This is an optimization exercise on Yosys and OpenROAD, whose aim is small area, not a production implementation.
At most, simulation tests tie the RTL to the original design; equivalence was not proved.
The series may have gaps, and a smaller design here may also do less where the tests do not look.
No functional check of the RTL was part of runs 1 to 3, 10, 11 and 14.
No activity file was given, so power comes from the tool's default toggle rates.

==> design/flow/design.v <==
module HandwashSensor(
    input clk,
    input reset,
    input acceptLeftHandDistance,
    input [15:0] leftHandDistance,
    input acceptLeftHandGain,
    input [7:0] leftHandGain,
    input acceptRightHandDistance,
    input [15:0] rightHandDistance,
    input acceptRightHandGain,
    input [7:0] rightHandGain,
    output waterOn
);
reg [15:0] leftHandDistanceHeld;
reg [7:0]  leftHandGainHeld;
reg [15:0] rightHandDistanceHeld;
reg [7:0]  rightHandGainHeld;
always @(posedge clk) begin
    if (reset) begin
        leftHandDistanceHeld  <= 16'd0;
        leftHandGainHeld      <= 8'd0;
        rightHandDistanceHeld <= 16'd0;
        rightHandGainHeld     <= 8'd0;
    end else begin
        if (acceptLeftHandDistance)  leftHandDistanceHeld  <= leftHandDistance;
        if (acceptLeftHandGain)      leftHandGainHeld      <= leftHandGain;
        if (acceptRightHandDistance) rightHandDistanceHeld <= rightHandDistance;
        if (acceptRightHandGain)     rightHandGainHeld     <= rightHandGain;
    end
end
wire l_pp_0_0 = leftHandDistanceHeld[0] & leftHandGainHeld[0];
wire l_pp_0_1 = leftHandDistanceHeld[0] & leftHandGainHeld[1];
wire l_pp_0_2 = leftHandDistanceHeld[0] & leftHandGainHeld[2];
wire l_pp_0_3 = leftHandDistanceHeld[0] & leftHandGainHeld[3];
wire l_pp_0_4 = leftHandDistanceHeld[0] & leftHandGainHeld[4];
wire l_pp_0_5 = leftHandDistanceHeld[0] & leftHandGainHeld[5];
wire l_pp_0_6 = leftHandDistanceHeld[0] & leftHandGainHeld[6];
wire l_pp_0_7 = leftHandDistanceHeld[0] & leftHandGainHeld[7];
wire l_pp_1_0 = leftHandDistanceHeld[1] & leftHandGainHeld[0];
wire l_pp_1_1 = leftHandDistanceHeld[1] & leftHandGainHeld[1];
wire l_pp_1_2 = leftHandDistanceHeld[1] & leftHandGainHeld[2];
wire l_pp_1_3 = leftHandDistanceHeld[1] & leftHandGainHeld[3];
wire l_pp_1_4 = leftHandDistanceHeld[1] & leftHandGainHeld[4];
wire l_pp_1_5 = leftHandDistanceHeld[1] & leftHandGainHeld[5];
wire l_pp_1_6 = leftHandDistanceHeld[1] & leftHandGainHeld[6];
wire l_pp_1_7 = leftHandDistanceHeld[1] & leftHandGainHeld[7];
wire l_pp_2_0 = leftHandDistanceHeld[2] & leftHandGainHeld[0];
wire l_pp_2_1 = leftHandDistanceHeld[2] & leftHandGainHeld[1];
wire l_pp_2_2 = leftHandDistanceHeld[2] & leftHandGainHeld[2];
wire l_pp_2_3 = leftHandDistanceHeld[2] & leftHandGainHeld[3];
wire l_pp_2_4 = leftHandDistanceHeld[2] & leftHandGainHeld[4];
wire l_pp_2_5 = leftHandDistanceHeld[2] & leftHandGainHeld[5];
wire l_pp_2_6 = leftHandDistanceHeld[2] & leftHandGainHeld[6];
wire l_pp_2_7 = leftHandDistanceHeld[2] & leftHandGainHeld[7];
wire l_pp_3_0 = leftHandDistanceHeld[3] & leftHandGainHeld[0];
wire l_pp_3_1 = leftHandDistanceHeld[3] & leftHandGainHeld[1];
wire l_pp_3_2 = leftHandDistanceHeld[3] & leftHandGainHeld[2];
wire l_pp_3_3 = leftHandDistanceHeld[3] & leftHandGainHeld[3];
wire l_pp_3_4 = leftHandDistanceHeld[3] & leftHandGainHeld[4];
wire l_pp_3_5 = leftHandDistanceHeld[3] & leftHandGainHeld[5];
wire l_pp_3_6 = leftHandDistanceHeld[3] & leftHandGainHeld[6];
wire l_pp_3_7 = leftHandDistanceHeld[3] & leftHandGainHeld[7];
wire l_pp_4_0 = leftHandDistanceHeld[4] & leftHandGainHeld[0];
wire l_pp_4_1 = leftHandDistanceHeld[4] & leftHandGainHeld[1];
wire l_pp_4_2 = leftHandDistanceHeld[4] & leftHandGainHeld[2];
wire l_pp_4_3 = leftHandDistanceHeld[4] & leftHandGainHeld[3];
wire l_pp_4_4 = leftHandDistanceHeld[4] & leftHandGainHeld[4];
wire l_pp_4_5 = leftHandDistanceHeld[4] & leftHandGainHeld[5];
wire l_pp_4_6 = leftHandDistanceHeld[4] & leftHandGainHeld[6];
wire l_pp_4_7 = leftHandDistanceHeld[4] & leftHandGainHeld[7];
wire l_pp_5_0 = leftHandDistanceHeld[5] & leftHandGainHeld[0];
wire l_pp_5_1 = leftHandDistanceHeld[5] & leftHandGainHeld[1];
wire l_pp_5_2 = leftHandDistanceHeld[5] & leftHandGainHeld[2];
wire l_pp_5_3 = leftHandDistanceHeld[5] & leftHandGainHeld[3];
wire l_pp_5_4 = leftHandDistanceHeld[5] & leftHandGainHeld[4];
wire l_pp_5_5 = leftHandDistanceHeld[5] & leftHandGainHeld[5];
wire l_pp_5_6 = leftHandDistanceHeld[5] & leftHandGainHeld[6];
wire l_pp_5_7 = leftHandDistanceHeld[5] & leftHandGainHeld[7];
wire l_pp_6_0 = leftHandDistanceHeld[6] & leftHandGainHeld[0];
wire l_pp_6_1 = leftHandDistanceHeld[6] & leftHandGainHeld[1];
wire l_pp_6_2 = leftHandDistanceHeld[6] & leftHandGainHeld[2];
wire l_pp_6_3 = leftHandDistanceHeld[6] & leftHandGainHeld[3];
wire l_pp_6_4 = leftHandDistanceHeld[6] & leftHandGainHeld[4];
wire l_pp_6_5 = leftHandDistanceHeld[6] & leftHandGainHeld[5];
wire l_pp_6_6 = leftHandDistanceHeld[6] & leftHandGainHeld[6];
wire l_pp_6_7 = leftHandDistanceHeld[6] & leftHandGainHeld[7];
wire l_pp_7_0 = leftHandDistanceHeld[7] & leftHandGainHeld[0];
wire l_pp_7_1 = leftHandDistanceHeld[7] & leftHandGainHeld[1];
wire l_pp_7_2 = leftHandDistanceHeld[7] & leftHandGainHeld[2];
wire l_pp_7_3 = leftHandDistanceHeld[7] & leftHandGainHeld[3];
wire l_pp_7_4 = leftHandDistanceHeld[7] & leftHandGainHeld[4];
wire l_pp_7_5 = leftHandDistanceHeld[7] & leftHandGainHeld[5];
wire l_pp_7_6 = leftHandDistanceHeld[7] & leftHandGainHeld[6];
wire l_pp_7_7 = leftHandDistanceHeld[7] & leftHandGainHeld[7];
wire l_pp_8_0 = leftHandDistanceHeld[8] & leftHandGainHeld[0];
wire l_pp_8_1 = leftHandDistanceHeld[8] & leftHandGainHeld[1];
wire l_pp_8_2 = leftHandDistanceHeld[8] & leftHandGainHeld[2];
wire l_pp_8_3 = leftHandDistanceHeld[8] & leftHandGainHeld[3];
wire l_pp_8_4 = leftHandDistanceHeld[8] & leftHandGainHeld[4];
wire l_pp_8_5 = leftHandDistanceHeld[8] & leftHandGainHeld[5];
wire l_pp_8_6 = leftHandDistanceHeld[8] & leftHandGainHeld[6];
wire l_pp_8_7 = leftHandDistanceHeld[8] & leftHandGainHeld[7];
wire l_pp_9_0 = leftHandDistanceHeld[9] & leftHandGainHeld[0];
wire l_pp_9_1 = leftHandDistanceHeld[9] & leftHandGainHeld[1];
wire l_pp_9_2 = leftHandDistanceHeld[9] & leftHandGainHeld[2];
wire l_pp_9_3 = leftHandDistanceHeld[9] & leftHandGainHeld[3];
wire l_pp_9_4 = leftHandDistanceHeld[9] & leftHandGainHeld[4];
wire l_pp_9_5 = leftHandDistanceHeld[9] & leftHandGainHeld[5];
wire l_pp_9_6 = leftHandDistanceHeld[9] & leftHandGainHeld[6];
wire l_pp_9_7 = leftHandDistanceHeld[9] & leftHandGainHeld[7];
wire l_pp_10_0 = leftHandDistanceHeld[10] & leftHandGainHeld[0];
wire l_pp_10_1 = leftHandDistanceHeld[10] & leftHandGainHeld[1];
wire l_pp_10_2 = leftHandDistanceHeld[10] & leftHandGainHeld[2];
wire l_pp_10_3 = leftHandDistanceHeld[10] & leftHandGainHeld[3];
wire l_pp_10_4 = leftHandDistanceHeld[10] & leftHandGainHeld[4];
wire l_pp_10_5 = leftHandDistanceHeld[10] & leftHandGainHeld[5];
wire l_pp_10_6 = leftHandDistanceHeld[10] & leftHandGainHeld[6];
wire l_pp_10_7 = leftHandDistanceHeld[10] & leftHandGainHeld[7];
wire l_pp_11_0 = leftHandDistanceHeld[11] & leftHandGainHeld[0];
wire l_pp_11_1 = leftHandDistanceHeld[11] & leftHandGainHeld[1];
wire l_pp_11_2 = leftHandDistanceHeld[11] & leftHandGainHeld[2];
wire l_pp_11_3 = leftHandDistanceHeld[11] & leftHandGainHeld[3];
wire l_pp_11_4 = leftHandDistanceHeld[11] & leftHandGainHeld[4];
wire l_pp_11_5 = leftHandDistanceHeld[11] & leftHandGainHeld[5];
wire l_pp_11_6 = leftHandDistanceHeld[11] & leftHandGainHeld[6];
wire l_pp_11_7 = leftHandDistanceHeld[11] & leftHandGainHeld[7];
wire l_pp_12_0 = leftHandDistanceHeld[12] & leftHandGainHeld[0];
wire l_pp_12_1 = leftHandDistanceHeld[12] & leftHandGainHeld[1];
wire l_pp_12_2 = leftHandDistanceHeld[12] & leftHandGainHeld[2];
wire l_pp_12_3 = leftHandDistanceHeld[12] & leftHandGainHeld[3];
wire l_pp_12_4 = leftHandDistanceHeld[12] & leftHandGainHeld[4];
wire l_pp_12_5 = leftHandDistanceHeld[12] & leftHandGainHeld[5];
wire l_pp_12_6 = leftHandDistanceHeld[12] & leftHandGainHeld[6];
wire l_pp_12_7 = leftHandDistanceHeld[12] & leftHandGainHeld[7];
wire l_pp_13_0 = leftHandDistanceHeld[13] & leftHandGainHeld[0];
wire l_pp_13_1 = leftHandDistanceHeld[13] & leftHandGainHeld[1];
wire l_pp_13_2 = leftHandDistanceHeld[13] & leftHandGainHeld[2];
wire l_pp_13_3 = leftHandDistanceHeld[13] & leftHandGainHeld[3];
wire l_pp_13_4 = leftHandDistanceHeld[13] & leftHandGainHeld[4];
wire l_pp_13_5 = leftHandDistanceHeld[13] & leftHandGainHeld[5];
wire l_pp_13_6 = leftHandDistanceHeld[13] & leftHandGainHeld[6];
wire l_pp_13_7 = leftHandDistanceHeld[13] & leftHandGainHeld[7];
wire l_pp_14_0 = leftHandDistanceHeld[14] & leftHandGainHeld[0];
wire l_pp_14_1 = leftHandDistanceHeld[14] & leftHandGainHeld[1];
wire l_pp_14_2 = leftHandDistanceHeld[14] & leftHandGainHeld[2];
wire l_pp_14_3 = leftHandDistanceHeld[14] & leftHandGainHeld[3];
wire l_pp_14_4 = leftHandDistanceHeld[14] & leftHandGainHeld[4];
wire l_pp_14_5 = leftHandDistanceHeld[14] & leftHandGainHeld[5];
wire l_pp_14_6 = leftHandDistanceHeld[14] & leftHandGainHeld[6];
wire l_pp_14_7 = leftHandDistanceHeld[14] & leftHandGainHeld[7];
wire l_pp_15_0 = leftHandDistanceHeld[15] & leftHandGainHeld[0];
wire l_pp_15_1 = leftHandDistanceHeld[15] & leftHandGainHeld[1];
wire l_pp_15_2 = leftHandDistanceHeld[15] & leftHandGainHeld[2];
wire l_pp_15_3 = leftHandDistanceHeld[15] & leftHandGainHeld[3];
wire l_pp_15_4 = leftHandDistanceHeld[15] & leftHandGainHeld[4];
wire l_pp_15_5 = leftHandDistanceHeld[15] & leftHandGainHeld[5];
wire l_pp_15_6 = leftHandDistanceHeld[15] & leftHandGainHeld[6];
wire l_pp_15_7 = leftHandDistanceHeld[15] & leftHandGainHeld[7];
wire l_c1 = l_pp_0_1 & l_pp_1_0;
wire l_c2 = (l_pp_0_2 & l_pp_1_1) | ((l_pp_0_2 | l_pp_1_1) & l_pp_2_0);
wire l_s3 = l_pp_0_2 ^ l_pp_1_1 ^ l_pp_2_0;
wire l_c4 = l_c1 & l_s3;
wire l_c5 = (l_pp_0_3 & l_pp_1_2) | ((l_pp_0_3 | l_pp_1_2) & l_pp_2_1);
wire l_s6 = l_pp_0_3 ^ l_pp_1_2 ^ l_pp_2_1;
wire l_c7 = (l_pp_3_0 & l_c2) | ((l_pp_3_0 | l_c2) & l_s6);
wire l_s8 = l_pp_3_0 ^ l_c2 ^ l_s6;
wire l_c9 = l_c4 & l_s8;
wire l_c10 = (l_pp_0_4 & l_pp_1_3) | ((l_pp_0_4 | l_pp_1_3) & l_pp_2_2);
wire l_s11 = l_pp_0_4 ^ l_pp_1_3 ^ l_pp_2_2;
wire l_c12 = (l_pp_3_1 & l_pp_4_0) | ((l_pp_3_1 | l_pp_4_0) & l_c5);
wire l_s13 = l_pp_3_1 ^ l_pp_4_0 ^ l_c5;
wire l_c14 = (l_s11 & l_c7) | ((l_s11 | l_c7) & l_s13);
wire l_s15 = l_s11 ^ l_c7 ^ l_s13;
wire l_c16 = l_c9 & l_s15;
wire l_c17 = (l_pp_0_5 & l_pp_1_4) | ((l_pp_0_5 | l_pp_1_4) & l_pp_2_3);
wire l_s18 = l_pp_0_5 ^ l_pp_1_4 ^ l_pp_2_3;
wire l_c19 = (l_pp_3_2 & l_pp_4_1) | ((l_pp_3_2 | l_pp_4_1) & l_pp_5_0);
wire l_s20 = l_pp_3_2 ^ l_pp_4_1 ^ l_pp_5_0;
wire l_c21 = (l_c10 & l_s18) | ((l_c10 | l_s18) & l_s20);
wire l_s22 = l_c10 ^ l_s18 ^ l_s20;
wire l_c23 = (l_c12 & l_s22) | ((l_c12 | l_s22) & l_c14);
wire l_s24 = l_c12 ^ l_s22 ^ l_c14;
wire l_c25 = l_c16 & l_s24;
wire l_c26 = (l_pp_0_6 & l_pp_1_5) | ((l_pp_0_6 | l_pp_1_5) & l_pp_2_4);
wire l_s27 = l_pp_0_6 ^ l_pp_1_5 ^ l_pp_2_4;
wire l_c28 = (l_pp_3_3 & l_pp_4_2) | ((l_pp_3_3 | l_pp_4_2) & l_pp_5_1);
wire l_s29 = l_pp_3_3 ^ l_pp_4_2 ^ l_pp_5_1;
wire l_c30 = (l_pp_6_0 & l_c17) | ((l_pp_6_0 | l_c17) & l_c19);
wire l_s31 = l_pp_6_0 ^ l_c17 ^ l_c19;
wire l_c32 = (l_s27 & l_s29) | ((l_s27 | l_s29) & l_c21);
wire l_s33 = l_s27 ^ l_s29 ^ l_c21;
wire l_c34 = (l_s31 & l_s33) | ((l_s31 | l_s33) & l_c23);
wire l_s35 = l_s31 ^ l_s33 ^ l_c23;
wire l_c36 = l_c25 & l_s35;
wire l_c37 = (l_pp_0_7 & l_pp_1_6) | ((l_pp_0_7 | l_pp_1_6) & l_pp_2_5);
wire l_s38 = l_pp_0_7 ^ l_pp_1_6 ^ l_pp_2_5;
wire l_c39 = (l_pp_3_4 & l_pp_4_3) | ((l_pp_3_4 | l_pp_4_3) & l_pp_5_2);
wire l_s40 = l_pp_3_4 ^ l_pp_4_3 ^ l_pp_5_2;
wire l_c41 = (l_pp_6_1 & l_pp_7_0) | ((l_pp_6_1 | l_pp_7_0) & l_c26);
wire l_s42 = l_pp_6_1 ^ l_pp_7_0 ^ l_c26;
wire l_c43 = (l_c28 & l_s38) | ((l_c28 | l_s38) & l_s40);
wire l_s44 = l_c28 ^ l_s38 ^ l_s40;
wire l_c45 = (l_c30 & l_s42) | ((l_c30 | l_s42) & l_s44);
wire l_s46 = l_c30 ^ l_s42 ^ l_s44;
wire l_c47 = (l_c32 & l_s46) | ((l_c32 | l_s46) & l_c34);
wire l_s48 = l_c32 ^ l_s46 ^ l_c34;
wire l_c49 = l_c36 & l_s48;
wire l_s50 = l_c36 ^ l_s48;
wire l_c51 = (l_pp_1_7 & l_pp_2_6) | ((l_pp_1_7 | l_pp_2_6) & l_pp_3_5);
wire l_s52 = l_pp_1_7 ^ l_pp_2_6 ^ l_pp_3_5;
wire l_c53 = (l_pp_4_4 & l_pp_5_3) | ((l_pp_4_4 | l_pp_5_3) & l_pp_6_2);
wire l_s54 = l_pp_4_4 ^ l_pp_5_3 ^ l_pp_6_2;
wire l_c55 = (l_pp_7_1 & l_pp_8_0) | ((l_pp_7_1 | l_pp_8_0) & l_c37);
wire l_s56 = l_pp_7_1 ^ l_pp_8_0 ^ l_c37;
wire l_c57 = (l_c39 & l_s52) | ((l_c39 | l_s52) & l_s54);
wire l_s58 = l_c39 ^ l_s52 ^ l_s54;
wire l_c59 = (l_c41 & l_c43) | ((l_c41 | l_c43) & l_s56);
wire l_s60 = l_c41 ^ l_c43 ^ l_s56;
wire l_c61 = (l_s58 & l_c45) | ((l_s58 | l_c45) & l_s60);
wire l_s62 = l_s58 ^ l_c45 ^ l_s60;
wire l_c63 = (l_s62 & l_c47) | ((l_s62 | l_c47) & l_c49);
wire l_s64 = l_s62 ^ l_c47 ^ l_c49;
wire l_c65 = (l_pp_2_7 & l_pp_3_6) | ((l_pp_2_7 | l_pp_3_6) & l_pp_4_5);
wire l_s66 = l_pp_2_7 ^ l_pp_3_6 ^ l_pp_4_5;
wire l_c67 = (l_pp_5_4 & l_pp_6_3) | ((l_pp_5_4 | l_pp_6_3) & l_pp_7_2);
wire l_s68 = l_pp_5_4 ^ l_pp_6_3 ^ l_pp_7_2;
wire l_c69 = (l_pp_8_1 & l_pp_9_0) | ((l_pp_8_1 | l_pp_9_0) & l_c51);
wire l_s70 = l_pp_8_1 ^ l_pp_9_0 ^ l_c51;
wire l_c71 = (l_c53 & l_s66) | ((l_c53 | l_s66) & l_s68);
wire l_s72 = l_c53 ^ l_s66 ^ l_s68;
wire l_c73 = (l_c55 & l_c57) | ((l_c55 | l_c57) & l_s70);
wire l_s74 = l_c55 ^ l_c57 ^ l_s70;
wire l_c75 = (l_s72 & l_c59) | ((l_s72 | l_c59) & l_s74);
wire l_s76 = l_s72 ^ l_c59 ^ l_s74;
wire l_c77 = (l_c61 & l_s76) | ((l_c61 | l_s76) & l_c63);
wire l_s78 = l_c61 ^ l_s76 ^ l_c63;
wire l_c79 = (l_pp_3_7 & l_pp_4_6) | ((l_pp_3_7 | l_pp_4_6) & l_pp_5_5);
wire l_s80 = l_pp_3_7 ^ l_pp_4_6 ^ l_pp_5_5;
wire l_c81 = (l_pp_6_4 & l_pp_7_3) | ((l_pp_6_4 | l_pp_7_3) & l_pp_8_2);
wire l_s82 = l_pp_6_4 ^ l_pp_7_3 ^ l_pp_8_2;
wire l_c83 = (l_pp_9_1 & l_pp_10_0) | ((l_pp_9_1 | l_pp_10_0) & l_c65);
wire l_s84 = l_pp_9_1 ^ l_pp_10_0 ^ l_c65;
wire l_c85 = (l_c67 & l_s80) | ((l_c67 | l_s80) & l_s82);
wire l_s86 = l_c67 ^ l_s80 ^ l_s82;
wire l_c87 = (l_c69 & l_c71) | ((l_c69 | l_c71) & l_s84);
wire l_s88 = l_c69 ^ l_c71 ^ l_s84;
wire l_c89 = (l_s86 & l_c73) | ((l_s86 | l_c73) & l_s88);
wire l_s90 = l_s86 ^ l_c73 ^ l_s88;
wire l_c91 = (l_c75 & l_s90) | ((l_c75 | l_s90) & l_c77);
wire l_s92 = l_c75 ^ l_s90 ^ l_c77;
wire l_c93 = (l_pp_4_7 & l_pp_5_6) | ((l_pp_4_7 | l_pp_5_6) & l_pp_6_5);
wire l_s94 = l_pp_4_7 ^ l_pp_5_6 ^ l_pp_6_5;
wire l_c95 = (l_pp_7_4 & l_pp_8_3) | ((l_pp_7_4 | l_pp_8_3) & l_pp_9_2);
wire l_s96 = l_pp_7_4 ^ l_pp_8_3 ^ l_pp_9_2;
wire l_c97 = (l_pp_10_1 & l_pp_11_0) | ((l_pp_10_1 | l_pp_11_0) & l_c79);
wire l_s98 = l_pp_10_1 ^ l_pp_11_0 ^ l_c79;
wire l_c99 = (l_c81 & l_s94) | ((l_c81 | l_s94) & l_s96);
wire l_s100 = l_c81 ^ l_s94 ^ l_s96;
wire l_c101 = (l_c83 & l_c85) | ((l_c83 | l_c85) & l_s98);
wire l_s102 = l_c83 ^ l_c85 ^ l_s98;
wire l_c103 = (l_s100 & l_c87) | ((l_s100 | l_c87) & l_s102);
wire l_s104 = l_s100 ^ l_c87 ^ l_s102;
wire l_c105 = (l_c89 & l_s104) | ((l_c89 | l_s104) & l_c91);
wire l_s106 = l_c89 ^ l_s104 ^ l_c91;
wire l_c107 = (l_pp_5_7 & l_pp_6_6) | ((l_pp_5_7 | l_pp_6_6) & l_pp_7_5);
wire l_s108 = l_pp_5_7 ^ l_pp_6_6 ^ l_pp_7_5;
wire l_c109 = (l_pp_8_4 & l_pp_9_3) | ((l_pp_8_4 | l_pp_9_3) & l_pp_10_2);
wire l_s110 = l_pp_8_4 ^ l_pp_9_3 ^ l_pp_10_2;
wire l_c111 = (l_pp_11_1 & l_pp_12_0) | ((l_pp_11_1 | l_pp_12_0) & l_c93);
wire l_s112 = l_pp_11_1 ^ l_pp_12_0 ^ l_c93;
wire l_c113 = (l_c95 & l_s108) | ((l_c95 | l_s108) & l_s110);
wire l_s114 = l_c95 ^ l_s108 ^ l_s110;
wire l_c115 = (l_c97 & l_c99) | ((l_c97 | l_c99) & l_s112);
wire l_s116 = l_c97 ^ l_c99 ^ l_s112;
wire l_c117 = (l_s114 & l_c101) | ((l_s114 | l_c101) & l_s116);
wire l_s118 = l_s114 ^ l_c101 ^ l_s116;
wire l_c119 = (l_c103 & l_s118) | ((l_c103 | l_s118) & l_c105);
wire l_s120 = l_c103 ^ l_s118 ^ l_c105;
wire l_c121 = (l_pp_6_7 & l_pp_7_6) | ((l_pp_6_7 | l_pp_7_6) & l_pp_8_5);
wire l_s122 = l_pp_6_7 ^ l_pp_7_6 ^ l_pp_8_5;
wire l_c123 = (l_pp_9_4 & l_pp_10_3) | ((l_pp_9_4 | l_pp_10_3) & l_pp_11_2);
wire l_s124 = l_pp_9_4 ^ l_pp_10_3 ^ l_pp_11_2;
wire l_c125 = (l_pp_12_1 & l_pp_13_0) | ((l_pp_12_1 | l_pp_13_0) & l_c107);
wire l_s126 = l_pp_12_1 ^ l_pp_13_0 ^ l_c107;
wire l_c127 = (l_c109 & l_s122) | ((l_c109 | l_s122) & l_s124);
wire l_s128 = l_c109 ^ l_s122 ^ l_s124;
wire l_c129 = (l_c111 & l_c113) | ((l_c111 | l_c113) & l_s126);
wire l_s130 = l_c111 ^ l_c113 ^ l_s126;
wire l_c131 = (l_s128 & l_c115) | ((l_s128 | l_c115) & l_s130);
wire l_s132 = l_s128 ^ l_c115 ^ l_s130;
wire l_c133 = (l_c117 & l_s132) | ((l_c117 | l_s132) & l_c119);
wire l_s134 = l_c117 ^ l_s132 ^ l_c119;
wire l_c135 = (l_pp_7_7 & l_pp_8_6) | ((l_pp_7_7 | l_pp_8_6) & l_pp_9_5);
wire l_s136 = l_pp_7_7 ^ l_pp_8_6 ^ l_pp_9_5;
wire l_c137 = (l_pp_10_4 & l_pp_11_3) | ((l_pp_10_4 | l_pp_11_3) & l_pp_12_2);
wire l_s138 = l_pp_10_4 ^ l_pp_11_3 ^ l_pp_12_2;
wire l_c139 = (l_pp_13_1 & l_pp_14_0) | ((l_pp_13_1 | l_pp_14_0) & l_c121);
wire l_s140 = l_pp_13_1 ^ l_pp_14_0 ^ l_c121;
wire l_c141 = (l_c123 & l_s136) | ((l_c123 | l_s136) & l_s138);
wire l_s142 = l_c123 ^ l_s136 ^ l_s138;
wire l_c143 = (l_c125 & l_c127) | ((l_c125 | l_c127) & l_s140);
wire l_s144 = l_c125 ^ l_c127 ^ l_s140;
wire l_c145 = (l_s142 & l_c129) | ((l_s142 | l_c129) & l_s144);
wire l_s146 = l_s142 ^ l_c129 ^ l_s144;
wire l_c147 = l_c131 & l_s146;
wire l_s148 = l_c131 ^ l_s146;
wire l_c149 = (l_pp_8_7 & l_pp_9_6) | ((l_pp_8_7 | l_pp_9_6) & l_pp_10_5);
wire l_s150 = l_pp_8_7 ^ l_pp_9_6 ^ l_pp_10_5;
wire l_c151 = (l_pp_11_4 & l_pp_12_3) | ((l_pp_11_4 | l_pp_12_3) & l_pp_13_2);
wire l_s152 = l_pp_11_4 ^ l_pp_12_3 ^ l_pp_13_2;
wire l_c153 = (l_pp_14_1 & l_pp_15_0) | ((l_pp_14_1 | l_pp_15_0) & l_c135);
wire l_s154 = l_pp_14_1 ^ l_pp_15_0 ^ l_c135;
wire l_c155 = (l_c137 & l_s150) | ((l_c137 | l_s150) & l_s152);
wire l_s156 = l_c137 ^ l_s150 ^ l_s152;
wire l_c157 = (l_c139 & l_c141) | ((l_c139 | l_c141) & l_s154);
wire l_s158 = l_c139 ^ l_c141 ^ l_s154;
wire l_c159 = (l_s156 & l_c143) | ((l_s156 | l_c143) & l_s158);
wire l_s160 = l_s156 ^ l_c143 ^ l_s158;
wire l_c161 = (l_c145 & l_s160) | ((l_c145 | l_s160) & l_c147);
wire l_s162 = l_c145 ^ l_s160 ^ l_c147;
wire l_c163 = (l_pp_9_7 & l_pp_10_6) | ((l_pp_9_7 | l_pp_10_6) & l_pp_11_5);
wire l_s164 = l_pp_9_7 ^ l_pp_10_6 ^ l_pp_11_5;
wire l_c165 = (l_pp_12_4 & l_pp_13_3) | ((l_pp_12_4 | l_pp_13_3) & l_pp_14_2);
wire l_s166 = l_pp_12_4 ^ l_pp_13_3 ^ l_pp_14_2;
wire l_c167 = (l_pp_15_1 & l_c149) | ((l_pp_15_1 | l_c149) & l_c151);
wire l_s168 = l_pp_15_1 ^ l_c149 ^ l_c151;
wire l_c169 = (l_s164 & l_s166) | ((l_s164 | l_s166) & l_c153);
wire l_s170 = l_s164 ^ l_s166 ^ l_c153;
wire l_c171 = (l_c155 & l_s168) | ((l_c155 | l_s168) & l_c157);
wire l_s172 = l_c155 ^ l_s168 ^ l_c157;
wire l_c173 = (l_s170 & l_c159) | ((l_s170 | l_c159) & l_s172);
wire l_s174 = l_s170 ^ l_c159 ^ l_s172;
wire l_c175 = l_s174 & l_c161;
wire l_s176 = l_s174 ^ l_c161;
wire l_c177 = (l_pp_10_7 & l_pp_11_6) | ((l_pp_10_7 | l_pp_11_6) & l_pp_12_5);
wire l_s178 = l_pp_10_7 ^ l_pp_11_6 ^ l_pp_12_5;
wire l_c179 = (l_pp_13_4 & l_pp_14_3) | ((l_pp_13_4 | l_pp_14_3) & l_pp_15_2);
wire l_s180 = l_pp_13_4 ^ l_pp_14_3 ^ l_pp_15_2;
wire l_c181 = (l_c163 & l_c165) | ((l_c163 | l_c165) & l_s178);
wire l_s182 = l_c163 ^ l_c165 ^ l_s178;
wire l_c183 = (l_s180 & l_c167) | ((l_s180 | l_c167) & l_c169);
wire l_s184 = l_s180 ^ l_c167 ^ l_c169;
wire l_c185 = (l_s182 & l_c171) | ((l_s182 | l_c171) & l_s184);
wire l_s186 = l_s182 ^ l_c171 ^ l_s184;
wire l_c187 = (l_c173 & l_s186) | ((l_c173 | l_s186) & l_c175);
wire l_s188 = l_c173 ^ l_s186 ^ l_c175;
wire l_c189 = (l_pp_11_7 & l_pp_12_6) | ((l_pp_11_7 | l_pp_12_6) & l_pp_13_5);
wire l_s190 = l_pp_11_7 ^ l_pp_12_6 ^ l_pp_13_5;
wire l_c191 = (l_pp_14_4 & l_pp_15_3) | ((l_pp_14_4 | l_pp_15_3) & l_c177);
wire l_s192 = l_pp_14_4 ^ l_pp_15_3 ^ l_c177;
wire l_c193 = (l_c179 & l_s190) | ((l_c179 | l_s190) & l_c181);
wire l_s194 = l_c179 ^ l_s190 ^ l_c181;
wire l_c195 = (l_s192 & l_c183) | ((l_s192 | l_c183) & l_s194);
wire l_s196 = l_s192 ^ l_c183 ^ l_s194;
wire l_c197 = (l_c185 & l_s196) | ((l_c185 | l_s196) & l_c187);
wire l_s198 = l_c185 ^ l_s196 ^ l_c187;
wire l_c199 = (l_pp_12_7 & l_pp_13_6) | ((l_pp_12_7 | l_pp_13_6) & l_pp_14_5);
wire l_s200 = l_pp_12_7 ^ l_pp_13_6 ^ l_pp_14_5;
wire l_c201 = (l_pp_15_4 & l_c189) | ((l_pp_15_4 | l_c189) & l_s200);
wire l_s202 = l_pp_15_4 ^ l_c189 ^ l_s200;
wire l_c203 = (l_c191 & l_s202) | ((l_c191 | l_s202) & l_c193);
wire l_s204 = l_c191 ^ l_s202 ^ l_c193;
wire l_c205 = (l_c195 & l_s204) | ((l_c195 | l_s204) & l_c197);
wire l_s206 = l_c195 ^ l_s204 ^ l_c197;
wire l_c207 = (l_pp_13_7 & l_pp_14_6) | ((l_pp_13_7 | l_pp_14_6) & l_pp_15_5);
wire l_s208 = l_pp_13_7 ^ l_pp_14_6 ^ l_pp_15_5;
wire l_c209 = (l_c199 & l_s208) | ((l_c199 | l_s208) & l_c201);
wire l_s210 = l_c199 ^ l_s208 ^ l_c201;
wire l_c211 = (l_s210 & l_c203) | ((l_s210 | l_c203) & l_c205);
wire l_s212 = l_s210 ^ l_c203 ^ l_c205;
wire l_c213 = (l_pp_14_7 & l_pp_15_6) | ((l_pp_14_7 | l_pp_15_6) & l_c207);
wire l_s214 = l_pp_14_7 ^ l_pp_15_6 ^ l_c207;
wire l_c215 = (l_s214 & l_c209) | ((l_s214 | l_c209) & l_c211);
wire l_s216 = l_s214 ^ l_c209 ^ l_c211;
wire l_s217 = l_pp_15_7 ^ l_c213 ^ l_c215;
wire [8:0] l_top = {l_s217, l_s216, l_s212, l_s206, l_s198, l_s188, l_s176, l_s162, l_s148};
wire [6:0] l_low = {l_s134, l_s120, l_s106, l_s92, l_s78, l_s64, l_s50};
wire l_cK = l_c133;
wire l_topZero = l_cK ? (l_top == 9'd511) : (l_top == 9'd0);
wire l_topLtQ = l_cK ? ((l_top < 9'd10) | (l_top == 9'd511)) : (l_top < 9'd11);
wire l_topEqQ = l_cK ? (l_top == 9'd10) : (l_top == 9'd11);
wire l_nonZero = ~(l_topZero & (l_low == 7'd0));
wire l_belowThreshold = l_topLtQ | (l_topEqQ & (l_low < 7'd92));
wire r_pp_0_0 = rightHandDistanceHeld[0] & rightHandGainHeld[0];
wire r_pp_0_1 = rightHandDistanceHeld[0] & rightHandGainHeld[1];
wire r_pp_0_2 = rightHandDistanceHeld[0] & rightHandGainHeld[2];
wire r_pp_0_3 = rightHandDistanceHeld[0] & rightHandGainHeld[3];
wire r_pp_0_4 = rightHandDistanceHeld[0] & rightHandGainHeld[4];
wire r_pp_0_5 = rightHandDistanceHeld[0] & rightHandGainHeld[5];
wire r_pp_0_6 = rightHandDistanceHeld[0] & rightHandGainHeld[6];
wire r_pp_0_7 = rightHandDistanceHeld[0] & rightHandGainHeld[7];
wire r_pp_1_0 = rightHandDistanceHeld[1] & rightHandGainHeld[0];
wire r_pp_1_1 = rightHandDistanceHeld[1] & rightHandGainHeld[1];
wire r_pp_1_2 = rightHandDistanceHeld[1] & rightHandGainHeld[2];
wire r_pp_1_3 = rightHandDistanceHeld[1] & rightHandGainHeld[3];
wire r_pp_1_4 = rightHandDistanceHeld[1] & rightHandGainHeld[4];
wire r_pp_1_5 = rightHandDistanceHeld[1] & rightHandGainHeld[5];
wire r_pp_1_6 = rightHandDistanceHeld[1] & rightHandGainHeld[6];
wire r_pp_1_7 = rightHandDistanceHeld[1] & rightHandGainHeld[7];
wire r_pp_2_0 = rightHandDistanceHeld[2] & rightHandGainHeld[0];
wire r_pp_2_1 = rightHandDistanceHeld[2] & rightHandGainHeld[1];
wire r_pp_2_2 = rightHandDistanceHeld[2] & rightHandGainHeld[2];
wire r_pp_2_3 = rightHandDistanceHeld[2] & rightHandGainHeld[3];
wire r_pp_2_4 = rightHandDistanceHeld[2] & rightHandGainHeld[4];
wire r_pp_2_5 = rightHandDistanceHeld[2] & rightHandGainHeld[5];
wire r_pp_2_6 = rightHandDistanceHeld[2] & rightHandGainHeld[6];
wire r_pp_2_7 = rightHandDistanceHeld[2] & rightHandGainHeld[7];
wire r_pp_3_0 = rightHandDistanceHeld[3] & rightHandGainHeld[0];
wire r_pp_3_1 = rightHandDistanceHeld[3] & rightHandGainHeld[1];
wire r_pp_3_2 = rightHandDistanceHeld[3] & rightHandGainHeld[2];
wire r_pp_3_3 = rightHandDistanceHeld[3] & rightHandGainHeld[3];
wire r_pp_3_4 = rightHandDistanceHeld[3] & rightHandGainHeld[4];
wire r_pp_3_5 = rightHandDistanceHeld[3] & rightHandGainHeld[5];
wire r_pp_3_6 = rightHandDistanceHeld[3] & rightHandGainHeld[6];
wire r_pp_3_7 = rightHandDistanceHeld[3] & rightHandGainHeld[7];
wire r_pp_4_0 = rightHandDistanceHeld[4] & rightHandGainHeld[0];
wire r_pp_4_1 = rightHandDistanceHeld[4] & rightHandGainHeld[1];
wire r_pp_4_2 = rightHandDistanceHeld[4] & rightHandGainHeld[2];
wire r_pp_4_3 = rightHandDistanceHeld[4] & rightHandGainHeld[3];
wire r_pp_4_4 = rightHandDistanceHeld[4] & rightHandGainHeld[4];
wire r_pp_4_5 = rightHandDistanceHeld[4] & rightHandGainHeld[5];
wire r_pp_4_6 = rightHandDistanceHeld[4] & rightHandGainHeld[6];
wire r_pp_4_7 = rightHandDistanceHeld[4] & rightHandGainHeld[7];
wire r_pp_5_0 = rightHandDistanceHeld[5] & rightHandGainHeld[0];
wire r_pp_5_1 = rightHandDistanceHeld[5] & rightHandGainHeld[1];
wire r_pp_5_2 = rightHandDistanceHeld[5] & rightHandGainHeld[2];
wire r_pp_5_3 = rightHandDistanceHeld[5] & rightHandGainHeld[3];
wire r_pp_5_4 = rightHandDistanceHeld[5] & rightHandGainHeld[4];
wire r_pp_5_5 = rightHandDistanceHeld[5] & rightHandGainHeld[5];
wire r_pp_5_6 = rightHandDistanceHeld[5] & rightHandGainHeld[6];
wire r_pp_5_7 = rightHandDistanceHeld[5] & rightHandGainHeld[7];
wire r_pp_6_0 = rightHandDistanceHeld[6] & rightHandGainHeld[0];
wire r_pp_6_1 = rightHandDistanceHeld[6] & rightHandGainHeld[1];
wire r_pp_6_2 = rightHandDistanceHeld[6] & rightHandGainHeld[2];
wire r_pp_6_3 = rightHandDistanceHeld[6] & rightHandGainHeld[3];
wire r_pp_6_4 = rightHandDistanceHeld[6] & rightHandGainHeld[4];
wire r_pp_6_5 = rightHandDistanceHeld[6] & rightHandGainHeld[5];
wire r_pp_6_6 = rightHandDistanceHeld[6] & rightHandGainHeld[6];
wire r_pp_6_7 = rightHandDistanceHeld[6] & rightHandGainHeld[7];
wire r_pp_7_0 = rightHandDistanceHeld[7] & rightHandGainHeld[0];
wire r_pp_7_1 = rightHandDistanceHeld[7] & rightHandGainHeld[1];
wire r_pp_7_2 = rightHandDistanceHeld[7] & rightHandGainHeld[2];
wire r_pp_7_3 = rightHandDistanceHeld[7] & rightHandGainHeld[3];
wire r_pp_7_4 = rightHandDistanceHeld[7] & rightHandGainHeld[4];
wire r_pp_7_5 = rightHandDistanceHeld[7] & rightHandGainHeld[5];
wire r_pp_7_6 = rightHandDistanceHeld[7] & rightHandGainHeld[6];
wire r_pp_7_7 = rightHandDistanceHeld[7] & rightHandGainHeld[7];
wire r_pp_8_0 = rightHandDistanceHeld[8] & rightHandGainHeld[0];
wire r_pp_8_1 = rightHandDistanceHeld[8] & rightHandGainHeld[1];
wire r_pp_8_2 = rightHandDistanceHeld[8] & rightHandGainHeld[2];
wire r_pp_8_3 = rightHandDistanceHeld[8] & rightHandGainHeld[3];
wire r_pp_8_4 = rightHandDistanceHeld[8] & rightHandGainHeld[4];
wire r_pp_8_5 = rightHandDistanceHeld[8] & rightHandGainHeld[5];
wire r_pp_8_6 = rightHandDistanceHeld[8] & rightHandGainHeld[6];
wire r_pp_8_7 = rightHandDistanceHeld[8] & rightHandGainHeld[7];
wire r_pp_9_0 = rightHandDistanceHeld[9] & rightHandGainHeld[0];
wire r_pp_9_1 = rightHandDistanceHeld[9] & rightHandGainHeld[1];
wire r_pp_9_2 = rightHandDistanceHeld[9] & rightHandGainHeld[2];
wire r_pp_9_3 = rightHandDistanceHeld[9] & rightHandGainHeld[3];
wire r_pp_9_4 = rightHandDistanceHeld[9] & rightHandGainHeld[4];
wire r_pp_9_5 = rightHandDistanceHeld[9] & rightHandGainHeld[5];
wire r_pp_9_6 = rightHandDistanceHeld[9] & rightHandGainHeld[6];
wire r_pp_9_7 = rightHandDistanceHeld[9] & rightHandGainHeld[7];
wire r_pp_10_0 = rightHandDistanceHeld[10] & rightHandGainHeld[0];
wire r_pp_10_1 = rightHandDistanceHeld[10] & rightHandGainHeld[1];
wire r_pp_10_2 = rightHandDistanceHeld[10] & rightHandGainHeld[2];
wire r_pp_10_3 = rightHandDistanceHeld[10] & rightHandGainHeld[3];
wire r_pp_10_4 = rightHandDistanceHeld[10] & rightHandGainHeld[4];
wire r_pp_10_5 = rightHandDistanceHeld[10] & rightHandGainHeld[5];
wire r_pp_10_6 = rightHandDistanceHeld[10] & rightHandGainHeld[6];
wire r_pp_10_7 = rightHandDistanceHeld[10] & rightHandGainHeld[7];
wire r_pp_11_0 = rightHandDistanceHeld[11] & rightHandGainHeld[0];
wire r_pp_11_1 = rightHandDistanceHeld[11] & rightHandGainHeld[1];
wire r_pp_11_2 = rightHandDistanceHeld[11] & rightHandGainHeld[2];
wire r_pp_11_3 = rightHandDistanceHeld[11] & rightHandGainHeld[3];
wire r_pp_11_4 = rightHandDistanceHeld[11] & rightHandGainHeld[4];
wire r_pp_11_5 = rightHandDistanceHeld[11] & rightHandGainHeld[5];
wire r_pp_11_6 = rightHandDistanceHeld[11] & rightHandGainHeld[6];
wire r_pp_11_7 = rightHandDistanceHeld[11] & rightHandGainHeld[7];
wire r_pp_12_0 = rightHandDistanceHeld[12] & rightHandGainHeld[0];
wire r_pp_12_1 = rightHandDistanceHeld[12] & rightHandGainHeld[1];
wire r_pp_12_2 = rightHandDistanceHeld[12] & rightHandGainHeld[2];
wire r_pp_12_3 = rightHandDistanceHeld[12] & rightHandGainHeld[3];
wire r_pp_12_4 = rightHandDistanceHeld[12] & rightHandGainHeld[4];
wire r_pp_12_5 = rightHandDistanceHeld[12] & rightHandGainHeld[5];
wire r_pp_12_6 = rightHandDistanceHeld[12] & rightHandGainHeld[6];
wire r_pp_12_7 = rightHandDistanceHeld[12] & rightHandGainHeld[7];
wire r_pp_13_0 = rightHandDistanceHeld[13] & rightHandGainHeld[0];
wire r_pp_13_1 = rightHandDistanceHeld[13] & rightHandGainHeld[1];
wire r_pp_13_2 = rightHandDistanceHeld[13] & rightHandGainHeld[2];
wire r_pp_13_3 = rightHandDistanceHeld[13] & rightHandGainHeld[3];
wire r_pp_13_4 = rightHandDistanceHeld[13] & rightHandGainHeld[4];
wire r_pp_13_5 = rightHandDistanceHeld[13] & rightHandGainHeld[5];
wire r_pp_13_6 = rightHandDistanceHeld[13] & rightHandGainHeld[6];
wire r_pp_13_7 = rightHandDistanceHeld[13] & rightHandGainHeld[7];
wire r_pp_14_0 = rightHandDistanceHeld[14] & rightHandGainHeld[0];
wire r_pp_14_1 = rightHandDistanceHeld[14] & rightHandGainHeld[1];
wire r_pp_14_2 = rightHandDistanceHeld[14] & rightHandGainHeld[2];
wire r_pp_14_3 = rightHandDistanceHeld[14] & rightHandGainHeld[3];
wire r_pp_14_4 = rightHandDistanceHeld[14] & rightHandGainHeld[4];
wire r_pp_14_5 = rightHandDistanceHeld[14] & rightHandGainHeld[5];
wire r_pp_14_6 = rightHandDistanceHeld[14] & rightHandGainHeld[6];
wire r_pp_14_7 = rightHandDistanceHeld[14] & rightHandGainHeld[7];
wire r_pp_15_0 = rightHandDistanceHeld[15] & rightHandGainHeld[0];
wire r_pp_15_1 = rightHandDistanceHeld[15] & rightHandGainHeld[1];
wire r_pp_15_2 = rightHandDistanceHeld[15] & rightHandGainHeld[2];
wire r_pp_15_3 = rightHandDistanceHeld[15] & rightHandGainHeld[3];
wire r_pp_15_4 = rightHandDistanceHeld[15] & rightHandGainHeld[4];
wire r_pp_15_5 = rightHandDistanceHeld[15] & rightHandGainHeld[5];
wire r_pp_15_6 = rightHandDistanceHeld[15] & rightHandGainHeld[6];
wire r_pp_15_7 = rightHandDistanceHeld[15] & rightHandGainHeld[7];
wire r_c1 = r_pp_0_1 & r_pp_1_0;
wire r_c2 = (r_pp_0_2 & r_pp_1_1) | ((r_pp_0_2 | r_pp_1_1) & r_pp_2_0);
wire r_s3 = r_pp_0_2 ^ r_pp_1_1 ^ r_pp_2_0;
wire r_c4 = r_c1 & r_s3;
wire r_c5 = (r_pp_0_3 & r_pp_1_2) | ((r_pp_0_3 | r_pp_1_2) & r_pp_2_1);
wire r_s6 = r_pp_0_3 ^ r_pp_1_2 ^ r_pp_2_1;
wire r_c7 = (r_pp_3_0 & r_c2) | ((r_pp_3_0 | r_c2) & r_s6);
wire r_s8 = r_pp_3_0 ^ r_c2 ^ r_s6;
wire r_c9 = r_c4 & r_s8;
wire r_c10 = (r_pp_0_4 & r_pp_1_3) | ((r_pp_0_4 | r_pp_1_3) & r_pp_2_2);
wire r_s11 = r_pp_0_4 ^ r_pp_1_3 ^ r_pp_2_2;
wire r_c12 = (r_pp_3_1 & r_pp_4_0) | ((r_pp_3_1 | r_pp_4_0) & r_c5);
wire r_s13 = r_pp_3_1 ^ r_pp_4_0 ^ r_c5;
wire r_c14 = (r_s11 & r_c7) | ((r_s11 | r_c7) & r_s13);
wire r_s15 = r_s11 ^ r_c7 ^ r_s13;
wire r_c16 = r_c9 & r_s15;
wire r_c17 = (r_pp_0_5 & r_pp_1_4) | ((r_pp_0_5 | r_pp_1_4) & r_pp_2_3);
wire r_s18 = r_pp_0_5 ^ r_pp_1_4 ^ r_pp_2_3;
wire r_c19 = (r_pp_3_2 & r_pp_4_1) | ((r_pp_3_2 | r_pp_4_1) & r_pp_5_0);
wire r_s20 = r_pp_3_2 ^ r_pp_4_1 ^ r_pp_5_0;
wire r_c21 = (r_c10 & r_s18) | ((r_c10 | r_s18) & r_s20);
wire r_s22 = r_c10 ^ r_s18 ^ r_s20;
wire r_c23 = (r_c12 & r_s22) | ((r_c12 | r_s22) & r_c14);
wire r_s24 = r_c12 ^ r_s22 ^ r_c14;
wire r_c25 = r_c16 & r_s24;
wire r_c26 = (r_pp_0_6 & r_pp_1_5) | ((r_pp_0_6 | r_pp_1_5) & r_pp_2_4);
wire r_s27 = r_pp_0_6 ^ r_pp_1_5 ^ r_pp_2_4;
wire r_c28 = (r_pp_3_3 & r_pp_4_2) | ((r_pp_3_3 | r_pp_4_2) & r_pp_5_1);
wire r_s29 = r_pp_3_3 ^ r_pp_4_2 ^ r_pp_5_1;
wire r_c30 = (r_pp_6_0 & r_c17) | ((r_pp_6_0 | r_c17) & r_c19);
wire r_s31 = r_pp_6_0 ^ r_c17 ^ r_c19;
wire r_c32 = (r_s27 & r_s29) | ((r_s27 | r_s29) & r_c21);
wire r_s33 = r_s27 ^ r_s29 ^ r_c21;
wire r_c34 = (r_s31 & r_s33) | ((r_s31 | r_s33) & r_c23);
wire r_s35 = r_s31 ^ r_s33 ^ r_c23;
wire r_c36 = r_c25 & r_s35;
wire r_c37 = (r_pp_0_7 & r_pp_1_6) | ((r_pp_0_7 | r_pp_1_6) & r_pp_2_5);
wire r_s38 = r_pp_0_7 ^ r_pp_1_6 ^ r_pp_2_5;
wire r_c39 = (r_pp_3_4 & r_pp_4_3) | ((r_pp_3_4 | r_pp_4_3) & r_pp_5_2);
wire r_s40 = r_pp_3_4 ^ r_pp_4_3 ^ r_pp_5_2;
wire r_c41 = (r_pp_6_1 & r_pp_7_0) | ((r_pp_6_1 | r_pp_7_0) & r_c26);
wire r_s42 = r_pp_6_1 ^ r_pp_7_0 ^ r_c26;
wire r_c43 = (r_c28 & r_s38) | ((r_c28 | r_s38) & r_s40);
wire r_s44 = r_c28 ^ r_s38 ^ r_s40;
wire r_c45 = (r_c30 & r_s42) | ((r_c30 | r_s42) & r_s44);
wire r_s46 = r_c30 ^ r_s42 ^ r_s44;
wire r_c47 = (r_c32 & r_s46) | ((r_c32 | r_s46) & r_c34);
wire r_s48 = r_c32 ^ r_s46 ^ r_c34;
wire r_c49 = r_c36 & r_s48;
wire r_s50 = r_c36 ^ r_s48;
wire r_c51 = (r_pp_1_7 & r_pp_2_6) | ((r_pp_1_7 | r_pp_2_6) & r_pp_3_5);
wire r_s52 = r_pp_1_7 ^ r_pp_2_6 ^ r_pp_3_5;
wire r_c53 = (r_pp_4_4 & r_pp_5_3) | ((r_pp_4_4 | r_pp_5_3) & r_pp_6_2);
wire r_s54 = r_pp_4_4 ^ r_pp_5_3 ^ r_pp_6_2;
wire r_c55 = (r_pp_7_1 & r_pp_8_0) | ((r_pp_7_1 | r_pp_8_0) & r_c37);
wire r_s56 = r_pp_7_1 ^ r_pp_8_0 ^ r_c37;
wire r_c57 = (r_c39 & r_s52) | ((r_c39 | r_s52) & r_s54);
wire r_s58 = r_c39 ^ r_s52 ^ r_s54;
wire r_c59 = (r_c41 & r_c43) | ((r_c41 | r_c43) & r_s56);
wire r_s60 = r_c41 ^ r_c43 ^ r_s56;
wire r_c61 = (r_s58 & r_c45) | ((r_s58 | r_c45) & r_s60);
wire r_s62 = r_s58 ^ r_c45 ^ r_s60;
wire r_c63 = (r_s62 & r_c47) | ((r_s62 | r_c47) & r_c49);
wire r_s64 = r_s62 ^ r_c47 ^ r_c49;
wire r_c65 = (r_pp_2_7 & r_pp_3_6) | ((r_pp_2_7 | r_pp_3_6) & r_pp_4_5);
wire r_s66 = r_pp_2_7 ^ r_pp_3_6 ^ r_pp_4_5;
wire r_c67 = (r_pp_5_4 & r_pp_6_3) | ((r_pp_5_4 | r_pp_6_3) & r_pp_7_2);
wire r_s68 = r_pp_5_4 ^ r_pp_6_3 ^ r_pp_7_2;
wire r_c69 = (r_pp_8_1 & r_pp_9_0) | ((r_pp_8_1 | r_pp_9_0) & r_c51);
wire r_s70 = r_pp_8_1 ^ r_pp_9_0 ^ r_c51;
wire r_c71 = (r_c53 & r_s66) | ((r_c53 | r_s66) & r_s68);
wire r_s72 = r_c53 ^ r_s66 ^ r_s68;
wire r_c73 = (r_c55 & r_c57) | ((r_c55 | r_c57) & r_s70);
wire r_s74 = r_c55 ^ r_c57 ^ r_s70;
wire r_c75 = (r_s72 & r_c59) | ((r_s72 | r_c59) & r_s74);
wire r_s76 = r_s72 ^ r_c59 ^ r_s74;
wire r_c77 = (r_c61 & r_s76) | ((r_c61 | r_s76) & r_c63);
wire r_s78 = r_c61 ^ r_s76 ^ r_c63;
wire r_c79 = (r_pp_3_7 & r_pp_4_6) | ((r_pp_3_7 | r_pp_4_6) & r_pp_5_5);
wire r_s80 = r_pp_3_7 ^ r_pp_4_6 ^ r_pp_5_5;
wire r_c81 = (r_pp_6_4 & r_pp_7_3) | ((r_pp_6_4 | r_pp_7_3) & r_pp_8_2);
wire r_s82 = r_pp_6_4 ^ r_pp_7_3 ^ r_pp_8_2;
wire r_c83 = (r_pp_9_1 & r_pp_10_0) | ((r_pp_9_1 | r_pp_10_0) & r_c65);
wire r_s84 = r_pp_9_1 ^ r_pp_10_0 ^ r_c65;
wire r_c85 = (r_c67 & r_s80) | ((r_c67 | r_s80) & r_s82);
wire r_s86 = r_c67 ^ r_s80 ^ r_s82;
wire r_c87 = (r_c69 & r_c71) | ((r_c69 | r_c71) & r_s84);
wire r_s88 = r_c69 ^ r_c71 ^ r_s84;
wire r_c89 = (r_s86 & r_c73) | ((r_s86 | r_c73) & r_s88);
wire r_s90 = r_s86 ^ r_c73 ^ r_s88;
wire r_c91 = (r_c75 & r_s90) | ((r_c75 | r_s90) & r_c77);
wire r_s92 = r_c75 ^ r_s90 ^ r_c77;
wire r_c93 = (r_pp_4_7 & r_pp_5_6) | ((r_pp_4_7 | r_pp_5_6) & r_pp_6_5);
wire r_s94 = r_pp_4_7 ^ r_pp_5_6 ^ r_pp_6_5;
wire r_c95 = (r_pp_7_4 & r_pp_8_3) | ((r_pp_7_4 | r_pp_8_3) & r_pp_9_2);
wire r_s96 = r_pp_7_4 ^ r_pp_8_3 ^ r_pp_9_2;
wire r_c97 = (r_pp_10_1 & r_pp_11_0) | ((r_pp_10_1 | r_pp_11_0) & r_c79);
wire r_s98 = r_pp_10_1 ^ r_pp_11_0 ^ r_c79;
wire r_c99 = (r_c81 & r_s94) | ((r_c81 | r_s94) & r_s96);
wire r_s100 = r_c81 ^ r_s94 ^ r_s96;
wire r_c101 = (r_c83 & r_c85) | ((r_c83 | r_c85) & r_s98);
wire r_s102 = r_c83 ^ r_c85 ^ r_s98;
wire r_c103 = (r_s100 & r_c87) | ((r_s100 | r_c87) & r_s102);
wire r_s104 = r_s100 ^ r_c87 ^ r_s102;
wire r_c105 = (r_c89 & r_s104) | ((r_c89 | r_s104) & r_c91);
wire r_s106 = r_c89 ^ r_s104 ^ r_c91;
wire r_c107 = (r_pp_5_7 & r_pp_6_6) | ((r_pp_5_7 | r_pp_6_6) & r_pp_7_5);
wire r_s108 = r_pp_5_7 ^ r_pp_6_6 ^ r_pp_7_5;
wire r_c109 = (r_pp_8_4 & r_pp_9_3) | ((r_pp_8_4 | r_pp_9_3) & r_pp_10_2);
wire r_s110 = r_pp_8_4 ^ r_pp_9_3 ^ r_pp_10_2;
wire r_c111 = (r_pp_11_1 & r_pp_12_0) | ((r_pp_11_1 | r_pp_12_0) & r_c93);
wire r_s112 = r_pp_11_1 ^ r_pp_12_0 ^ r_c93;
wire r_c113 = (r_c95 & r_s108) | ((r_c95 | r_s108) & r_s110);
wire r_s114 = r_c95 ^ r_s108 ^ r_s110;
wire r_c115 = (r_c97 & r_c99) | ((r_c97 | r_c99) & r_s112);
wire r_s116 = r_c97 ^ r_c99 ^ r_s112;
wire r_c117 = (r_s114 & r_c101) | ((r_s114 | r_c101) & r_s116);
wire r_s118 = r_s114 ^ r_c101 ^ r_s116;
wire r_c119 = (r_c103 & r_s118) | ((r_c103 | r_s118) & r_c105);
wire r_s120 = r_c103 ^ r_s118 ^ r_c105;
wire r_c121 = (r_pp_6_7 & r_pp_7_6) | ((r_pp_6_7 | r_pp_7_6) & r_pp_8_5);
wire r_s122 = r_pp_6_7 ^ r_pp_7_6 ^ r_pp_8_5;
wire r_c123 = (r_pp_9_4 & r_pp_10_3) | ((r_pp_9_4 | r_pp_10_3) & r_pp_11_2);
wire r_s124 = r_pp_9_4 ^ r_pp_10_3 ^ r_pp_11_2;
wire r_c125 = (r_pp_12_1 & r_pp_13_0) | ((r_pp_12_1 | r_pp_13_0) & r_c107);
wire r_s126 = r_pp_12_1 ^ r_pp_13_0 ^ r_c107;
wire r_c127 = (r_c109 & r_s122) | ((r_c109 | r_s122) & r_s124);
wire r_s128 = r_c109 ^ r_s122 ^ r_s124;
wire r_c129 = (r_c111 & r_c113) | ((r_c111 | r_c113) & r_s126);
wire r_s130 = r_c111 ^ r_c113 ^ r_s126;
wire r_c131 = (r_s128 & r_c115) | ((r_s128 | r_c115) & r_s130);
wire r_s132 = r_s128 ^ r_c115 ^ r_s130;
wire r_c133 = (r_c117 & r_s132) | ((r_c117 | r_s132) & r_c119);
wire r_s134 = r_c117 ^ r_s132 ^ r_c119;
wire r_c135 = (r_pp_7_7 & r_pp_8_6) | ((r_pp_7_7 | r_pp_8_6) & r_pp_9_5);
wire r_s136 = r_pp_7_7 ^ r_pp_8_6 ^ r_pp_9_5;
wire r_c137 = (r_pp_10_4 & r_pp_11_3) | ((r_pp_10_4 | r_pp_11_3) & r_pp_12_2);
wire r_s138 = r_pp_10_4 ^ r_pp_11_3 ^ r_pp_12_2;
wire r_c139 = (r_pp_13_1 & r_pp_14_0) | ((r_pp_13_1 | r_pp_14_0) & r_c121);
wire r_s140 = r_pp_13_1 ^ r_pp_14_0 ^ r_c121;
wire r_c141 = (r_c123 & r_s136) | ((r_c123 | r_s136) & r_s138);
wire r_s142 = r_c123 ^ r_s136 ^ r_s138;
wire r_c143 = (r_c125 & r_c127) | ((r_c125 | r_c127) & r_s140);
wire r_s144 = r_c125 ^ r_c127 ^ r_s140;
wire r_c145 = (r_s142 & r_c129) | ((r_s142 | r_c129) & r_s144);
wire r_s146 = r_s142 ^ r_c129 ^ r_s144;
wire r_c147 = r_c131 & r_s146;
wire r_s148 = r_c131 ^ r_s146;
wire r_c149 = (r_pp_8_7 & r_pp_9_6) | ((r_pp_8_7 | r_pp_9_6) & r_pp_10_5);
wire r_s150 = r_pp_8_7 ^ r_pp_9_6 ^ r_pp_10_5;
wire r_c151 = (r_pp_11_4 & r_pp_12_3) | ((r_pp_11_4 | r_pp_12_3) & r_pp_13_2);
wire r_s152 = r_pp_11_4 ^ r_pp_12_3 ^ r_pp_13_2;
wire r_c153 = (r_pp_14_1 & r_pp_15_0) | ((r_pp_14_1 | r_pp_15_0) & r_c135);
wire r_s154 = r_pp_14_1 ^ r_pp_15_0 ^ r_c135;
wire r_c155 = (r_c137 & r_s150) | ((r_c137 | r_s150) & r_s152);
wire r_s156 = r_c137 ^ r_s150 ^ r_s152;
wire r_c157 = (r_c139 & r_c141) | ((r_c139 | r_c141) & r_s154);
wire r_s158 = r_c139 ^ r_c141 ^ r_s154;
wire r_c159 = (r_s156 & r_c143) | ((r_s156 | r_c143) & r_s158);
wire r_s160 = r_s156 ^ r_c143 ^ r_s158;
wire r_c161 = (r_c145 & r_s160) | ((r_c145 | r_s160) & r_c147);
wire r_s162 = r_c145 ^ r_s160 ^ r_c147;
wire r_c163 = (r_pp_9_7 & r_pp_10_6) | ((r_pp_9_7 | r_pp_10_6) & r_pp_11_5);
wire r_s164 = r_pp_9_7 ^ r_pp_10_6 ^ r_pp_11_5;
wire r_c165 = (r_pp_12_4 & r_pp_13_3) | ((r_pp_12_4 | r_pp_13_3) & r_pp_14_2);
wire r_s166 = r_pp_12_4 ^ r_pp_13_3 ^ r_pp_14_2;
wire r_c167 = (r_pp_15_1 & r_c149) | ((r_pp_15_1 | r_c149) & r_c151);
wire r_s168 = r_pp_15_1 ^ r_c149 ^ r_c151;
wire r_c169 = (r_s164 & r_s166) | ((r_s164 | r_s166) & r_c153);
wire r_s170 = r_s164 ^ r_s166 ^ r_c153;
wire r_c171 = (r_c155 & r_s168) | ((r_c155 | r_s168) & r_c157);
wire r_s172 = r_c155 ^ r_s168 ^ r_c157;
wire r_c173 = (r_s170 & r_c159) | ((r_s170 | r_c159) & r_s172);
wire r_s174 = r_s170 ^ r_c159 ^ r_s172;
wire r_c175 = r_s174 & r_c161;
wire r_s176 = r_s174 ^ r_c161;
wire r_c177 = (r_pp_10_7 & r_pp_11_6) | ((r_pp_10_7 | r_pp_11_6) & r_pp_12_5);
wire r_s178 = r_pp_10_7 ^ r_pp_11_6 ^ r_pp_12_5;
wire r_c179 = (r_pp_13_4 & r_pp_14_3) | ((r_pp_13_4 | r_pp_14_3) & r_pp_15_2);
wire r_s180 = r_pp_13_4 ^ r_pp_14_3 ^ r_pp_15_2;
wire r_c181 = (r_c163 & r_c165) | ((r_c163 | r_c165) & r_s178);
wire r_s182 = r_c163 ^ r_c165 ^ r_s178;
wire r_c183 = (r_s180 & r_c167) | ((r_s180 | r_c167) & r_c169);
wire r_s184 = r_s180 ^ r_c167 ^ r_c169;
wire r_c185 = (r_s182 & r_c171) | ((r_s182 | r_c171) & r_s184);
wire r_s186 = r_s182 ^ r_c171 ^ r_s184;
wire r_c187 = (r_c173 & r_s186) | ((r_c173 | r_s186) & r_c175);
wire r_s188 = r_c173 ^ r_s186 ^ r_c175;
wire r_c189 = (r_pp_11_7 & r_pp_12_6) | ((r_pp_11_7 | r_pp_12_6) & r_pp_13_5);
wire r_s190 = r_pp_11_7 ^ r_pp_12_6 ^ r_pp_13_5;
wire r_c191 = (r_pp_14_4 & r_pp_15_3) | ((r_pp_14_4 | r_pp_15_3) & r_c177);
wire r_s192 = r_pp_14_4 ^ r_pp_15_3 ^ r_c177;
wire r_c193 = (r_c179 & r_s190) | ((r_c179 | r_s190) & r_c181);
wire r_s194 = r_c179 ^ r_s190 ^ r_c181;
wire r_c195 = (r_s192 & r_c183) | ((r_s192 | r_c183) & r_s194);
wire r_s196 = r_s192 ^ r_c183 ^ r_s194;
wire r_c197 = (r_c185 & r_s196) | ((r_c185 | r_s196) & r_c187);
wire r_s198 = r_c185 ^ r_s196 ^ r_c187;
wire r_c199 = (r_pp_12_7 & r_pp_13_6) | ((r_pp_12_7 | r_pp_13_6) & r_pp_14_5);
wire r_s200 = r_pp_12_7 ^ r_pp_13_6 ^ r_pp_14_5;
wire r_c201 = (r_pp_15_4 & r_c189) | ((r_pp_15_4 | r_c189) & r_s200);
wire r_s202 = r_pp_15_4 ^ r_c189 ^ r_s200;
wire r_c203 = (r_c191 & r_s202) | ((r_c191 | r_s202) & r_c193);
wire r_s204 = r_c191 ^ r_s202 ^ r_c193;
wire r_c205 = (r_c195 & r_s204) | ((r_c195 | r_s204) & r_c197);
wire r_s206 = r_c195 ^ r_s204 ^ r_c197;
wire r_c207 = (r_pp_13_7 & r_pp_14_6) | ((r_pp_13_7 | r_pp_14_6) & r_pp_15_5);
wire r_s208 = r_pp_13_7 ^ r_pp_14_6 ^ r_pp_15_5;
wire r_c209 = (r_c199 & r_s208) | ((r_c199 | r_s208) & r_c201);
wire r_s210 = r_c199 ^ r_s208 ^ r_c201;
wire r_c211 = (r_s210 & r_c203) | ((r_s210 | r_c203) & r_c205);
wire r_s212 = r_s210 ^ r_c203 ^ r_c205;
wire r_c213 = (r_pp_14_7 & r_pp_15_6) | ((r_pp_14_7 | r_pp_15_6) & r_c207);
wire r_s214 = r_pp_14_7 ^ r_pp_15_6 ^ r_c207;
wire r_c215 = (r_s214 & r_c209) | ((r_s214 | r_c209) & r_c211);
wire r_s216 = r_s214 ^ r_c209 ^ r_c211;
wire r_s217 = r_pp_15_7 ^ r_c213 ^ r_c215;
wire [8:0] r_top = {r_s217, r_s216, r_s212, r_s206, r_s198, r_s188, r_s176, r_s162, r_s148};
wire [6:0] r_low = {r_s134, r_s120, r_s106, r_s92, r_s78, r_s64, r_s50};
wire r_cK = r_c133;
wire r_topZero = r_cK ? (r_top == 9'd511) : (r_top == 9'd0);
wire r_topLtQ = r_cK ? ((r_top < 9'd10) | (r_top == 9'd511)) : (r_top < 9'd11);
wire r_topEqQ = r_cK ? (r_top == 9'd10) : (r_top == 9'd11);
wire r_nonZero = ~(r_topZero & (r_low == 7'd0));
wire r_belowThreshold = r_topLtQ | (r_topEqQ & (r_low < 7'd92));
reg waterOnReg;
always @(posedge clk) begin
    if (reset)
        waterOnReg <= 1'b0;
    else
        waterOnReg <= l_nonZero & r_nonZero & (l_belowThreshold | r_belowThreshold);
end
assign waterOn = waterOnReg;
endmodule
==> design/flow/flow/run.sh <==
#!/bin/bash
# Own layout flow: the standard synthesis, then its combinational logic
# is rebuilt as an explicit gate netlist (flow/mulgen.py, same adder tree as
# the RTL, with inverted partial products so the full adders chain without
# inverters), then the standard layout steps from floorplan to finish.
set -euo pipefail
K=14
RES=orfs/results/${FLOW_PLATFORM}/HandwashSensor/base
LIB=${FLOW_HOME}/platforms/${FLOW_PLATFORM}/lib/sky130_fd_sc_hd__tt_025C_1v80.lib
YOSYS=$(command -v yosys || echo "${FLOW_HOME}/../tools/install/yosys/bin/yosys")

bash standard.sh synth > 1_standard_synth.log 2>&1
cp "$RES/1_2_yosys.v" standard_netlist.v
python3 flow/mulgen.py net "$K" standard_netlist.v net_pre.v > 2_mulgen.log 2>&1
MAP_LIB="$LIB" MAP_IN=net_pre.v MAP_TOP="$FLOW_TOP" MAP_OUT=net_post.v \
  "$YOSYS" -c flow/map.ys.tcl > 3_map_yosys.log 2>&1
cp net_post.v "$RES/1_2_yosys.v"
rm -f "$RES/1_synth.odb" "$RES/1_synth.sdc"
bash standard.sh finish \
  "BUFFER_PORTS_ARGS=-buffer_cell sky130_fd_sc_hd__buf_1" \
  "CTS_ARGS=-sink_clustering_enable -repair_clock_nets -dont_use_dummy_load -buf_list {sky130_fd_sc_hd__clkbuf_4 sky130_fd_sc_hd__clkbuf_8}" \
  > 4_layout.log 2>&1
==> design/flow/flow/map.ys.tcl <==
# Map the tail logic of the rewritten netlist; cells already instantiated stay as they are.
set lib $::env(MAP_LIB)
yosys read_liberty -lib $lib
yosys read_verilog $::env(MAP_IN)
yosys hierarchy -check -top $::env(MAP_TOP)
yosys proc
yosys opt -fast
yosys techmap
yosys opt -fast
yosys abc -liberty $lib -dont_use sky130_fd_sc_hd__probe_p_8 -dont_use sky130_fd_sc_hd__probec_p_8 -dont_use sky130_fd_sc_hd__lpflow_* -D 7000
yosys opt_clean -purge
yosys hilomap -singleton -hicell sky130_fd_sc_hd__conb_1 HI -locell sky130_fd_sc_hd__conb_1 LO
yosys splitnets
yosys opt_clean -purge
yosys stat -liberty $lib
yosys check -assert
yosys write_verilog -noattr -nohex -nodec $::env(MAP_OUT)
==> design/flow/flow/mulgen.py <==
#!/usr/bin/env python3
"""Shared generator for the HandwashSensor datapath.

build(K) returns, per hand, the list of adder operations of the scaled
product dist*gain (bits [22:7]): a timing-ordered carry-save tree whose
last merges ripple.  The columns are split at K: the low section's
final carry (cK) is kept apart, and the tests on the top section are
made for both values of cK and selected.

emit_rtl() writes the design's Verilog; emit_net() writes a gate-level
netlist of the same structure (see run.sh)."""
import sys

T_PP = 0.9
D_FA_S, D_FA_C = 0.50, 0.30
D_HA_S, D_HA_C = 0.30, 0.20
HANDS = (("l", "leftHandDistanceHeld", "leftHandGainHeld"),
         ("r", "rightHandDistanceHeld", "rightHandGainHeld"))


def build(p, K):
    """ops: list of (kind, out_sum, out_carry, inputs); kind fa/ha.
    out_sum/out_carry are names or None when unused."""
    ops = []
    cols = [[] for _ in range(24)]
    for i in range(16):
        for j in range(8):
            cols[i + j].append((T_PP, ("pp", i, j)))
    cnt = [0]

    def new(kind):
        cnt[0] += 1
        return f"{p}_{kind}{cnt[0]}"
    final = {}
    chain = None
    for c in range(23):
        col = cols[c]
        keep_sum = c >= 7
        keep_carry = c < 22
        while len(col) > 1:
            col.sort(key=lambda x: x[0])
            if len(col) >= 3:
                (ta, a), (tb, b), (tc, cc) = col[:3]
                col = col[3:]
                t = max(ta, tb, tc)
                last = len(col) == 0
                co = s = None
                if keep_carry:
                    co = new("c")
                    if last and c == K - 1:
                        chain = (t + D_FA_C, co)
                    else:
                        cols[c + 1].append((t + D_FA_C, co))
                if not (last and not keep_sum):
                    s = new("s")
                    col.append((t + D_FA_S, s))
                ops.append(("fa", s, co, (a, b, cc)))
                if s is None:
                    break
            else:
                (ta, a), (tb, b) = col[:2]
                col = []
                t = max(ta, tb)
                co = s = None
                if keep_carry:
                    co = new("c")
                    if c == K - 1:
                        chain = (t + D_HA_C, co)
                    else:
                        cols[c + 1].append((t + D_HA_C, co))
                if keep_sum:
                    s = new("s")
                    col.append((t + D_HA_S, s))
                ops.append(("ha", s, co, (a, b)))
        cols[c] = col
        if keep_sum:
            assert col
            final[c] = col[0]
    return ops, final, chain


def tail_lines(p, K, final, chain, sig):
    """Zero / threshold tests; sig(x) gives the expression for signal x."""
    k = K - 7
    m = 23 - K
    q = 1500 >> k
    r = 1500 & ((1 << k) - 1)
    assert q >= 1
    top = [sig(final[c][1]) for c in range(K, 23)]
    low = [sig(final[c][1]) for c in range(7, K)]
    S, L, CK = f"{p}_top", f"{p}_low", f"{p}_cK"
    all1 = (1 << m) - 1
    return [
        f"wire [{m-1}:0] {S} = {{{', '.join(reversed(top))}}};",
        f"wire [{k-1}:0] {L} = {{{', '.join(reversed(low))}}};",
        f"wire {CK} = {sig(chain[1])};",
        f"wire {p}_topZero = {CK} ? ({S} == {m}'d{all1}) : ({S} == {m}'d0);",
        f"wire {p}_topLtQ = {CK} ? (({S} < {m}'d{q-1}) | ({S} == {m}'d{all1})) : ({S} < {m}'d{q});",
        f"wire {p}_topEqQ = {CK} ? ({S} == {m}'d{q-1}) : ({S} == {m}'d{q});",
        f"wire {p}_nonZero = ~({p}_topZero & ({L} == {k}'d0));",
        f"wire {p}_belowThreshold = {p}_topLtQ | ({p}_topEqQ & ({L} < {k}'d{r}));",
    ]


def emit_rtl(K, template, out):
    body = []
    for p, d, g in HANDS:
        ops, final, chain = build(p, K)

        def nm(x):
            return f"{p}_pp_{x[1]}_{x[2]}" if isinstance(x, tuple) else x
        for i in range(16):
            for j in range(8):
                body.append(f"wire {p}_pp_{i}_{j} = {d}[{i}] & {g}[{j}];")
        for kind, s, co, ins in ops:
            if kind == "fa":
                a, b, c = map(nm, ins)
                if co:
                    body.append(f"wire {co} = ({a} & {b}) | (({a} | {b}) & {c});")
                if s:
                    body.append(f"wire {s} = {a} ^ {b} ^ {c};")
            else:
                a, b = map(nm, ins)
                if co:
                    body.append(f"wire {co} = {a} & {b};")
                if s:
                    body.append(f"wire {s} = {a} ^ {b};")
        body += tail_lines(p, K, final, chain, nm)
    open(out, "w").write(open(template).read().replace("//@MULT@", "\n".join(body)))


CELL = "sky130_fd_sc_hd__"


class Net:
    def __init__(self):
        self.cells = []
        self.n = 0

    def cell(self, typ, pins):
        self.n += 1
        name = f"mg_{typ}_{self.n}"
        pl = ", ".join(f".{k}({v} )" if v.startswith("\\") else f".{k}({v})"
                       for k, v in pins.items())
        self.cells.append(f"  {CELL}{typ} {name} ({pl});")

    def wire(self, base):
        self.n += 1
        return f"mgn_{base}_{self.n}"


def emit_net(K, std_netlist, out):
    """Rewrite the standard netlist: keep its ports and flip-flops, and
    replace all combinational logic by the structure below.  Tail logic
    is left as assign statements for Yosys/ABC to map."""
    import re
    src = open(std_netlist).read()
    flops = re.findall(r"(sky130_fd_sc_hd__df\w+)\s+(\\\S+|\S+)\s*\((.*?)\);", src, re.S)
    header = src[src.index("module "):]
    header = header[:header.index(";") + 1]
    ports = re.findall(r"^\s*(input|output)\s*(\[\d+:\d+\])?\s*(\w+);", src, re.M)
    regs = {}
    for typ, name, body in flops:
        pins = dict((k, v.strip()) for k, v in re.findall(r"\.(\w+)\(([^()]*)\)", body))
        base = name.lstrip("\\").split("$")[0]
        regs[base] = (typ, name, pins)
    N = Net()
    W = []          # extra wire declarations
    A = []          # assigns
    dnet = {}       # register bit -> D net name
    for base in regs:
        dnet[base] = N.wire("d")
    # hold registers
    groups = [("acceptLeftHandDistance", "leftHandDistance", "leftHandDistanceHeld", 16),
              ("acceptLeftHandGain", "leftHandGain", "leftHandGainHeld", 8),
              ("acceptRightHandDistance", "rightHandDistance", "rightHandDistanceHeld", 16),
              ("acceptRightHandGain", "rightHandGain", "rightHandGainHeld", 8)]
    for acc, inp, held, w in groups:
        load, keep = N.wire("load"), N.wire("keep")
        N.cell("nor2b_1", {"A": "reset", "B_N": acc, "Y": load})
        N.cell("nor2_1", {"A": acc, "B": "reset", "Y": keep})
        for i in range(w):
            b = f"{held}[{i}]"
            q = regs[b][2]["Q"]
            N.cell("a22o_1", {"A1": load, "A2": f"{inp}[{i}]", "B1": keep, "B2": q,
                              "X": dnet[b]})
    body_tail = []
    for p, d, g in HANDS:
        ops, final, chain = build(p, K)
        pol = {}    # signal -> (net, inverted)
        qd = [regs[f"{d}[{i}]"][2]["Q"] for i in range(16)]
        qg = [regs[f"{g}[{j}]"][2]["Q"] for j in range(8)]
        for i in range(16):
            for j in range(8):
                n = N.wire(f"{p}pp")
                N.cell("nand2_1", {"A": qd[i], "B": qg[j], "Y": n})
                pol[("pp", i, j)] = (n, True)

        def get(x, want):
            net, inv = pol[x]
            if inv == want:
                return net
            n = N.wire("inv")
            N.cell("inv_1", {"A": net, "Y": n})
            return n
        for kind, s, co, ins in ops:
            invs = [pol[x][1] for x in ins]
            if kind == "fa":
                P = sum(invs) >= 2
                a, b, c = (get(x, P) for x in ins)
                if s and co:
                    ns, nc = N.wire("s"), N.wire("c")
                    N.cell("fa_1", {"A": a, "B": b, "CIN": c, "COUT": nc, "SUM": ns})
                    pol[s] = (ns, P)
                    pol[co] = (nc, P)
                elif co:
                    nc = N.wire("c")
                    N.cell("maj3_1", {"A": a, "B": b, "C": c, "X": nc})
                    pol[co] = (nc, P)
                else:
                    t, ns = N.wire("t"), N.wire("s")
                    N.cell("xor2_1", {"A": a, "B": b, "X": t})
                    N.cell("xor2_1", {"A": t, "B": c, "X": ns})
                    # xor of (possibly inverted) inputs: inverted iff P (odd count)
                    pol[s] = (ns, P)
            else:
                P = sum(invs) >= 1 and (sum(invs) == 2 or invs[0])
                a, b = (get(x, P) for x in ins)
                if not P:
                    if s and co:
                        ns, nc = N.wire("s"), N.wire("c")
                        N.cell("ha_1", {"A": a, "B": b, "COUT": nc, "SUM": ns})
                        pol[s], pol[co] = (ns, False), (nc, False)
                    elif co:
                        nc = N.wire("c")
                        N.cell("and2_1", {"A": a, "B": b, "X": nc})
                        pol[co] = (nc, False)
                    else:
                        ns = N.wire("s")
                        N.cell("xor2_1", {"A": a, "B": b, "X": ns})
                        pol[s] = (ns, False)
                else:
                    # inputs carry ~a, ~b: ~(a&b) = ~a | ~b, ~(a^b) = xnor(~a, ~b)
                    if co:
                        nc = N.wire("c")
                        N.cell("or2_1", {"A": a, "B": b, "X": nc})
                        pol[co] = (nc, True)
                    if s:
                        ns = N.wire("s")
                        N.cell("xnor2_1", {"A": a, "B": b, "Y": ns})
                        pol[s] = (ns, True)

        def sig(x):
            net, inv = pol[x]
            return f"~{net}" if inv else net
        body_tail += tail_lines(p, K, final, chain, sig)
    A.append(f"assign {dnet['waterOnReg']} = ~reset & l_nonZero & r_nonZero & (l_belowThreshold | r_belowThreshold);")
    assert set(regs) == set(dnet)
    lines = [header]
    for io, rng, nm in ports:
        lines.append(f"  {io} {rng + ' ' if rng else ''}{nm};")
    qnets = set()
    for base, (typ, name, pins) in regs.items():
        qn = pins["Q"]
        if not qn.startswith("waterOn") or qn != "waterOn":
            qnets.add(qn)
    for qn in sorted(qnets):
        lines.append(f"  wire {qn if not qn.startswith(chr(92)) else qn + ' '};")
    decl = set()
    for c in N.cells:
        for v in re.findall(r"\((mgn_\w+)\)", c):
            decl.add(v)
    decl.update(dnet.values())
    for v in sorted(decl):
        lines.append(f"  wire {v};")
    for base, (typ, name, pins) in regs.items():
        lines.append(f"  {typ} {name} (.CLK({pins['CLK']}), .D({dnet[base]}), .Q({pins['Q']}{' ' if pins['Q'].startswith(chr(92)) else ''}));")
    lines += N.cells
    lines += ["  " + x for x in body_tail]
    lines += ["  " + x for x in A]
    lines.append("endmodule")
    open(out, "w").write("\n".join(lines) + "\n")


if __name__ == "__main__":
    cmd = sys.argv[1]
    K = int(sys.argv[2])
    if cmd == "rtl":
        emit_rtl(K, sys.argv[3], sys.argv[4])
    else:
        emit_net(K, sys.argv[3], sys.argv[4])
==> design/flow/standard.sh <==
#!/bin/bash
# synth_recipe.tcl (not shown) runs the flow's synth.tcl, then flattens the netlist and writes it again
# the make line also repeats each setting of config.mk as NAME=value (left out here)
make -C /OpenROAD-flow-scripts/flow DESIGN_CONFIG=/design/flow/config.mk WORK_HOME=/design/flow/orfs CLKGATE_MAP_FILE= SYNTH_SCRIPT=/design/flow/synth_recipe.tcl "${@:-finish}"
==> design/flow/config.mk <==
export PLATFORM = sky130hd
export DESIGN_NAME = HandwashSensor
export DESIGN_NICKNAME = HandwashSensor
export VERILOG_FILES = /design/flow/design.v
export SDC_FILE = /design/flow/constraint.sdc
export NUM_CORES = 4
export LEC_CHECK = 0
export CAP_MARGIN = 20
export CORE_MARGIN = 2
export CORE_UTILIZATION = 40
export GPL_TIMING_DRIVEN = 0
export SLEW_MARGIN = 20
==> design/flow/constraint.sdc <==
create_clock -name core_clock -period 7.0 [get_ports {clk}]
set_input_delay 1.4000 -clock core_clock [delete_from_list [all_inputs] [get_ports {clk}]]
set_output_delay 1.4000 -clock core_clock [all_outputs]
set_load 0.01 [all_outputs]
==> run_1/placed.png <==
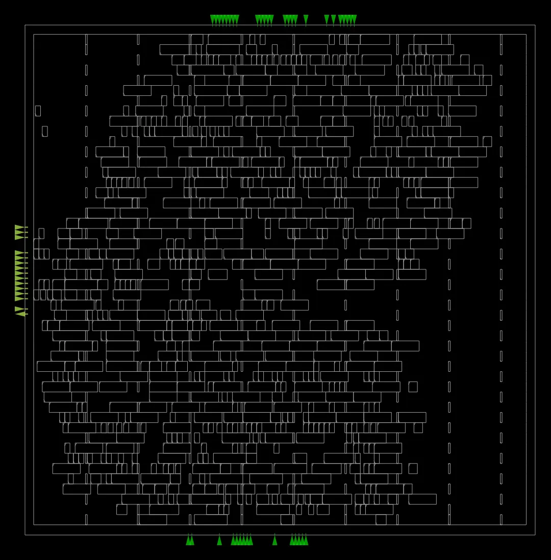
Filler Cell Count: 1,612
seq_cells: 49
row count: 48
# Taps: 225

==> run_1/port_trees.png <==
Drawn at 3 px/µm.
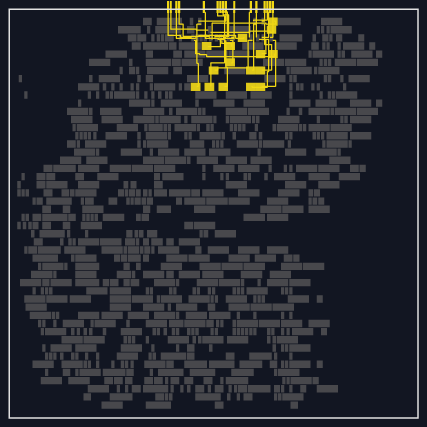
colour	port	bits	direction	end cells	buffers	wire
yellow	`leftHandDistance`	16	input	16	16	498 µm
PortBufs: 54
# IOs: 55

==> results.tsv, run 1 <==
stage	metric	value	unit
placed_design	hpwl	13300	µm
setup_path	cp_slowest_cell	or4_4	
setup_path	start_kind	flip-flop	
setup_path	crit_required	7.23	ns
setup_path	arrival	6.97	ns
job	drv_cap	0	
outcome	status	complete, no violations	
setup_path	crit_path_max_fanout	8	
route	drtIter0Drc	311	
timing	fin_crit	6.74	ns
worst_hold_path	hp-class	flip-flop to flip-flop	
yosys	synth_cells	637	
setup_path	critPathBufInv	0	
pwr	leakage	1.51	nW
setup_path	cpMostUsedCell	fa_1	
global_routing	grt_overflow	0	
floorplanning	initial_core_util	0.406	
yosys	syn_area	6950	µm²
pwr	power_density	95.5	nW/µm²
yosys	synth_nets	895	
clocking	htreeDepth	2	
final_layout	antenna_cells	0	
final_layout	syn2layout_area_growth	12.1	%
timing	max_freq	148	MHz
global_routing	grt_antenna_before_repair	0	
timing	setup_violations	0	
floorplanning	die_x	136	µm
yosys	synth.avg_cell_area	10.9	µm²
setup_path	cp-end-kind	flip-flop	
clocking	cts_root_buf	clkbuf_8	
global_routing	grt_max_degree	18	
clocking	path_clk_slew	0.09	ns
setup_path	cpLargestDelayFamily	adder cells	
final_layout	nets	981	
clocking	numCtsBuffers	5	
timing	maxSlewHeadroom	0.325	
route	first_pass_iters	6	
global_routing	grtUsageTotal	0.195	
setup_path	path_class	flip-flop to flip-flop	
setup_path	worstPathCellList	nand2_1 > fa_1 > fa_1 > fa_1 > fa_1 > or2_1 > fa_1 > or2_1 > fa_1 > fa_2 > fa_2 > fa_1 > fa_1 > xor2_1 > or4_4 > o311a_1 > a211oi_2 > o22ai_1 > a21oi_1	
route	routedWlPerCell	18.0	µm
pwr	ir_worst_vdd	0.0559	mV
timing	finalMaxSlewViolations	0	
timing	fin_crit_sh	0.963	
timing	hold_violations	0	
final_layout	drive_above_1_share	0.0929	
floorplanning	design.die.area	18400	µm²
placed_design	gp_congestion	0.818	
floorplanning	fp.coreArea	17100	µm²
global_routing	grt_pass1_wl	28000	µm
clocking	clockBufferDepth	2	
clocking	clock_sinks	49	
route	ant_nets	0	
clocking	cts_tree	yes	
floorplanning	die_h	136	µm
route	via_count	5172	
setup_path	max_stage_delay	0.55	ns
yosys	yosys_warnings	1	
pwr	total_power	0.000743	W
route	drcViolationCount	0	
route	vias_per_cell	5.47	
timing	whs	0.542	ns
timing	fin_skew	0.0229	ns
timing	worst_pin_slew	1.01	ns
clocking	insertion_delay	0.32	ns
global_routing	grt_pass1_vias	5694	
route	wirelength	17000	µm
==> run_1/clock_wires.png <==
Drawn at 3 px/µm.
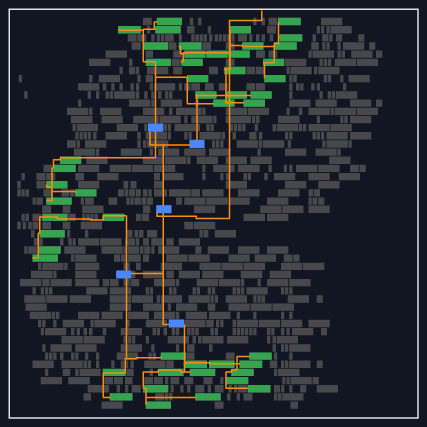
[orange] clock wires | length: 731 µm
[blue] clock-net drivers | count: 5
[green] flip-flops | count: 49
routed clock nets	6

==> run_1/class_map.png <==
Drawn at 3 px/µm.
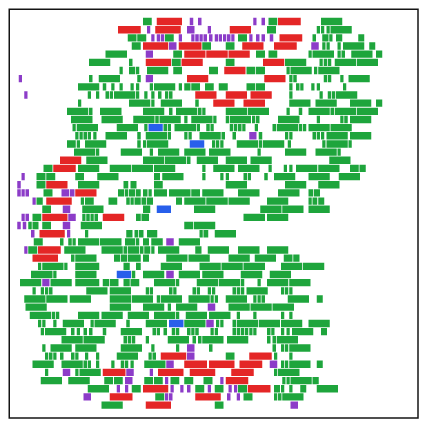
colour	class	cells
purple	remaining buffers and delay cells	79
red	registers	49
blue	clock-net drivers	5
green	remaining logic cells	588

run 1: per-stage QoR:
step / area [µm²] / TNS, ns / std cells / util / setup slack, ns
floorplan: 6950 / 0 / 637 / - / 0.262
global placement: 7430 / -0.203 / 916 / 0.434 / -0.203
detailed placement: 7430 / -0.309 / 916 / 0.434 / -0.309
CTS: 7530 / 0 / 921 / 0.440 / 0.00704
global route: 7780 / -0.000742 / 946 / 0.455 / -0.000742
finish: 7780 / 0 / 946 / 0.455 / 0.259
run 1: registers in the layout, summed over array words and instances, names as in the netlist:
name / cells
rightHandGainHeld: 8
rightHandDistanceHeld: 16
leftHandGainHeld: 8
waterOnReg: 1
leftHandDistanceHeld: 16
run 1: worst paths after layout:
kind / startpoint / to / slack, ns / cells past startpoint
max: rightHandGainHeld[7]$_SDFFE_PP0P_ / waterOnReg$_SDFF_PP0_ / 0.26 / 19
min: rightHandGainHeld[1]$_SDFFE_PP0P_ / rightHandGainHeld[1]$_SDFFE_PP0P_ / 0.54 / 1
max reg2reg: rightHandGainHeld[7]$_SDFFE_PP0P_ / waterOnReg$_SDFF_PP0_ / 0.26 / 19
min reg2reg: rightHandGainHeld[1]$_SDFFE_PP0P_ / rightHandGainHeld[1]$_SDFFE_PP0P_ / 0.54 / 1
run 1: layer usage:
layer  vias to the layer above  global-route usage  wire, µm
met5                         -                   0         0
met4                         0              0.0573       318
met3                        22              0.0224       937
met2                       175               0.346      8870
met1                      2725               0.252      6890
li1                       2250                   -         -
run 1: layout make-up:
| cell class | instances | area (µm²) | area share |
|---|---|---|---|
| tap | 225 | 282 | 0.0362 |
| sequential | 49 | 1060 | 0.136 |
| inverter | 1 | 3.75 | 0.000482 |
| clock buffer | 5 | 68.8 | 0.00884 |
| multi-input combinational | 587 | 5980 | 0.769 |
| timing repair buffer | 79 | 388 | 0.0498 |
run 1: report_power, final:
group	total, W	internal (W)	switching, W	leakage (nW)
registers	0.000351	0.000296	0.0000553	0.420
logic	0.000231	0.000106	0.000125	1.05
clock network	0.000160	0.0000649	0.0000954	0.0359
run 1: timing repair:
item / CTS / global route
endpoints found under the setup margin: 1 / 1
resized for setup: 20 / 30
hold buffers: 0 / 0
setup buffers: 0 / 25
run 1: cell usage in the layout, fill, tap and decap left out, types with 2 or more instances in the layout:
cell and instances:
a211oi_2 2, clkbuf_8 5, nor2b_1 3, dfxtp_2 15, dfxtp_4 15, nand4_1 3
fa_1 202, or3_1 2, buf_4 24, xor2_1 4, nand3_1 5, a21oi_1 3
or2_1 18, fa_2 2, xnor2_1 6, a22o_1 48, nor4_1 6, nand2_1 258
buf_1 54, dfxtp_1 19, o21ai_0 2, nor2_1 10, o22ai_1 2
==> run 1 -> run 2 <==
--- a/design/flow/flow/run.sh
+++ b/design/flow/flow/run.sh
@@ -17,6 +17,4 @@
 cp net_post.v "$RES/1_2_yosys.v"
 rm -f "$RES/1_synth.odb" "$RES/1_synth.sdc"
 bash standard.sh finish \
-  "BUFFER_PORTS_ARGS=-buffer_cell sky130_fd_sc_hd__buf_1" \
-  "CTS_ARGS=-sink_clustering_enable -repair_clock_nets -dont_use_dummy_load -buf_list {sky130_fd_sc_hd__clkbuf_4 sky130_fd_sc_hd__clkbuf_8}" \
-  > 4_layout.log 2>&1
+  "BUFFER_PORTS_ARGS=-buffer_cell sky130_fd_sc_hd__buf_1" > 4_layout.log 2>&1
--- a/design/flow/flow/mulgen.py
+++ b/design/flow/flow/mulgen.py
@@ -149,6 +149,79 @@
         return f"mgn_{base}_{self.n}"
 
 
+def late_tail(N, p, K, final, chain, pol):
+    """Tests of one hand, built so that the last signals of the adder
+    chain (its carry cK and the top low-section bit h) pass through only
+    a mux and one gate.  The early flags are assigns for ABC to map."""
+    k = K - 7
+    m = 23 - K
+    q = 1500 >> k
+    r = 1500 & ((1 << k) - 1)
+    all1 = (1 << m) - 1
+
+    def sig(x):
+        net, inv = pol[x]
+        return f"~{net}" if inv else net
+    top = [sig(final[c][1]) for c in range(K, 23)]
+    lowr = [sig(final[c][1]) for c in range(7, K - 1)]
+    S, L = f"{p}_top", f"{p}_lowr"
+    out = [
+        f"wire [{m-1}:0] {S} = {{{', '.join(reversed(top))}}};",
+        f"wire [{k-2}:0] {L} = {{{', '.join(reversed(lowr))}}};",
+        f"wire {p}_Z0 = {S} == {m}'d0;",
+        f"wire {p}_Z1 = {S} == {m}'d{all1};",
+        f"wire {p}_Lt0 = {S} < {m}'d{q};",
+        f"wire {p}_Lt1 = ({S} < {m}'d{q-1}) | ({S} == {m}'d{all1});",
+        f"wire {p}_E0 = {S} == {m}'d{q};",
+        f"wire {p}_E1 = {S} == {m}'d{q-1};",
+        f"wire {p}_LZr = {L} == {k-1}'d0;",
+    ]
+    for w in ("Z0", "Z1", "Lt0", "Lt1", "E0", "E1", "LZr", "Q"):
+        pass
+    hi = 1 << (k - 1)
+    rtop = bool(r & hi)
+    out.append(f"wire {p}_Q = {L} < {k-1}'d{r - hi if rtop else r};")
+    cnet, cinv = pol[chain[1]]
+    hnet, hinv = pol[final[K - 1][1]]
+    # mux on the (true) carry: S=1 selects A1
+    def mux(a0, a1, name):
+        o = N.wire(name)
+        if cinv:
+            a0, a1 = a1, a0
+        N.cell("mux2_1", {"A0": f"{p}_{a0}", "A1": f"{p}_{a1}", "S": cnet, "X": o})
+        return o
+    tz = mux("Z0", "Z1", "tz")
+    tl = mux("Lt0", "Lt1", "tl")
+    te = mux("E0", "E1", "te")
+    # nz = ~(tz & ~h & LZr)
+    if hinv:   # hnet = ~h
+        N.cell("nand3_1", {"A": tz, "B": hnet, "C": f"{p}_LZr", "Y": f"{p}_nz"})
+    else:
+        N.cell("nand3b_1", {"A_N": hnet, "B": tz, "C": f"{p}_LZr", "Y": f"{p}_nz"})
+    if rtop:
+        # lowLt = ~h | Q ; lt = tl | (te & (~h | Q))
+        if hinv:
+            t = N.wire("t")
+            N.cell("o21a_1", {"A1": hnet, "A2": f"{p}_Q", "B1": te, "X": t})
+        else:
+            # ~h | Q = ~(h & ~Q)
+            t = N.wire("t")
+            out.append(f"wire {p}_Qn = ~{p}_Q;")
+            hq = N.wire("hq")
+            N.cell("nand2_1", {"A": hnet, "B": f"{p}_Qn", "Y": hq})
+            N.cell("and2_1", {"A": hq, "B": te, "X": t})
+        N.cell("or2_1", {"A": tl, "B": t, "X": f"{p}_lt"})
+    else:
+        # lowLt = ~h & Q ; lt = tl | (te & ~h & Q)
+        if hinv:
+            N.cell("a31o_1", {"A1": te, "A2": hnet, "A3": f"{p}_Q", "B1": tl, "X": f"{p}_lt"})
+        else:
+            t = N.wire("t")
+            N.cell("and3b_1", {"A_N": hnet, "B": te, "C": f"{p}_Q", "X": t})
+            N.cell("or2_1", {"A": tl, "B": t, "X": f"{p}_lt"})
+    return out
+
+
 def emit_net(K, std_netlist, out):
     """Rewrite the standard netlist: keep its ports and flip-flops, and
     replace all combinational logic by the structure below.  Tail logic
@@ -253,8 +326,12 @@
         def sig(x):
             net, inv = pol[x]
             return f"~{net}" if inv else net
-        body_tail += tail_lines(p, K, final, chain, sig)
-    A.append(f"assign {dnet['waterOnReg']} = ~reset & l_nonZero & r_nonZero & (l_belowThreshold | r_belowThreshold);")
+        body_tail += late_tail(N, p, K, final, chain, pol)
+    # waterOn D = ~reset & nzL & nzR & (ltL | ltR)
+    lt = N.wire("lt")
+    N.cell("or2_1", {"A": "l_lt", "B": "r_lt", "X": lt})
+    N.cell("and4b_1", {"A_N": "reset", "B": "l_nz", "C": "r_nz", "D": lt,
+                       "X": dnet["waterOnReg"]})
     assert set(regs) == set(dnet)
     lines = [header]
     for io, rng, nm in ports:
@@ -268,9 +345,10 @@
         lines.append(f"  wire {qn if not qn.startswith(chr(92)) else qn + ' '};")
     decl = set()
     for c in N.cells:
-        for v in re.findall(r"\((mgn_\w+)\)", c):
+        for v in re.findall(r"\((mgn_\w+|[lr]_[A-Z]\w*)\)", c):
             decl.add(v)
     decl.update(dnet.values())
+    decl.update(f"{p}_{w}" for p in "lr" for w in ("nz", "lt"))
     for v in sorted(decl):
         lines.append(f"  wire {v};")
     for base, (typ, name, pins) in regs.items():
==> run_2/port_trees.png <==
Drawn at 3 px/µm.
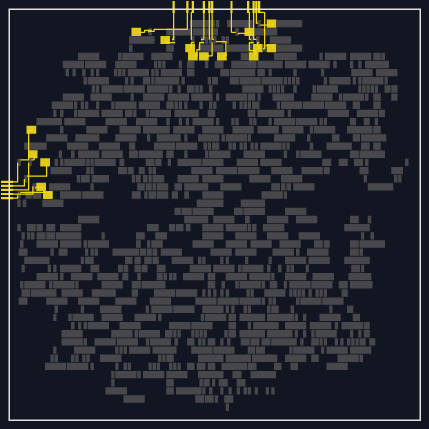
colour	port	bits	direction	end cells	buffers	wire
yellow	`leftHandDistance`	16	input	16	16	263 µm

==> run 2 against run 1 <==
  * Clock skew decreased by 0.021 ns
  * Combinational power increased by 16%
  * Power increased by 16%
  * Design area increased by 5.3%
  * Worst setup slack got worse by 0.032 ns
  * Critical path depth unchanged
  * Core utilization increased by 2.1 points
  * Via count increased by 1.6%
  * Sequential share of layout area increased by 0.13 points
  * Non-clock buffer count increased by 20
  * Largest cell class unchanged
  * Highest routed layer unchanged
==> results.tsv, run 2 <==
stage	metric	value	unit	change
route	wirelength	17200	µm	+1.1%
setup_path	cpLargestDelayFamily	adder cells		
placed_design	io_buffers	54		unchanged
floorplanning	die_h	136	µm	+0.52%
final_layout	nets	1008		+2.8%
route	drtIter0Drc	262		-16%
clocking	cts_tree	yes		
clocking	cts_hold_buf	0		unchanged
pwr	ir_worst_vdd	0.0897	mV	+60%
setup_path	worstPathCellList	nand2_1 > fa_1 > fa_1 > fa_1 > fa_1 > fa_1 > fa_1 > or2_1 > fa_1 > fa_1 > fa_1 > fa_1 > fa_1 > fa_2 > mux2_1 > o21a_1 > or2_1 > or2_1 > and4b_1		
route	routedWlPerCell	17.6	µm	-2.0%
setup_path	max_stage_delay	0.51	ns	-0.04 ns
route	drcViolationCount	0		unchanged
clocking	insertion_delay	0.30	ns	-0.02 ns
floorplanning	die_x	136	µm	+0.52%
placed_design	postPlaceCellArea	7510	µm²	+1.1%
final_layout	drive_above_1_share	0.148		+0.0549
setup_path	path_class	flip-flop to flip-flop		
floorplanning	design.die.area	18600	µm²	+1.0%
global_routing	grt_antenna_before_repair	0		unchanged
clocking	cts_root_buf	clkbuf_16		
job	drv_cap	0		unchanged
pwr	leakage	1.69	nW	+12%
placed_design	hpwl	13100	µm	-1.2%
global_routing	grt_overflow	0		unchanged
route	vias_per_cell	5.38		-1.5%
setup_path	r2r_start	rightHandGainHeld[3]$_SDFFE_PP0P_		
yosys	yosys_warnings	1		unchanged
setup_path	cp-end-kind	flip-flop		
timing	hold_violations	0		unchanged
setup_path	start_kind	flip-flop		
global_routing	grt_pass1_wl	29000	µm	+3.5%
worst_hold_path	min_from	leftHandGainHeld[0]$_SDFFE_PP0P_		
floorplanning	num_rows	48		unchanged
placed_design	gp_congestion	0.825		+0.86%
yosys	synth_cells	644		+1.1%
route	first_pass_iters	7		+1
clocking	htreeDepth	2		unchanged
outcome	status	complete, no violations		
timing	whs	0.515	ns	-0.0271 ns
final_layout	reg.largest.list	leftHandDistanceHeld x16, rightHandDistanceHeld x16		
timing	fin_crit	6.77	ns	+0.0317 ns
timing	finalMaxSlewViolations	0		unchanged
final_layout	antenna_cells	0		unchanged
timing	setup_violations	0		unchanged
route	ant_nets	0		unchanged
setup_path	r2r_setup_slack	0.23	ns	-0.03 ns
global_routing	grtUsageTotal	0.201		+0.00604
global_routing	grt_max_degree	18		unchanged
clocking	clockBufferDepth	2		unchanged
clocking	path_clk_slew	0.07	ns	-0.02 ns
timing	fin_crit_sh	0.968		+0.00453
clocking	numCtsBuffers	5		unchanged
setup_path	arrival	6.98	ns	about the same
setup_path	cp_slowest_cell	fa_1		
setup_path	crit_path_max_fanout	8		unchanged
setup_path	critPathBufInv	0		unchanged
setup_path	crit_required	7.20	ns	-0.03 ns
yosys	synth.avg_cell_area	10.9	µm²	about the same
final_layout	design_area	8190	µm²	+5.3%
floorplanning	io_pins	55		unchanged
pwr	power_density	105	nW/µm²	+10%
setup_path	cpMostUsedCell	fa_1		
final_layout	most-common-layout-cells	254 x nand2_1, 191 x fa_1, 54 x buf_1		
timing	worst_pin_slew	0.863	ns	-0.147 ns
timing	maxSlewHeadroom	0.424		+0.0984
route	via_count	5254		+1.6%
setup_path	crit_path_start	rightHandGainHeld[3]$_SDFFE_PP0P_		
floorplanning	initial_core_util	0.407		+0.00153
global_routing	grt_pass1_vias	5814		+2.1%
clocking	clock_sinks	49		unchanged
final_layout	final_common_cell	nand2_1		
final_layout	syn2layout_area_growth	16.7	%	
worst_hold_path	hp-class	flip-flop to flip-flop		
timing	max_freq	148	MHz	-0.47%
yosys	synth_nets	902		+0.78%
timing	fin_skew	0.00163	ns	-0.0213 ns
yosys	syn_area	7020	µm²	+1.1%
==> run_2/placed.png <==
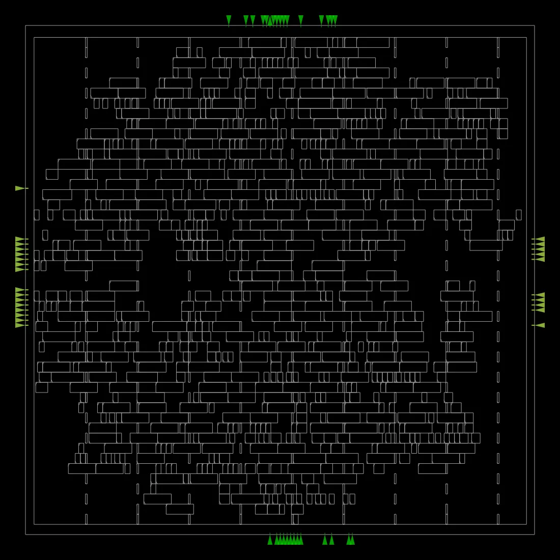
core area: 17,200 µm²
Seq/total area: 0.137
Filler Cell Count: 1,592

[run 2: what timing repair did]
item / in CTS / in global routing
gates resized for setup: 40 / 55
pin swaps: 0 / 3
gates cloned: 0 / 0
endpoints found under the hold margin: 0 / 0
setup endpoints to repair: 1 / 1
setup buffers: 2 / 43
[run 2: metrics by stage]
| stage | setup slack (ns) | cells | setup TNS (ns) | power (W) | util |
|---|---|---|---|---|---|
| finish | 0.227 | 976 | 0 | 0.000861 | 0.475 |
| global route | -0.00679 | 976 | -0.00679 | 0.000918 | 0.475 |
| CTS | 0.00101 | 933 | 0 | 0.000847 | 0.449 |
| detailed placement | -0.439 | 923 | -0.439 | 0.000587 | 0.436 |
| global placement | -0.362 | 923 | -0.362 | 0.000579 | 0.435 |
| floorplan | 0.125 | 644 | 0 | 0.000505 | - |
[run 2: final timing paths]
| kind | depth (start not counted) | endpoint |
|---|---|---|
| max | 19 | waterOnReg$_SDFF_PP0_ |
| max reg2reg | 19 | waterOnReg$_SDFF_PP0_ |
| min reg2reg | 1 | leftHandGainHeld[0]$_SDFFE_PP0P_ |
| min | 1 | leftHandGainHeld[0]$_SDFFE_PP0P_ |
[run 2: final cells by class]
class | count | area (µm²)
fill | 1592 | 9040
multi-input combinational | 594 | 6090
sequential | 49 | 1120
timing repair buffer | 99 | 557
tap | 225 | 282
clock buffer | 6 | 129
clock inverter | 2 | 15.0
inverter | 1 | 3.75
[run 2: power by group]
group | internal, W | total, W | switching, W
Combinational | 0.000125 | 0.000267 | 0.000142
Sequential | 0.000293 | 0.000338 | 0.0000455
Clock | 0.000133 | 0.000256 | 0.000122
Total | 0.000551 | 0.000861 | 0.000310
[run 2: metal layers]
layer | vias up | part of all wire | track usage
met2 | 134 | 0.52 | 0.348
li1 | 2298 | - | -
met5 | - | 0 | 0
met1 | 2795 | 0.43 | 0.270
met3 | 27 | 0.043 | 0.0257
met4 | 0 | 0.015 | 0.0434
==> run 2 -> run 3 <==
--- a/design/flow/design.v
+++ b/design/flow/design.v
@@ -288,8 +288,8 @@
 wire l_s130 = l_c111 ^ l_c113 ^ l_s126;
 wire l_c131 = (l_s128 & l_c115) | ((l_s128 | l_c115) & l_s130);
 wire l_s132 = l_s128 ^ l_c115 ^ l_s130;
-wire l_c133 = (l_c117 & l_s132) | ((l_c117 | l_s132) & l_c119);
-wire l_s134 = l_c117 ^ l_s132 ^ l_c119;
+wire l_c133 = l_c117 & l_s132;
+wire l_s134 = l_c117 ^ l_s132;
 wire l_c135 = (l_pp_7_7 & l_pp_8_6) | ((l_pp_7_7 | l_pp_8_6) & l_pp_9_5);
 wire l_s136 = l_pp_7_7 ^ l_pp_8_6 ^ l_pp_9_5;
 wire l_c137 = (l_pp_10_4 & l_pp_11_3) | ((l_pp_10_4 | l_pp_11_3) & l_pp_12_2);
@@ -302,8 +302,8 @@
 wire l_s144 = l_c125 ^ l_c127 ^ l_s140;
 wire l_c145 = (l_s142 & l_c129) | ((l_s142 | l_c129) & l_s144);
 wire l_s146 = l_s142 ^ l_c129 ^ l_s144;
-wire l_c147 = l_c131 & l_s146;
-wire l_s148 = l_c131 ^ l_s146;
+wire l_c147 = (l_c131 & l_s146) | ((l_c131 | l_s146) & l_c133);
+wire l_s148 = l_c131 ^ l_s146 ^ l_c133;
 wire l_c149 = (l_pp_8_7 & l_pp_9_6) | ((l_pp_8_7 | l_pp_9_6) & l_pp_10_5);
 wire l_s150 = l_pp_8_7 ^ l_pp_9_6 ^ l_pp_10_5;
 wire l_c151 = (l_pp_11_4 & l_pp_12_3) | ((l_pp_11_4 | l_pp_12_3) & l_pp_13_2);
@@ -373,14 +373,14 @@
 wire l_c215 = (l_s214 & l_c209) | ((l_s214 | l_c209) & l_c211);
 wire l_s216 = l_s214 ^ l_c209 ^ l_c211;
 wire l_s217 = l_pp_15_7 ^ l_c213 ^ l_c215;
-wire [8:0] l_top = {l_s217, l_s216, l_s212, l_s206, l_s198, l_s188, l_s176, l_s162, l_s148};
-wire [6:0] l_low = {l_s134, l_s120, l_s106, l_s92, l_s78, l_s64, l_s50};
-wire l_cK = l_c133;
-wire l_topZero = l_cK ? (l_top == 9'd511) : (l_top == 9'd0);
-wire l_topLtQ = l_cK ? ((l_top < 9'd10) | (l_top == 9'd511)) : (l_top < 9'd11);
-wire l_topEqQ = l_cK ? (l_top == 9'd10) : (l_top == 9'd11);
-wire l_nonZero = ~(l_topZero & (l_low == 7'd0));
-wire l_belowThreshold = l_topLtQ | (l_topEqQ & (l_low < 7'd92));
+wire [9:0] l_top = {l_s217, l_s216, l_s212, l_s206, l_s198, l_s188, l_s176, l_s162, l_s148, l_s134};
+wire [5:0] l_low = {l_s120, l_s106, l_s92, l_s78, l_s64, l_s50};
+wire l_cK = l_c119;
+wire l_topZero = l_cK ? (l_top == 10'd1023) : (l_top == 10'd0);
+wire l_topLtQ = l_cK ? ((l_top < 10'd22) | (l_top == 10'd1023)) : (l_top < 10'd23);
+wire l_topEqQ = l_cK ? (l_top == 10'd22) : (l_top == 10'd23);
+wire l_nonZero = ~(l_topZero & (l_low == 6'd0));
+wire l_belowThreshold = l_topLtQ | (l_topEqQ & (l_low < 6'd28));
 wire r_pp_0_0 = rightHandDistanceHeld[0] & rightHandGainHeld[0];
 wire r_pp_0_1 = rightHandDistanceHeld[0] & rightHandGainHeld[1];
 wire r_pp_0_2 = rightHandDistanceHeld[0] & rightHandGainHeld[2];
@@ -641,8 +641,8 @@
 wire r_s130 = r_c111 ^ r_c113 ^ r_s126;
 wire r_c131 = (r_s128 & r_c115) | ((r_s128 | r_c115) & r_s130);
 wire r_s132 = r_s128 ^ r_c115 ^ r_s130;
-wire r_c133 = (r_c117 & r_s132) | ((r_c117 | r_s132) & r_c119);
-wire r_s134 = r_c117 ^ r_s132 ^ r_c119;
+wire r_c133 = r_c117 & r_s132;
+wire r_s134 = r_c117 ^ r_s132;
 wire r_c135 = (r_pp_7_7 & r_pp_8_6) | ((r_pp_7_7 | r_pp_8_6) & r_pp_9_5);
 wire r_s136 = r_pp_7_7 ^ r_pp_8_6 ^ r_pp_9_5;
 wire r_c137 = (r_pp_10_4 & r_pp_11_3) | ((r_pp_10_4 | r_pp_11_3) & r_pp_12_2);
@@ -655,8 +655,8 @@
 wire r_s144 = r_c125 ^ r_c127 ^ r_s140;
 wire r_c145 = (r_s142 & r_c129) | ((r_s142 | r_c129) & r_s144);
 wire r_s146 = r_s142 ^ r_c129 ^ r_s144;
-wire r_c147 = r_c131 & r_s146;
-wire r_s148 = r_c131 ^ r_s146;
+wire r_c147 = (r_c131 & r_s146) | ((r_c131 | r_s146) & r_c133);
+wire r_s148 = r_c131 ^ r_s146 ^ r_c133;
 wire r_c149 = (r_pp_8_7 & r_pp_9_6) | ((r_pp_8_7 | r_pp_9_6) & r_pp_10_5);
 wire r_s150 = r_pp_8_7 ^ r_pp_9_6 ^ r_pp_10_5;
 wire r_c151 = (r_pp_11_4 & r_pp_12_3) | ((r_pp_11_4 | r_pp_12_3) & r_pp_13_2);
@@ -726,14 +726,14 @@
 wire r_c215 = (r_s214 & r_c209) | ((r_s214 | r_c209) & r_c211);
 wire r_s216 = r_s214 ^ r_c209 ^ r_c211;
 wire r_s217 = r_pp_15_7 ^ r_c213 ^ r_c215;
-wire [8:0] r_top = {r_s217, r_s216, r_s212, r_s206, r_s198, r_s188, r_s176, r_s162, r_s148};
-wire [6:0] r_low = {r_s134, r_s120, r_s106, r_s92, r_s78, r_s64, r_s50};
-wire r_cK = r_c133;
-wire r_topZero = r_cK ? (r_top == 9'd511) : (r_top == 9'd0);
-wire r_topLtQ = r_cK ? ((r_top < 9'd10) | (r_top == 9'd511)) : (r_top < 9'd11);
-wire r_topEqQ = r_cK ? (r_top == 9'd10) : (r_top == 9'd11);
-wire r_nonZero = ~(r_topZero & (r_low == 7'd0));
-wire r_belowThreshold = r_topLtQ | (r_topEqQ & (r_low < 7'd92));
+wire [9:0] r_top = {r_s217, r_s216, r_s212, r_s206, r_s198, r_s188, r_s176, r_s162, r_s148, r_s134};
+wire [5:0] r_low = {r_s120, r_s106, r_s92, r_s78, r_s64, r_s50};
+wire r_cK = r_c119;
+wire r_topZero = r_cK ? (r_top == 10'd1023) : (r_top == 10'd0);
+wire r_topLtQ = r_cK ? ((r_top < 10'd22) | (r_top == 10'd1023)) : (r_top < 10'd23);
+wire r_topEqQ = r_cK ? (r_top == 10'd22) : (r_top == 10'd23);
+wire r_nonZero = ~(r_topZero & (r_low == 6'd0));
+wire r_belowThreshold = r_topLtQ | (r_topEqQ & (r_low < 6'd28));
 reg waterOnReg;
 always @(posedge clk) begin
     if (reset)
--- a/design/flow/flow/run.sh
+++ b/design/flow/flow/run.sh
@@ -4,7 +4,7 @@
 # the RTL, with inverted partial products so the full adders chain without
 # inverters), then the standard layout steps from floorplan to finish.
 set -euo pipefail
-K=14
+K=13
 RES=orfs/results/${FLOW_PLATFORM}/HandwashSensor/base
 LIB=${FLOW_HOME}/platforms/${FLOW_PLATFORM}/lib/sky130_fd_sc_hd__tt_025C_1v80.lib
 YOSYS=$(command -v yosys || echo "${FLOW_HOME}/../tools/install/yosys/bin/yosys")
==> run_3/placed.png <==
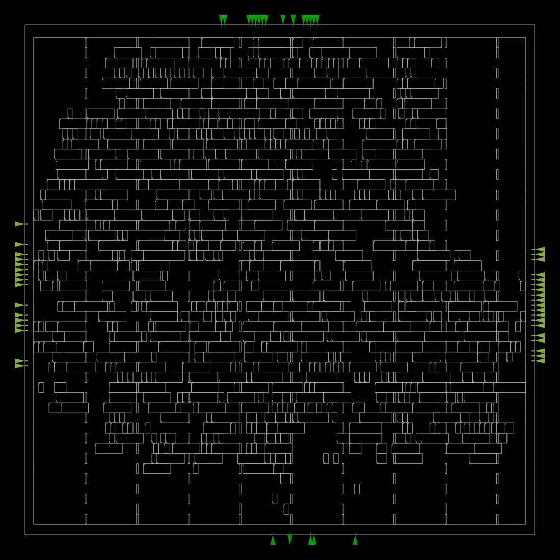
Layout Cells excl Fill: 1,003
Filler Cell Count: 1,537

==> run 3 against run 2 <==
  * Global-route usage up 2.1 points
  * Non-clock buffer count increased by 22
  * Hold slack better by 0.021 ns
  * Combinational power grew about 10%
==> results.tsv, run 3 <==
stage	metric	value	unit	change
route	routed.top_layer	met4		
route	vias_per_cell	5.44		+1.1%
setup_path	path_class	flip-flop to flip-flop		
yosys	synth_nets	906		+0.44%
placed_design	io_buffers	54		unchanged
final_layout	drive_above_1_share	0.205		+0.0568
route	routedWlPerCell	18.6	µm	+5.4%
pwr	power_density	110	nW/µm²	+4.6%
pwr	ir_worst_vdd	0.128	mV	+43%
route	wl_met3	1280	µm	+73%
setup_path	max_stage_delay	0.52	ns	about the same
setup_path	cpMostUsedCell	fa_2		
floorplanning	die_h	137	µm	+0.14%
route	first_pass_iters	5		-2
yosys	synth_cells	648		+0.62%
timing	maxSlewHeadroom	0.446		+0.0217
floorplanning	io_pins	55		unchanged
setup_path	r2r_end	waterOnReg$_SDFF_PP0_		
floorplanning	design.die.area	18700	µm²	+0.28%
pwr	leakage	1.89	nW	+11%
floorplanning	die_x	137	µm	+0.14%
global_routing	grt_pass1_vias	6337		+9.0%
route	dr_wl_met2	9300	µm	+5.0%
setup_path	cp_slowest_cell	fa_1		
worst_hold_path	hp-class	flip-flop to flip-flop		
setup_path	arrival	7.07	ns	+0.09 ns
floorplanning	fp.coreArea	17200	µm²	unchanged
final_layout	syn2layout_area_growth	20.3	%	
global_routing	grt_max_degree	18		unchanged
route	ant_nets	0		unchanged
route	drtIter0Drc	338		+29%
clocking	path_clk_slew	0.07	ns	about the same
setup_path	start_kind	flip-flop		
worst_hold_path	holdPathEnd	leftHandDistanceHeld[6]$_SDFFE_PP0P_		
timing	setup_violations	0		unchanged
global_routing	grtUsageTotal	0.221		+0.0206
timing	finalMaxSlewViolations	0		unchanged
final_layout	reg.largest.list	leftHandDistanceHeld x16, rightHandDistanceHeld x16		
final_layout	final_common_cell	nand2_1		
yosys	yosys_warnings	1		unchanged
setup_path	r2r_setup_slack	0.18	ns	-0.04 ns
clocking	htreeDepth	2		unchanged
route	drt-met1-wl	7700	µm	+4.9%
setup_path	worstPathCellList	nand2_2 > fa_1 > fa_2 > fa_1 > fa_1 > or2_1 > fa_2 > fa_2 > or2_1 > fa_2 > fa_2 > fa_2 > fa_2 > fa_2 > xor2_1 > or4_4 > nor4_4 > o21bai_4 > mux2_4 > a31o_1 > or2_1 > and4b_1		
clocking	numCtsBuffers	5		unchanged
floorplanning	initial_core_util	0.408		+0.00116
global_routing	grt_pass1_wl	31500	µm	+8.8%
clocking	cts_root_buf	clkbuf_16		
route	wirelength	18600	µm	+8.4%
final_layout	nets	1034		+2.6%
route	drcViolationCount	0		unchanged
global_routing	grt_antenna_before_repair	1		+1
pwr	total_power	0.000931	W	+8.1%
worst_hold_path	hold_depth	1		unchanged
setup_path	crit_required	7.26	ns	+0.06 ns
setup_path	crit_path_max_fanout	6		-2
outcome	status	complete, no violations		
timing	fin_crit	6.82	ns	+0.0425 ns
floorplanning	num_rows	48		unchanged
timing	hold_violations	0		unchanged
clocking	insertion_delay	0.31	ns	about the same
final_layout	seqCellArea	1100	µm²	-2.3%
yosys	synth.avg_cell_area	10.9	µm²	-0.33%
placed_design	gp_congestion	0.829		+0.57%
setup_path	rr_worst_depth	22		+3
clocking	cts_tree	yes		
placed_design	hpwl	13500	µm	+3.1%
setup_path	cp-end-kind	flip-flop		
yosys	syn_area	7040	µm²	+0.29%
job	drv_cap	0		unchanged
timing	rsz0062_at_grt	true		
clocking	clock_sinks	49		unchanged
global_routing	grt_overflow	0		unchanged
timing	fin_crit_sh	0.974		+0.00606
clocking	clockBufferDepth	2		unchanged
setup_path	r2r_start	rightHandGainHeld[2]$_SDFFE_PP0P_		
timing	max_freq	147	MHz	-0.62%
timing	fin_skew	0.00302	ns	+0.00139 ns
final_layout	most-common-layout-cells	256 x nand2_1, 171 x fa_1, 67 x buf_4		
clocking	cts_hold_buf	0		unchanged
final_layout	finish.utilization	0.491		+0.0159
final_layout	multi_input_area	6210	µm²	+2.0%
worst_hold_path	min_from	leftHandDistanceHeld[6]$_SDFFE_PP0P_		
route	via_count	5458		+3.9%
placed_design	placedCellCount	927		+0.43%
timing	worst_pin_slew	0.831	ns	-0.0325 ns
==> run_3/gates.png <==
Drawn at 3 px/µm.
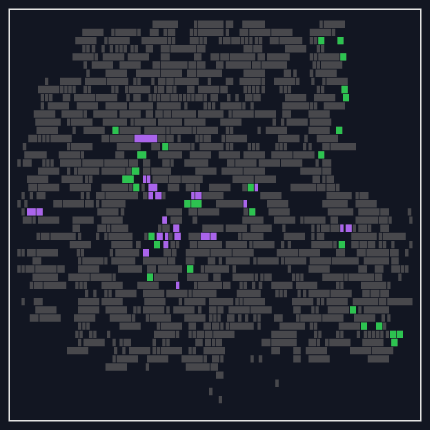
colour	family	cells	most used
purple	nor cells	24	nor2_1
green	and/or cells	28	or2_1

-- run 3: cell type report --
| class | count | area share |
|---|---|---|
| multi-input combinational | 598 | 0.733 |
| sequential | 49 | 0.129 |
| timing repair buffer | 121 | 0.0833 |
| tap | 225 | 0.0332 |
| clock buffer | 5 | 0.0148 |
| clock inverter | 3 | 0.00561 |
| inverter | 1 | 0.000443 |
| antenna | 1 | 0.000296 |
-- run 3: power by group --
part / switching [W] / internal [W] / total, W
registers: 0.0000446 / 0.000294 / 0.000338
clock network: 0.000125 / 0.000172 / 0.000297
logic: 0.000156 / 0.000139 / 0.000295
total: 0.000326 / 0.000604 / 0.000931
-- run 3: worst max-delay path, delay by kind of cell, from the launching register on --
| family | cells | cell delay [ns] |
|---|---|---|
| xor+xnor | 1 | 0.16 |
| mux | 1 | 0.15 |
| fa+ha+maj | 11 | 4.31 |
| simple gates | 7 | 1.49 |
| compound gates | 2 | 0.24 |
| flops | 1 | 0.41 |
-- run 3: metal layers --
| layer | track usage | up-vias |
|---|---|---|
| met3 | 0.0504 | 40 |
| met5 | 0 | - |
| met2 | 0.372 | 199 |
| met4 | 0.0567 | 0 |
| met1 | 0.291 | 2852 |
| li1 | - | 2367 |
-- run 3: repair_timing --
| item | 4_1_cts | 5_1_grt |
|---|---|---|
| pin swaps | 8 | 16 |
| endpoints found under the setup margin | 1 | 1 |
| buffers inserted | 56 | 11 |
| resized for setup | 67 | 25 |
-- run 3: metrics by stage --
step / area [µm²] / setup TNS (ns) / worst slack, ns / hold slack, ns
after floorplan: 7070 / 0 / 0.0149 / 0.518
after global placement: 7550 / -0.388 / -0.388 / 0.598
after detailed placement: 7560 / -0.521 / -0.521 / 0.602
after CTS: 8300 / 0 / 0.0000644 / 0.530
after global routing: 8470 / -0.0192 / -0.0192 / 0.537
final: 8470 / 0 / 0.185 / 0.536
-- run 3: worst max-delay path by stage --
stage,start,to,cells past startpoint
floorplan,leftHandDistanceHeld[5]$_SDFFE_PP0P_,waterOnReg$_SDFF_PP0_,22
global placement,leftHandDistanceHeld[9]$_SDFFE_PP0P_,waterOnReg$_SDFF_PP0_,22
detailed placement,rightHandDistanceHeld[4]$_SDFFE_PP0P_,waterOnReg$_SDFF_PP0_,22
CTS,leftHandDistanceHeld[7]$_SDFFE_PP0P_,waterOnReg$_SDFF_PP0_,22
global route,rightHandGainHeld[2]$_SDFFE_PP0P_,waterOnReg$_SDFF_PP0_,22
finish,rightHandGainHeld[2]$_SDFFE_PP0P_,waterOnReg$_SDFF_PP0_,22
==> run 3 -> run 4 <==
--- a/design/flow/design.v
+++ b/design/flow/design.v
@@ -260,8 +260,8 @@
 wire l_s102 = l_c83 ^ l_c85 ^ l_s98;
 wire l_c103 = (l_s100 & l_c87) | ((l_s100 | l_c87) & l_s102);
 wire l_s104 = l_s100 ^ l_c87 ^ l_s102;
-wire l_c105 = (l_c89 & l_s104) | ((l_c89 | l_s104) & l_c91);
-wire l_s106 = l_c89 ^ l_s104 ^ l_c91;
+wire l_c105 = l_c89 & l_s104;
+wire l_s106 = l_c89 ^ l_s104;
 wire l_c107 = (l_pp_5_7 & l_pp_6_6) | ((l_pp_5_7 | l_pp_6_6) & l_pp_7_5);
 wire l_s108 = l_pp_5_7 ^ l_pp_6_6 ^ l_pp_7_5;
 wire l_c109 = (l_pp_8_4 & l_pp_9_3) | ((l_pp_8_4 | l_pp_9_3) & l_pp_10_2);
@@ -288,8 +288,8 @@
 wire l_s130 = l_c111 ^ l_c113 ^ l_s126;
 wire l_c131 = (l_s128 & l_c115) | ((l_s128 | l_c115) & l_s130);
 wire l_s132 = l_s128 ^ l_c115 ^ l_s130;
-wire l_c133 = l_c117 & l_s132;
-wire l_s134 = l_c117 ^ l_s132;
+wire l_c133 = (l_c117 & l_s132) | ((l_c117 | l_s132) & l_c119);
+wire l_s134 = l_c117 ^ l_s132 ^ l_c119;
 wire l_c135 = (l_pp_7_7 & l_pp_8_6) | ((l_pp_7_7 | l_pp_8_6) & l_pp_9_5);
 wire l_s136 = l_pp_7_7 ^ l_pp_8_6 ^ l_pp_9_5;
 wire l_c137 = (l_pp_10_4 & l_pp_11_3) | ((l_pp_10_4 | l_pp_11_3) & l_pp_12_2);
@@ -342,8 +342,8 @@
 wire l_s184 = l_s180 ^ l_c167 ^ l_c169;
 wire l_c185 = (l_s182 & l_c171) | ((l_s182 | l_c171) & l_s184);
 wire l_s186 = l_s182 ^ l_c171 ^ l_s184;
-wire l_c187 = (l_c173 & l_s186) | ((l_c173 | l_s186) & l_c175);
-wire l_s188 = l_c173 ^ l_s186 ^ l_c175;
+wire l_c187 = l_c173 & l_s186;
+wire l_s188 = l_c173 ^ l_s186;
 wire l_c189 = (l_pp_11_7 & l_pp_12_6) | ((l_pp_11_7 | l_pp_12_6) & l_pp_13_5);
 wire l_s190 = l_pp_11_7 ^ l_pp_12_6 ^ l_pp_13_5;
 wire l_c191 = (l_pp_14_4 & l_pp_15_3) | ((l_pp_14_4 | l_pp_15_3) & l_c177);
@@ -373,14 +373,16 @@
 wire l_c215 = (l_s214 & l_c209) | ((l_s214 | l_c209) & l_c211);
 wire l_s216 = l_s214 ^ l_c209 ^ l_c211;
 wire l_s217 = l_pp_15_7 ^ l_c213 ^ l_c215;
-wire [9:0] l_top = {l_s217, l_s216, l_s212, l_s206, l_s198, l_s188, l_s176, l_s162, l_s148, l_s134};
-wire [5:0] l_low = {l_s120, l_s106, l_s92, l_s78, l_s64, l_s50};
-wire l_cK = l_c119;
-wire l_topZero = l_cK ? (l_top == 10'd1023) : (l_top == 10'd0);
-wire l_topLtQ = l_cK ? ((l_top < 10'd22) | (l_top == 10'd1023)) : (l_top < 10'd23);
-wire l_topEqQ = l_cK ? (l_top == 10'd22) : (l_top == 10'd23);
-wire l_nonZero = ~(l_topZero & (l_low == 6'd0));
-wire l_belowThreshold = l_topLtQ | (l_topEqQ & (l_low < 6'd28));
+wire [3:0] l_sec0 = {l_s92, l_s78, l_s64, l_s50};
+wire l_cin1 = l_c91;
+wire [6:0] l_sec1_sum = {l_s176, l_s162, l_s148, l_s134, l_s120, l_s106} + l_cin1;
+wire [5:0] l_sec1 = l_sec1_sum[5:0];
+wire l_cin2 = l_c175 | l_sec1_sum[6];
+wire [6:0] l_sec2_sum = {l_s217, l_s216, l_s212, l_s206, l_s198, l_s188} + l_cin2;
+wire [5:0] l_sec2 = l_sec2_sum[5:0];
+wire [15:0] lHand = {l_sec2, l_sec1, l_sec0};
+wire l_nonZero = lHand != 16'd0;
+wire l_belowThreshold = lHand < 16'd1500;
 wire r_pp_0_0 = rightHandDistanceHeld[0] & rightHandGainHeld[0];
 wire r_pp_0_1 = rightHandDistanceHeld[0] & rightHandGainHeld[1];
 wire r_pp_0_2 = rightHandDistanceHeld[0] & rightHandGainHeld[2];
@@ -613,8 +615,8 @@
 wire r_s102 = r_c83 ^ r_c85 ^ r_s98;
 wire r_c103 = (r_s100 & r_c87) | ((r_s100 | r_c87) & r_s102);
 wire r_s104 = r_s100 ^ r_c87 ^ r_s102;
-wire r_c105 = (r_c89 & r_s104) | ((r_c89 | r_s104) & r_c91);
-wire r_s106 = r_c89 ^ r_s104 ^ r_c91;
+wire r_c105 = r_c89 & r_s104;
+wire r_s106 = r_c89 ^ r_s104;
 wire r_c107 = (r_pp_5_7 & r_pp_6_6) | ((r_pp_5_7 | r_pp_6_6) & r_pp_7_5);
 wire r_s108 = r_pp_5_7 ^ r_pp_6_6 ^ r_pp_7_5;
 wire r_c109 = (r_pp_8_4 & r_pp_9_3) | ((r_pp_8_4 | r_pp_9_3) & r_pp_10_2);
@@ -641,8 +643,8 @@
 wire r_s130 = r_c111 ^ r_c113 ^ r_s126;
 wire r_c131 = (r_s128 & r_c115) | ((r_s128 | r_c115) & r_s130);
 wire r_s132 = r_s128 ^ r_c115 ^ r_s130;
-wire r_c133 = r_c117 & r_s132;
-wire r_s134 = r_c117 ^ r_s132;
+wire r_c133 = (r_c117 & r_s132) | ((r_c117 | r_s132) & r_c119);
+wire r_s134 = r_c117 ^ r_s132 ^ r_c119;
 wire r_c135 = (r_pp_7_7 & r_pp_8_6) | ((r_pp_7_7 | r_pp_8_6) & r_pp_9_5);
 wire r_s136 = r_pp_7_7 ^ r_pp_8_6 ^ r_pp_9_5;
 wire r_c137 = (r_pp_10_4 & r_pp_11_3) | ((r_pp_10_4 | r_pp_11_3) & r_pp_12_2);
@@ -695,8 +697,8 @@
 wire r_s184 = r_s180 ^ r_c167 ^ r_c169;
 wire r_c185 = (r_s182 & r_c171) | ((r_s182 | r_c171) & r_s184);
 wire r_s186 = r_s182 ^ r_c171 ^ r_s184;
-wire r_c187 = (r_c173 & r_s186) | ((r_c173 | r_s186) & r_c175);
-wire r_s188 = r_c173 ^ r_s186 ^ r_c175;
+wire r_c187 = r_c173 & r_s186;
+wire r_s188 = r_c173 ^ r_s186;
 wire r_c189 = (r_pp_11_7 & r_pp_12_6) | ((r_pp_11_7 | r_pp_12_6) & r_pp_13_5);
 wire r_s190 = r_pp_11_7 ^ r_pp_12_6 ^ r_pp_13_5;
 wire r_c191 = (r_pp_14_4 & r_pp_15_3) | ((r_pp_14_4 | r_pp_15_3) & r_c177);
@@ -726,14 +728,16 @@
 wire r_c215 = (r_s214 & r_c209) | ((r_s214 | r_c209) & r_c211);
 wire r_s216 = r_s214 ^ r_c209 ^ r_c211;
 wire r_s217 = r_pp_15_7 ^ r_c213 ^ r_c215;
-wire [9:0] r_top = {r_s217, r_s216, r_s212, r_s206, r_s198, r_s188, r_s176, r_s162, r_s148, r_s134};
-wire [5:0] r_low = {r_s120, r_s106, r_s92, r_s78, r_s64, r_s50};
-wire r_cK = r_c119;
-wire r_topZero = r_cK ? (r_top == 10'd1023) : (r_top == 10'd0);
-wire r_topLtQ = r_cK ? ((r_top < 10'd22) | (r_top == 10'd1023)) : (r_top < 10'd23);
-wire r_topEqQ = r_cK ? (r_top == 10'd22) : (r_top == 10'd23);
-wire r_nonZero = ~(r_topZero & (r_low == 6'd0));
-wire r_belowThreshold = r_topLtQ | (r_topEqQ & (r_low < 6'd28));
+wire [3:0] r_sec0 = {r_s92, r_s78, r_s64, r_s50};
+wire r_cin1 = r_c91;
+wire [6:0] r_sec1_sum = {r_s176, r_s162, r_s148, r_s134, r_s120, r_s106} + r_cin1;
+wire [5:0] r_sec1 = r_sec1_sum[5:0];
+wire r_cin2 = r_c175 | r_sec1_sum[6];
+wire [6:0] r_sec2_sum = {r_s217, r_s216, r_s212, r_s206, r_s198, r_s188} + r_cin2;
+wire [5:0] r_sec2 = r_sec2_sum[5:0];
+wire [15:0] rHand = {r_sec2, r_sec1, r_sec0};
+wire r_nonZero = rHand != 16'd0;
+wire r_belowThreshold = rHand < 16'd1500;
 reg waterOnReg;
 always @(posedge clk) begin
     if (reset)
==> design/flow/flow/run.sh (replaced) <==
#!/bin/bash
# Own layout flow: the standard synthesis, then its combinational logic
# is rebuilt as an explicit gate netlist (flow/mulgen.py: the same adder
# tree as the RTL, with inverted partial products so the full adders chain
# without inverters, and carry-selected test flags), then the standard
# layout steps from floorplan to finish, with buf_1 port buffers and a
# clock tree of clkbuf_4/clkbuf_8 without dummy loads.
set -euo pipefail
BOUNDS=11,17
RES=orfs/results/${FLOW_PLATFORM}/HandwashSensor/base
LIB=${FLOW_HOME}/platforms/${FLOW_PLATFORM}/lib/sky130_fd_sc_hd__tt_025C_1v80.lib
YOSYS=$(command -v yosys || echo "${FLOW_HOME}/../tools/install/yosys/bin/yosys")

bash standard.sh synth > 1_standard_synth.log 2>&1
cp "$RES/1_2_yosys.v" standard_netlist.v
python3 flow/mulgen.py net "$BOUNDS" standard_netlist.v net_pre.v > 2_mulgen.log 2>&1
MAP_LIB="$LIB" MAP_IN=net_pre.v MAP_TOP="$FLOW_TOP" MAP_OUT=net_post.v \
  "$YOSYS" -c flow/map.ys.tcl > 3_map_yosys.log 2>&1
cp net_post.v "$RES/1_2_yosys.v"
rm -f "$RES/1_synth.odb" "$RES/1_synth.sdc"
bash standard.sh finish \
  "BUFFER_PORTS_ARGS=-buffer_cell sky130_fd_sc_hd__buf_1" \
  "CTS_ARGS=-sink_clustering_enable -repair_clock_nets -dont_use_dummy_load -buf_list {sky130_fd_sc_hd__clkbuf_4 sky130_fd_sc_hd__clkbuf_8}" \
  > 4_layout.log 2>&1
--- a/design/flow/flow/map.ys.tcl
+++ b/design/flow/flow/map.ys.tcl
@@ -7,7 +7,10 @@
 yosys opt -fast
 yosys techmap
 yosys opt -fast
-yosys abc -liberty $lib -dont_use sky130_fd_sc_hd__probe_p_8 -dont_use sky130_fd_sc_hd__probec_p_8 -dont_use sky130_fd_sc_hd__lpflow_* -D 7000
+yosys abc -liberty $lib -dont_use sky130_fd_sc_hd__probe_p_8 -dont_use sky130_fd_sc_hd__probec_p_8 -dont_use sky130_fd_sc_hd__lpflow_* -D 100 mgcar_*
+yosys abc -liberty $lib -dont_use sky130_fd_sc_hd__probe_p_8 -dont_use sky130_fd_sc_hd__probec_p_8 -dont_use sky130_fd_sc_hd__lpflow_* -D 7000 $::env(MAP_TOP) mgfin_*
+yosys scratchpad -set flatten.separator _
+yosys flatten
 yosys opt_clean -purge
 yosys hilomap -singleton -hicell sky130_fd_sc_hd__conb_1 HI -locell sky130_fd_sc_hd__conb_1 LO
 yosys splitnets
==> design/flow/flow/mulgen.py (replaced) <==
#!/usr/bin/env python3
"""Shared generator for the HandwashSensor datapath.

Each hand's scaled value is bits [22:7] of dist*gain.  build() sums the
partial products column by column with full/half adders, always merging
the earliest-arriving bits (a carry-save tree whose last merges ripple).
The product columns are cut into sections at the columns in BOUNDS: the
first section (columns 0..BOUNDS[0]-1) ripples from column 0; every
later section ripples assuming no carry in, and its carry in is applied
afterwards (carry select on the section's test flags).

  python3 mulgen.py rtl B1,B2,... template.v out.v   -- the design's RTL
  python3 mulgen.py net B1,B2,... standard.v out.v   -- gate netlist (run.sh)
"""
import re
import sys

T_PP = 0.9
D_FA_S, D_FA_C = 0.50, 0.30
D_HA_S, D_HA_C = 0.30, 0.20
THRESH = 1500
HANDS = (("l", "leftHandDistanceHeld", "leftHandGainHeld"),
         ("r", "rightHandDistanceHeld", "rightHandGainHeld"))


def build(p, bounds):
    """Returns ops, final, cuts.  ops: (kind, sum, carry, inputs) with kind
    fa/ha and unused outputs None; final[c]: the one bit left in column
    c >= 7; cuts[b]: the ripple carry out of column b-1 that the section
    starting at column b does not take in."""
    ops = []
    cols = [[] for _ in range(24)]
    for i in range(16):
        for j in range(8):
            cols[i + j].append((T_PP, ("pp", i, j)))
    cnt = [0]

    def new(kind):
        cnt[0] += 1
        return f"{p}_{kind}{cnt[0]}"
    final, cuts = {}, {}
    for c in range(23):
        col = cols[c]
        keep_sum = c >= 7
        keep_carry = c < 22
        cut = (c + 1) in bounds
        while len(col) > 1:
            col.sort(key=lambda x: x[0])
            n3 = len(col) >= 3
            ins = col[:3] if n3 else col[:2]
            col = col[len(ins):]
            t = max(x[0] for x in ins)
            last = len(col) == 0
            co = s = None
            if keep_carry:
                co = new("c")
                tc = t + (D_FA_C if n3 else D_HA_C)
                if last and cut:
                    cuts[c + 1] = (tc, co)
                else:
                    cols[c + 1].append((tc, co))
            if keep_sum or not last:
                s = new("s")
                col.append((t + (D_FA_S if n3 else D_HA_S), s))
            ops.append(("fa" if n3 else "ha", s, co, tuple(x[1] for x in ins)))
        cols[c] = col
        if keep_sum:
            assert col
            final[c] = col[0]
    assert set(cuts) == set(bounds)
    return ops, final, cuts


def sections(bounds):
    """(start column, width, threshold bits) of each section, low first."""
    edges = [7] + list(bounds) + [23]
    out = []
    for a, b in zip(edges, edges[1:]):
        w = b - a
        out.append((a, w, (THRESH >> (a - 7)) & ((1 << w) - 1)))
    return out


def rtl_tail(p, bounds, final, cuts, nm):
    """The tests written plainly: each section's value plus its carry in."""
    secs = sections(bounds)
    lines = []
    vals = []
    carry = None
    for j, (a, w, _) in enumerate(secs):
        bits = [nm(final[c][1]) for c in range(a, a + w)]
        v = f"{p}_sec{j}"
        s0 = f"{{{', '.join(reversed(bits))}}}"
        if carry is None:
            lines.append(f"wire [{w-1}:0] {v} = {s0};")
        else:
            lines.append(f"wire [{w}:0] {v}_sum = {s0} + {carry};")
            lines.append(f"wire [{w-1}:0] {v} = {v}_sum[{w-1}:0];")
        vals.append(v)
        if a + w < 23:
            cin = cuts[a + w][1]
            if carry is None:
                carry = f"{p}_cin{j+1}"
                lines.append(f"wire {carry} = {cin};")
            else:
                nc = f"{p}_cin{j+1}"
                lines.append(f"wire {nc} = {cin} | {v}_sum[{w}];")
                carry = nc
    lines.append(f"wire [15:0] {p}Hand = {{{', '.join(reversed(vals))}}};")
    lines.append(f"wire {p}_nonZero = {p}Hand != 16'd0;")
    lines.append(f"wire {p}_belowThreshold = {p}Hand < 16'd{THRESH};")
    return lines


def emit_rtl(bounds, template, out):
    body = []
    for p, d, g in HANDS:
        ops, final, cuts = build(p, bounds)

        def nm(x):
            return f"{p}_pp_{x[1]}_{x[2]}" if isinstance(x, tuple) else x
        for i in range(16):
            for j in range(8):
                body.append(f"wire {p}_pp_{i}_{j} = {d}[{i}] & {g}[{j}];")
        for kind, s, co, ins in ops:
            if kind == "fa":
                a, b, c = map(nm, ins)
                if co:
                    body.append(f"wire {co} = ({a} & {b}) | (({a} | {b}) & {c});")
                if s:
                    body.append(f"wire {s} = {a} ^ {b} ^ {c};")
            else:
                a, b = map(nm, ins)
                if co:
                    body.append(f"wire {co} = {a} & {b};")
                if s:
                    body.append(f"wire {s} = {a} ^ {b};")
        body += rtl_tail(p, bounds, final, cuts, nm)
    open(out, "w").write(open(template).read().replace("//@MULT@", "\n".join(body)))


CELL = "sky130_fd_sc_hd__"


class Net:
    def __init__(self):
        self.cells = []
        self.n = 0
        self.wires = set()

    def cell(self, typ, pins):
        self.n += 1
        name = f"mg_{typ}_{self.n}"
        pl = ", ".join(f".{k}({v} )" if v.startswith("\\") else f".{k}({v})"
                       for k, v in pins.items())
        self.cells.append(f"  {CELL}{typ} {name} ({pl});")

    def wire(self, base):
        self.n += 1
        w = f"mgn_{base}_{self.n}"
        self.wires.add(w)
        return w

    def named(self, w):
        self.wires.add(w)
        return w


def net_tail(N, p, bounds, final, cuts, pol, early, fin, cars, carinst):
    """Test flags of one hand.  early: assigns of constant comparisons on
    each section's carry-free sum (mapped by ABC, off the critical path);
    explicit cells for the carry recurrence and the carry-selected flags;
    fin: the last combination, mapped by ABC in a module of its own."""
    secs = sections(bounds)

    def sig(x):
        net, inv = pol[x]
        return f"~{net}" if inv else net
    carry = None        # (net, inverted) carry into the current section
    fins = []           # per section: (Z, L, E) net names, or None for constant
    flags, muxes = {}, {}
    for j, (a, w, k) in enumerate(secs):
        S = N.named(f"{p}_s{j}")
        bits = [sig(final[c][1]) for c in range(a, a + w)]
        early.append(f"wire [{w-1}:0] {S} = {{{', '.join(reversed(bits))}}};")
        all1 = (1 << w) - 1

        def flag(name, expr):
            if expr not in flags:
                n = N.named(f"{p}_{name}{j}")
                early.append(f"assign {n} = {expr};")
                flags[expr] = n
            return flags[expr]
        if j == 0:
            z = flag("Z", f"{S} == {w}'d0")
            l = flag("L", f"{S} < {w}'d{k}") if k else None
            e = flag("E", f"{S} == {w}'d{k}") if k else z
        else:
            z0 = flag("Za", f"{S} == {w}'d0")
            z1 = flag("Zb", f"{S} == {w}'d{all1}")
            if k:
                l0 = flag("La", f"{S} < {w}'d{k}")
                l1 = flag("Lb", f"({S} < {w}'d{k-1})" + (f" | ({S} == {w}'d{all1})"))
                e0 = flag("Ea", f"{S} == {w}'d{k}")
                e1 = flag("Eb", f"{S} == {w}'d{k-1}")
            cnet, cinv = carry

            def mux(f0, f1, name):
                if cinv:
                    f0, f1 = f1, f0
                key = (f0, f1, cnet)
                if key not in muxes:
                    o = N.named(f"{p}_{name}{j}")
                    N.cell("mux2_1", {"A0": f0, "A1": f1, "S": cnet, "X": o})
                    muxes[key] = o
                return muxes[key]
            z = mux(z0, z1, "Z")
            if k:
                l = mux(l0, l1, "L")
                e = mux(e0, e1, "E")
            else:
                l, e = None, z
        fins.append((z, l, e))
        # carry out of this section
        if a + w < 23:
            co_net, co_inv = pol_or(cuts[a + w][1], pol)
            if j == 0:
                carry = (co_net, co_inv)
            else:
                # c_next = cout0 | (c & all bits of the section's sum set),
                # in a module of its own that ABC maps for speed
                cnet, cinv = carry
                nc = N.named(f"{p}_c{j+1}")
                ins = [("ci", cnet, cinv), ("co", co_net, co_inv)] + \
                      [(f"b{i}",) + pol[final[c][1]] for i, c in enumerate(range(a, a + w))]
                expr = lambda n, v: f"~{n}" if v else n
                body = " & ".join(expr(x[0], x[2]) for x in ins[2:])
                cars.append(
                    f"module mgcar_{p}{j}({', '.join(x[0] for x in ins)}, c);\n"
                    f"  input {', '.join(x[0] for x in ins)};\n  output c;\n"
                    f"  assign c = {expr('co', co_inv)} | ({expr('ci', cinv)} & {body});\n"
                    f"endmodule\n")
                pl = ", ".join(f".{x[0]}({x[1]})" for x in ins)
                carinst.append(f"  mgcar_{p}{j} mgcar_{p}{j}_u ({pl}, .c({nc}));")
                carry = (nc, False)
    # LT = L_top | E_top & (L_.. | E_.. & (...))
    lt = "1'b0"
    for z, l, e in fins:
        lt = f"({l} | ({e} & {lt}))" if l else f"({e} & {lt})"
    nz = " & ".join(z for z, _, _ in fins)
    ins = []
    for f in fins:
        for x in f:
            if x and x not in ins:
                ins.append(x)
    fin.append((p, ins, lt, f"~({nz})"))


def pol_or(x, pol):
    return pol[x]


def emit_net(bounds, std_netlist, out):
    """Rewrite the standard netlist: keep its ports and flip-flops, and
    replace all combinational logic by the structure above."""
    src = open(std_netlist).read()
    flops = re.findall(r"(sky130_fd_sc_hd__df\w+)\s+(\\\S+|\S+)\s*\((.*?)\);", src, re.S)
    header = src[src.index("module "):]
    header = header[:header.index(";") + 1]
    ports = re.findall(r"^\s*(input|output)\s*(\[\d+:\d+\])?\s*(\w+);", src, re.M)
    regs = {}
    for typ, name, body in flops:
        pins = dict((k, v.strip()) for k, v in re.findall(r"\.(\w+)\(([^()]*)\)", body))
        base = name.lstrip("\\").split("$")[0]
        regs[base] = (typ, name, pins)
    N = Net()
    dnet = {base: N.wire("d") for base in regs}
    groups = [("acceptLeftHandDistance", "leftHandDistance", "leftHandDistanceHeld", 16),
              ("acceptLeftHandGain", "leftHandGain", "leftHandGainHeld", 8),
              ("acceptRightHandDistance", "rightHandDistance", "rightHandDistanceHeld", 16),
              ("acceptRightHandGain", "rightHandGain", "rightHandGainHeld", 8)]
    # hold registers: D = (accept & ~reset & in) | (~accept & ~reset & q)
    for acc, inp, held, w in groups:
        load, keep = N.wire("load"), N.wire("keep")
        N.cell("nor2b_1", {"A": "reset", "B_N": acc, "Y": load})
        N.cell("nor2_1", {"A": acc, "B": "reset", "Y": keep})
        for i in range(w):
            b = f"{held}[{i}]"
            N.cell("a22o_1", {"A1": load, "A2": f"{inp}[{i}]", "B1": keep,
                              "B2": regs[b][2]["Q"], "X": dnet[b]})
    early, fin, cars, carinst = [], [], [], []
    for p, d, g in HANDS:
        ops, final, cuts = build(p, bounds)
        pol = {}    # signal -> (net, inverted)
        qd = [regs[f"{d}[{i}]"][2]["Q"] for i in range(16)]
        qg = [regs[f"{g}[{j}]"][2]["Q"] for j in range(8)]
        for i in range(16):
            for j in range(8):
                n = N.wire(f"{p}pp")
                N.cell("nand2_1", {"A": qd[i], "B": qg[j], "Y": n})
                pol[("pp", i, j)] = (n, True)

        def get(x, want):
            net, inv = pol[x]
            if inv == want:
                return net
            n = N.wire("inv")
            N.cell("inv_1", {"A": net, "Y": n})
            return n
        for kind, s, co, ins in ops:
            invs = [pol[x][1] for x in ins]
            if kind == "fa":
                P = sum(invs) >= 2
                a, b, c = (get(x, P) for x in ins)
                if s and co:
                    ns, nc = N.wire("s"), N.wire("c")
                    N.cell("fa_1", {"A": a, "B": b, "CIN": c, "COUT": nc, "SUM": ns})
                    pol[s], pol[co] = (ns, P), (nc, P)
                elif co:
                    nc = N.wire("c")
                    N.cell("maj3_1", {"A": a, "B": b, "C": c, "X": nc})
                    pol[co] = (nc, P)
                else:
                    t, ns = N.wire("t"), N.wire("s")
                    N.cell("xor2_1", {"A": a, "B": b, "X": t})
                    N.cell("xor2_1", {"A": t, "B": c, "X": ns})
                    pol[s] = (ns, P)
            else:
                P = sum(invs) == 2 or (sum(invs) == 1 and invs[0])
                a, b = (get(x, P) for x in ins)
                if not P:
                    if s and co:
                        ns, nc = N.wire("s"), N.wire("c")
                        N.cell("ha_1", {"A": a, "B": b, "COUT": nc, "SUM": ns})
                        pol[s], pol[co] = (ns, False), (nc, False)
                    elif co:
                        nc = N.wire("c")
                        N.cell("and2_1", {"A": a, "B": b, "X": nc})
                        pol[co] = (nc, False)
                    else:
                        ns = N.wire("s")
                        N.cell("xor2_1", {"A": a, "B": b, "X": ns})
                        pol[s] = (ns, False)
                else:
                    # inputs carry ~a, ~b: ~(a&b) = ~a | ~b, ~(a^b) = xnor(~a, ~b)
                    if co:
                        nc = N.wire("c")
                        N.cell("or2_1", {"A": a, "B": b, "X": nc})
                        pol[co] = (nc, True)
                    if s:
                        ns = N.wire("s")
                        N.cell("xnor2_1", {"A": a, "B": b, "Y": ns})
                        pol[s] = (ns, True)
        net_tail(N, p, bounds, final, cuts, pol, early, fin, cars, carinst)
    # final combination per hand in its own module (mapped by ABC apart)
    mods = []
    for p, ins, lt, nz in fin:
        mods.append(f"module mgfin_{p}({', '.join(ins)}, lt, nz);\n"
                    f"  input {', '.join(ins)};\n  output lt, nz;\n"
                    f"  assign lt = {lt};\n  assign nz = {nz};\nendmodule\n")
        N.cell_inst = None
    insts = []
    for p, ins, lt, nz in fin:
        ltn, nzn = N.named(f"{p}_lt"), N.named(f"{p}_nz")
        pl = ", ".join(f".{x}({x})" for x in ins)
        insts.append(f"  mgfin_{p} mgfin_{p}_u ({pl}, .lt({ltn}), .nz({nzn}));")
    lt = N.wire("lt")
    N.cell("or2_1", {"A": "l_lt", "B": "r_lt", "X": lt})
    N.cell("and4b_1", {"A_N": "reset", "B": "l_nz", "C": "r_nz", "D": lt,
                       "X": dnet["waterOnReg"]})
    assert set(regs) == set(dnet)
    lines = [header]
    for io, rng, nm in ports:
        lines.append(f"  {io} {rng + ' ' if rng else ''}{nm};")
    for base, (typ, name, pins) in sorted(regs.items()):
        qn = pins["Q"]
        if qn != "waterOn":
            lines.append(f"  wire {qn + ' ' if qn.startswith(chr(92)) else qn};")
    for v in sorted(N.wires | set(dnet.values())):
        if not re.match(r"[lr]_s\d+$", v):
            lines.append(f"  wire {v};")
    for base, (typ, name, pins) in regs.items():
        q = pins["Q"] + (" " if pins["Q"].startswith("\\") else "")
        lines.append(f"  {typ} {name} (.CLK({pins['CLK']}), .D({dnet[base]}), .Q({q}));")
    lines += N.cells
    lines += insts
    lines += carinst
    lines += ["  " + x for x in early]
    lines.append("endmodule")
    open(out, "w").write("\n".join(lines) + "\n\n" + "\n".join(mods + cars))


if __name__ == "__main__":
    cmd, bnd = sys.argv[1], [int(x) for x in sys.argv[2].split(",")]
    if cmd == "rtl":
        emit_rtl(bnd, sys.argv[3], sys.argv[4])
    else:
        emit_net(bnd, sys.argv[3], sys.argv[4])
==> run_4/placed.png <==
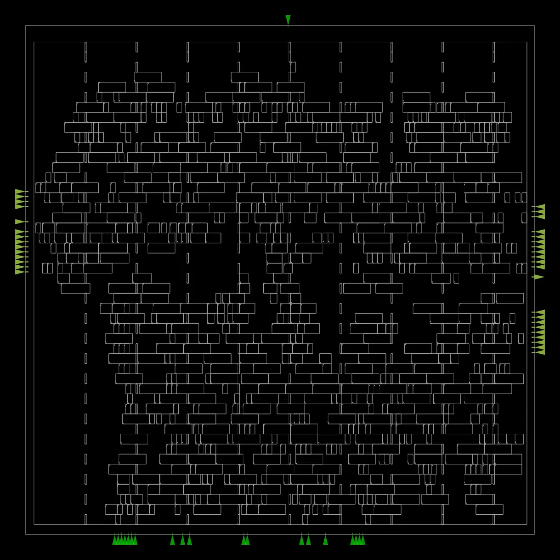
Layout Cells excl Fill: 950
utilization after layout: 0.445
Seq/total area: 0.129
core area: 17,400 µm²

==> run 4 against run 3 <==
  * Critical path depth down 5
  * Clock power shrank 47%
  * Flip-flop and latch count stayed put
  * Sequential share of layout area about the same
  * Worst setup slack better by 0.056 ns
  * Via count is 3.4% lower
  * Hold slack gained 0.15 ns
  * Cell count down 5.3%
  * Critical path type unchanged
  * Largest cell class unchanged
==> results.tsv, run 4 <==
stage	metric	value	unit	change
yosys	synth.avg_cell_area	10.7	µm²	-1.1%
route	drtIter0Drc	281		-17%
route	drcViolationCount	0		unchanged
outcome	status	complete, no violations		
clocking	htreeDepth	2		unchanged
floorplanning	initial_core_util	0.411		+0.00246
clocking	clockBufferDepth	2		unchanged
timing	fin_skew	0.0206	ns	+0.0176 ns
route	first_pass_iters	5		unchanged
route	vias_per_cell	5.55		+2.0%
timing	maxSlewHeadroom	0.280		-0.166
timing	setup_violations	0		unchanged
pwr	power_density	97.7	nW/µm²	-11%
global_routing	use_met3	0.0272		-0.0231
setup_path	crit_required	7.22	ns	-0.04 ns
timing	worst_pin_slew	1.08	ns	+0.246 ns
final_layout	antenna_cells	0		-1
global_routing	top_usage_layer	met2		
setup_path	max_stage_delay	0.61	ns	+0.09 ns
timing	whs	0.689	ns	+0.153 ns
placed_design	hpwl	13400	µm	-0.59%
final_layout	nets	983		-4.9%
timing	max_freq	148	MHz	+0.83%
clocking	clock_sinks	49		unchanged
pwr	ir_worst_vdd	0.0809	mV	-37%
global_routing	grt_use_met2	0.339		-0.0336
placed_design	io_buffers	54		unchanged
placed_design	gp_congestion	0.822		-0.92%
setup_path	cp_slowest_cell	dfxtp_2		
setup_path	worstPathCellList	nand2_1 > fa_1 > fa_1 > fa_1 > fa_1 > fa_1 > fa_1 > or2_1 > fa_1 > fa_1 > fa_1 > or4_1 > o41ai_2 > mux2_1 > a21o_1 > or2_1 > and4b_1		
setup_path	cp-end-kind	flip-flop		
setup_path	cpMostUsedCell	fa_1		
floorplanning	die_x	138	µm	+0.80%
route	wirelength	16900	µm	-9.0%
setup_path	crit_path_max_fanout	17		+11
yosys	synth_nets	922		+1.8%
clocking	insertion_delay	0.32	ns	about the same
global_routing	grt_pass1_wl	29300	µm	-7.0%
yosys	synth_cells	666		+2.8%
setup_path	critPathBufInv	0		unchanged
pwr	leakage	1.47	nW	-22%
setup_path	path_class	flip-flop to flip-flop		
global_routing	grt_antenna_before_repair	0		-1
clocking	cts_tree	yes		
route	via_count	5273		-3.4%
final_layout	seqCellArea	1000	µm²	-8.7%
route	ant_nets	0		unchanged
clocking	cts_root_buf	clkbuf_8		
route	routedWlPerCell	17.8	µm	-4.0%
floorplanning	num_rows	48		unchanged
timing	finalMaxSlewViolations	0		unchanged
final_layout	drive_above_1_share	0.0359		-0.169
placed_design	placedCellCount	945		+1.9%
yosys	syn_area	7160	µm²	+1.7%
global_routing	grt_pass1_vias	6035		-4.8%
timing	fin_crit_sh	0.966		-0.00799
job	drv_cap	0		unchanged
floorplanning	design.die.area	19000	µm²	+1.6%
final_layout	multi_input_area	6200	µm²	-0.12%
final_layout	final_common_cell	nand2_1		
timing	fin_crit	6.76	ns	-0.0559 ns
final_layout	most-common-layout-cells	262 x nand2_1, 202 x fa_1, 54 x buf_1		
final_layout	reg.largest.list	leftHandDistanceHeld x16, rightHandDistanceHeld x16		
final_layout	n_fill_cell	1671		+8.7%
==> run_4/port_trees.png <==
Drawn at 3 px/µm.
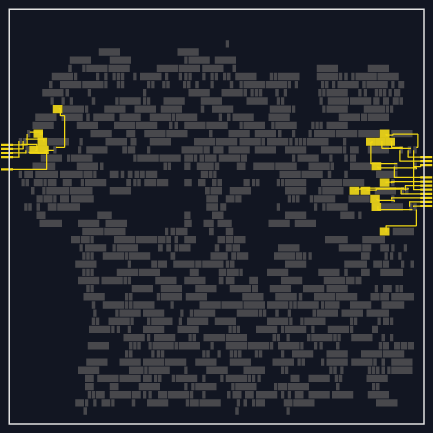
colour	port	bits	direction	end cells	buffers	wire
yellow	`leftHandDistance`	16	input	16	16	326 µm

-- run 4: worst register-to-register path, stage by stage, from the launching register on --
cell	delay [ns]
dfxtp_2	0.61
nand2_1	0.17
fa_1	0.46
fa_1	0.44
fa_1	0.42
fa_1	0.39
fa_1	0.38
fa_1	0.49
or2_1	0.25
fa_1	0.40
fa_1	0.40
fa_1	0.46
or4_1	0.44
o41ai_2	0.38
mux2_1	0.38
a21o_1	0.16
or2_1	0.22
and4b_1	0.22
-- run 4: metal layers --
metal	vias to the layer above	share of wire
met5	-	0
met4	0	0.018
met3	23	0.053
met2	167	0.49
met1	2799	0.44
li1	2284	-
-- run 4: cell type report --
type	count	share of cell area
clock buffers	5	0.00888
multi-input cells	617	0.800
well taps	225	0.0363
repair buffers	54	0.0261
flip-flops and latches	49	0.129
-- run 4: timing repair --
action,in CTS,in global routing
hold buffers,0,0
setup buffers,0,0
gates resized for setup,16,2
endpoints found under the setup margin,1,1
-- run 4: report_power, final --
part | internal [W] | switching [W] | total (W)
Combinational | 0.000110 | 0.000128 | 0.000238
Clock | 0.0000646 | 0.0000911 | 0.000156
Sequential | 0.000298 | 0.0000661 | 0.000364
-- run 4: final timing paths --
path,cells after the start,slack [ns],end,startpoint
setup / recovery,17,0.24,waterOnReg$_SDFF_PP0_,leftHandGainHeld[2]$_SDFFE_PP0P_
hold / removal,1,0.69,rightHandDistanceHeld[3]$_SDFFE_PP0P_,rightHandDistanceHeld[3]$_SDFFE_PP0P_
setup reg to reg,17,0.24,waterOnReg$_SDFF_PP0_,leftHandGainHeld[2]$_SDFFE_PP0P_
hold reg to reg,1,0.69,rightHandDistanceHeld[3]$_SDFFE_PP0P_,rightHandDistanceHeld[3]$_SDFFE_PP0P_
-- run 4: through the flow --
step | cell area, µm² | power (W)
6_report | 7750 | 0.000758
5_1_grt | 7750 | 0.000814
4_1_cts | 7730 | 0.000766
3_5_place_dp | 7640 | 0.000605
3_3_place_gp | 7640 | 0.000593
2_1_floorplan | 7160 | 0.000518
==> run 4 -> run 5 <==
--- a/design/flow/flow/mulgen.py
+++ b/design/flow/flow/mulgen.py
@@ -235,13 +235,22 @@
                       [(f"b{i}",) + pol[final[c][1]] for i, c in enumerate(range(a, a + w))]
                 expr = lambda n, v: f"~{n}" if v else n
                 body = " & ".join(expr(x[0], x[2]) for x in ins[2:])
+                # the section's own carry out is the latest input: it meets
+                # the rest (carry in and all-ones, mapped by ABC) in one gate
+                ins = [ins[0]] + ins[2:]
+                xn = N.named(f"{p}_x{j+1}")
                 cars.append(
-                    f"module mgcar_{p}{j}({', '.join(x[0] for x in ins)}, c);\n"
-                    f"  input {', '.join(x[0] for x in ins)};\n  output c;\n"
-                    f"  assign c = {expr('co', co_inv)} | ({expr('ci', cinv)} & {body});\n"
+                    f"module mgcar_{p}{j}({', '.join(x[0] for x in ins)}, x);\n"
+                    f"  input {', '.join(x[0] for x in ins)};\n  output x;\n"
+                    f"  assign x = {expr('ci', cinv)} & {body};\n"
                     f"endmodule\n")
                 pl = ", ".join(f".{x[0]}({x[1]})" for x in ins)
-                carinst.append(f"  mgcar_{p}{j} mgcar_{p}{j}_u ({pl}, .c({nc}));")
+                carinst.append(f"  mgcar_{p}{j} mgcar_{p}{j}_u ({pl}, .x({xn}));")
+                if co_inv:
+                    # c = x | ~co_net
+                    N.cell("nand2b_1", {"A_N": xn, "B": co_net, "Y": nc})
+                else:
+                    N.cell("or2_1", {"A": xn, "B": co_net, "X": nc})
                 carry = (nc, False)
     # LT = L_top | E_top & (L_.. | E_.. & (...))
     lt = "1'b0"
==> run_5/placed.png <==
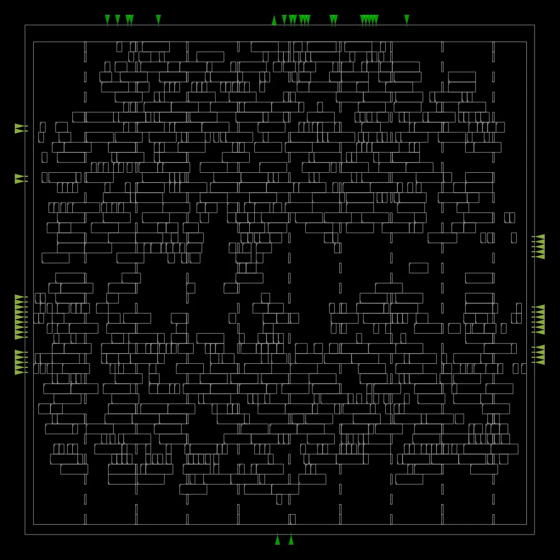
Filler Cell Count: 1,685
utilization after layout: 0.445
Layout Cells excl Fill: 952
Seq/total area: 0.129

==> run 5 against run 4 <==
  * Still clean on timing, DRC and antenna
  * Sequential share of layout area about the same
  * Hold slack got worse by 0.013 ns
  * Clock power increased by 3%
  * Sequential power about the same
  * Register-to-register slack improved by 0.03 ns
  * Flip-flop and latch count unchanged
  * Largest cell class unchanged
==> results.tsv, run 5 <==
stage	metric	value	unit	change
placed_design	hpwl	13800	µm	+2.8%
clocking	clockBufferDepth	2		unchanged
timing	rsz0062_at_grt	false		
pwr	netSwitchingFraction	0.381		+0.00414
timing	fin_crit	6.73	ns	-0.0314 ns
yosys	yosys_warnings	1		
clocking	htreeDepth	2		unchanged
floorplanning	die_h	138	µm	
timing	setup_violations	0		unchanged
pwr	ir_worst_vdd	0.0728	mV	-10%
worst_hold_path	hp-class	flip-flop to flip-flop		
final_layout	nets	985		+0.20%
setup_path	cpLargestDelayFamily	adder cells		
final_layout	antenna_cells	0		unchanged
setup_path	worstPathCellList	nand2_1 > fa_1 > fa_1 > fa_1 > fa_1 > or2_1 > fa_1 > fa_1 > fa_1 > fa_1 > xnor2_1 > or4_1 > nor4_1 > nand2b_1 > mux2_1 > a21o_1 > or2_1 > and4b_1		
setup_path	cpMostUsedCell	fa_1		
clocking	cts_root_buf	clkbuf_8		
outcome	status	complete, no violations		
route	drtIter0Drc	349		+24%
timing	worst_slack	0.272	ns	
clocking	insertion_delay	0.33	ns	about the same
yosys	synth_nets	924		+0.22%
floorplanning	io_pins	55		
placed_design	io_buffers	54		unchanged
clocking	cts_setup_buffers	0		unchanged
timing	finalMaxSlewViolations	0		unchanged
floorplanning	fp.coreArea	17400	µm²	unchanged
pwr	p_switching	0.000290	W	+1.7%
final_layout	most-common-layout-cells	262 x nand2_1, 202 x fa_1, 54 x buf_1		
route	vias_per_cell	5.60		+0.94%
clocking	cts_tree	yes		
setup_path	arrival	6.95	ns	
pwr	clkPwrFrac	0.211		+0.005
yosys	synth_cells	668		+0.30%
placed_design	pre_cts_slack	-0.0635	ns	
pwr	seq_power_share	0.479		about the same
route	wirelength	17600	µm	+3.9%
pwr	pwr-share-comb	0.310		-0.004
setup_path	r2r_setup_slack	0.27	ns	+0.03 ns
yosys	synth.avg_cell_area	10.7	µm²	-0.19%
final_layout	drive_above_1_share	0.0289		-0.00698
route	first_pass_iters	5		unchanged
timing	fin_crit_sh	0.961		-0.00448
clocking	cts_hold_buf	0		unchanged
timing	worst_pin_slew	0.853	ns	-0.223 ns
setup_path	max_stage_delay	0.60	ns	about the same
floorplanning	num_rows	48		unchanged
route	drcViolationCount	0		unchanged
setup_path	crit_path_max_fanout	17		unchanged
global_routing	grt_antenna_before_repair	0		unchanged
setup_path	path_class	flip-flop to flip-flop		
global_routing	grt_max_degree	18		
final_layout	syn2layout_area_growth	8.10	%	
global_routing	grt_pass1_vias	5957		-1.3%
timing	hold_violations	0		
timing	fin_skew	0.0170	ns	-0.00360 ns
placed_design	placedCellCount	947		+0.21%
floorplanning	design.die.area	19000	µm²	+0.10%
global_routing	grt_overflow	0		
route	routedWlPerCell	18.5	µm	+3.6%
global_routing	grtUsageTotal	0.203		
floorplanning	initial_core_util	0.411		+0.000431
setup_path	start_kind	flip-flop		
clocking	path_clk_slew	0.09	ns	
global_routing	grt_pass1_wl	29600	µm	+0.83%
setup_path	crit_required	7.22	ns	about the same
placed_design	gp_congestion	0.834		+1.5%
yosys	syn_area	7160	µm²	+0.10%
pwr	power_density	98.4	nW/µm²	+0.70%
timing	max_freq	149	MHz	+0.47%
route	via_count	5334		+1.2%
timing	maxSlewHeadroom	0.429		+0.149
setup_path	cp_slowest_cell	dfxtp_2		
pwr	intPower	0.000472	W	about the same
final_layout	final_common_cell	nand2_1		
pwr	leakage	1.47	nW	-0.32%
setup_path	cp-end-kind	flip-flop		
floorplanning	die_x	138	µm	about the same
setup_path	critPathBufInv	0		unchanged
clocking	numCtsBuffers	5		
final_layout	reg.largest.list	leftHandDistanceHeld x16, rightHandDistanceHeld x16		
clocking	clock_sinks	49		unchanged
route	ant_nets	0		unchanged
job	drv_cap	0		unchanged
==> run_5/class_map.png <==
Drawn at 3 px/µm.
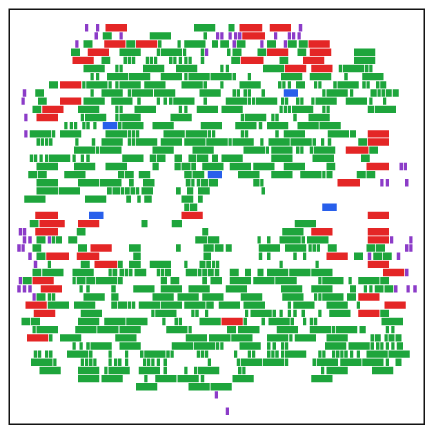
colour	class	cells
green	remaining logic cells	619
purple	remaining buffers and delay cells	54
blue	clock-net drivers	5
red	registers	49

run 5: final cells by class:
| class | count | area [µm²] |
|---|---|---|
| clock buffer | 5 | 68.8 |
| fill | 1685 | 9670 |
| multi-input combinational | 619 | 6190 |
| sequential | 49 | 998 |
| tap | 225 | 282 |
| timing repair buffer | 54 | 203 |
run 5: repair_timing:
action                     CTS  global route
setup endpoints to repair    1             1
pin swaps                    0             0
gates resized for setup      3            10
hold endpoints to repair     0             0
run 5: power by group through the flow:
stage	Sequential [W]	Clock [W]	Combinational (W)
floorplan	0.000339	0	0.000180
global placement	0.000369	0	0.000226
detailed placement	0.000369	0	0.000239
CTS	0.000363	0.000169	0.000240
global route	0.000369	0.000181	0.000273
finish	0.000365	0.000161	0.000236
run 5: final timing paths:
check / start / endpoint / cells past startpoint
setup / recovery: leftHandGainHeld[6]$_SDFFE_PP0P_ / waterOnReg$_SDFF_PP0_ / 18
hold / removal: leftHandGainHeld[7]$_SDFFE_PP0P_ / leftHandGainHeld[7]$_SDFFE_PP0P_ / 1
setup reg to reg: leftHandGainHeld[6]$_SDFFE_PP0P_ / waterOnReg$_SDFF_PP0_ / 18
hold reg to reg: leftHandGainHeld[7]$_SDFFE_PP0P_ / leftHandGainHeld[7]$_SDFFE_PP0P_ / 1
run 5: per-stage QoR:
step | setup TNS, ns | util | power (W) | area (µm²) | hold WS, ns
floorplan | 0 | - | 0.000518 | 7160 | 0.566
global placement | 0 | 0.439 | 0.000595 | 7650 | 0.653
detailed placement | -0.0635 | 0.439 | 0.000607 | 7650 | 0.660
CTS | 0 | 0.444 | 0.000772 | 7730 | 0.672
global route | 0 | 0.445 | 0.000823 | 7740 | 0.694
finish | 0 | 0.445 | 0.000762 | 7740 | 0.676
run 5: routing by layer:
layer	routed length, µm	track usage	part of all wire
met1	7570	0.282	0.43
met2	8740	0.342	0.50
met3	920	0.0221	0.052
met4	368	0.0533	0.021
met5	0	0	0
==> run 5 -> run 6 <==
--- a/design/flow/flow/mulgen.py
+++ b/design/flow/flow/mulgen.py
@@ -239,6 +239,23 @@
                 # the rest (carry in and all-ones, mapped by ABC) in one gate
                 ins = [ins[0]] + ins[2:]
                 xn = N.named(f"{p}_x{j+1}")
+                top = ins[-1]
+                if co_inv and top[2]:
+                    # c = ~(co_net & (top_net | ~x)), x = carry in & the
+                    # other bits all set: the section's last sum bit and
+                    # carry out, its latest signals, meet in one o21ai
+                    ins = ins[:-1]
+                    body = " & ".join(expr(x[0], x[2]) for x in ins[1:])
+                    cars.append(
+                        f"module mgcar_{p}{j}({', '.join(x[0] for x in ins)}, x);\n"
+                        f"  input {', '.join(x[0] for x in ins)};\n  output x;\n"
+                        f"  assign x = ~({expr('ci', cinv)} & {body});\n"
+                        f"endmodule\n")
+                    pl = ", ".join(f".{x[0]}({x[1]})" for x in ins)
+                    carinst.append(f"  mgcar_{p}{j} mgcar_{p}{j}_u ({pl}, .x({xn}));")
+                    N.cell("o21ai_0", {"A1": top[1], "A2": xn, "B1": co_net, "Y": nc})
+                    carry = (nc, False)
+                    continue
                 cars.append(
                     f"module mgcar_{p}{j}({', '.join(x[0] for x in ins)}, x);\n"
                     f"  input {', '.join(x[0] for x in ins)};\n  output x;\n"
==> run_6/gates.png <==
Drawn at 3 px/µm.
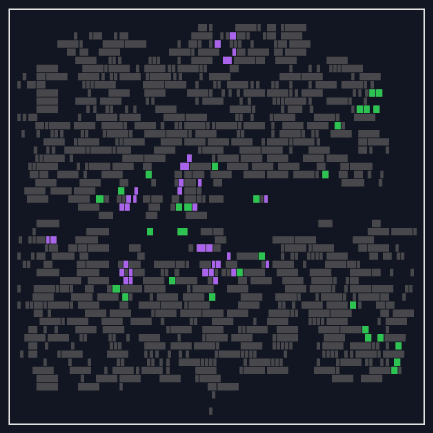
colour	family	cells	most used
green	and/or cells	29	or2_1
purple	nor cells	33	nor3_1

==> run 6 against run 5 <==
  * Sequential power is essentially flat
  * Largest cell class unchanged
  * Register-to-register slack gained 0.09 ns
  * Highest routed layer unchanged
  * Maximum frequency grew 1.3%
==> results.tsv, run 6 <==
stage	metric	value	unit	change
outcome	status	complete, no violations		
setup_path	cpMostUsedCell	fa_1		
setup_path	max_stage_delay	0.78	ns	+0.18 ns
floorplanning	fp.coreArea	17400	µm²	unchanged
clocking	cts_tree	yes		
global_routing	grt_antenna_before_repair	0		unchanged
global_routing	grt_max_degree	18		unchanged
pwr	power_density	98.4	nW/µm²	about the same
setup_path	r2r_start	leftHandGainHeld[0]$_SDFFE_PP0P_		
clocking	htreeDepth	2		unchanged
route	first_pass_iters	9		+4
setup_path	path_class	flip-flop to flip-flop		
timing	setup_violations	0		unchanged
setup_path	rr_worst_depth	18		unchanged
worst_hold_path	hp-class	flip-flop to flip-flop		
setup_path	r2r_setup_slack	0.36	ns	+0.09 ns
route	via_count	5261		-1.4%
setup_path	cp-end-kind	flip-flop		
global_routing	grtUsageTotal	0.203		-0.000632
final_layout	antenna_cells	0		unchanged
pwr	ir_worst_vdd	0.0730	mV	+0.28%
route	ant_nets	0		unchanged
floorplanning	die_x	138	µm	about the same
timing	rsz0062_at_grt	false		
setup_path	start_kind	flip-flop		
clocking	clock_sinks	49		unchanged
global_routing	grt_pass1_wl	29600	µm	+0.14%
clocking	cts_setup_buffers	0		unchanged
route	routedWlPerCell	18.0	µm	-2.4%
final_layout	drive_above_1_share	0.0247		-0.00419
final_layout	reg.largest.list	leftHandDistanceHeld x16, rightHandDistanceHeld x16		
route	vias_per_cell	5.51		-1.6%
clocking	path_clk_slew	0.09	ns	about the same
timing	whs	0.670	ns	-0.00609 ns
yosys	synth_cells	670		+0.30%
yosys	synth_nets	926		+0.22%
clocking	cts_resized	0		-3
global_routing	grt_overflow	0		unchanged
clocking	clockBufferDepth	2		unchanged
timing	maxSlewHeadroom	0.425		-0.00361
setup_path	crit_path_max_fanout	16		-1
timing	fin_skew	0.00832	ns	-0.00872 ns
floorplanning	io_pins	55		unchanged
setup_path	crit_required	7.22	ns	about the same
pwr	leakage	1.46	nW	-0.69%
route	drtIter0Drc	341		-2.3%
final_layout	nets	987		+0.20%
clocking	numCtsBuffers	5		unchanged
timing	fin_crit	6.64	ns	-0.0887 ns
final_layout	layoutNonFillerInstCount	954		+0.21%
floorplanning	initial_core_util	0.411		about the same
timing	max_freq	151	MHz	+1.3%
floorplanning	die_h	138	µm	about the same
placed_design	placedCellCount	949		+0.21%
setup_path	r2r_end	waterOnReg$_SDFF_PP0_		
placed_design	io_buffers	54		unchanged
floorplanning	design.die.area	19000	µm²	about the same
global_routing	grt_pass1_vias	6000		+0.72%
final_layout	final_common_cell	nand2_1		
timing	hold_violations	0		unchanged
clocking	cts_root_buf	clkbuf_8		
worst_hold_path	min_from	rightHandDistanceHeld[0]$_SDFFE_PP0P_		
final_layout	most-common-layout-cells	264 x nand2_1, 202 x fa_1, 54 x buf_1		
final_layout	finish.utilization	0.444		-0.000503
setup_path	cp_slowest_cell	dfxtp_1		
timing	finalMaxSlewViolations	0		unchanged
route	wirelength	17200	µm	-2.2%
pwr	total_power	0.000762	W	about the same
yosys	synth.avg_cell_area	10.7	µm²	-0.33%
placed_design	gp_congestion	0.832		-0.24%
job	drv_cap	0		unchanged
route	drcViolationCount	0		unchanged
yosys	syn_area	7160	µm²	about the same
timing	fin_crit_sh	0.948		-0.0127
yosys	yosys_warnings	1		unchanged
timing	finalSetupTns	0	ns	unchanged
final_layout	syn2layout_area_growth	8.02	%	about the same
placed_design	hpwl	13600	µm	-1.2%
clocking	cts_hold_buf	0		unchanged
worst_hold_path	hold_depth	1		unchanged
floorplanning	num_rows	48		unchanged
worst_hold_path	holdPathEnd	rightHandDistanceHeld[0]$_SDFFE_PP0P_		
timing	worst_pin_slew	0.859	ns	+0.00539 ns
setup_path	worstPathCellList	nand2_1 > fa_1 > fa_1 > fa_1 > fa_1 > fa_1 > fa_1 > or2_1 > fa_1 > fa_1 > fa_1 > nor3_1 > nand2_1 > o21ai_0 > mux2_1 > a21o_1 > or2_1 > and4b_1		
setup_path	arrival	6.86	ns	-0.09 ns
==> run_6/clock_wires.png <==
Drawn at 3 px/µm.
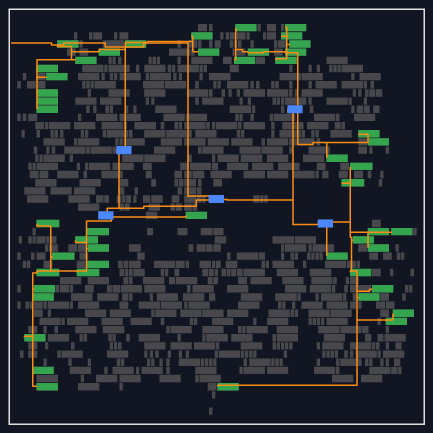
[orange] clock wires | length: 830 µm
[green] flip-flops | count: 49
[blue] clock-net drivers | count: 5
routed clock nets	6
Skew-Pair Late Insertion Delay: 0.31 ns
clock group total power: 0.000162 W
Clk pwr share: 0.212

run 6: cell count changes in the layout (fill, tap and decap cells not counted):
cell | before | now
nor3_1 | 10 | 14
dfxtp_1 | 37 | 40
or4_1 | 5 | 3
dfxtp_2 | 11 | 9
nand2b_1 | 2 | 0
nor4_1 | 2 | 0
o21ai_0 | 0 | 2
dfxtp_4 | 1 | 0
nand2_1 | 262 | 264
run 6: worst max path at each step:
stage,start,to,cells past startpoint
floorplan,leftHandGainHeld[7]$_SDFFE_PP0P_,waterOnReg$_SDFF_PP0_,17
global placement,leftHandGainHeld[7]$_SDFFE_PP0P_,waterOnReg$_SDFF_PP0_,17
detailed placement,leftHandGainHeld[7]$_SDFFE_PP0P_,waterOnReg$_SDFF_PP0_,17
CTS,leftHandGainHeld[7]$_SDFFE_PP0P_,waterOnReg$_SDFF_PP0_,17
global route,leftHandGainHeld[0]$_SDFFE_PP0P_,waterOnReg$_SDFF_PP0_,18
finish,leftHandGainHeld[0]$_SDFFE_PP0P_,waterOnReg$_SDFF_PP0_,18
run 6: report_power, final:
group	internal (W)	switching, W
Combinational	0.000110	0.000127
Clock	0.0000648	0.0000970
Sequential	0.000297	0.0000658
run 6: routing by layer:
metal / global-route usage / vias to the layer above / part of all wire
li1: - / 2302 / -
met1: 0.272 / 2770 / 0.43
met2: 0.343 / 166 / 0.50
met3: 0.0305 / 23 / 0.060
met4: 0.0590 / 0 / 0.017
met5: 0 / - / 0
run 6: final cells by class:
class	instances	area, µm²
fill	1675	9680
multi-input combinational	621	6190
sequential	49	992
tap	225	282
timing repair buffer	54	203
clock buffer	5	68.8
run 6: critical path: cells and delay by family, from the launching register on:
family	cells	cell delay (ns)
adder cells (fa/ha/maj)	9	3.78
AND/OR/NAND/NOR	6	1.04
multiplexers	1	0.37
flip-flops	1	0.78
AO/OA/AOI/OAI	2	0.55
run 6: per-stage QoR:
stage                     setup slack [ns]  cell area (µm²)
after global placement               0.266             7650
final                                0.361             7740
after global routing                0.0636             7740
after detailed placement             0.126             7650
after CTS                            0.115             7720
after floorplan                      0.786             7160
==> run 6 -> run 7 <==
--- a/design/flow/config.mk
+++ b/design/flow/config.mk
@@ -7,6 +7,6 @@
 export LEC_CHECK = 0
 export CAP_MARGIN = 20
 export CORE_MARGIN = 2
-export CORE_UTILIZATION = 40
+export CORE_UTILIZATION = 65
 export GPL_TIMING_DRIVEN = 0
 export SLEW_MARGIN = 20
==> run_7/class_map.png <==
Drawn at 3 px/µm.
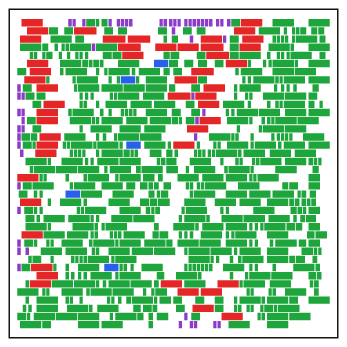
colour	class	cells
blue	clock-net drivers	5
green	remaining logic cells	621
red	registers	49
purple	remaining buffers and delay cells	54
design area: 7620 µm²
Seq/total area: 0.130
utilization after layout: 0.706
row count: 38
core area: 10,800 µm²

==> run 7 against run 6 <==
  * Still clean
  * Combinational power down 2%
  * Critical endpoint unchanged
  * Die area down 37%
  * Hold slack worse by 0.015 ns
  * Via count down 0.57%
  * Register-to-register slack worse by 0.12 ns
  * Core utilization up 26 points
  * Non-clock buffer count unchanged
  * Sequential power down 1%
  * Synthesized cell count unchanged
==> results.tsv, run 7 <==
stage	metric	value	unit	change
outcome	status	complete, no violations		
yosys	synth_nets	926		unchanged
route	drtIter0Drc	233		-32%
setup_path	cpLargestDelayFamily	adder cells		
floorplanning	die_h	109	µm	-21%
timing	fin_crit	6.76	ns	+0.119 ns
clocking	cts_tree	yes		
yosys	syn_area	7160	µm²	unchanged
floorplanning	design.die.area	11900	µm²	-37%
route	vias_per_cell	6.02		+9.2%
setup_path	cp_slowest_cell	dfxtp_1		
setup_path	crit_path_max_fanout	17		+1
timing	max_freq	148	MHz	-1.8%
global_routing	grt_pass1_wl	26400	µm	-11%
floorplanning	die_x	109	µm	-21%
worst_hold_path	hp-class	flip-flop to flip-flop		
placed_design	hpwl	12700	µm	-6.6%
final_layout	syn2layout_area_growth	6.46	%	
yosys	synth_cells	670		unchanged
placed_design	gp_congestion	0.894		+7.4%
global_routing	grtUsageTotal	0.291		+0.0882
global_routing	grt_antenna_before_repair	0		unchanged
route	first_pass_iters	5		-4
timing	finalMaxSlewViolations	0		unchanged
final_layout	multi_input_area	6190	µm²	about the same
job	drv_cap	0		unchanged
final_layout	antenna_cells	0		unchanged
timing	fin_skew	0.0135	ns	+0.00522 ns
setup_path	cp-end-kind	flip-flop		
setup_path	max_stage_delay	0.81	ns	+0.03 ns
clocking	cts_root_buf	clkbuf_8		
setup_path	crit_required	7.20	ns	-0.02 ns
final_layout	drive_above_1_share	0.0219		-0.00274
clocking	insertion_delay	0.31	ns	about the same
clocking	htreeDepth	2		unchanged
timing	worst_pin_slew	1.00	ns	+0.143 ns
setup_path	cpMostUsedCell	fa_1		
pwr	total_power	0.000747	W	-1.9%
timing	worst_slack	0.242	ns	-0.119 ns
final_layout	seqCellArea	992	µm²	unchanged
pwr	ir_worst_vdd	0.103	mV	+41%
setup_path	start_kind	flip-flop		
route	routedWlPerCell	18.4	µm	+1.8%
clocking	cts_hold_buf	0		unchanged
final_layout	reg.largest.list	leftHandDistanceHeld x16, rightHandDistanceHeld x16		
clocking	cts_setup_buffers	0		unchanged
global_routing	grt_overflow	0		unchanged
floorplanning	io_pins	55		unchanged
pwr	power_density	97.9	nW/µm²	-0.51%
final_layout	most-common-layout-cells	264 x nand2_1, 202 x fa_1, 54 x buf_1		
clocking	clock_sinks	49		unchanged
placed_design	pre_cts_slack	0.203	ns	+0.0770 ns
setup_path	worstPathCellList	nand2_1 > fa_1 > fa_1 > fa_1 > fa_1 > fa_1 > fa_1 > or2_1 > fa_1 > fa_1 > fa_1 > nor3_1 > nand2_1 > o21ai_0 > mux2_1 > a21o_1 > or2_1 > and4b_1		
route	wirelength	16000	µm	-7.3%
pwr	leakage	1.46	nW	about the same
timing	hold_violations	0		unchanged
global_routing	grt_max_degree	18		unchanged
timing	setup_violations	0		unchanged
clocking	path_clk_slew	0.10	ns	about the same
yosys	synth.avg_cell_area	10.7	µm²	unchanged
final_layout	nets	987		unchanged
timing	finalSetupTns	0	ns	unchanged
route	drcViolationCount	0		unchanged
route	ant_nets	0		unchanged
yosys	yosys_warnings	1		unchanged
placed_design	io_buffers	54		unchanged
floorplanning	initial_core_util	0.664		+0.252
setup_path	path_class	flip-flop to flip-flop		
timing	fin_crit_sh	0.965		+0.0169
final_layout	n_fill_cell	842		-50%
route	via_count	5231		-0.57%
global_routing	grt_pass1_vias	5477		-8.7%
setup_path	critPathBufInv	0		unchanged
timing	rsz0062_at_grt	false		
clocking	clockBufferDepth	2		unchanged
setup_path	arrival	6.96	ns	+0.10 ns
clocking	numCtsBuffers	5		unchanged
timing	maxSlewHeadroom	0.331		-0.0939
==> run_7/gates.png <==
Drawn at 3 px/µm.
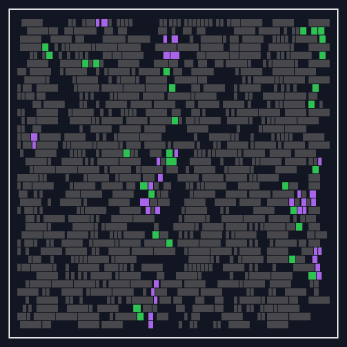
colour	family	cells	most used	where
purple	nor cells	33	nor3_1	spread over the die
green	and/or cells	29	or2_1	spread over the die
Layout Cells excl Fill: 869
most common cell after layout, fill and taps aside: nand2_1
fraction of area in multi-input gates: 0.811

==> run 7: layer usage <==
metal / track usage / share of wire / wire (µm)
met2: 0.510 / 0.52 / 8350
met3: 0.0353 / 0.057 / 911
met5: 0 / 0 / 0
met4: 0.0861 / 0.019 / 309
met1: 0.384 / 0.40 / 6400
==> run 7: power by group <==
group / internal, W / switching (W)
Clock: 0.0000647 / 0.0000910
Combinational: 0.000109 / 0.000124
Sequential: 0.000297 / 0.0000606
Total: 0.000471 / 0.000276
==> run 7: metrics by stage <==
step	hold slack, ns	utilization	cells	cell area (µm²)
after floorplan	0.566	-	670	7160
after global placement	0.642	0.699	864	7540
after detailed placement	0.644	0.699	864	7540
after CTS	0.654	0.705	869	7610
after global routing	0.699	0.706	869	7620
final	0.655	0.706	869	7620
==> run 7: layout make-up <==
class	count	area share
Multi-Input combinational cell	621	0.811
Sequential cell	49	0.130
Timing Repair Buffer	54	0.0266
Tap cell	140	0.0230
Clock buffer	5	0.00903
==> run 7: worst paths after layout <==
| kind | endpoint | slack (ns) | from | depth (start not counted) |
|---|---|---|---|---|
| setup reg to reg | waterOnReg$_SDFF_PP0_ | 0.24 | leftHandGainHeld[2]$_SDFFE_PP0P_ | 18 |
| setup / recovery | waterOnReg$_SDFF_PP0_ | 0.24 | leftHandGainHeld[2]$_SDFFE_PP0P_ | 18 |
| hold reg to reg | rightHandDistanceHeld[0]$_SDFFE_PP0P_ | 0.66 | rightHandDistanceHeld[0]$_SDFFE_PP0P_ | 1 |
| hold / removal | rightHandDistanceHeld[0]$_SDFFE_PP0P_ | 0.66 | rightHandDistanceHeld[0]$_SDFFE_PP0P_ | 1 |
==> run 7: repair_timing <==
item,CTS,global route
setup endpoints to repair,0,1
resized for setup,0,9
endpoints found under the hold margin,0,0
==> run 7 -> run 8 <==
--- a/design/flow/flow/mulgen.py
+++ b/design/flow/flow/mulgen.py
@@ -240,6 +240,22 @@
                 ins = [ins[0]] + ins[2:]
                 xn = N.named(f"{p}_x{j+1}")
                 top = ins[-1]
+                if co_inv and top[2] and cinv:
+                    # c = ~(co_net & (ci_net | top_net | ~x)), x = the other
+                    # bits all set: carry in, last sum bit and carry out,
+                    # the latest signals, meet in one o31ai
+                    ins = ins[1:-1]
+                    body = " & ".join(expr(x[0], x[2]) for x in ins)
+                    cars.append(
+                        f"module mgcar_{p}{j}({', '.join(x[0] for x in ins)}, x);\n"
+                        f"  input {', '.join(x[0] for x in ins)};\n  output x;\n"
+                        f"  assign x = ~({body});\n"
+                        f"endmodule\n")
+                    pl = ", ".join(f".{x[0]}({x[1]})" for x in ins)
+                    carinst.append(f"  mgcar_{p}{j} mgcar_{p}{j}_u ({pl}, .x({xn}));")
+                    N.cell("o31ai_1", {"A1": cnet, "A2": top[1], "A3": xn, "B1": co_net, "Y": nc})
+                    carry = (nc, False)
+                    continue
                 if co_inv and top[2]:
                     # c = ~(co_net & (top_net | ~x)), x = carry in & the
                     # other bits all set: the section's last sum bit and
--- a/design/flow/config.mk
+++ b/design/flow/config.mk
@@ -7,6 +7,6 @@
 export LEC_CHECK = 0
 export CAP_MARGIN = 20
 export CORE_MARGIN = 2
-export CORE_UTILIZATION = 65
+export CORE_UTILIZATION = 40
 export GPL_TIMING_DRIVEN = 0
 export SLEW_MARGIN = 20
==> run_8/class_map.png <==
Drawn at 3 px/µm.
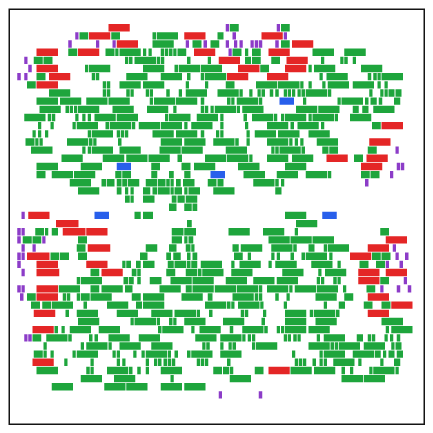
colour	class	cells
blue	clock-net drivers	5
purple	remaining buffers and delay cells	54
green	remaining logic cells	621
red	registers	49

==> run 8 against run 7 <==
  * Synthesized cell count unchanged
  * Die area up 60%
  * Flip-flop and latch count unchanged
  * Cell count up 9.8%
  * Critical path depth down 1
  * Non-clock buffer count unchanged
  * Clock skew down 0.0048 ns
  * Design area up 1.4%
  * Sequential share of layout area down 0.25 points
  * First-iteration DRC count up 13%
  * Combinational power up 3%
  * Critical path type unchanged
==> results.tsv, run 8 <==
stage	metric	value	unit	change
outcome	status	complete, no violations		
yosys	yosys_warnings	1		unchanged
setup_path	rr_worst_depth	17		-1
global_routing	grt_pass1_vias	5916		+8.0%
floorplanning	fp.coreArea	17400	µm²	+61%
floorplanning	num_rows	48		+26%
timing	finalMaxSlewViolations	0		unchanged
global_routing	grt_pass1_wl	29200	µm	+11%
clocking	cts_resized	0		unchanged
clocking	cts_setup_buffers	0		unchanged
route	vias_per_cell	5.51		-8.5%
global_routing	grt_max_degree	18		unchanged
clocking	insertion_delay	0.32	ns	about the same
setup_path	cp-end-kind	flip-flop		
route	drtIter0Drc	263		+13%
clocking	cts_tree	yes		
yosys	synth_nets	926		unchanged
worst_hold_path	hold_depth	1		unchanged
timing	hold_violations	0		unchanged
route	first_pass_iters	5		unchanged
clocking	clockBufferDepth	2		unchanged
job	drv_cap	0		unchanged
final_layout	design_area	7730	µm²	+1.4%
pwr	leakage	1.46	nW	+0.16%
worst_hold_path	holdPathEnd	rightHandDistanceHeld[0]$_SDFFE_PP0P_		
timing	fin_skew	0.00878	ns	-0.00477 ns
worst_hold_path	min_from	rightHandDistanceHeld[0]$_SDFFE_PP0P_		
route	drcViolationCount	0		unchanged
timing	max_freq	148	MHz	+0.12%
route	ant_nets	0		unchanged
floorplanning	die_x	138	µm	+26%
setup_path	r2r_end	waterOnReg$_SDFF_PP0_		
timing	fin_crit_sh	0.964		-0.00119
clocking	path_clk_slew	0.09	ns	about the same
yosys	synth_cells	670		unchanged
final_layout	drive_above_1_share	0.0192		-0.00274
final_layout	seqCellArea	987	µm²	-0.50%
yosys	syn_area	7160	µm²	about the same
timing	fin_crit	6.75	ns	-0.00835 ns
global_routing	grtUsageTotal	0.199		-0.0917
timing	finalSetupTns	0	ns	unchanged
yosys	synth.avg_cell_area	10.7	µm²	about the same
pwr	power_density	98.7	nW/µm²	+0.82%
setup_path	start_kind	flip-flop		
timing	worst_pin_slew	0.928	ns	-0.0728 ns
timing	maxSlewHeadroom	0.378		+0.0471
floorplanning	io_pins	55		unchanged
worst_hold_path	hp-class	flip-flop to flip-flop		
final_layout	final_common_cell	nand2_1		
final_layout	n_fill_cell	1707		+100%
final_layout	nets	987		unchanged
final_layout	most-common-layout-cells	264 x nand2_1, 202 x fa_1, 54 x buf_1		
placed_design	gp_congestion	0.825		-7.7%
final_layout	syn2layout_area_growth	7.95	%	
clocking	numCtsBuffers	5		unchanged
pwr	total_power	0.000764	W	+2.3%
clocking	clock_sinks	49		unchanged
setup_path	arrival	6.96	ns	about the same
final_layout	reg.largest.list	leftHandDistanceHeld x16, rightHandDistanceHeld x16		
timing	worst_slack	0.251	ns	+0.00835 ns
final_layout	multi_input_area	6190	µm²	+0.12%
floorplanning	initial_core_util	0.411		-0.252
setup_path	r2r_setup_slack	0.25	ns	about the same
setup_path	crit_required	7.21	ns	about the same
pwr	ir_worst_vdd	0.0767	mV	-26%
placed_design	postPlaceCellArea	7650	µm²	+1.5%
setup_path	path_class	flip-flop to flip-flop		
timing	setup_violations	0		unchanged
placed_design	io_buffers	54		unchanged
clocking	htreeDepth	2		unchanged
final_layout	antenna_cells	0		unchanged
global_routing	grt_overflow	0		unchanged
placed_design	hpwl	13800	µm	+8.6%
floorplanning	die_h	138	µm	+26%
timing	whs	0.668	ns	+0.0130 ns
route	routedWlPerCell	18.1	µm	-1.3%
route	wirelength	17300	µm	+8.4%
clocking	cts_root_buf	clkbuf_8		
setup_path	crit_path_max_fanout	17		unchanged
setup_path	r2r_start	leftHandGainHeld[5]$_SDFFE_PP0P_		
clocking	cts_hold_buf	0		unchanged
floorplanning	design.die.area	19000	µm²	+60%
route	via_count	5253		+0.42%
placed_design	pre_cts_slack	0.229	ns	+0.0268 ns
timing	rsz0062_at_grt	false		
global_routing	grt_antenna_before_repair	0		unchanged
==> run_8/gates.png <==
Drawn at 3 px/µm.
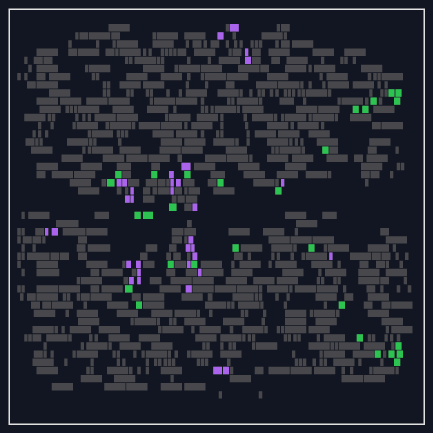
colour	family	cells	most used
purple	nor cells	33	nor2_1
green	and/or cells	29	or2_1

[run 8: how the worst max path moves through the flow]
stage | end | slack, ns | from | depth (start not counted)
final | waterOnReg$_SDFF_PP0_ | 0.25 | leftHandGainHeld[5]$_SDFFE_PP0P_ | 17
after global routing | waterOnReg$_SDFF_PP0_ | 0.01 | leftHandGainHeld[5]$_SDFFE_PP0P_ | 18
after CTS | waterOnReg$_SDFF_PP0_ | 0.19 | leftHandGainHeld[4]$_SDFFE_PP0P_ | 17
after detailed placement | waterOnReg$_SDFF_PP0_ | 0.23 | leftHandGainHeld[4]$_SDFFE_PP0P_ | 17
after global placement | waterOnReg$_SDFF_PP0_ | 0.31 | leftHandGainHeld[7]$_SDFFE_PP0P_ | 17
after floorplan | waterOnReg$_SDFF_PP0_ | 0.79 | leftHandGainHeld[7]$_SDFFE_PP0P_ | 17
[run 8: worst max-delay path, stage by stage (launching register included)]
cell     delay [ns]
dfxtp_1        0.84
nand2_1        0.15
fa_1           0.48
fa_1           0.44
fa_1           0.54
fa_1           0.44
or2_1          0.24
fa_1           0.39
fa_1           0.39
fa_1           0.38
fa_1           0.49
or3_1          0.47
mux2_1         0.33
mux2_1         0.28
a21o_1         0.16
a21o_1         0.17
or2_1          0.21
and4b_1        0.22
[run 8: layout make-up]
type | count | area share
Multi-Input combinational cell | 621 | 0.801
Clock buffer | 5 | 0.00890
Sequential cell | 49 | 0.128
Tap cell | 225 | 0.0364
Timing Repair Buffer | 54 | 0.0262
[run 8: routing by layer]
metal | share of wire | track usage | vias up | wire length, µm
met1 | 0.44 | 0.276 | 2788 | 7580
met5 | 0 | 0 | - | 0
li1 | - | - | 2298 | -
met2 | 0.50 | 0.341 | 150 | 8720
met4 | 0.012 | 0.0420 | 0 | 210
met3 | 0.046 | 0.0221 | 17 | 796
[run 8: where the power goes]
group | internal [W] | switching [W] | leakage [nW]
combinational | 0.000110 | 0.000130 | 1.02
clock | 0.0000648 | 0.0000971 | 0.0359
sequential | 0.000297 | 0.0000644 | 0.406
total | 0.000472 | 0.000292 | 1.46
[run 8: per-stage QoR]
stage                     cells  utilization
after floorplan             670            -
after global placement      949        0.439
after detailed placement    949        0.439
after CTS                   954        0.443
after global routing        954        0.444
final                       954        0.444
==> run 8 -> run 9 <==
--- a/design/flow/flow/map.ys.tcl
+++ b/design/flow/flow/map.ys.tcl
@@ -8,7 +8,7 @@
 yosys techmap
 yosys opt -fast
 yosys abc -liberty $lib -dont_use sky130_fd_sc_hd__probe_p_8 -dont_use sky130_fd_sc_hd__probec_p_8 -dont_use sky130_fd_sc_hd__lpflow_* -D 100 mgcar_*
-yosys abc -liberty $lib -dont_use sky130_fd_sc_hd__probe_p_8 -dont_use sky130_fd_sc_hd__probec_p_8 -dont_use sky130_fd_sc_hd__lpflow_* -D 7000 $::env(MAP_TOP) mgfin_*
+yosys abc -liberty $lib -dont_use sky130_fd_sc_hd__probe_p_8 -dont_use sky130_fd_sc_hd__probec_p_8 -dont_use sky130_fd_sc_hd__lpflow_* -dont_use sky130_fd_sc_hd__or4* -dont_use sky130_fd_sc_hd__or3* -D 7000 $::env(MAP_TOP) mgfin_*
 yosys scratchpad -set flatten.separator _
 yosys flatten
 yosys opt_clean -purge
==> run_9/port_trees.png <==
Drawn at 3 px/µm.
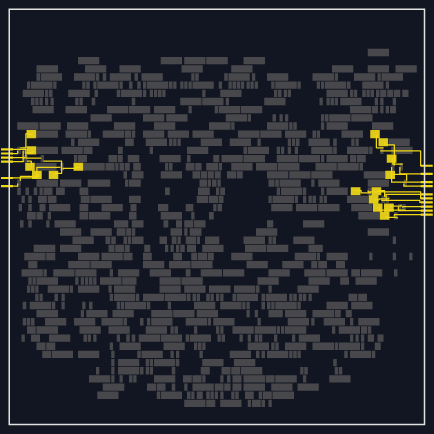
colour	port	bits	direction	end cells	buffers	wire
yellow	`leftHandDistance`	16	input	16	16	283 µm

==> run 9 against run 8 <==
  * Still clean on timing, DRC and antenna
  * Sequential power grew 1%
  * Cell count grew 0.21%
  * Count of clock-buffer cells in the layout is the same
  * First-iteration DRC count shrank 4.2%
  * Via count grew 2.2%
  * Die area grew 0.15%
  * Largest cell class unchanged
  * Highest routed layer unchanged
==> results.tsv, run 9 <==
stage	metric	value	unit	change
timing	setup_violations	0		unchanged
timing	max_freq	149	MHz	+0.54%
route	routedWlPerCell	18.5	µm	+1.9%
floorplanning	die_h	138	µm	about the same
placed_design	postPlaceCellArea	7660	µm²	+0.15%
job	drv_cap	0		unchanged
timing	maxSlewHeadroom	0.423		+0.0450
floorplanning	initial_core_util	0.412		+0.000647
global_routing	grt_overflow	0		unchanged
route	drtIter0Drc	252		-4.2%
setup_path	arrival	6.92	ns	-0.04 ns
yosys	syn_area	7180	µm²	+0.16%
floorplanning	die_x	138	µm	about the same
placed_design	placedCellCount	951		+0.21%
timing	rsz0062_at_grt	false		
clocking	cts_setup_buffers	0		unchanged
yosys	yosys_warnings	1		unchanged
final_layout	antenna_cells	0		unchanged
yosys	synth.avg_cell_area	10.7	µm²	-0.14%
global_routing	grtUsageTotal	0.208		+0.00898
yosys	synth_nets	928		+0.22%
clocking	path_clk_slew	0.08	ns	about the same
global_routing	grt_antenna_before_repair	0		unchanged
final_layout	n_fill_cell	1668		-2.3%
global_routing	grt_pass1_vias	6266		+5.9%
setup_path	critPathBufInv	0		unchanged
clocking	cts_root_buf	clkbuf_8		
global_routing	grt_pass1_wl	30400	µm	+4.3%
setup_path	cpLargestDelayFamily	adder cells		
clocking	clock_sinks	49		unchanged
setup_path	cp-end-kind	flip-flop		
worst_hold_path	hp-class	flip-flop to flip-flop		
setup_path	cp_slowest_cell	dfxtp_1		
route	ant_nets	0		unchanged
setup_path	r2r_setup_slack	0.29	ns	+0.04 ns
timing	fin_skew	0.00428	ns	-0.00449 ns
setup_path	start_kind	flip-flop		
timing	worst_pin_slew	0.864	ns	-0.0645 ns
placed_design	hpwl	13900	µm	+0.77%
final_layout	most-common-layout-cells	263 x nand2_1, 202 x fa_1, 54 x buf_1		
yosys	synth_cells	672		+0.30%
timing	finalSetupTns	0	ns	unchanged
global_routing	grt_max_degree	18		unchanged
timing	fin_crit	6.71	ns	-0.0363 ns
pwr	ir_worst_vdd	0.0832	mV	+8.4%
clocking	htreeDepth	2		unchanged
clocking	cts_tree	yes		
pwr	leakage	1.47	nW	+0.82%
clocking	numCtsBuffers	5		unchanged
final_layout	layoutNonFillerInstCount	956		+0.21%
route	drcViolationCount	0		unchanged
route	wirelength	17700	µm	+2.1%
final_layout	reg.largest.list	leftHandDistanceHeld x16, rightHandDistanceHeld x16		
clocking	clockBufferDepth	2		unchanged
final_layout	syn2layout_area_growth	7.86	%	about the same
setup_path	crit_path_max_fanout	17		unchanged
placed_design	gp_congestion	0.845		+2.4%
pwr	power_density	98.3	nW/µm²	-0.43%
final_layout	nets	989		+0.20%
setup_path	worstPathCellList	nand2_1 > fa_1 > fa_1 > fa_1 > fa_1 > fa_1 > fa_1 > or2_1 > fa_1 > fa_1 > fa_1 > o31ai_1 > mux2_1 > a21o_1 > or2_1 > and4b_1		
route	via_count	5368		+2.2%
setup_path	crit_required	7.20	ns	about the same
floorplanning	design.die.area	19000	µm²	+0.15%
timing	hold_violations	0		unchanged
timing	finalMaxSlewViolations	0		unchanged
route	vias_per_cell	5.62		+2.0%
final_layout	drive_above_1_share	0.0137		-0.00552
final_layout	final_common_cell	nand2_1		
clocking	insertion_delay	0.31	ns	about the same
setup_path	path_class	flip-flop to flip-flop		
timing	fin_crit_sh	0.959		-0.00519
floorplanning	io_pins	55		unchanged
setup_path	cpMostUsedCell	fa_1		
placed_design	io_buffers	54		unchanged
route	first_pass_iters	5		unchanged
setup_path	max_stage_delay	0.84	ns	about the same
outcome	status	complete, no violations		
==> run_9/class_map.png <==
Drawn at 3 px/µm.
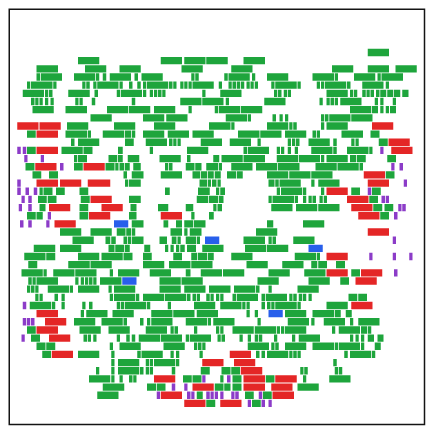
colour	class	cells
red	registers	49
green	remaining logic cells	623
purple	remaining buffers and delay cells	54
blue	clock-net drivers	5
core area: 17,400 µm²
design area: 7740 µm²
row count: 48
Seq/total area: 0.127
utilization after layout: 0.444

[run 9: layout make-up]
class	count	area, µm²	area share
sequential	49	982	0.127
tap	225	282	0.0364
multi-input combinational	622	6200	0.801
inverter	1	3.75	0.000485
timing repair buffer	54	203	0.0262
clock buffer	5	68.8	0.00889
[run 9: per-stage QoR]
stage,power (W),worst slack [ns],hold WS [ns]
2_1_floorplan,0.000521,0.971,0.566
3_3_place_gp,0.000598,0.391,0.657
3_5_place_dp,0.000610,0.258,0.675
4_1_cts,0.000769,0.246,0.688
5_1_grt,0.000822,0.0305,0.727
6_report,0.000761,0.287,0.686
[run 9: timing repair]
action | CTS | global route
gates resized for setup | 0 | 1
hold buffers | 0 | 0
setup endpoints to repair | 0 | 1
[run 9: power breakdown]
group / switching (W) / total [W] / internal [W]
Combinational: 0.000129 / 0.000240 / 0.000110
Clock: 0.0000917 / 0.000156 / 0.0000647
Sequential: 0.0000683 / 0.000365 / 0.000297
[run 9: worst reg2reg max path, stage by stage, from the launching register on]
cell and delay, ns:
dfxtp_1 0.84, nand2_1 0.21, fa_1 0.51, fa_1 0.40, fa_1 0.41, fa_1 0.40
fa_1 0.39, fa_1 0.47, or2_1 0.24, fa_1 0.38, fa_1 0.39, fa_1 0.48
o31ai_1 0.53, mux2_1 0.37, a21o_1 0.16, or2_1 0.22, and4b_1 0.19
[run 9: layer usage]
metal,GRT usage,wire (µm)
met1,0.279,7370
met2,0.356,8750
met3,0.0351,1250
met4,0.0482,291
met5,0,0
[run 9: path summary, 6_finish.rpt]
path / from / to / cells past startpoint
setup / recovery: leftHandGainHeld[2]$_SDFFE_PP0P_ / waterOnReg$_SDFF_PP0_ / 16
hold / removal: rightHandDistanceHeld[2]$_SDFFE_PP0P_ / rightHandDistanceHeld[2]$_SDFFE_PP0P_ / 1
setup reg to reg: leftHandGainHeld[2]$_SDFFE_PP0P_ / waterOnReg$_SDFF_PP0_ / 16
hold reg to reg: rightHandDistanceHeld[2]$_SDFFE_PP0P_ / rightHandDistanceHeld[2]$_SDFFE_PP0P_ / 1
==> run 9 -> run 10 <==
--- a/design/flow/design.v
+++ b/design/flow/design.v
@@ -342,8 +342,8 @@
 wire l_s184 = l_s180 ^ l_c167 ^ l_c169;
 wire l_c185 = (l_s182 & l_c171) | ((l_s182 | l_c171) & l_s184);
 wire l_s186 = l_s182 ^ l_c171 ^ l_s184;
-wire l_c187 = l_c173 & l_s186;
-wire l_s188 = l_c173 ^ l_s186;
+wire l_c187 = (l_c173 & l_s186) | ((l_c173 | l_s186) & l_c175);
+wire l_s188 = l_c173 ^ l_s186 ^ l_c175;
 wire l_c189 = (l_pp_11_7 & l_pp_12_6) | ((l_pp_11_7 | l_pp_12_6) & l_pp_13_5);
 wire l_s190 = l_pp_11_7 ^ l_pp_12_6 ^ l_pp_13_5;
 wire l_c191 = (l_pp_14_4 & l_pp_15_3) | ((l_pp_14_4 | l_pp_15_3) & l_c177);
@@ -352,8 +352,8 @@
 wire l_s194 = l_c179 ^ l_s190 ^ l_c181;
 wire l_c195 = (l_s192 & l_c183) | ((l_s192 | l_c183) & l_s194);
 wire l_s196 = l_s192 ^ l_c183 ^ l_s194;
-wire l_c197 = (l_c185 & l_s196) | ((l_c185 | l_s196) & l_c187);
-wire l_s198 = l_c185 ^ l_s196 ^ l_c187;
+wire l_c197 = l_c185 & l_s196;
+wire l_s198 = l_c185 ^ l_s196;
 wire l_c199 = (l_pp_12_7 & l_pp_13_6) | ((l_pp_12_7 | l_pp_13_6) & l_pp_14_5);
 wire l_s200 = l_pp_12_7 ^ l_pp_13_6 ^ l_pp_14_5;
 wire l_c201 = (l_pp_15_4 & l_c189) | ((l_pp_15_4 | l_c189) & l_s200);
@@ -375,11 +375,11 @@
 wire l_s217 = l_pp_15_7 ^ l_c213 ^ l_c215;
 wire [3:0] l_sec0 = {l_s92, l_s78, l_s64, l_s50};
 wire l_cin1 = l_c91;
-wire [6:0] l_sec1_sum = {l_s176, l_s162, l_s148, l_s134, l_s120, l_s106} + l_cin1;
-wire [5:0] l_sec1 = l_sec1_sum[5:0];
-wire l_cin2 = l_c175 | l_sec1_sum[6];
-wire [6:0] l_sec2_sum = {l_s217, l_s216, l_s212, l_s206, l_s198, l_s188} + l_cin2;
-wire [5:0] l_sec2 = l_sec2_sum[5:0];
+wire [7:0] l_sec1_sum = {l_s188, l_s176, l_s162, l_s148, l_s134, l_s120, l_s106} + l_cin1;
+wire [6:0] l_sec1 = l_sec1_sum[6:0];
+wire l_cin2 = l_c187 | l_sec1_sum[7];
+wire [5:0] l_sec2_sum = {l_s217, l_s216, l_s212, l_s206, l_s198} + l_cin2;
+wire [4:0] l_sec2 = l_sec2_sum[4:0];
 wire [15:0] lHand = {l_sec2, l_sec1, l_sec0};
 wire l_nonZero = lHand != 16'd0;
 wire l_belowThreshold = lHand < 16'd1500;
@@ -697,8 +697,8 @@
 wire r_s184 = r_s180 ^ r_c167 ^ r_c169;
 wire r_c185 = (r_s182 & r_c171) | ((r_s182 | r_c171) & r_s184);
 wire r_s186 = r_s182 ^ r_c171 ^ r_s184;
-wire r_c187 = r_c173 & r_s186;
-wire r_s188 = r_c173 ^ r_s186;
+wire r_c187 = (r_c173 & r_s186) | ((r_c173 | r_s186) & r_c175);
+wire r_s188 = r_c173 ^ r_s186 ^ r_c175;
 wire r_c189 = (r_pp_11_7 & r_pp_12_6) | ((r_pp_11_7 | r_pp_12_6) & r_pp_13_5);
 wire r_s190 = r_pp_11_7 ^ r_pp_12_6 ^ r_pp_13_5;
 wire r_c191 = (r_pp_14_4 & r_pp_15_3) | ((r_pp_14_4 | r_pp_15_3) & r_c177);
@@ -707,8 +707,8 @@
 wire r_s194 = r_c179 ^ r_s190 ^ r_c181;
 wire r_c195 = (r_s192 & r_c183) | ((r_s192 | r_c183) & r_s194);
 wire r_s196 = r_s192 ^ r_c183 ^ r_s194;
-wire r_c197 = (r_c185 & r_s196) | ((r_c185 | r_s196) & r_c187);
-wire r_s198 = r_c185 ^ r_s196 ^ r_c187;
+wire r_c197 = r_c185 & r_s196;
+wire r_s198 = r_c185 ^ r_s196;
 wire r_c199 = (r_pp_12_7 & r_pp_13_6) | ((r_pp_12_7 | r_pp_13_6) & r_pp_14_5);
 wire r_s200 = r_pp_12_7 ^ r_pp_13_6 ^ r_pp_14_5;
 wire r_c201 = (r_pp_15_4 & r_c189) | ((r_pp_15_4 | r_c189) & r_s200);
@@ -730,11 +730,11 @@
 wire r_s217 = r_pp_15_7 ^ r_c213 ^ r_c215;
 wire [3:0] r_sec0 = {r_s92, r_s78, r_s64, r_s50};
 wire r_cin1 = r_c91;
-wire [6:0] r_sec1_sum = {r_s176, r_s162, r_s148, r_s134, r_s120, r_s106} + r_cin1;
-wire [5:0] r_sec1 = r_sec1_sum[5:0];
-wire r_cin2 = r_c175 | r_sec1_sum[6];
-wire [6:0] r_sec2_sum = {r_s217, r_s216, r_s212, r_s206, r_s198, r_s188} + r_cin2;
-wire [5:0] r_sec2 = r_sec2_sum[5:0];
+wire [7:0] r_sec1_sum = {r_s188, r_s176, r_s162, r_s148, r_s134, r_s120, r_s106} + r_cin1;
+wire [6:0] r_sec1 = r_sec1_sum[6:0];
+wire r_cin2 = r_c187 | r_sec1_sum[7];
+wire [5:0] r_sec2_sum = {r_s217, r_s216, r_s212, r_s206, r_s198} + r_cin2;
+wire [4:0] r_sec2 = r_sec2_sum[4:0];
 wire [15:0] rHand = {r_sec2, r_sec1, r_sec0};
 wire r_nonZero = rHand != 16'd0;
 wire r_belowThreshold = rHand < 16'd1500;
--- a/design/flow/flow/run.sh
+++ b/design/flow/flow/run.sh
@@ -6,7 +6,7 @@
 # layout steps from floorplan to finish, with buf_1 port buffers and a
 # clock tree of clkbuf_4/clkbuf_8 without dummy loads.
 set -euo pipefail
-BOUNDS=11,17
+BOUNDS=11,18
 RES=orfs/results/${FLOW_PLATFORM}/HandwashSensor/base
 LIB=${FLOW_HOME}/platforms/${FLOW_PLATFORM}/lib/sky130_fd_sc_hd__tt_025C_1v80.lib
 YOSYS=$(command -v yosys || echo "${FLOW_HOME}/../tools/install/yosys/bin/yosys")
--- a/design/flow/flow/map.ys.tcl
+++ b/design/flow/flow/map.ys.tcl
@@ -8,7 +8,7 @@
 yosys techmap
 yosys opt -fast
 yosys abc -liberty $lib -dont_use sky130_fd_sc_hd__probe_p_8 -dont_use sky130_fd_sc_hd__probec_p_8 -dont_use sky130_fd_sc_hd__lpflow_* -D 100 mgcar_*
-yosys abc -liberty $lib -dont_use sky130_fd_sc_hd__probe_p_8 -dont_use sky130_fd_sc_hd__probec_p_8 -dont_use sky130_fd_sc_hd__lpflow_* -dont_use sky130_fd_sc_hd__or4* -dont_use sky130_fd_sc_hd__or3* -D 7000 $::env(MAP_TOP) mgfin_*
+yosys abc -liberty $lib -dont_use sky130_fd_sc_hd__probe_p_8 -dont_use sky130_fd_sc_hd__probec_p_8 -dont_use sky130_fd_sc_hd__lpflow_* -D 7000 $::env(MAP_TOP) mgfin_*
 yosys scratchpad -set flatten.separator _
 yosys flatten
 yosys opt_clean -purge
==> run_10/class_map.png <==
Drawn at 3 px/µm.
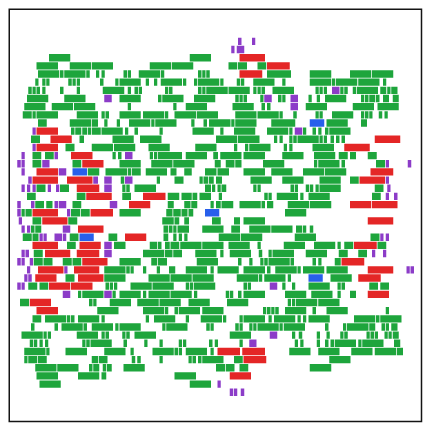
colour	class	cells
green	remaining logic cells	611
red	registers	49
blue	clock-net drivers	5
purple	remaining buffers and delay cells	79
Seq/total area: 0.135
core area: 17,300 µm²
design area: 7920 µm²
utilization after layout: 0.458

==> run 10 against run 9 <==
  * Still clean on timing, DRC and antenna
  * Core utilization is 1.4 points higher
  * Non-clock buffer count is 25 higher
  * Worst setup slack worse by 0.041 ns
  * Clock skew is 0.013 ns higher
  * Count of clock-buffer cells in the layout stayed put
  * Critical endpoint unchanged
==> results.tsv, run 10 <==
stage	metric	value	unit	change
clocking	clock_sinks	49		unchanged
worst_hold_path	min_from	leftHandDistanceHeld[6]$_SDFFE_PP0P_		
final_layout	drive_above_1_share	0.0954		+0.0818
route	via_count	5389		+0.39%
setup_path	path_class	flip-flop to flip-flop		
final_layout	n_fill_cell	1661		-0.42%
clocking	insertion_delay	0.33	ns	+0.02 ns
clocking	cts_root_buf	clkbuf_8		
placed_design	io_buffers	54		unchanged
floorplanning	die_x	137	µm	-0.72%
setup_path	crit_path_max_fanout	10		-7
timing	worst_pin_slew	0.942	ns	+0.0779 ns
global_routing	grt_max_degree	18		unchanged
final_layout	reg.largest.list	leftHandDistanceHeld x16, rightHandDistanceHeld x16		
timing	finalSetupTns	0	ns	unchanged
final_layout	nets	1002		+1.3%
setup_path	start_kind	flip-flop		
setup_path	arrival	6.94	ns	+0.02 ns
setup_path	r2r_start	leftHandGainHeld[5]$_SDFFE_PP0P_		
route	drcViolationCount	0		unchanged
global_routing	grt_pass1_wl	30500	µm	+0.23%
final_layout	syn2layout_area_growth	12.0	%	
route	ant_nets	0		unchanged
route	first_pass_iters	5		unchanged
pwr	power_density	96.3	nW/µm²	-2.0%
clocking	cts_hold_buf	0		unchanged
final_layout	final_common_cell	nand2_1		
timing	finalMaxSlewViolations	0		unchanged
yosys	synth_nets	916		-1.3%
route	routedWlPerCell	19.1	µm	+3.4%
setup_path	crit_path_start	leftHandGainHeld[5]$_SDFFE_PP0P_		
timing	maxSlewHeadroom	0.371		-0.0518
yosys	synth_cells	660		-1.8%
global_routing	grt_overflow	0		unchanged
pwr	leakage	1.55	nW	+5.5%
clocking	htreeDepth	2		unchanged
placed_design	gp_congestion	0.826		-2.2%
placed_design	hpwl	13700	µm	-1.9%
clocking	clockBufferDepth	2		unchanged
clocking	numCtsBuffers	5		unchanged
timing	fin_skew	0.0173	ns	+0.0130 ns
final_layout	most-common-layout-cells	265 x nand2_1, 199 x fa_1, 54 x buf_1		
global_routing	grt_antenna_before_repair	0		unchanged
job	drv_cap	0		unchanged
timing	max_freq	148	MHz	-0.60%
yosys	syn_area	7070	µm²	-1.5%
global_routing	grt_pass1_vias	6085		-2.9%
pwr	ir_worst_vdd	0.118	mV	+42%
floorplanning	io_pins	55		unchanged
setup_path	cp-end-kind	flip-flop		
floorplanning	die_h	137	µm	-0.72%
clocking	path_clk_slew	0.09	ns	about the same
timing	fin_crit_sh	0.965		+0.00583
route	vias_per_cell	5.56		-0.96%
timing	fin_crit	6.75	ns	+0.0408 ns
route	wirelength	18500	µm	+4.8%
clocking	cts_tree	yes		
timing	setup_violations	0		unchanged
yosys	yosys_warnings	1		unchanged
floorplanning	initial_core_util	0.409		-0.00329
yosys	synth.avg_cell_area	10.7	µm²	+0.31%
final_layout	antenna_cells	0		unchanged
route	drtIter0Drc	299		+19%
worst_hold_path	hp-class	flip-flop to flip-flop		
global_routing	grtUsageTotal	0.213		+0.00449
timing	hold_violations	0		unchanged
setup_path	crit_required	7.19	ns	about the same
outcome	status	complete, no violations		
floorplanning	num_rows	48		unchanged
floorplanning	design.die.area	18800	µm²	-1.4%
==> run_10/port_trees.png <==
Drawn at 3 px/µm.
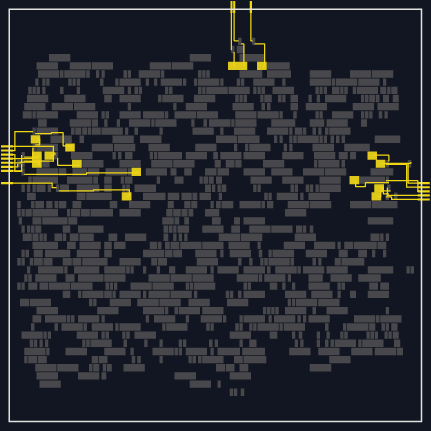
colour	port	bits	direction	end cells	buffers	wire
yellow	`leftHandDistance`	16	input	16	16	376 µm

## run 10: cell types whose count changed in the layout (fill, tap and decap cells not counted), sizes merged, moves of 3 or more
cell and delta:
nor4b -3, nand3 -3, a21o -4, nor2 -4, buf +25, mux2 -4
## run 10: layout make-up
type / instances / area [µm²] / area share
Multi-Input combinational cell: 611 / 6110 / 0.772
Sequential cell: 49 / 1070 / 0.135
Timing Repair Buffer: 79 / 388 / 0.0490
Tap cell: 225 / 282 / 0.0355
Clock buffer: 5 / 68.8 / 0.00869
## run 10: path summary, 6_finish.rpt
kind                            cells past startpoint  slack (ns)                                   end
worst max-delay path                               20        0.25                 waterOnReg$_SDFF_PP0_
worst min-delay path                                1        0.56  leftHandDistanceHeld[6]$_SDFFE_PP0P_
worst max register to register                     20        0.25                 waterOnReg$_SDFF_PP0_
worst min register to register                      1        0.56  leftHandDistanceHeld[6]$_SDFFE_PP0P_
## run 10: worst max-delay path, stage by stage (launching register included)
cell,delay (ns)
dfxtp_4,0.45
nand2_1,0.09
fa_1,0.48
fa_2,0.40
fa_1,0.53
fa_1,0.45
or2_1,0.24
fa_1,0.38
fa_1,0.39
fa_1,0.38
fa_1,0.40
or2_1,0.24
fa_2,0.47
or4_4,0.59
o21ai_2,0.09
nand2_1,0.08
mux2_1,0.30
a21oi_1,0.13
nor2b_1,0.05
or2_1,0.21
and4b_1,0.24
## run 10: metrics by stage
| step | cell area, µm² | cells | hold slack, ns | power, W | setup slack (ns) |
|---|---|---|---|---|---|
| 2_1_floorplan | 7070 | 660 | 0.566 | 0.000505 | 0.286 |
| 3_3_place_gp | 7550 | 939 | 0.653 | 0.000582 | -0.305 |
| 3_5_place_dp | 7560 | 939 | 0.675 | 0.000594 | -0.429 |
| 4_1_cts | 7710 | 949 | 0.604 | 0.000757 | 0.00849 |
| 5_1_grt | 7920 | 969 | 0.587 | 0.000816 | -0.0249 |
| 6_report | 7920 | 969 | 0.560 | 0.000763 | 0.246 |
## run 10: repair_timing
item	4_1_cts	5_1_grt
endpoints found under the setup margin	1	1
resized for setup	25	32
buffers inserted	5	20
cloned	0	0
pin swaps	0	0
## run 10: metal layers
metal / up-vias / share of wire / global-route usage
li1: 2311 / - / -
met1: 2868 / 0.44 / 0.301
met2: 192 / 0.48 / 0.345
met3: 18 / 0.069 / 0.0404
met4: 0 / 0.011 / 0.0395
met5: - / 0 / 0
## run 10: where the power goes
group	internal (W)	leakage [nW]	total, W	switching [W]
clock	0.0000647	0.0359	0.000158	0.0000935
combinational	0.000113	1.09	0.000251	0.000139
sequential	0.000295	0.422	0.000353	0.0000580
total	0.000473	1.55	0.000763	0.000290
==> run 10 -> run 11 <==
--- a/design/flow/flow/mulgen.py
+++ b/design/flow/flow/mulgen.py
@@ -240,22 +240,6 @@
                 ins = [ins[0]] + ins[2:]
                 xn = N.named(f"{p}_x{j+1}")
                 top = ins[-1]
-                if co_inv and top[2] and cinv:
-                    # c = ~(co_net & (ci_net | top_net | ~x)), x = the other
-                    # bits all set: carry in, last sum bit and carry out,
-                    # the latest signals, meet in one o31ai
-                    ins = ins[1:-1]
-                    body = " & ".join(expr(x[0], x[2]) for x in ins)
-                    cars.append(
-                        f"module mgcar_{p}{j}({', '.join(x[0] for x in ins)}, x);\n"
-                        f"  input {', '.join(x[0] for x in ins)};\n  output x;\n"
-                        f"  assign x = ~({body});\n"
-                        f"endmodule\n")
-                    pl = ", ".join(f".{x[0]}({x[1]})" for x in ins)
-                    carinst.append(f"  mgcar_{p}{j} mgcar_{p}{j}_u ({pl}, .x({xn}));")
-                    N.cell("o31ai_1", {"A1": cnet, "A2": top[1], "A3": xn, "B1": co_net, "Y": nc})
-                    carry = (nc, False)
-                    continue
                 if co_inv and top[2]:
                     # c = ~(co_net & (top_net | ~x)), x = carry in & the
                     # other bits all set: the section's last sum bit and
==> run_11/port_trees.png <==
Drawn at 3 px/µm.
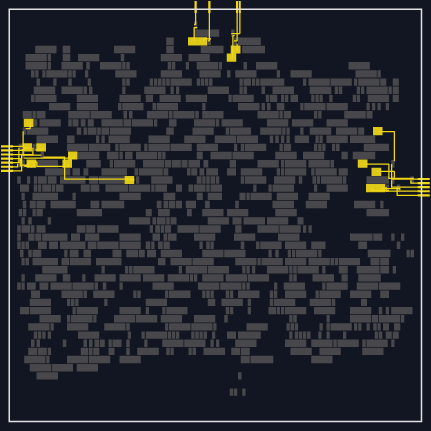
colour	port	bits	direction	end cells	buffers	wire
yellow	`leftHandDistance`	16	input	16	16	308 µm

==> run 11 against run 10 <==
  * Largest cell class unchanged
  * Count of clock-buffer cells in the layout is the same
  * Largest power group unchanged
  * Cell count grew 0.31%
  * Synthesized area is essentially flat
  * Highest routed layer unchanged
  * Worst setup slack gained 0.0018 ns
  * Critical path type unchanged
  * Die area is essentially flat
  * Combinational power is essentially flat
  * Clock power is essentially flat
  * Synthesized cell count is the same
  * Still clean
  * Clock skew shrank 0.00084 ns
  * Hold slack gained 0.018 ns
  * Core utilization grew 0.14 points
==> results.tsv, run 11 <==
stage	metric	value	unit	change
outcome	status	complete, no violations		
pwr	power_density	96.3	nW/µm²	about the same
timing	max_freq	148	MHz	about the same
setup_path	cp-end-kind	flip-flop		
floorplanning	initial_core_util	0.409		about the same
placed_design	io_buffers	54		unchanged
yosys	yosys_warnings	1		unchanged
floorplanning	die_x	137	µm	about the same
route	first_pass_iters	5		unchanged
clocking	cts_root_buf	clkbuf_8		
route	wirelength	17900	µm	-3.4%
setup_path	crit_required	7.20	ns	about the same
timing	fin_crit	6.75	ns	-0.00178 ns
setup_path	crit_path_max_fanout	10		unchanged
final_layout	antenna_cells	0		unchanged
timing	maxSlewHeadroom	0.404		+0.0323
timing	worst_slack	0.248	ns	+0.00177 ns
pwr	ir_worst_vdd	0.114	mV	-3.6%
clocking	cts_tree	yes		
placed_design	gp_congestion	0.818		-0.96%
timing	hold_violations	0		unchanged
final_layout	most-common-layout-cells	265 x nand2_1, 200 x fa_1, 54 x buf_1		
route	ant_nets	0		unchanged
floorplanning	design.die.area	18700	µm²	about the same
yosys	synth_cells	660		unchanged
yosys	synth_nets	916		unchanged
global_routing	grt_pass1_vias	5940		-2.4%
clocking	numCtsBuffers	5		unchanged
pwr	leakage	1.57	nW	+1.0%
floorplanning	io_pins	55		unchanged
placed_design	hpwl	13400	µm	-1.5%
final_layout	drive_above_1_share	0.0924		-0.00306
clocking	htreeDepth	2		unchanged
final_layout	n_fill_cell	1657		-0.24%
setup_path	arrival	6.95	ns	about the same
final_layout	final_common_cell	nand2_1		
floorplanning	fp.coreArea	17300	µm²	unchanged
route	routedWlPerCell	18.4	µm	-3.7%
worst_hold_path	hp-class	flip-flop to flip-flop		
route	drcViolationCount	0		unchanged
global_routing	grt_pass1_wl	29700	µm	-2.6%
route	vias_per_cell	5.45		-2.0%
job	drv_cap	0		unchanged
floorplanning	die_h	137	µm	about the same
global_routing	grt_antenna_before_repair	0		unchanged
timing	worst_pin_slew	0.890	ns	-0.0515 ns
clocking	path_clk_slew	0.10	ns	about the same
timing	finalMaxSlewViolations	0		unchanged
pwr	total_power	0.000765	W	+0.28%
clocking	insertion_delay	0.33	ns	about the same
global_routing	grt_overflow	0		unchanged
placed_design	pre_cts_slack	-0.487	ns	-0.0581 ns
final_layout	reg.largest.list	leftHandDistanceHeld x16, rightHandDistanceHeld x16		
route	via_count	5299		-1.7%
setup_path	path_class	flip-flop to flip-flop		
setup_path	rr_worst_depth	21		+5.0%
floorplanning	num_rows	48		unchanged
final_layout	nets	1005		+0.30%
clocking	clock_sinks	49		unchanged
global_routing	grt_max_degree	18		unchanged
worst_hold_path	hold_depth	1		unchanged
timing	setup_violations	0		unchanged
setup_path	start_kind	flip-flop		
global_routing	grtUsageTotal	0.207		-0.00550
route	drtIter0Drc	370		+24%
timing	fin_skew	0.0164	ns	-0.000838 ns
clocking	clockBufferDepth	2		unchanged
final_layout	multi_input_area	6100	µm²	-0.14%
final_layout	finish.utilization	0.459		+0.00145
yosys	synth.avg_cell_area	10.7	µm²	about the same
final_layout	seqCellArea	1050	µm²	-1.3%
timing	fin_crit_sh	0.965		about the same
yosys	syn_area	7070	µm²	about the same
final_layout	syn2layout_area_growth	12.4	%	
==> run_11/clock_wires.png <==
Drawn at 3 px/µm.
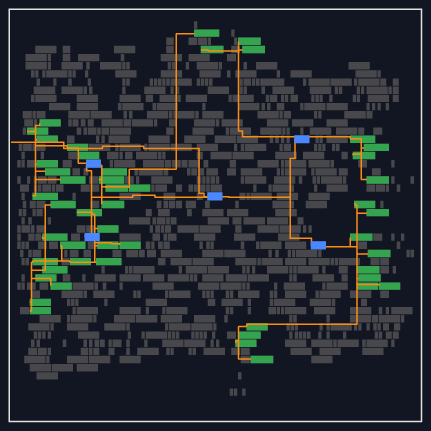
[orange] clock wires | length: 743 µm
[blue] clock-net drivers | count: 5
[green] flip-flops | count: 49
routed clock nets	6

==> run 11: worst max-delay path, stage by stage (launching register included) <==
cell	delay, ns
dfxtp_4	0.46
buf_12	0.13
nand2_1	0.06
fa_1	0.43
fa_1	0.45
fa_1	0.42
fa_1	0.43
or2_1	0.26
fa_1	0.38
fa_1	0.38
fa_1	0.38
fa_1	0.40
or2_1	0.24
fa_2	0.45
or4_4	0.57
o21ai_0	0.13
nand2_1	0.08
mux2_1	0.30
a21oi_1	0.15
nor2b_1	0.06
or2_1	0.21
and4b_1	0.23
==> run 11: metal layers <==
metal	global-route usage	wire, µm	part of all wire
met1	0.289	7820	0.44
met2	0.339	8680	0.49
met3	0.0389	1160	0.065
met4	0.0452	204	0.011
met5	0	0	0
==> run 11: metrics by stage <==
stage               hold WS (ns)   TNS, ns  cell area (µm²)  std cells
floorplan                  0.566         0             7070        660
global placement           0.650    -0.339             7550        939
detailed placement         0.678    -0.487             7560        939
CTS                        0.589         0             7750        953
global route               0.593  -0.00232             7950        972
finish                     0.578         0             7950        972
==> run 11: path summary, 6_finish.rpt <==
kind                                                           start                                   end  slack, ns
worst max-delay path                leftHandGainHeld[3]$_SDFFE_PP0P_                 waterOnReg$_SDFF_PP0_       0.25
worst min-delay path            leftHandDistanceHeld[7]$_SDFFE_PP0P_  leftHandDistanceHeld[7]$_SDFFE_PP0P_       0.58
worst max register to register      leftHandGainHeld[3]$_SDFFE_PP0P_                 waterOnReg$_SDFF_PP0_       0.25
worst min register to register  leftHandDistanceHeld[7]$_SDFFE_PP0P_  leftHandDistanceHeld[7]$_SDFFE_PP0P_       0.58
==> run 11: area by class of cell <==
cell class,count,share of cell area
Multi-Input combinational cell,611,0.768
Timing Repair Buffer,82,0.0548
Sequential cell,49,0.133
Tap cell,225,0.0354
Clock buffer,5,0.00866
==> run 11: where the power goes <==
group	total (W)	internal [W]	switching [W]
Sequential	0.000354	0.000296	0.0000582
Combinational	0.000250	0.000115	0.000136
Clock	0.000161	0.0000648	0.0000959
Total	0.000765	0.000475	0.000290
==> run 11: repair_timing <==
| action | in CTS | in global routing |
|---|---|---|
| hold buffers | 0 | 0 |
| cloned | 0 | 0 |
| setup buffers | 9 | 19 |
| setup endpoints to repair | 1 | 1 |
| gates resized for setup | 24 | 23 |
==> run 11 -> run 12 <==
--- a/design/flow/design.v
+++ b/design/flow/design.v
@@ -260,8 +260,8 @@
 wire l_s102 = l_c83 ^ l_c85 ^ l_s98;
 wire l_c103 = (l_s100 & l_c87) | ((l_s100 | l_c87) & l_s102);
 wire l_s104 = l_s100 ^ l_c87 ^ l_s102;
-wire l_c105 = l_c89 & l_s104;
-wire l_s106 = l_c89 ^ l_s104;
+wire l_c105 = (l_c89 & l_s104) | ((l_c89 | l_s104) & l_c91);
+wire l_s106 = l_c89 ^ l_s104 ^ l_c91;
 wire l_c107 = (l_pp_5_7 & l_pp_6_6) | ((l_pp_5_7 | l_pp_6_6) & l_pp_7_5);
 wire l_s108 = l_pp_5_7 ^ l_pp_6_6 ^ l_pp_7_5;
 wire l_c109 = (l_pp_8_4 & l_pp_9_3) | ((l_pp_8_4 | l_pp_9_3) & l_pp_10_2);
@@ -274,8 +274,8 @@
 wire l_s116 = l_c97 ^ l_c99 ^ l_s112;
 wire l_c117 = (l_s114 & l_c101) | ((l_s114 | l_c101) & l_s116);
 wire l_s118 = l_s114 ^ l_c101 ^ l_s116;
-wire l_c119 = (l_c103 & l_s118) | ((l_c103 | l_s118) & l_c105);
-wire l_s120 = l_c103 ^ l_s118 ^ l_c105;
+wire l_c119 = l_c103 & l_s118;
+wire l_s120 = l_c103 ^ l_s118;
 wire l_c121 = (l_pp_6_7 & l_pp_7_6) | ((l_pp_6_7 | l_pp_7_6) & l_pp_8_5);
 wire l_s122 = l_pp_6_7 ^ l_pp_7_6 ^ l_pp_8_5;
 wire l_c123 = (l_pp_9_4 & l_pp_10_3) | ((l_pp_9_4 | l_pp_10_3) & l_pp_11_2);
@@ -373,11 +373,11 @@
 wire l_c215 = (l_s214 & l_c209) | ((l_s214 | l_c209) & l_c211);
 wire l_s216 = l_s214 ^ l_c209 ^ l_c211;
 wire l_s217 = l_pp_15_7 ^ l_c213 ^ l_c215;
-wire [3:0] l_sec0 = {l_s92, l_s78, l_s64, l_s50};
-wire l_cin1 = l_c91;
-wire [7:0] l_sec1_sum = {l_s188, l_s176, l_s162, l_s148, l_s134, l_s120, l_s106} + l_cin1;
-wire [6:0] l_sec1 = l_sec1_sum[6:0];
-wire l_cin2 = l_c187 | l_sec1_sum[7];
+wire [4:0] l_sec0 = {l_s106, l_s92, l_s78, l_s64, l_s50};
+wire l_cin1 = l_c105;
+wire [6:0] l_sec1_sum = {l_s188, l_s176, l_s162, l_s148, l_s134, l_s120} + l_cin1;
+wire [5:0] l_sec1 = l_sec1_sum[5:0];
+wire l_cin2 = l_c187 | l_sec1_sum[6];
 wire [5:0] l_sec2_sum = {l_s217, l_s216, l_s212, l_s206, l_s198} + l_cin2;
 wire [4:0] l_sec2 = l_sec2_sum[4:0];
 wire [15:0] lHand = {l_sec2, l_sec1, l_sec0};
@@ -615,8 +615,8 @@
 wire r_s102 = r_c83 ^ r_c85 ^ r_s98;
 wire r_c103 = (r_s100 & r_c87) | ((r_s100 | r_c87) & r_s102);
 wire r_s104 = r_s100 ^ r_c87 ^ r_s102;
-wire r_c105 = r_c89 & r_s104;
-wire r_s106 = r_c89 ^ r_s104;
+wire r_c105 = (r_c89 & r_s104) | ((r_c89 | r_s104) & r_c91);
+wire r_s106 = r_c89 ^ r_s104 ^ r_c91;
 wire r_c107 = (r_pp_5_7 & r_pp_6_6) | ((r_pp_5_7 | r_pp_6_6) & r_pp_7_5);
 wire r_s108 = r_pp_5_7 ^ r_pp_6_6 ^ r_pp_7_5;
 wire r_c109 = (r_pp_8_4 & r_pp_9_3) | ((r_pp_8_4 | r_pp_9_3) & r_pp_10_2);
@@ -629,8 +629,8 @@
 wire r_s116 = r_c97 ^ r_c99 ^ r_s112;
 wire r_c117 = (r_s114 & r_c101) | ((r_s114 | r_c101) & r_s116);
 wire r_s118 = r_s114 ^ r_c101 ^ r_s116;
-wire r_c119 = (r_c103 & r_s118) | ((r_c103 | r_s118) & r_c105);
-wire r_s120 = r_c103 ^ r_s118 ^ r_c105;
+wire r_c119 = r_c103 & r_s118;
+wire r_s120 = r_c103 ^ r_s118;
 wire r_c121 = (r_pp_6_7 & r_pp_7_6) | ((r_pp_6_7 | r_pp_7_6) & r_pp_8_5);
 wire r_s122 = r_pp_6_7 ^ r_pp_7_6 ^ r_pp_8_5;
 wire r_c123 = (r_pp_9_4 & r_pp_10_3) | ((r_pp_9_4 | r_pp_10_3) & r_pp_11_2);
@@ -728,11 +728,11 @@
 wire r_c215 = (r_s214 & r_c209) | ((r_s214 | r_c209) & r_c211);
 wire r_s216 = r_s214 ^ r_c209 ^ r_c211;
 wire r_s217 = r_pp_15_7 ^ r_c213 ^ r_c215;
-wire [3:0] r_sec0 = {r_s92, r_s78, r_s64, r_s50};
-wire r_cin1 = r_c91;
-wire [7:0] r_sec1_sum = {r_s188, r_s176, r_s162, r_s148, r_s134, r_s120, r_s106} + r_cin1;
-wire [6:0] r_sec1 = r_sec1_sum[6:0];
-wire r_cin2 = r_c187 | r_sec1_sum[7];
+wire [4:0] r_sec0 = {r_s106, r_s92, r_s78, r_s64, r_s50};
+wire r_cin1 = r_c105;
+wire [6:0] r_sec1_sum = {r_s188, r_s176, r_s162, r_s148, r_s134, r_s120} + r_cin1;
+wire [5:0] r_sec1 = r_sec1_sum[5:0];
+wire r_cin2 = r_c187 | r_sec1_sum[6];
 wire [5:0] r_sec2_sum = {r_s217, r_s216, r_s212, r_s206, r_s198} + r_cin2;
 wire [4:0] r_sec2 = r_sec2_sum[4:0];
 wire [15:0] rHand = {r_sec2, r_sec1, r_sec0};
--- a/design/flow/flow/run.sh
+++ b/design/flow/flow/run.sh
@@ -6,7 +6,7 @@
 # layout steps from floorplan to finish, with buf_1 port buffers and a
 # clock tree of clkbuf_4/clkbuf_8 without dummy loads.
 set -euo pipefail
-BOUNDS=11,18
+BOUNDS=12,18
 RES=orfs/results/${FLOW_PLATFORM}/HandwashSensor/base
 LIB=${FLOW_HOME}/platforms/${FLOW_PLATFORM}/lib/sky130_fd_sc_hd__tt_025C_1v80.lib
 YOSYS=$(command -v yosys || echo "${FLOW_HOME}/../tools/install/yosys/bin/yosys")
--- a/design/flow/flow/mulgen.py
+++ b/design/flow/flow/mulgen.py
@@ -240,6 +240,22 @@
                 ins = [ins[0]] + ins[2:]
                 xn = N.named(f"{p}_x{j+1}")
                 top = ins[-1]
+                if co_inv and top[2] and cinv:
+                    # c = ~(co_net & (ci_net | top_net | ~x)), x = the other
+                    # bits all set: carry in, last sum bit and carry out,
+                    # the latest signals, meet in one o31ai
+                    ins = ins[1:-1]
+                    body = " & ".join(expr(x[0], x[2]) for x in ins)
+                    cars.append(
+                        f"module mgcar_{p}{j}({', '.join(x[0] for x in ins)}, x);\n"
+                        f"  input {', '.join(x[0] for x in ins)};\n  output x;\n"
+                        f"  assign x = ~({body});\n"
+                        f"endmodule\n")
+                    pl = ", ".join(f".{x[0]}({x[1]})" for x in ins)
+                    carinst.append(f"  mgcar_{p}{j} mgcar_{p}{j}_u ({pl}, .x({xn}));")
+                    N.cell("o31ai_1", {"A1": cnet, "A2": top[1], "A3": xn, "B1": co_net, "Y": nc})
+                    carry = (nc, False)
+                    continue
                 if co_inv and top[2]:
                     # c = ~(co_net & (top_net | ~x)), x = carry in & the
                     # other bits all set: the section's last sum bit and
==> run_12/gates.png <==
Drawn at 3 px/µm.
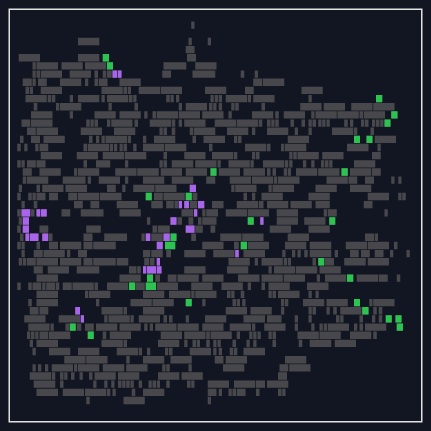
colour	family	cells	most used
purple	nor cells	28	nor2_1
green	and/or cells	29	or2_1
Layout Cells excl Fill: 943
fraction of area in multi-input gates: 0.796

==> run 12 against run 11 <==
  * Still clean
  * Combinational power decreased by 12%
  * Sequential power rose by 2%
  * Critical endpoint unchanged
  * First-iteration DRC count shrank 10%
  * Critical path type unchanged
  * Register-to-register slack improved by 0.07 ns
  * Power is 3.0% lower
  * Core utilization decreased by 1.7 points
  * Via count fell by 1.2%
  * Hold slack improved by 0.10 ns
  * Synthesized cell count down 0.15%
  * Global-route usage shrank 0.42 points
==> results.tsv, run 12 <==
stage	metric	value	unit	change
outcome	status	complete, no violations		
route	wirelength	16900	µm	-5.6%
setup_path	path_class	flip-flop to flip-flop		
final_layout	nets	976		-2.9%
floorplanning	fp.coreArea	17300	µm²	unchanged
yosys	synth_nets	915		-0.11%
route	wl_met3	1040	µm	-11%
clocking	htreeDepth	2		unchanged
clocking	insertion_delay	0.32	ns	about the same
setup_path	cp_slowest_cell	dfxtp_1		
timing	worst_slack	0.313	ns	+0.0656 ns
yosys	synth.avg_cell_area	10.7	µm²	+0.22%
final_layout	reg.largest.list	leftHandDistanceHeld x16, rightHandDistanceHeld x16		
global_routing	grt_overflow	0		unchanged
setup_path	cpLargestDelayFamily	adder cells		
final_layout	syn2layout_area_growth	8.10	%	
route	drtIter0Drc	332		-10%
setup_path	critPathBufInv	0		-1
timing	setup_violations	0		unchanged
floorplanning	design.die.area	18800	µm²	about the same
route	vias_per_cell	5.55		+1.8%
floorplanning	die_x	137	µm	about the same
setup_path	cp-end-kind	flip-flop		
final_layout	most-common-layout-cells	260 x nand2_1, 202 x fa_1, 54 x buf_1		
route	routedWlPerCell	17.9	µm	-2.7%
route	routed.top_layer	met4		
placed_design	hpwl	13500	µm	+0.25%
pwr	leakage	1.40	nW	-11%
route	ant_nets	0		unchanged
route	dr_wl_met2	8400	µm	-3.2%
global_routing	grt_antenna_before_repair	0		unchanged
global_routing	grt_pass1_vias	5967		+0.45%
job	drv_cap	0		unchanged
pwr	total_power	0.000742	W	-3.0%
timing	rsz0062_at_grt	false		
timing	finalMaxSlewViolations	0		unchanged
yosys	yosys_warnings	1		unchanged
final_layout	antenna_cells	0		unchanged
setup_path	start_kind	flip-flop		
timing	max_freq	150	MHz	+0.98%
timing	fin_crit	6.69	ns	-0.0656 ns
setup_path	max_stage_delay	0.81	ns	+0.24 ns
global_routing	grt_max_degree	18		unchanged
placed_design	io_buffers	54		unchanged
clocking	cts_root_buf	clkbuf_8		
timing	fin_skew	0.0177	ns	+0.00126 ns
route	first_pass_iters	5		unchanged
clocking	cts_setup_buffers	0		-9
setup_path	worstPathCellList	nand2_1 > fa_1 > fa_1 > fa_1 > fa_1 > or2_1 > fa_1 > fa_1 > fa_1 > or2_1 > fa_1 > nand3b_1 > nor4_1 > o21bai_1 > mux2_1 > a21oi_1 > nor2b_1 > or2_1 > and4b_1		
global_routing	grtUsageTotal	0.203		-0.00421
final_layout	drive_above_1_share	0.0237		-0.0687
setup_path	cpMostUsedCell	fa_1		
floorplanning	initial_core_util	0.409		about the same
route	via_count	5233		-1.2%
clocking	numCtsBuffers	5		unchanged
timing	finalSetupTns	0	ns	unchanged
route	drt-met1-wl	7090	µm	-9.3%
yosys	syn_area	7070	µm²	about the same
setup_path	crit_path_max_fanout	17		+7
timing	fin_crit_sh	0.955		-0.00937
placed_design	pre_cts_slack	0.168	ns	+0.656 ns
clocking	path_clk_slew	0.10	ns	about the same
clocking	clock_sinks	49		unchanged
timing	maxSlewHeadroom	0.408		+0.00444
setup_path	arrival	6.89	ns	-0.06 ns
pwr	power_density	97.1	nW/µm²	+0.83%
clocking	clockBufferDepth	2		unchanged
timing	worst_pin_slew	0.887	ns	-0.00358 ns
placed_design	placedCellCount	938		-0.11%
timing	hold_violations	0		unchanged
floorplanning	io_pins	55		unchanged
global_routing	grt_pass1_wl	29700	µm	about the same
yosys	synth_cells	659		-0.15%
floorplanning	die_h	137	µm	about the same
setup_path	crit_required	7.21	ns	about the same
worst_hold_path	hp-class	flip-flop to flip-flop		
floorplanning	num_rows	48		unchanged
placed_design	gp_congestion	0.799		-2.3%
pwr	ir_worst_vdd	0.0877	mV	-23%
final_layout	final_common_cell	nand2_1		
clocking	cts_tree	yes		
route	drcViolationCount	0		unchanged
==> run_12/placed.png <==
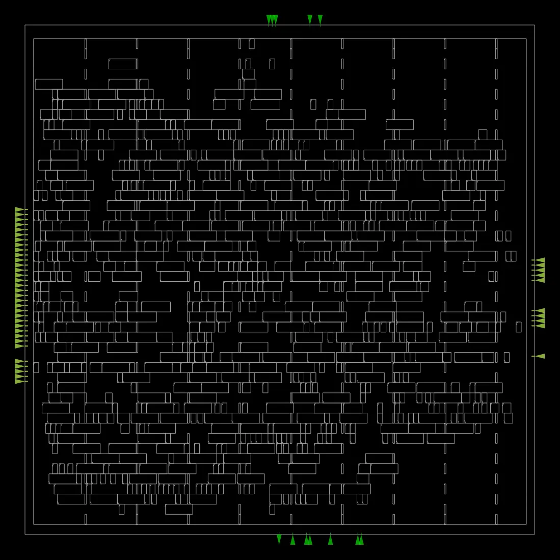
Filler Cell Count: 1,715
Seq/total area: 0.130
utilization after layout: 0.442

run 12: where the power goes:
part / internal [W] / switching (W) / leakage, nW / total, W
sequential: 0.000297 / 0.0000651 / 0.407 / 0.000362
combinational: 0.000101 / 0.000118 / 0.953 / 0.000219
clock: 0.0000648 / 0.0000960 / 0.0359 / 0.000161
run 12: worst paths after layout:
kind	from	end	slack, ns	cells after the start
max reg2reg	rightHandGainHeld[4]$_SDFFE_PP0P_	waterOnReg$_SDFF_PP0_	0.31	19
min reg2reg	rightHandDistanceHeld[6]$_SDFFE_PP0P_	rightHandDistanceHeld[6]$_SDFFE_PP0P_	0.68	1
min	rightHandDistanceHeld[6]$_SDFFE_PP0P_	rightHandDistanceHeld[6]$_SDFFE_PP0P_	0.68	1
max	rightHandGainHeld[4]$_SDFFE_PP0P_	waterOnReg$_SDFF_PP0_	0.31	19
run 12: per-stage QoR:
step           hold slack [ns]   util  instance area [µm²]
3_5_place_dp             0.669  0.437                 7570
3_3_place_gp             0.667  0.437                 7560
6_report                 0.682  0.442                 7640
4_1_cts                  0.680  0.441                 7630
5_1_grt                  0.702  0.442                 7640
2_1_floorplan            0.566      -                 7070
run 12: layout make-up:
| type | instances | area [µm²] |
|---|---|---|
| inverter | 4 | 15.0 |
| tap | 225 | 282 |
| clock buffer | 5 | 68.8 |
| timing repair buffer | 54 | 203 |
| multi-input combinational | 606 | 6090 |
| sequential | 49 | 991 |
| fill | 1715 | 9650 |
run 12: metal layers:
layer / track usage / vias up
met5: 0 / -
li1: - / 2255
met2: 0.335 / 189
met3: 0.0356 / 29
met4: 0.0487 / 0
met1: 0.280 / 2760
run 12: timing repair:
item,in CTS,in global routing
resized for setup,0,8
setup endpoints to repair,0,1
hold buffers,0,0
==> run 12 -> run 13 <==
--- a/design/flow/flow/mulgen.py
+++ b/design/flow/flow/mulgen.py
@@ -179,6 +179,7 @@
     carry = None        # (net, inverted) carry into the current section
     fins = []           # per section: (Z, L, E) net names, or None for constant
     flags, muxes = {}, {}
+    invflag = set()
     for j, (a, w, k) in enumerate(secs):
         S = N.named(f"{p}_s{j}")
         bits = [sig(final[c][1]) for c in range(a, a + w)]
@@ -211,7 +212,9 @@
                 key = (f0, f1, cnet)
                 if key not in muxes:
                     o = N.named(f"{p}_{name}{j}")
-                    N.cell("mux2_1", {"A0": f0, "A1": f1, "S": cnet, "X": o})
+                    # inverting mux: its output is the complement of the flag
+                    N.cell("mux2i_1", {"A0": f0, "A1": f1, "S": cnet, "Y": o})
+                    invflag.add(o)
                     muxes[key] = o
                 return muxes[key]
             z = mux(z0, z1, "Z")
@@ -286,10 +289,12 @@
                     N.cell("or2_1", {"A": xn, "B": co_net, "X": nc})
                 carry = (nc, False)
     # LT = L_top | E_top & (L_.. | E_.. & (...))
+    def ref(x):
+        return f"~{x}" if x in invflag else x
     lt = "1'b0"
     for z, l, e in fins:
-        lt = f"({l} | ({e} & {lt}))" if l else f"({e} & {lt})"
-    nz = " & ".join(z for z, _, _ in fins)
+        lt = f"({ref(l)} | ({ref(e)} & {lt}))" if l else f"({ref(e)} & {lt})"
+    nz = " & ".join(ref(z) for z, _, _ in fins)
     ins = []
     for f in fins:
         for x in f:
==> run_13/gates.png <==
Drawn at 3 px/µm.
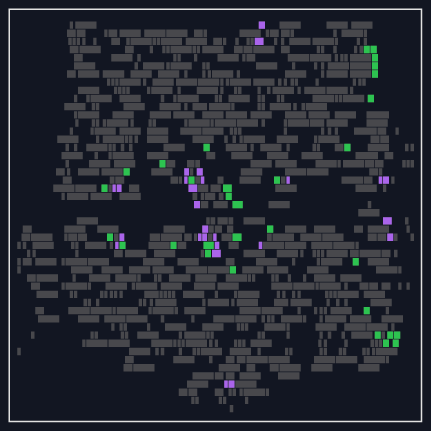
colour	family	cells	most used
green	and/or cells	31	or2_1
purple	nor cells	26	nor2_1
fraction of area in multi-input gates: 0.797

==> run 13 against run 12 <==
  * Combinational power decreased by 2%
  * Flip-flop and latch count unchanged
  * Non-clock buffer count unchanged
  * Synthesized area about the same
  * Core utilization decreased by 0.051 points
  * Critical endpoint unchanged
==> results.tsv, run 13 <==
stage	metric	value	unit	change
pwr	p_switching	0.000278	W	-0.42%
clocking	clockBufferDepth	2		unchanged
clocking	cts_tree	yes		
clocking	cts_root_buf	clkbuf_8		
yosys	synth_cells	659		unchanged
final_layout	antenna_cells	0		unchanged
placed_design	hpwl	13000	µm	-3.7%
timing	worst_pin_slew	0.883	ns	-0.00410 ns
final_layout	drive_above_1_share	0.0167		-0.00696
final_layout	reg.largest.list	leftHandDistanceHeld x16, rightHandDistanceHeld x16		
floorplanning	design.die.area	18800	µm²	about the same
final_layout	syn2layout_area_growth	8.02	%	about the same
setup_path	cpMostUsedCell	fa_1		
setup_path	rr_worst_depth	17		-2
clocking	cts_hold_buf	0		unchanged
setup_path	r2r_start	leftHandGainHeld[2]$_SDFFE_PP0P_		
floorplanning	die_x	137	µm	about the same
placed_design	pre_cts_slack	0.188	ns	+0.0193 ns
route	drtIter0Drc	233		-30%
timing	finalMaxSlewViolations	0		unchanged
floorplanning	fp.coreArea	17300	µm²	unchanged
global_routing	grtUsageTotal	0.195		-0.00750
final_layout	most-common-layout-cells	260 x nand2_1, 202 x fa_1, 54 x buf_1		
yosys	yosys_warnings	1		unchanged
timing	maxSlewHeadroom	0.409		+0.000704
setup_path	arrival	6.98	ns	+0.09 ns
final_layout	design_area	7640	µm²	-0.11%
worst_hold_path	holdPathEnd	rightHandDistanceHeld[0]$_SDFFE_PP0P_		
pwr	netSwitchingFraction	0.376		about the same
placed_design	postPlaceCellArea	7560	µm²	about the same
setup_path	r2r_setup_slack	0.24	ns	-0.07 ns
route	via_count	5125		-2.1%
timing	hold_violations	0		unchanged
setup_path	worstPathCellList	nand2_1 > fa_1 > fa_1 > fa_1 > fa_1 > fa_1 > fa_1 > or2_1 > fa_1 > fa_1 > fa_1 > fa_1 > o31ai_1 > mux2i_1 > a21oi_1 > or2_1 > and4b_1		
yosys	synth.avg_cell_area	10.7	µm²	about the same
setup_path	cp-end-kind	flip-flop		
global_routing	grt_antenna_before_repair	0		unchanged
floorplanning	die_h	137	µm	about the same
yosys	synth_nets	915		unchanged
clocking	numCtsBuffers	5		unchanged
worst_hold_path	hold_depth	1		unchanged
timing	rsz0062_at_grt	false		
route	first_pass_iters	5		unchanged
route	vias_per_cell	5.43		-2.1%
floorplanning	initial_core_util	0.409		about the same
setup_path	crit_required	7.22	ns	about the same
clocking	cts_setup_buffers	0		unchanged
worst_hold_path	min_from	rightHandDistanceHeld[0]$_SDFFE_PP0P_		
global_routing	grt_overflow	0		unchanged
final_layout	nets	976		unchanged
timing	max_freq	148	MHz	-1.1%
timing	fin_skew	0.00885	ns	-0.00883 ns
setup_path	max_stage_delay	0.78	ns	-0.03 ns
route	wirelength	16500	µm	-1.9%
placed_design	gp_congestion	0.804		+0.55%
placed_design	io_buffers	54		unchanged
outcome	status	complete, no violations		
timing	fin_crit	6.76	ns	+0.0746 ns
pwr	intPower	0.000461	W	-0.35%
timing	setup_violations	0		unchanged
global_routing	grt_max_degree	18		unchanged
global_routing	grt_pass1_vias	5871		-1.6%
timing	worst_slack	0.239	ns	-0.0746 ns
pwr	clkPwrFrac	0.221		+0.004
clocking	insertion_delay	0.32	ns	about the same
timing	finalSetupTns	0	ns	unchanged
clocking	cts_resized	0		unchanged
clocking	clock_sinks	49		unchanged
route	routedWlPerCell	17.5	µm	-1.9%
route	ant_nets	0		unchanged
route	drcViolationCount	0		unchanged
pwr	ir_worst_vdd	0.0659	mV	-25%
setup_path	cp_slowest_cell	dfxtp_1		
timing	fin_crit_sh	0.966		+0.0107
global_routing	grt_pass1_wl	28400	µm	-4.5%
pwr	seq_power_share	0.489		about the same
floorplanning	io_pins	55		unchanged
==> run_13/placed.png <==
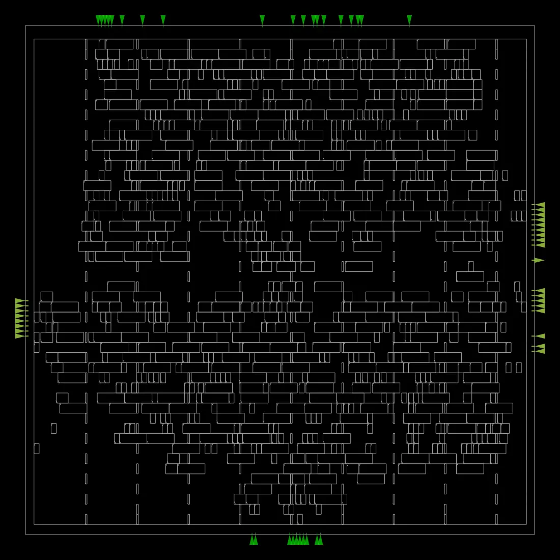
utilization after layout: 0.441
Filler Cell Count: 1,649
Seq/total area: 0.129

==> run 13: metal layers <==
layer / vias up / wire (µm) / GRT usage
met1: 2728 / 7050 / 0.257
met3: 26 / 586 / 0.0244
met4: 0 / 336 / 0.0567
met2: 118 / 8570 / 0.339
met5: - / 0 / 0
li1: 2253 / - / -
==> run 13: power groups by stage <==
| stage | Clock, W | Combinational (W) | Sequential, W |
|---|---|---|---|
| 3_5_place_dp | 0 | 0.000217 | 0.000366 |
| 5_1_grt | 0.000179 | 0.000248 | 0.000367 |
| 2_1_floorplan | 0 | 0.000164 | 0.000339 |
| 6_report | 0.000164 | 0.000214 | 0.000361 |
| 3_3_place_gp | 0 | 0.000207 | 0.000366 |
| 4_1_cts | 0.000170 | 0.000218 | 0.000360 |
==> run 13: final cells by class <==
cell class | count | area [µm²]
fillers | 1649 | 9660
multi-input cells | 606 | 6080
flip-flops and latches | 49 | 985
well taps | 225 | 282
repair buffers | 54 | 203
clock buffers | 5 | 68.8
inverters | 4 | 15.0
==> run 13: metrics by stage <==
stage | util | total power, W | instances | hold slack (ns)
6_report | 0.441 | 0.000739 | 943 | 0.666
5_1_grt | 0.441 | 0.000794 | 943 | 0.708
4_1_cts | 0.441 | 0.000748 | 943 | 0.674
3_5_place_dp | 0.437 | 0.000583 | 938 | 0.659
3_3_place_gp | 0.437 | 0.000574 | 938 | 0.658
2_1_floorplan | - | 0.000503 | 659 | 0.566
==> run 13: worst max-delay path: cells and delay by family (launching register included) <==
family,cells,cell delay (ns)
flip-flops,1,0.78
AND/OR/NAND/NOR,4,0.86
AO/OA/AOI/OAI,2,0.43
multiplexers,1,0.34
adder cells (fa/ha/maj),10,4.27
==> run 13: worst max-delay path by stage <==
| stage | to | slack (ns) | start | cells after the start |
|---|---|---|---|---|
| floorplan | waterOnReg$_SDFF_PP0_ | 0.91 | leftHandGainHeld[3]$_SDFFE_PP0P_ | 17 |
| detailed placement | waterOnReg$_SDFF_PP0_ | 0.19 | rightHandGainHeld[3]$_SDFFE_PP0P_ | 17 |
| global route | waterOnReg$_SDFF_PP0_ | 0.01 | leftHandGainHeld[3]$_SDFFE_PP0P_ | 17 |
| global placement | waterOnReg$_SDFF_PP0_ | 0.29 | rightHandGainHeld[3]$_SDFFE_PP0P_ | 17 |
| CTS | waterOnReg$_SDFF_PP0_ | 0.17 | rightHandGainHeld[3]$_SDFFE_PP0P_ | 17 |
| finish | waterOnReg$_SDFF_PP0_ | 0.24 | leftHandGainHeld[2]$_SDFFE_PP0P_ | 17 |
==> run 13 -> run 14 <==
--- a/design/flow/design.v
+++ b/design/flow/design.v
@@ -274,8 +274,8 @@
 wire l_s116 = l_c97 ^ l_c99 ^ l_s112;
 wire l_c117 = (l_s114 & l_c101) | ((l_s114 | l_c101) & l_s116);
 wire l_s118 = l_s114 ^ l_c101 ^ l_s116;
-wire l_c119 = l_c103 & l_s118;
-wire l_s120 = l_c103 ^ l_s118;
+wire l_c119 = (l_c103 & l_s118) | ((l_c103 | l_s118) & l_c105);
+wire l_s120 = l_c103 ^ l_s118 ^ l_c105;
 wire l_c121 = (l_pp_6_7 & l_pp_7_6) | ((l_pp_6_7 | l_pp_7_6) & l_pp_8_5);
 wire l_s122 = l_pp_6_7 ^ l_pp_7_6 ^ l_pp_8_5;
 wire l_c123 = (l_pp_9_4 & l_pp_10_3) | ((l_pp_9_4 | l_pp_10_3) & l_pp_11_2);
@@ -288,8 +288,8 @@
 wire l_s130 = l_c111 ^ l_c113 ^ l_s126;
 wire l_c131 = (l_s128 & l_c115) | ((l_s128 | l_c115) & l_s130);
 wire l_s132 = l_s128 ^ l_c115 ^ l_s130;
-wire l_c133 = (l_c117 & l_s132) | ((l_c117 | l_s132) & l_c119);
-wire l_s134 = l_c117 ^ l_s132 ^ l_c119;
+wire l_c133 = l_c117 & l_s132;
+wire l_s134 = l_c117 ^ l_s132;
 wire l_c135 = (l_pp_7_7 & l_pp_8_6) | ((l_pp_7_7 | l_pp_8_6) & l_pp_9_5);
 wire l_s136 = l_pp_7_7 ^ l_pp_8_6 ^ l_pp_9_5;
 wire l_c137 = (l_pp_10_4 & l_pp_11_3) | ((l_pp_10_4 | l_pp_11_3) & l_pp_12_2);
@@ -373,11 +373,11 @@
 wire l_c215 = (l_s214 & l_c209) | ((l_s214 | l_c209) & l_c211);
 wire l_s216 = l_s214 ^ l_c209 ^ l_c211;
 wire l_s217 = l_pp_15_7 ^ l_c213 ^ l_c215;
-wire [4:0] l_sec0 = {l_s106, l_s92, l_s78, l_s64, l_s50};
-wire l_cin1 = l_c105;
-wire [6:0] l_sec1_sum = {l_s188, l_s176, l_s162, l_s148, l_s134, l_s120} + l_cin1;
-wire [5:0] l_sec1 = l_sec1_sum[5:0];
-wire l_cin2 = l_c187 | l_sec1_sum[6];
+wire [5:0] l_sec0 = {l_s120, l_s106, l_s92, l_s78, l_s64, l_s50};
+wire l_cin1 = l_c119;
+wire [5:0] l_sec1_sum = {l_s188, l_s176, l_s162, l_s148, l_s134} + l_cin1;
+wire [4:0] l_sec1 = l_sec1_sum[4:0];
+wire l_cin2 = l_c187 | l_sec1_sum[5];
 wire [5:0] l_sec2_sum = {l_s217, l_s216, l_s212, l_s206, l_s198} + l_cin2;
 wire [4:0] l_sec2 = l_sec2_sum[4:0];
 wire [15:0] lHand = {l_sec2, l_sec1, l_sec0};
@@ -629,8 +629,8 @@
 wire r_s116 = r_c97 ^ r_c99 ^ r_s112;
 wire r_c117 = (r_s114 & r_c101) | ((r_s114 | r_c101) & r_s116);
 wire r_s118 = r_s114 ^ r_c101 ^ r_s116;
-wire r_c119 = r_c103 & r_s118;
-wire r_s120 = r_c103 ^ r_s118;
+wire r_c119 = (r_c103 & r_s118) | ((r_c103 | r_s118) & r_c105);
+wire r_s120 = r_c103 ^ r_s118 ^ r_c105;
 wire r_c121 = (r_pp_6_7 & r_pp_7_6) | ((r_pp_6_7 | r_pp_7_6) & r_pp_8_5);
 wire r_s122 = r_pp_6_7 ^ r_pp_7_6 ^ r_pp_8_5;
 wire r_c123 = (r_pp_9_4 & r_pp_10_3) | ((r_pp_9_4 | r_pp_10_3) & r_pp_11_2);
@@ -643,8 +643,8 @@
 wire r_s130 = r_c111 ^ r_c113 ^ r_s126;
 wire r_c131 = (r_s128 & r_c115) | ((r_s128 | r_c115) & r_s130);
 wire r_s132 = r_s128 ^ r_c115 ^ r_s130;
-wire r_c133 = (r_c117 & r_s132) | ((r_c117 | r_s132) & r_c119);
-wire r_s134 = r_c117 ^ r_s132 ^ r_c119;
+wire r_c133 = r_c117 & r_s132;
+wire r_s134 = r_c117 ^ r_s132;
 wire r_c135 = (r_pp_7_7 & r_pp_8_6) | ((r_pp_7_7 | r_pp_8_6) & r_pp_9_5);
 wire r_s136 = r_pp_7_7 ^ r_pp_8_6 ^ r_pp_9_5;
 wire r_c137 = (r_pp_10_4 & r_pp_11_3) | ((r_pp_10_4 | r_pp_11_3) & r_pp_12_2);
@@ -728,11 +728,11 @@
 wire r_c215 = (r_s214 & r_c209) | ((r_s214 | r_c209) & r_c211);
 wire r_s216 = r_s214 ^ r_c209 ^ r_c211;
 wire r_s217 = r_pp_15_7 ^ r_c213 ^ r_c215;
-wire [4:0] r_sec0 = {r_s106, r_s92, r_s78, r_s64, r_s50};
-wire r_cin1 = r_c105;
-wire [6:0] r_sec1_sum = {r_s188, r_s176, r_s162, r_s148, r_s134, r_s120} + r_cin1;
-wire [5:0] r_sec1 = r_sec1_sum[5:0];
-wire r_cin2 = r_c187 | r_sec1_sum[6];
+wire [5:0] r_sec0 = {r_s120, r_s106, r_s92, r_s78, r_s64, r_s50};
+wire r_cin1 = r_c119;
+wire [5:0] r_sec1_sum = {r_s188, r_s176, r_s162, r_s148, r_s134} + r_cin1;
+wire [4:0] r_sec1 = r_sec1_sum[4:0];
+wire r_cin2 = r_c187 | r_sec1_sum[5];
 wire [5:0] r_sec2_sum = {r_s217, r_s216, r_s212, r_s206, r_s198} + r_cin2;
 wire [4:0] r_sec2 = r_sec2_sum[4:0];
 wire [15:0] rHand = {r_sec2, r_sec1, r_sec0};
--- a/design/flow/flow/run.sh
+++ b/design/flow/flow/run.sh
@@ -6,7 +6,7 @@
 # layout steps from floorplan to finish, with buf_1 port buffers and a
 # clock tree of clkbuf_4/clkbuf_8 without dummy loads.
 set -euo pipefail
-BOUNDS=12,18
+BOUNDS=13,18
 RES=orfs/results/${FLOW_PLATFORM}/HandwashSensor/base
 LIB=${FLOW_HOME}/platforms/${FLOW_PLATFORM}/lib/sky130_fd_sc_hd__tt_025C_1v80.lib
 YOSYS=$(command -v yosys || echo "${FLOW_HOME}/../tools/install/yosys/bin/yosys")
--- a/design/flow/flow/mulgen.py
+++ b/design/flow/flow/mulgen.py
@@ -179,7 +179,6 @@
     carry = None        # (net, inverted) carry into the current section
     fins = []           # per section: (Z, L, E) net names, or None for constant
     flags, muxes = {}, {}
-    invflag = set()
     for j, (a, w, k) in enumerate(secs):
         S = N.named(f"{p}_s{j}")
         bits = [sig(final[c][1]) for c in range(a, a + w)]
@@ -212,9 +211,7 @@
                 key = (f0, f1, cnet)
                 if key not in muxes:
                     o = N.named(f"{p}_{name}{j}")
-                    # inverting mux: its output is the complement of the flag
-                    N.cell("mux2i_1", {"A0": f0, "A1": f1, "S": cnet, "Y": o})
-                    invflag.add(o)
+                    N.cell("mux2_1", {"A0": f0, "A1": f1, "S": cnet, "X": o})
                     muxes[key] = o
                 return muxes[key]
             z = mux(z0, z1, "Z")
@@ -289,12 +286,10 @@
                     N.cell("or2_1", {"A": xn, "B": co_net, "X": nc})
                 carry = (nc, False)
     # LT = L_top | E_top & (L_.. | E_.. & (...))
-    def ref(x):
-        return f"~{x}" if x in invflag else x
     lt = "1'b0"
     for z, l, e in fins:
-        lt = f"({ref(l)} | ({ref(e)} & {lt}))" if l else f"({ref(e)} & {lt})"
-    nz = " & ".join(ref(z) for z, _, _ in fins)
+        lt = f"({l} | ({e} & {lt}))" if l else f"({e} & {lt})"
+    nz = " & ".join(z for z, _, _ in fins)
     ins = []
     for f in fins:
         for x in f:
==> run_14/gates.png <==
Drawn at 3 px/µm.
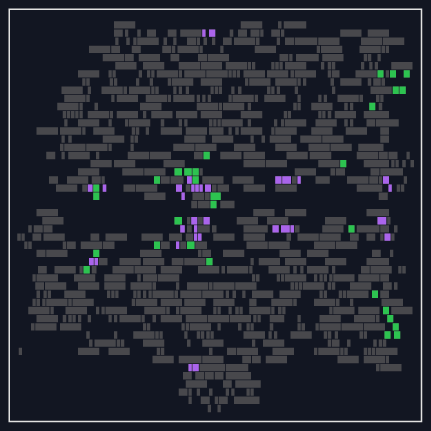
colour	family	cells	most used
green	and/or cells	30	or2_1
purple	nor cells	32	nor2_1

==> run 14 against run 13 <==
  * Power increased by 0.87%
  * Synthesized area about the same
  * Non-clock buffer count rose by 4
  * Clock power about the same
  * Synthesized cell count decreased by 0.30%
  * Via count rose by 0.70%
  * Wire length is 0.33% lower
  * First-iteration DRC count rose by 11%
  * Clock skew increased by 0.0050 ns
  * Flip-flop and latch count unchanged
==> results.tsv, run 14 <==
stage	metric	value	unit	change
route	dr_wl_met2	8390	µm	-2.1%
global_routing	grt_max_degree	18		unchanged
placed_design	gp_congestion	0.790		-1.8%
placed_design	postPlaceCellArea	7550	µm²	about the same
pwr	leakage	1.44	nW	
outcome	status	complete, no violations		
global_routing	grt_pass1_wl	28400	µm	about the same
final_layout	antenna_cells	0		unchanged
final_layout	reg.largest.list	leftHandDistanceHeld x16, rightHandDistanceHeld x16		
clocking	insertion_delay	0.32	ns	about the same
clocking	clockBufferDepth	2		unchanged
clocking	cts_root_buf	clkbuf_8		
timing	worst_pin_slew	1.03	ns	+0.148 ns
floorplanning	initial_core_util	0.408		about the same
setup_path	crit_required	7.22	ns	about the same
clocking	numCtsBuffers	5		unchanged
route	drtIter0Drc	259		+11%
setup_path	arrival	6.97	ns	about the same
timing	rsz0062_at_grt	false		
placed_design	io_buffers	54		unchanged
yosys	synth_nets	913		-0.22%
route	wl_met3	696	µm	+19%
clocking	cts_hold_buf	0		unchanged
final_layout	syn2layout_area_growth	9.10	%	
job	drv_cap	0		
floorplanning	design.die.area	18700	µm²	about the same
floorplanning	fp.coreArea	17300	µm²	unchanged
pwr	total_power	0.000746	W	+0.87%
setup_path	crit_path_max_fanout	17		
route	wirelength	16500	µm	-0.33%
route	via_count	5161		+0.70%
timing	setup_violations	0		unchanged
final_layout	final_common_cell	nand2_1		
final_layout	most-common-layout-cells	258 x nand2_1, 201 x fa_1, 54 x buf_1		
final_layout	seqCellArea	1020	µm²	+3.9%
placed_design	pre_cts_slack	-0.249	ns	-0.436 ns
route	vias_per_cell	5.46		+0.49%
clocking	path_clk_slew	0.10	ns	
floorplanning	num_rows	48		
setup_path	cp-end-kind	flip-flop		
final_layout	nets	978		+0.20%
clocking	clock_sinks	49		unchanged
yosys	syn_area	7060	µm²	
yosys	synth.avg_cell_area	10.8	µm²	+0.23%
route	routedWlPerCell	17.4	µm	-0.54%
global_routing	grt_pass1_vias	5789		-1.4%
clocking	cts_tree	yes		
timing	worst_slack	0.251	ns	+0.0121 ns
global_routing	grt_antenna_before_repair	0		unchanged
placed_design	hpwl	13200	µm	+1.4%
pwr	ir_worst_vdd	0.0699	mV	+6.2%
final_layout	multi_input_area	6100	µm²	+0.23%
timing	whs	0.532	ns	-0.134 ns
route	ant_nets	0		unchanged
yosys	yosys_warnings	1		unchanged
worst_hold_path	hp-class	flip-flop to flip-flop		
route	first_pass_iters	5		unchanged
timing	hold_violations	0		unchanged
setup_path	start_kind	flip-flop		
timing	fin_skew	0.0138	ns	+0.00499 ns
pwr	power_density	96.8	nW/µm²	
route	drt-met1-wl	7050	µm	-0.13%
yosys	synth_cells	657		-0.30%
clocking	htreeDepth	2		
timing	finalSetupTns	0	ns	unchanged
global_routing	grtUsageTotal	0.194		-0.00101
timing	maxSlewHeadroom	0.311		-0.0983
final_layout	drive_above_1_share	0.0444		+0.0277
floorplanning	die_h	137	µm	about the same
route	drcViolationCount	0		unchanged
floorplanning	io_pins	55		unchanged
timing	max_freq	148	MHz	+0.18%
route	routed.top_layer	met4		
setup_path	path_class	flip-flop to flip-flop		
final_layout	n_fill_cell	1634		-0.91%
final_layout	design_area	7710	µm²	+0.93%
timing	fin_crit	6.75	ns	-0.0121 ns
timing	fin_crit_sh	0.964		-0.00173
floorplanning	die_x	137	µm	about the same
timing	finalMaxSlewViolations	0		unchanged
global_routing	grt_overflow	0		unchanged
==> run_14/clock_wires.png <==
Drawn at 3 px/µm.
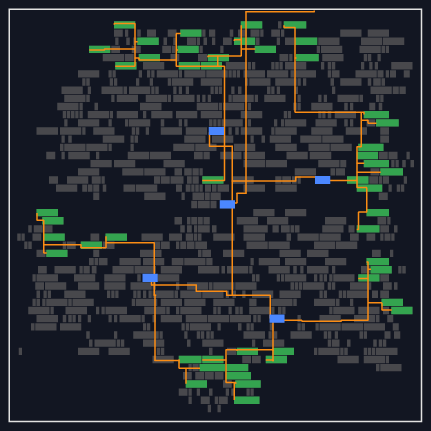
[orange] clock wires | length: 788 µm
[blue] clock-net drivers | count: 5
[green] flip-flops | count: 49
flops lie	spread over the die
routed clock nets	6

-- run 14: worst paths after layout --
check        slack (ns)  cells past startpoint                                 to                              start
max                0.25                     18              waterOnReg$_SDFF_PP0_  rightHandGainHeld[1]$_SDFFE_PP0P_
min reg2reg        0.53                      1  rightHandGainHeld[2]$_SDFFE_PP0P_  rightHandGainHeld[2]$_SDFFE_PP0P_
max reg2reg        0.25                     18              waterOnReg$_SDFF_PP0_  rightHandGainHeld[1]$_SDFFE_PP0P_
min                0.53                      1  rightHandGainHeld[2]$_SDFFE_PP0P_  rightHandGainHeld[2]$_SDFFE_PP0P_
-- run 14: power breakdown --
part	switching, W	internal, W	total [W]	leakage (nW)
Combinational	0.000121	0.000104	0.000225	0.986
Sequential	0.0000603	0.000296	0.000357	0.413
Clock	0.0000991	0.0000649	0.000164	0.0359
Total	0.000281	0.000465	0.000746	1.44
-- run 14: layer usage --
layer  vias to the layer above  global-route usage
li1                       2256                   -
met1                      2746               0.268
met2                       133               0.328
met3                        26              0.0200
met4                         0              0.0573
met5                         -                   0
-- run 14: critical path, cell delays in order, from the launching register on --
cell	delay, ns
dfxtp_4	0.48
nand2_1	0.11
fa_1	0.44
fa_1	0.44
fa_1	0.43
fa_1	0.41
fa_1	0.39
fa_1	0.47
or2_1	0.24
fa_1	0.38
fa_1	0.39
fa_1	0.39
fa_1	0.39
fa_1	0.48
o31ai_2	0.31
mux2_1	0.39
nor2b_1	0.14
or2_1	0.20
and4b_1	0.20
-- run 14: area by class of cell --
cell class / count / share of cell area
inverter: 1 / 0.000487
timing repair buffer: 58 / 0.0302
clock buffer: 5 / 0.00893
multi-input combinational: 607 / 0.791
sequential: 49 / 0.133
tap: 225 / 0.0365
-- run 14: what timing repair did --
action,4_1_cts,5_1_grt
buffers inserted,0,4
endpoints found under the setup margin,1,1
resized for setup,10,19
hold endpoints to repair,0,0
-- run 14: per-stage QoR --
stage,utilization,cells
global route,0.446,945
CTS,0.441,941
detailed placement,0.437,936
finish,0.446,945
floorplan,-,657
global placement,0.436,936

==> notes/layouts.md <==
Pictures saved along the way, in no particular order.

Placed standard cells.
picture 1
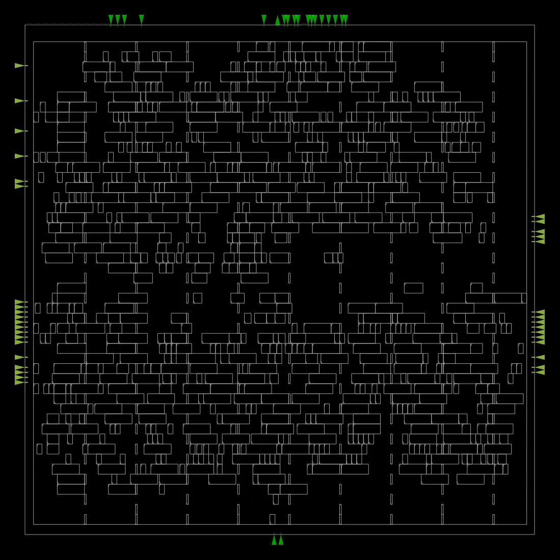
picture 2
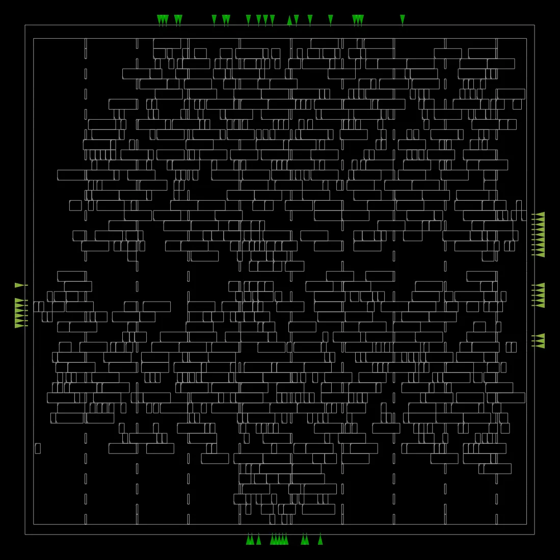
picture 3
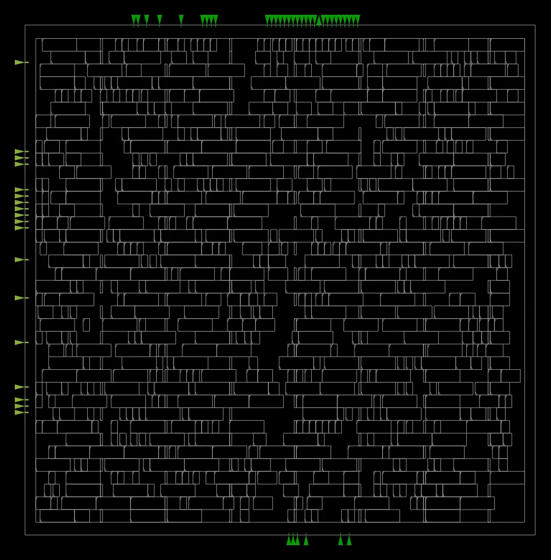
picture 4
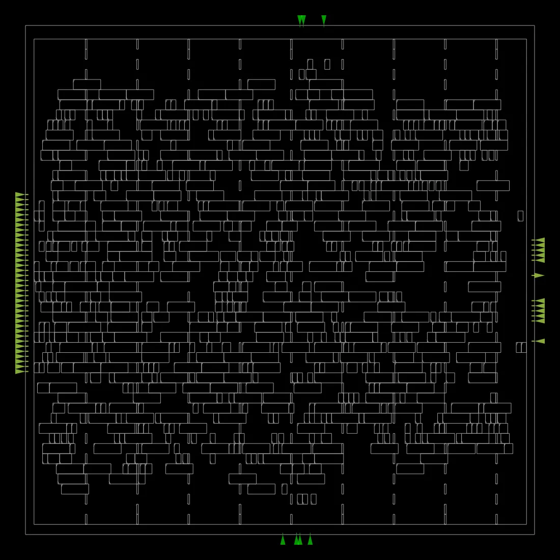
picture 5
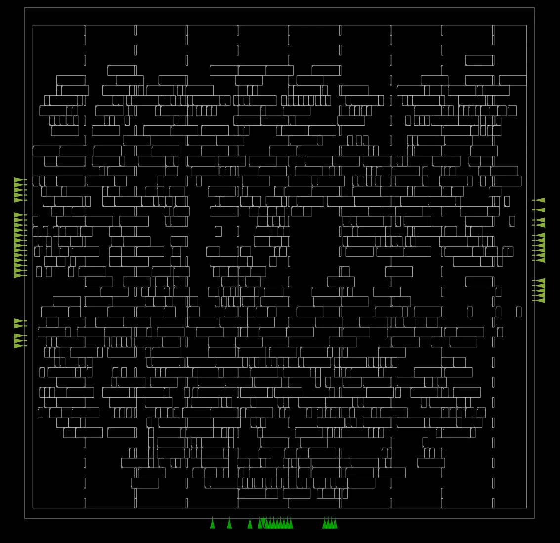
picture 6
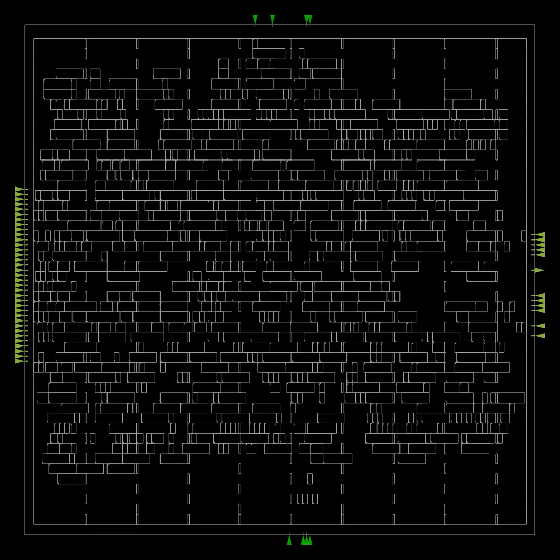
Picture 2 comes from run 14.
Picture 4 comes from run 10.
Picture 6 comes from run 11.
Picture 5 comes from run 9.
Picture 3 comes from run 7.
Picture 1 comes from run 6.
The one with the highest utilization is picture 3.


## Gallery

Wires at chosen ports, followed through buffers.
Drawn at 3 px/µm.
shot_01.png
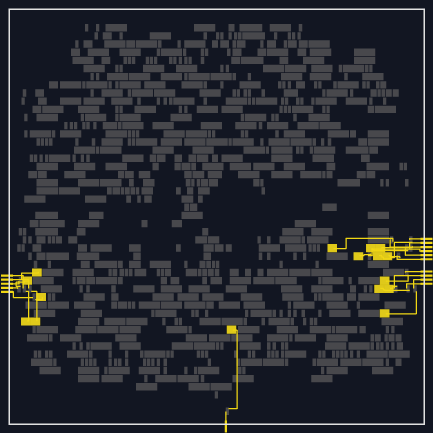
shot_02.png
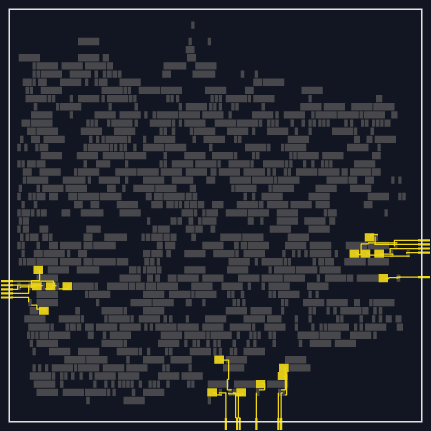
shot_03.png
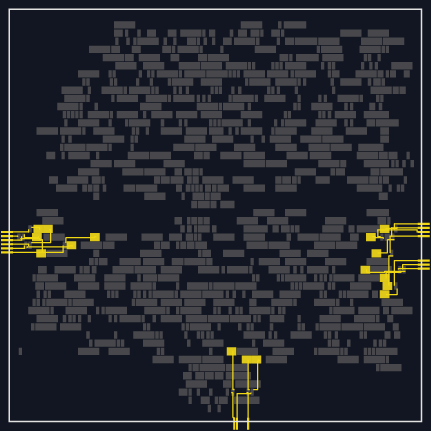
shot_04.png
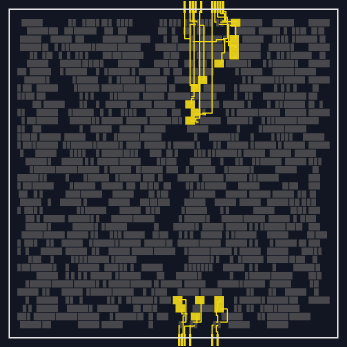
| picture | from |
|---|---|
| shot_04.png | run 7 |
| shot_03.png | run 14 |
| shot_01.png | run 5 |
| shot_02.png | run 12 |
The one with the smallest die is shot_04.png.

==> port drivers added, routing unchanged <==
No port has a modelled driver above. Below, the same layouts with a new extraction and two added sets of constraints. Step 1 assumes that a clkbuf_16 drives the clock port and a buf_2 every other input. Step 2 adds t to the input delays and takes it off the output delays; t is the mean of the earliest and latest rising clock arrival at the registers after step 1. Input paths then give back, and output paths get back, about the clock's delay inside the block. a / b / c = ideal ports / drivers / drivers and shift; a / b = the first two.
run | t (ns) | setup slack, ns | worst register clock-pin slew, ns
run 1 | 0.341 | 0.259 / 0.259 / 0.259 | 0.10 / 0.10
run 2 | 0.341 | 0.227 / 0.227 / 0.227 | 0.07 / 0.07
run 3 | 0.349 | 0.185 / 0.185 / 0.185 | 0.07 / 0.07
run 4 | 0.349 | 0.241 / 0.241 / 0.241 | 0.09 / 0.09
run 5 | 0.352 | 0.272 / 0.272 / 0.272 | 0.11 / 0.11
run 6 | 0.353 | 0.361 / 0.361 / 0.361 | 0.10 / 0.10
run 7 | 0.339 | 0.242 / 0.242 / 0.242 | 0.10 / 0.10
run 8 | 0.347 | 0.251 / 0.251 / 0.251 | 0.10 / 0.10
run 9 | 0.337 | 0.287 / 0.287 / 0.287 | 0.09 / 0.09
run 10 | 0.352 | 0.246 / 0.246 / 0.246 | 0.09 / 0.09
run 11 | 0.344 | 0.248 / 0.248 / 0.248 | 0.10 / 0.10
run 12 | 0.345 | 0.313 / 0.313 / 0.313 | 0.10 / 0.10
run 13 | 0.353 | 0.239 / 0.239 / 0.239 | 0.09 / 0.09
run 14 | 0.348 | 0.251 / 0.251 / 0.251 | 0.10 / 0.10
After both steps every run listed still meets setup and hold.
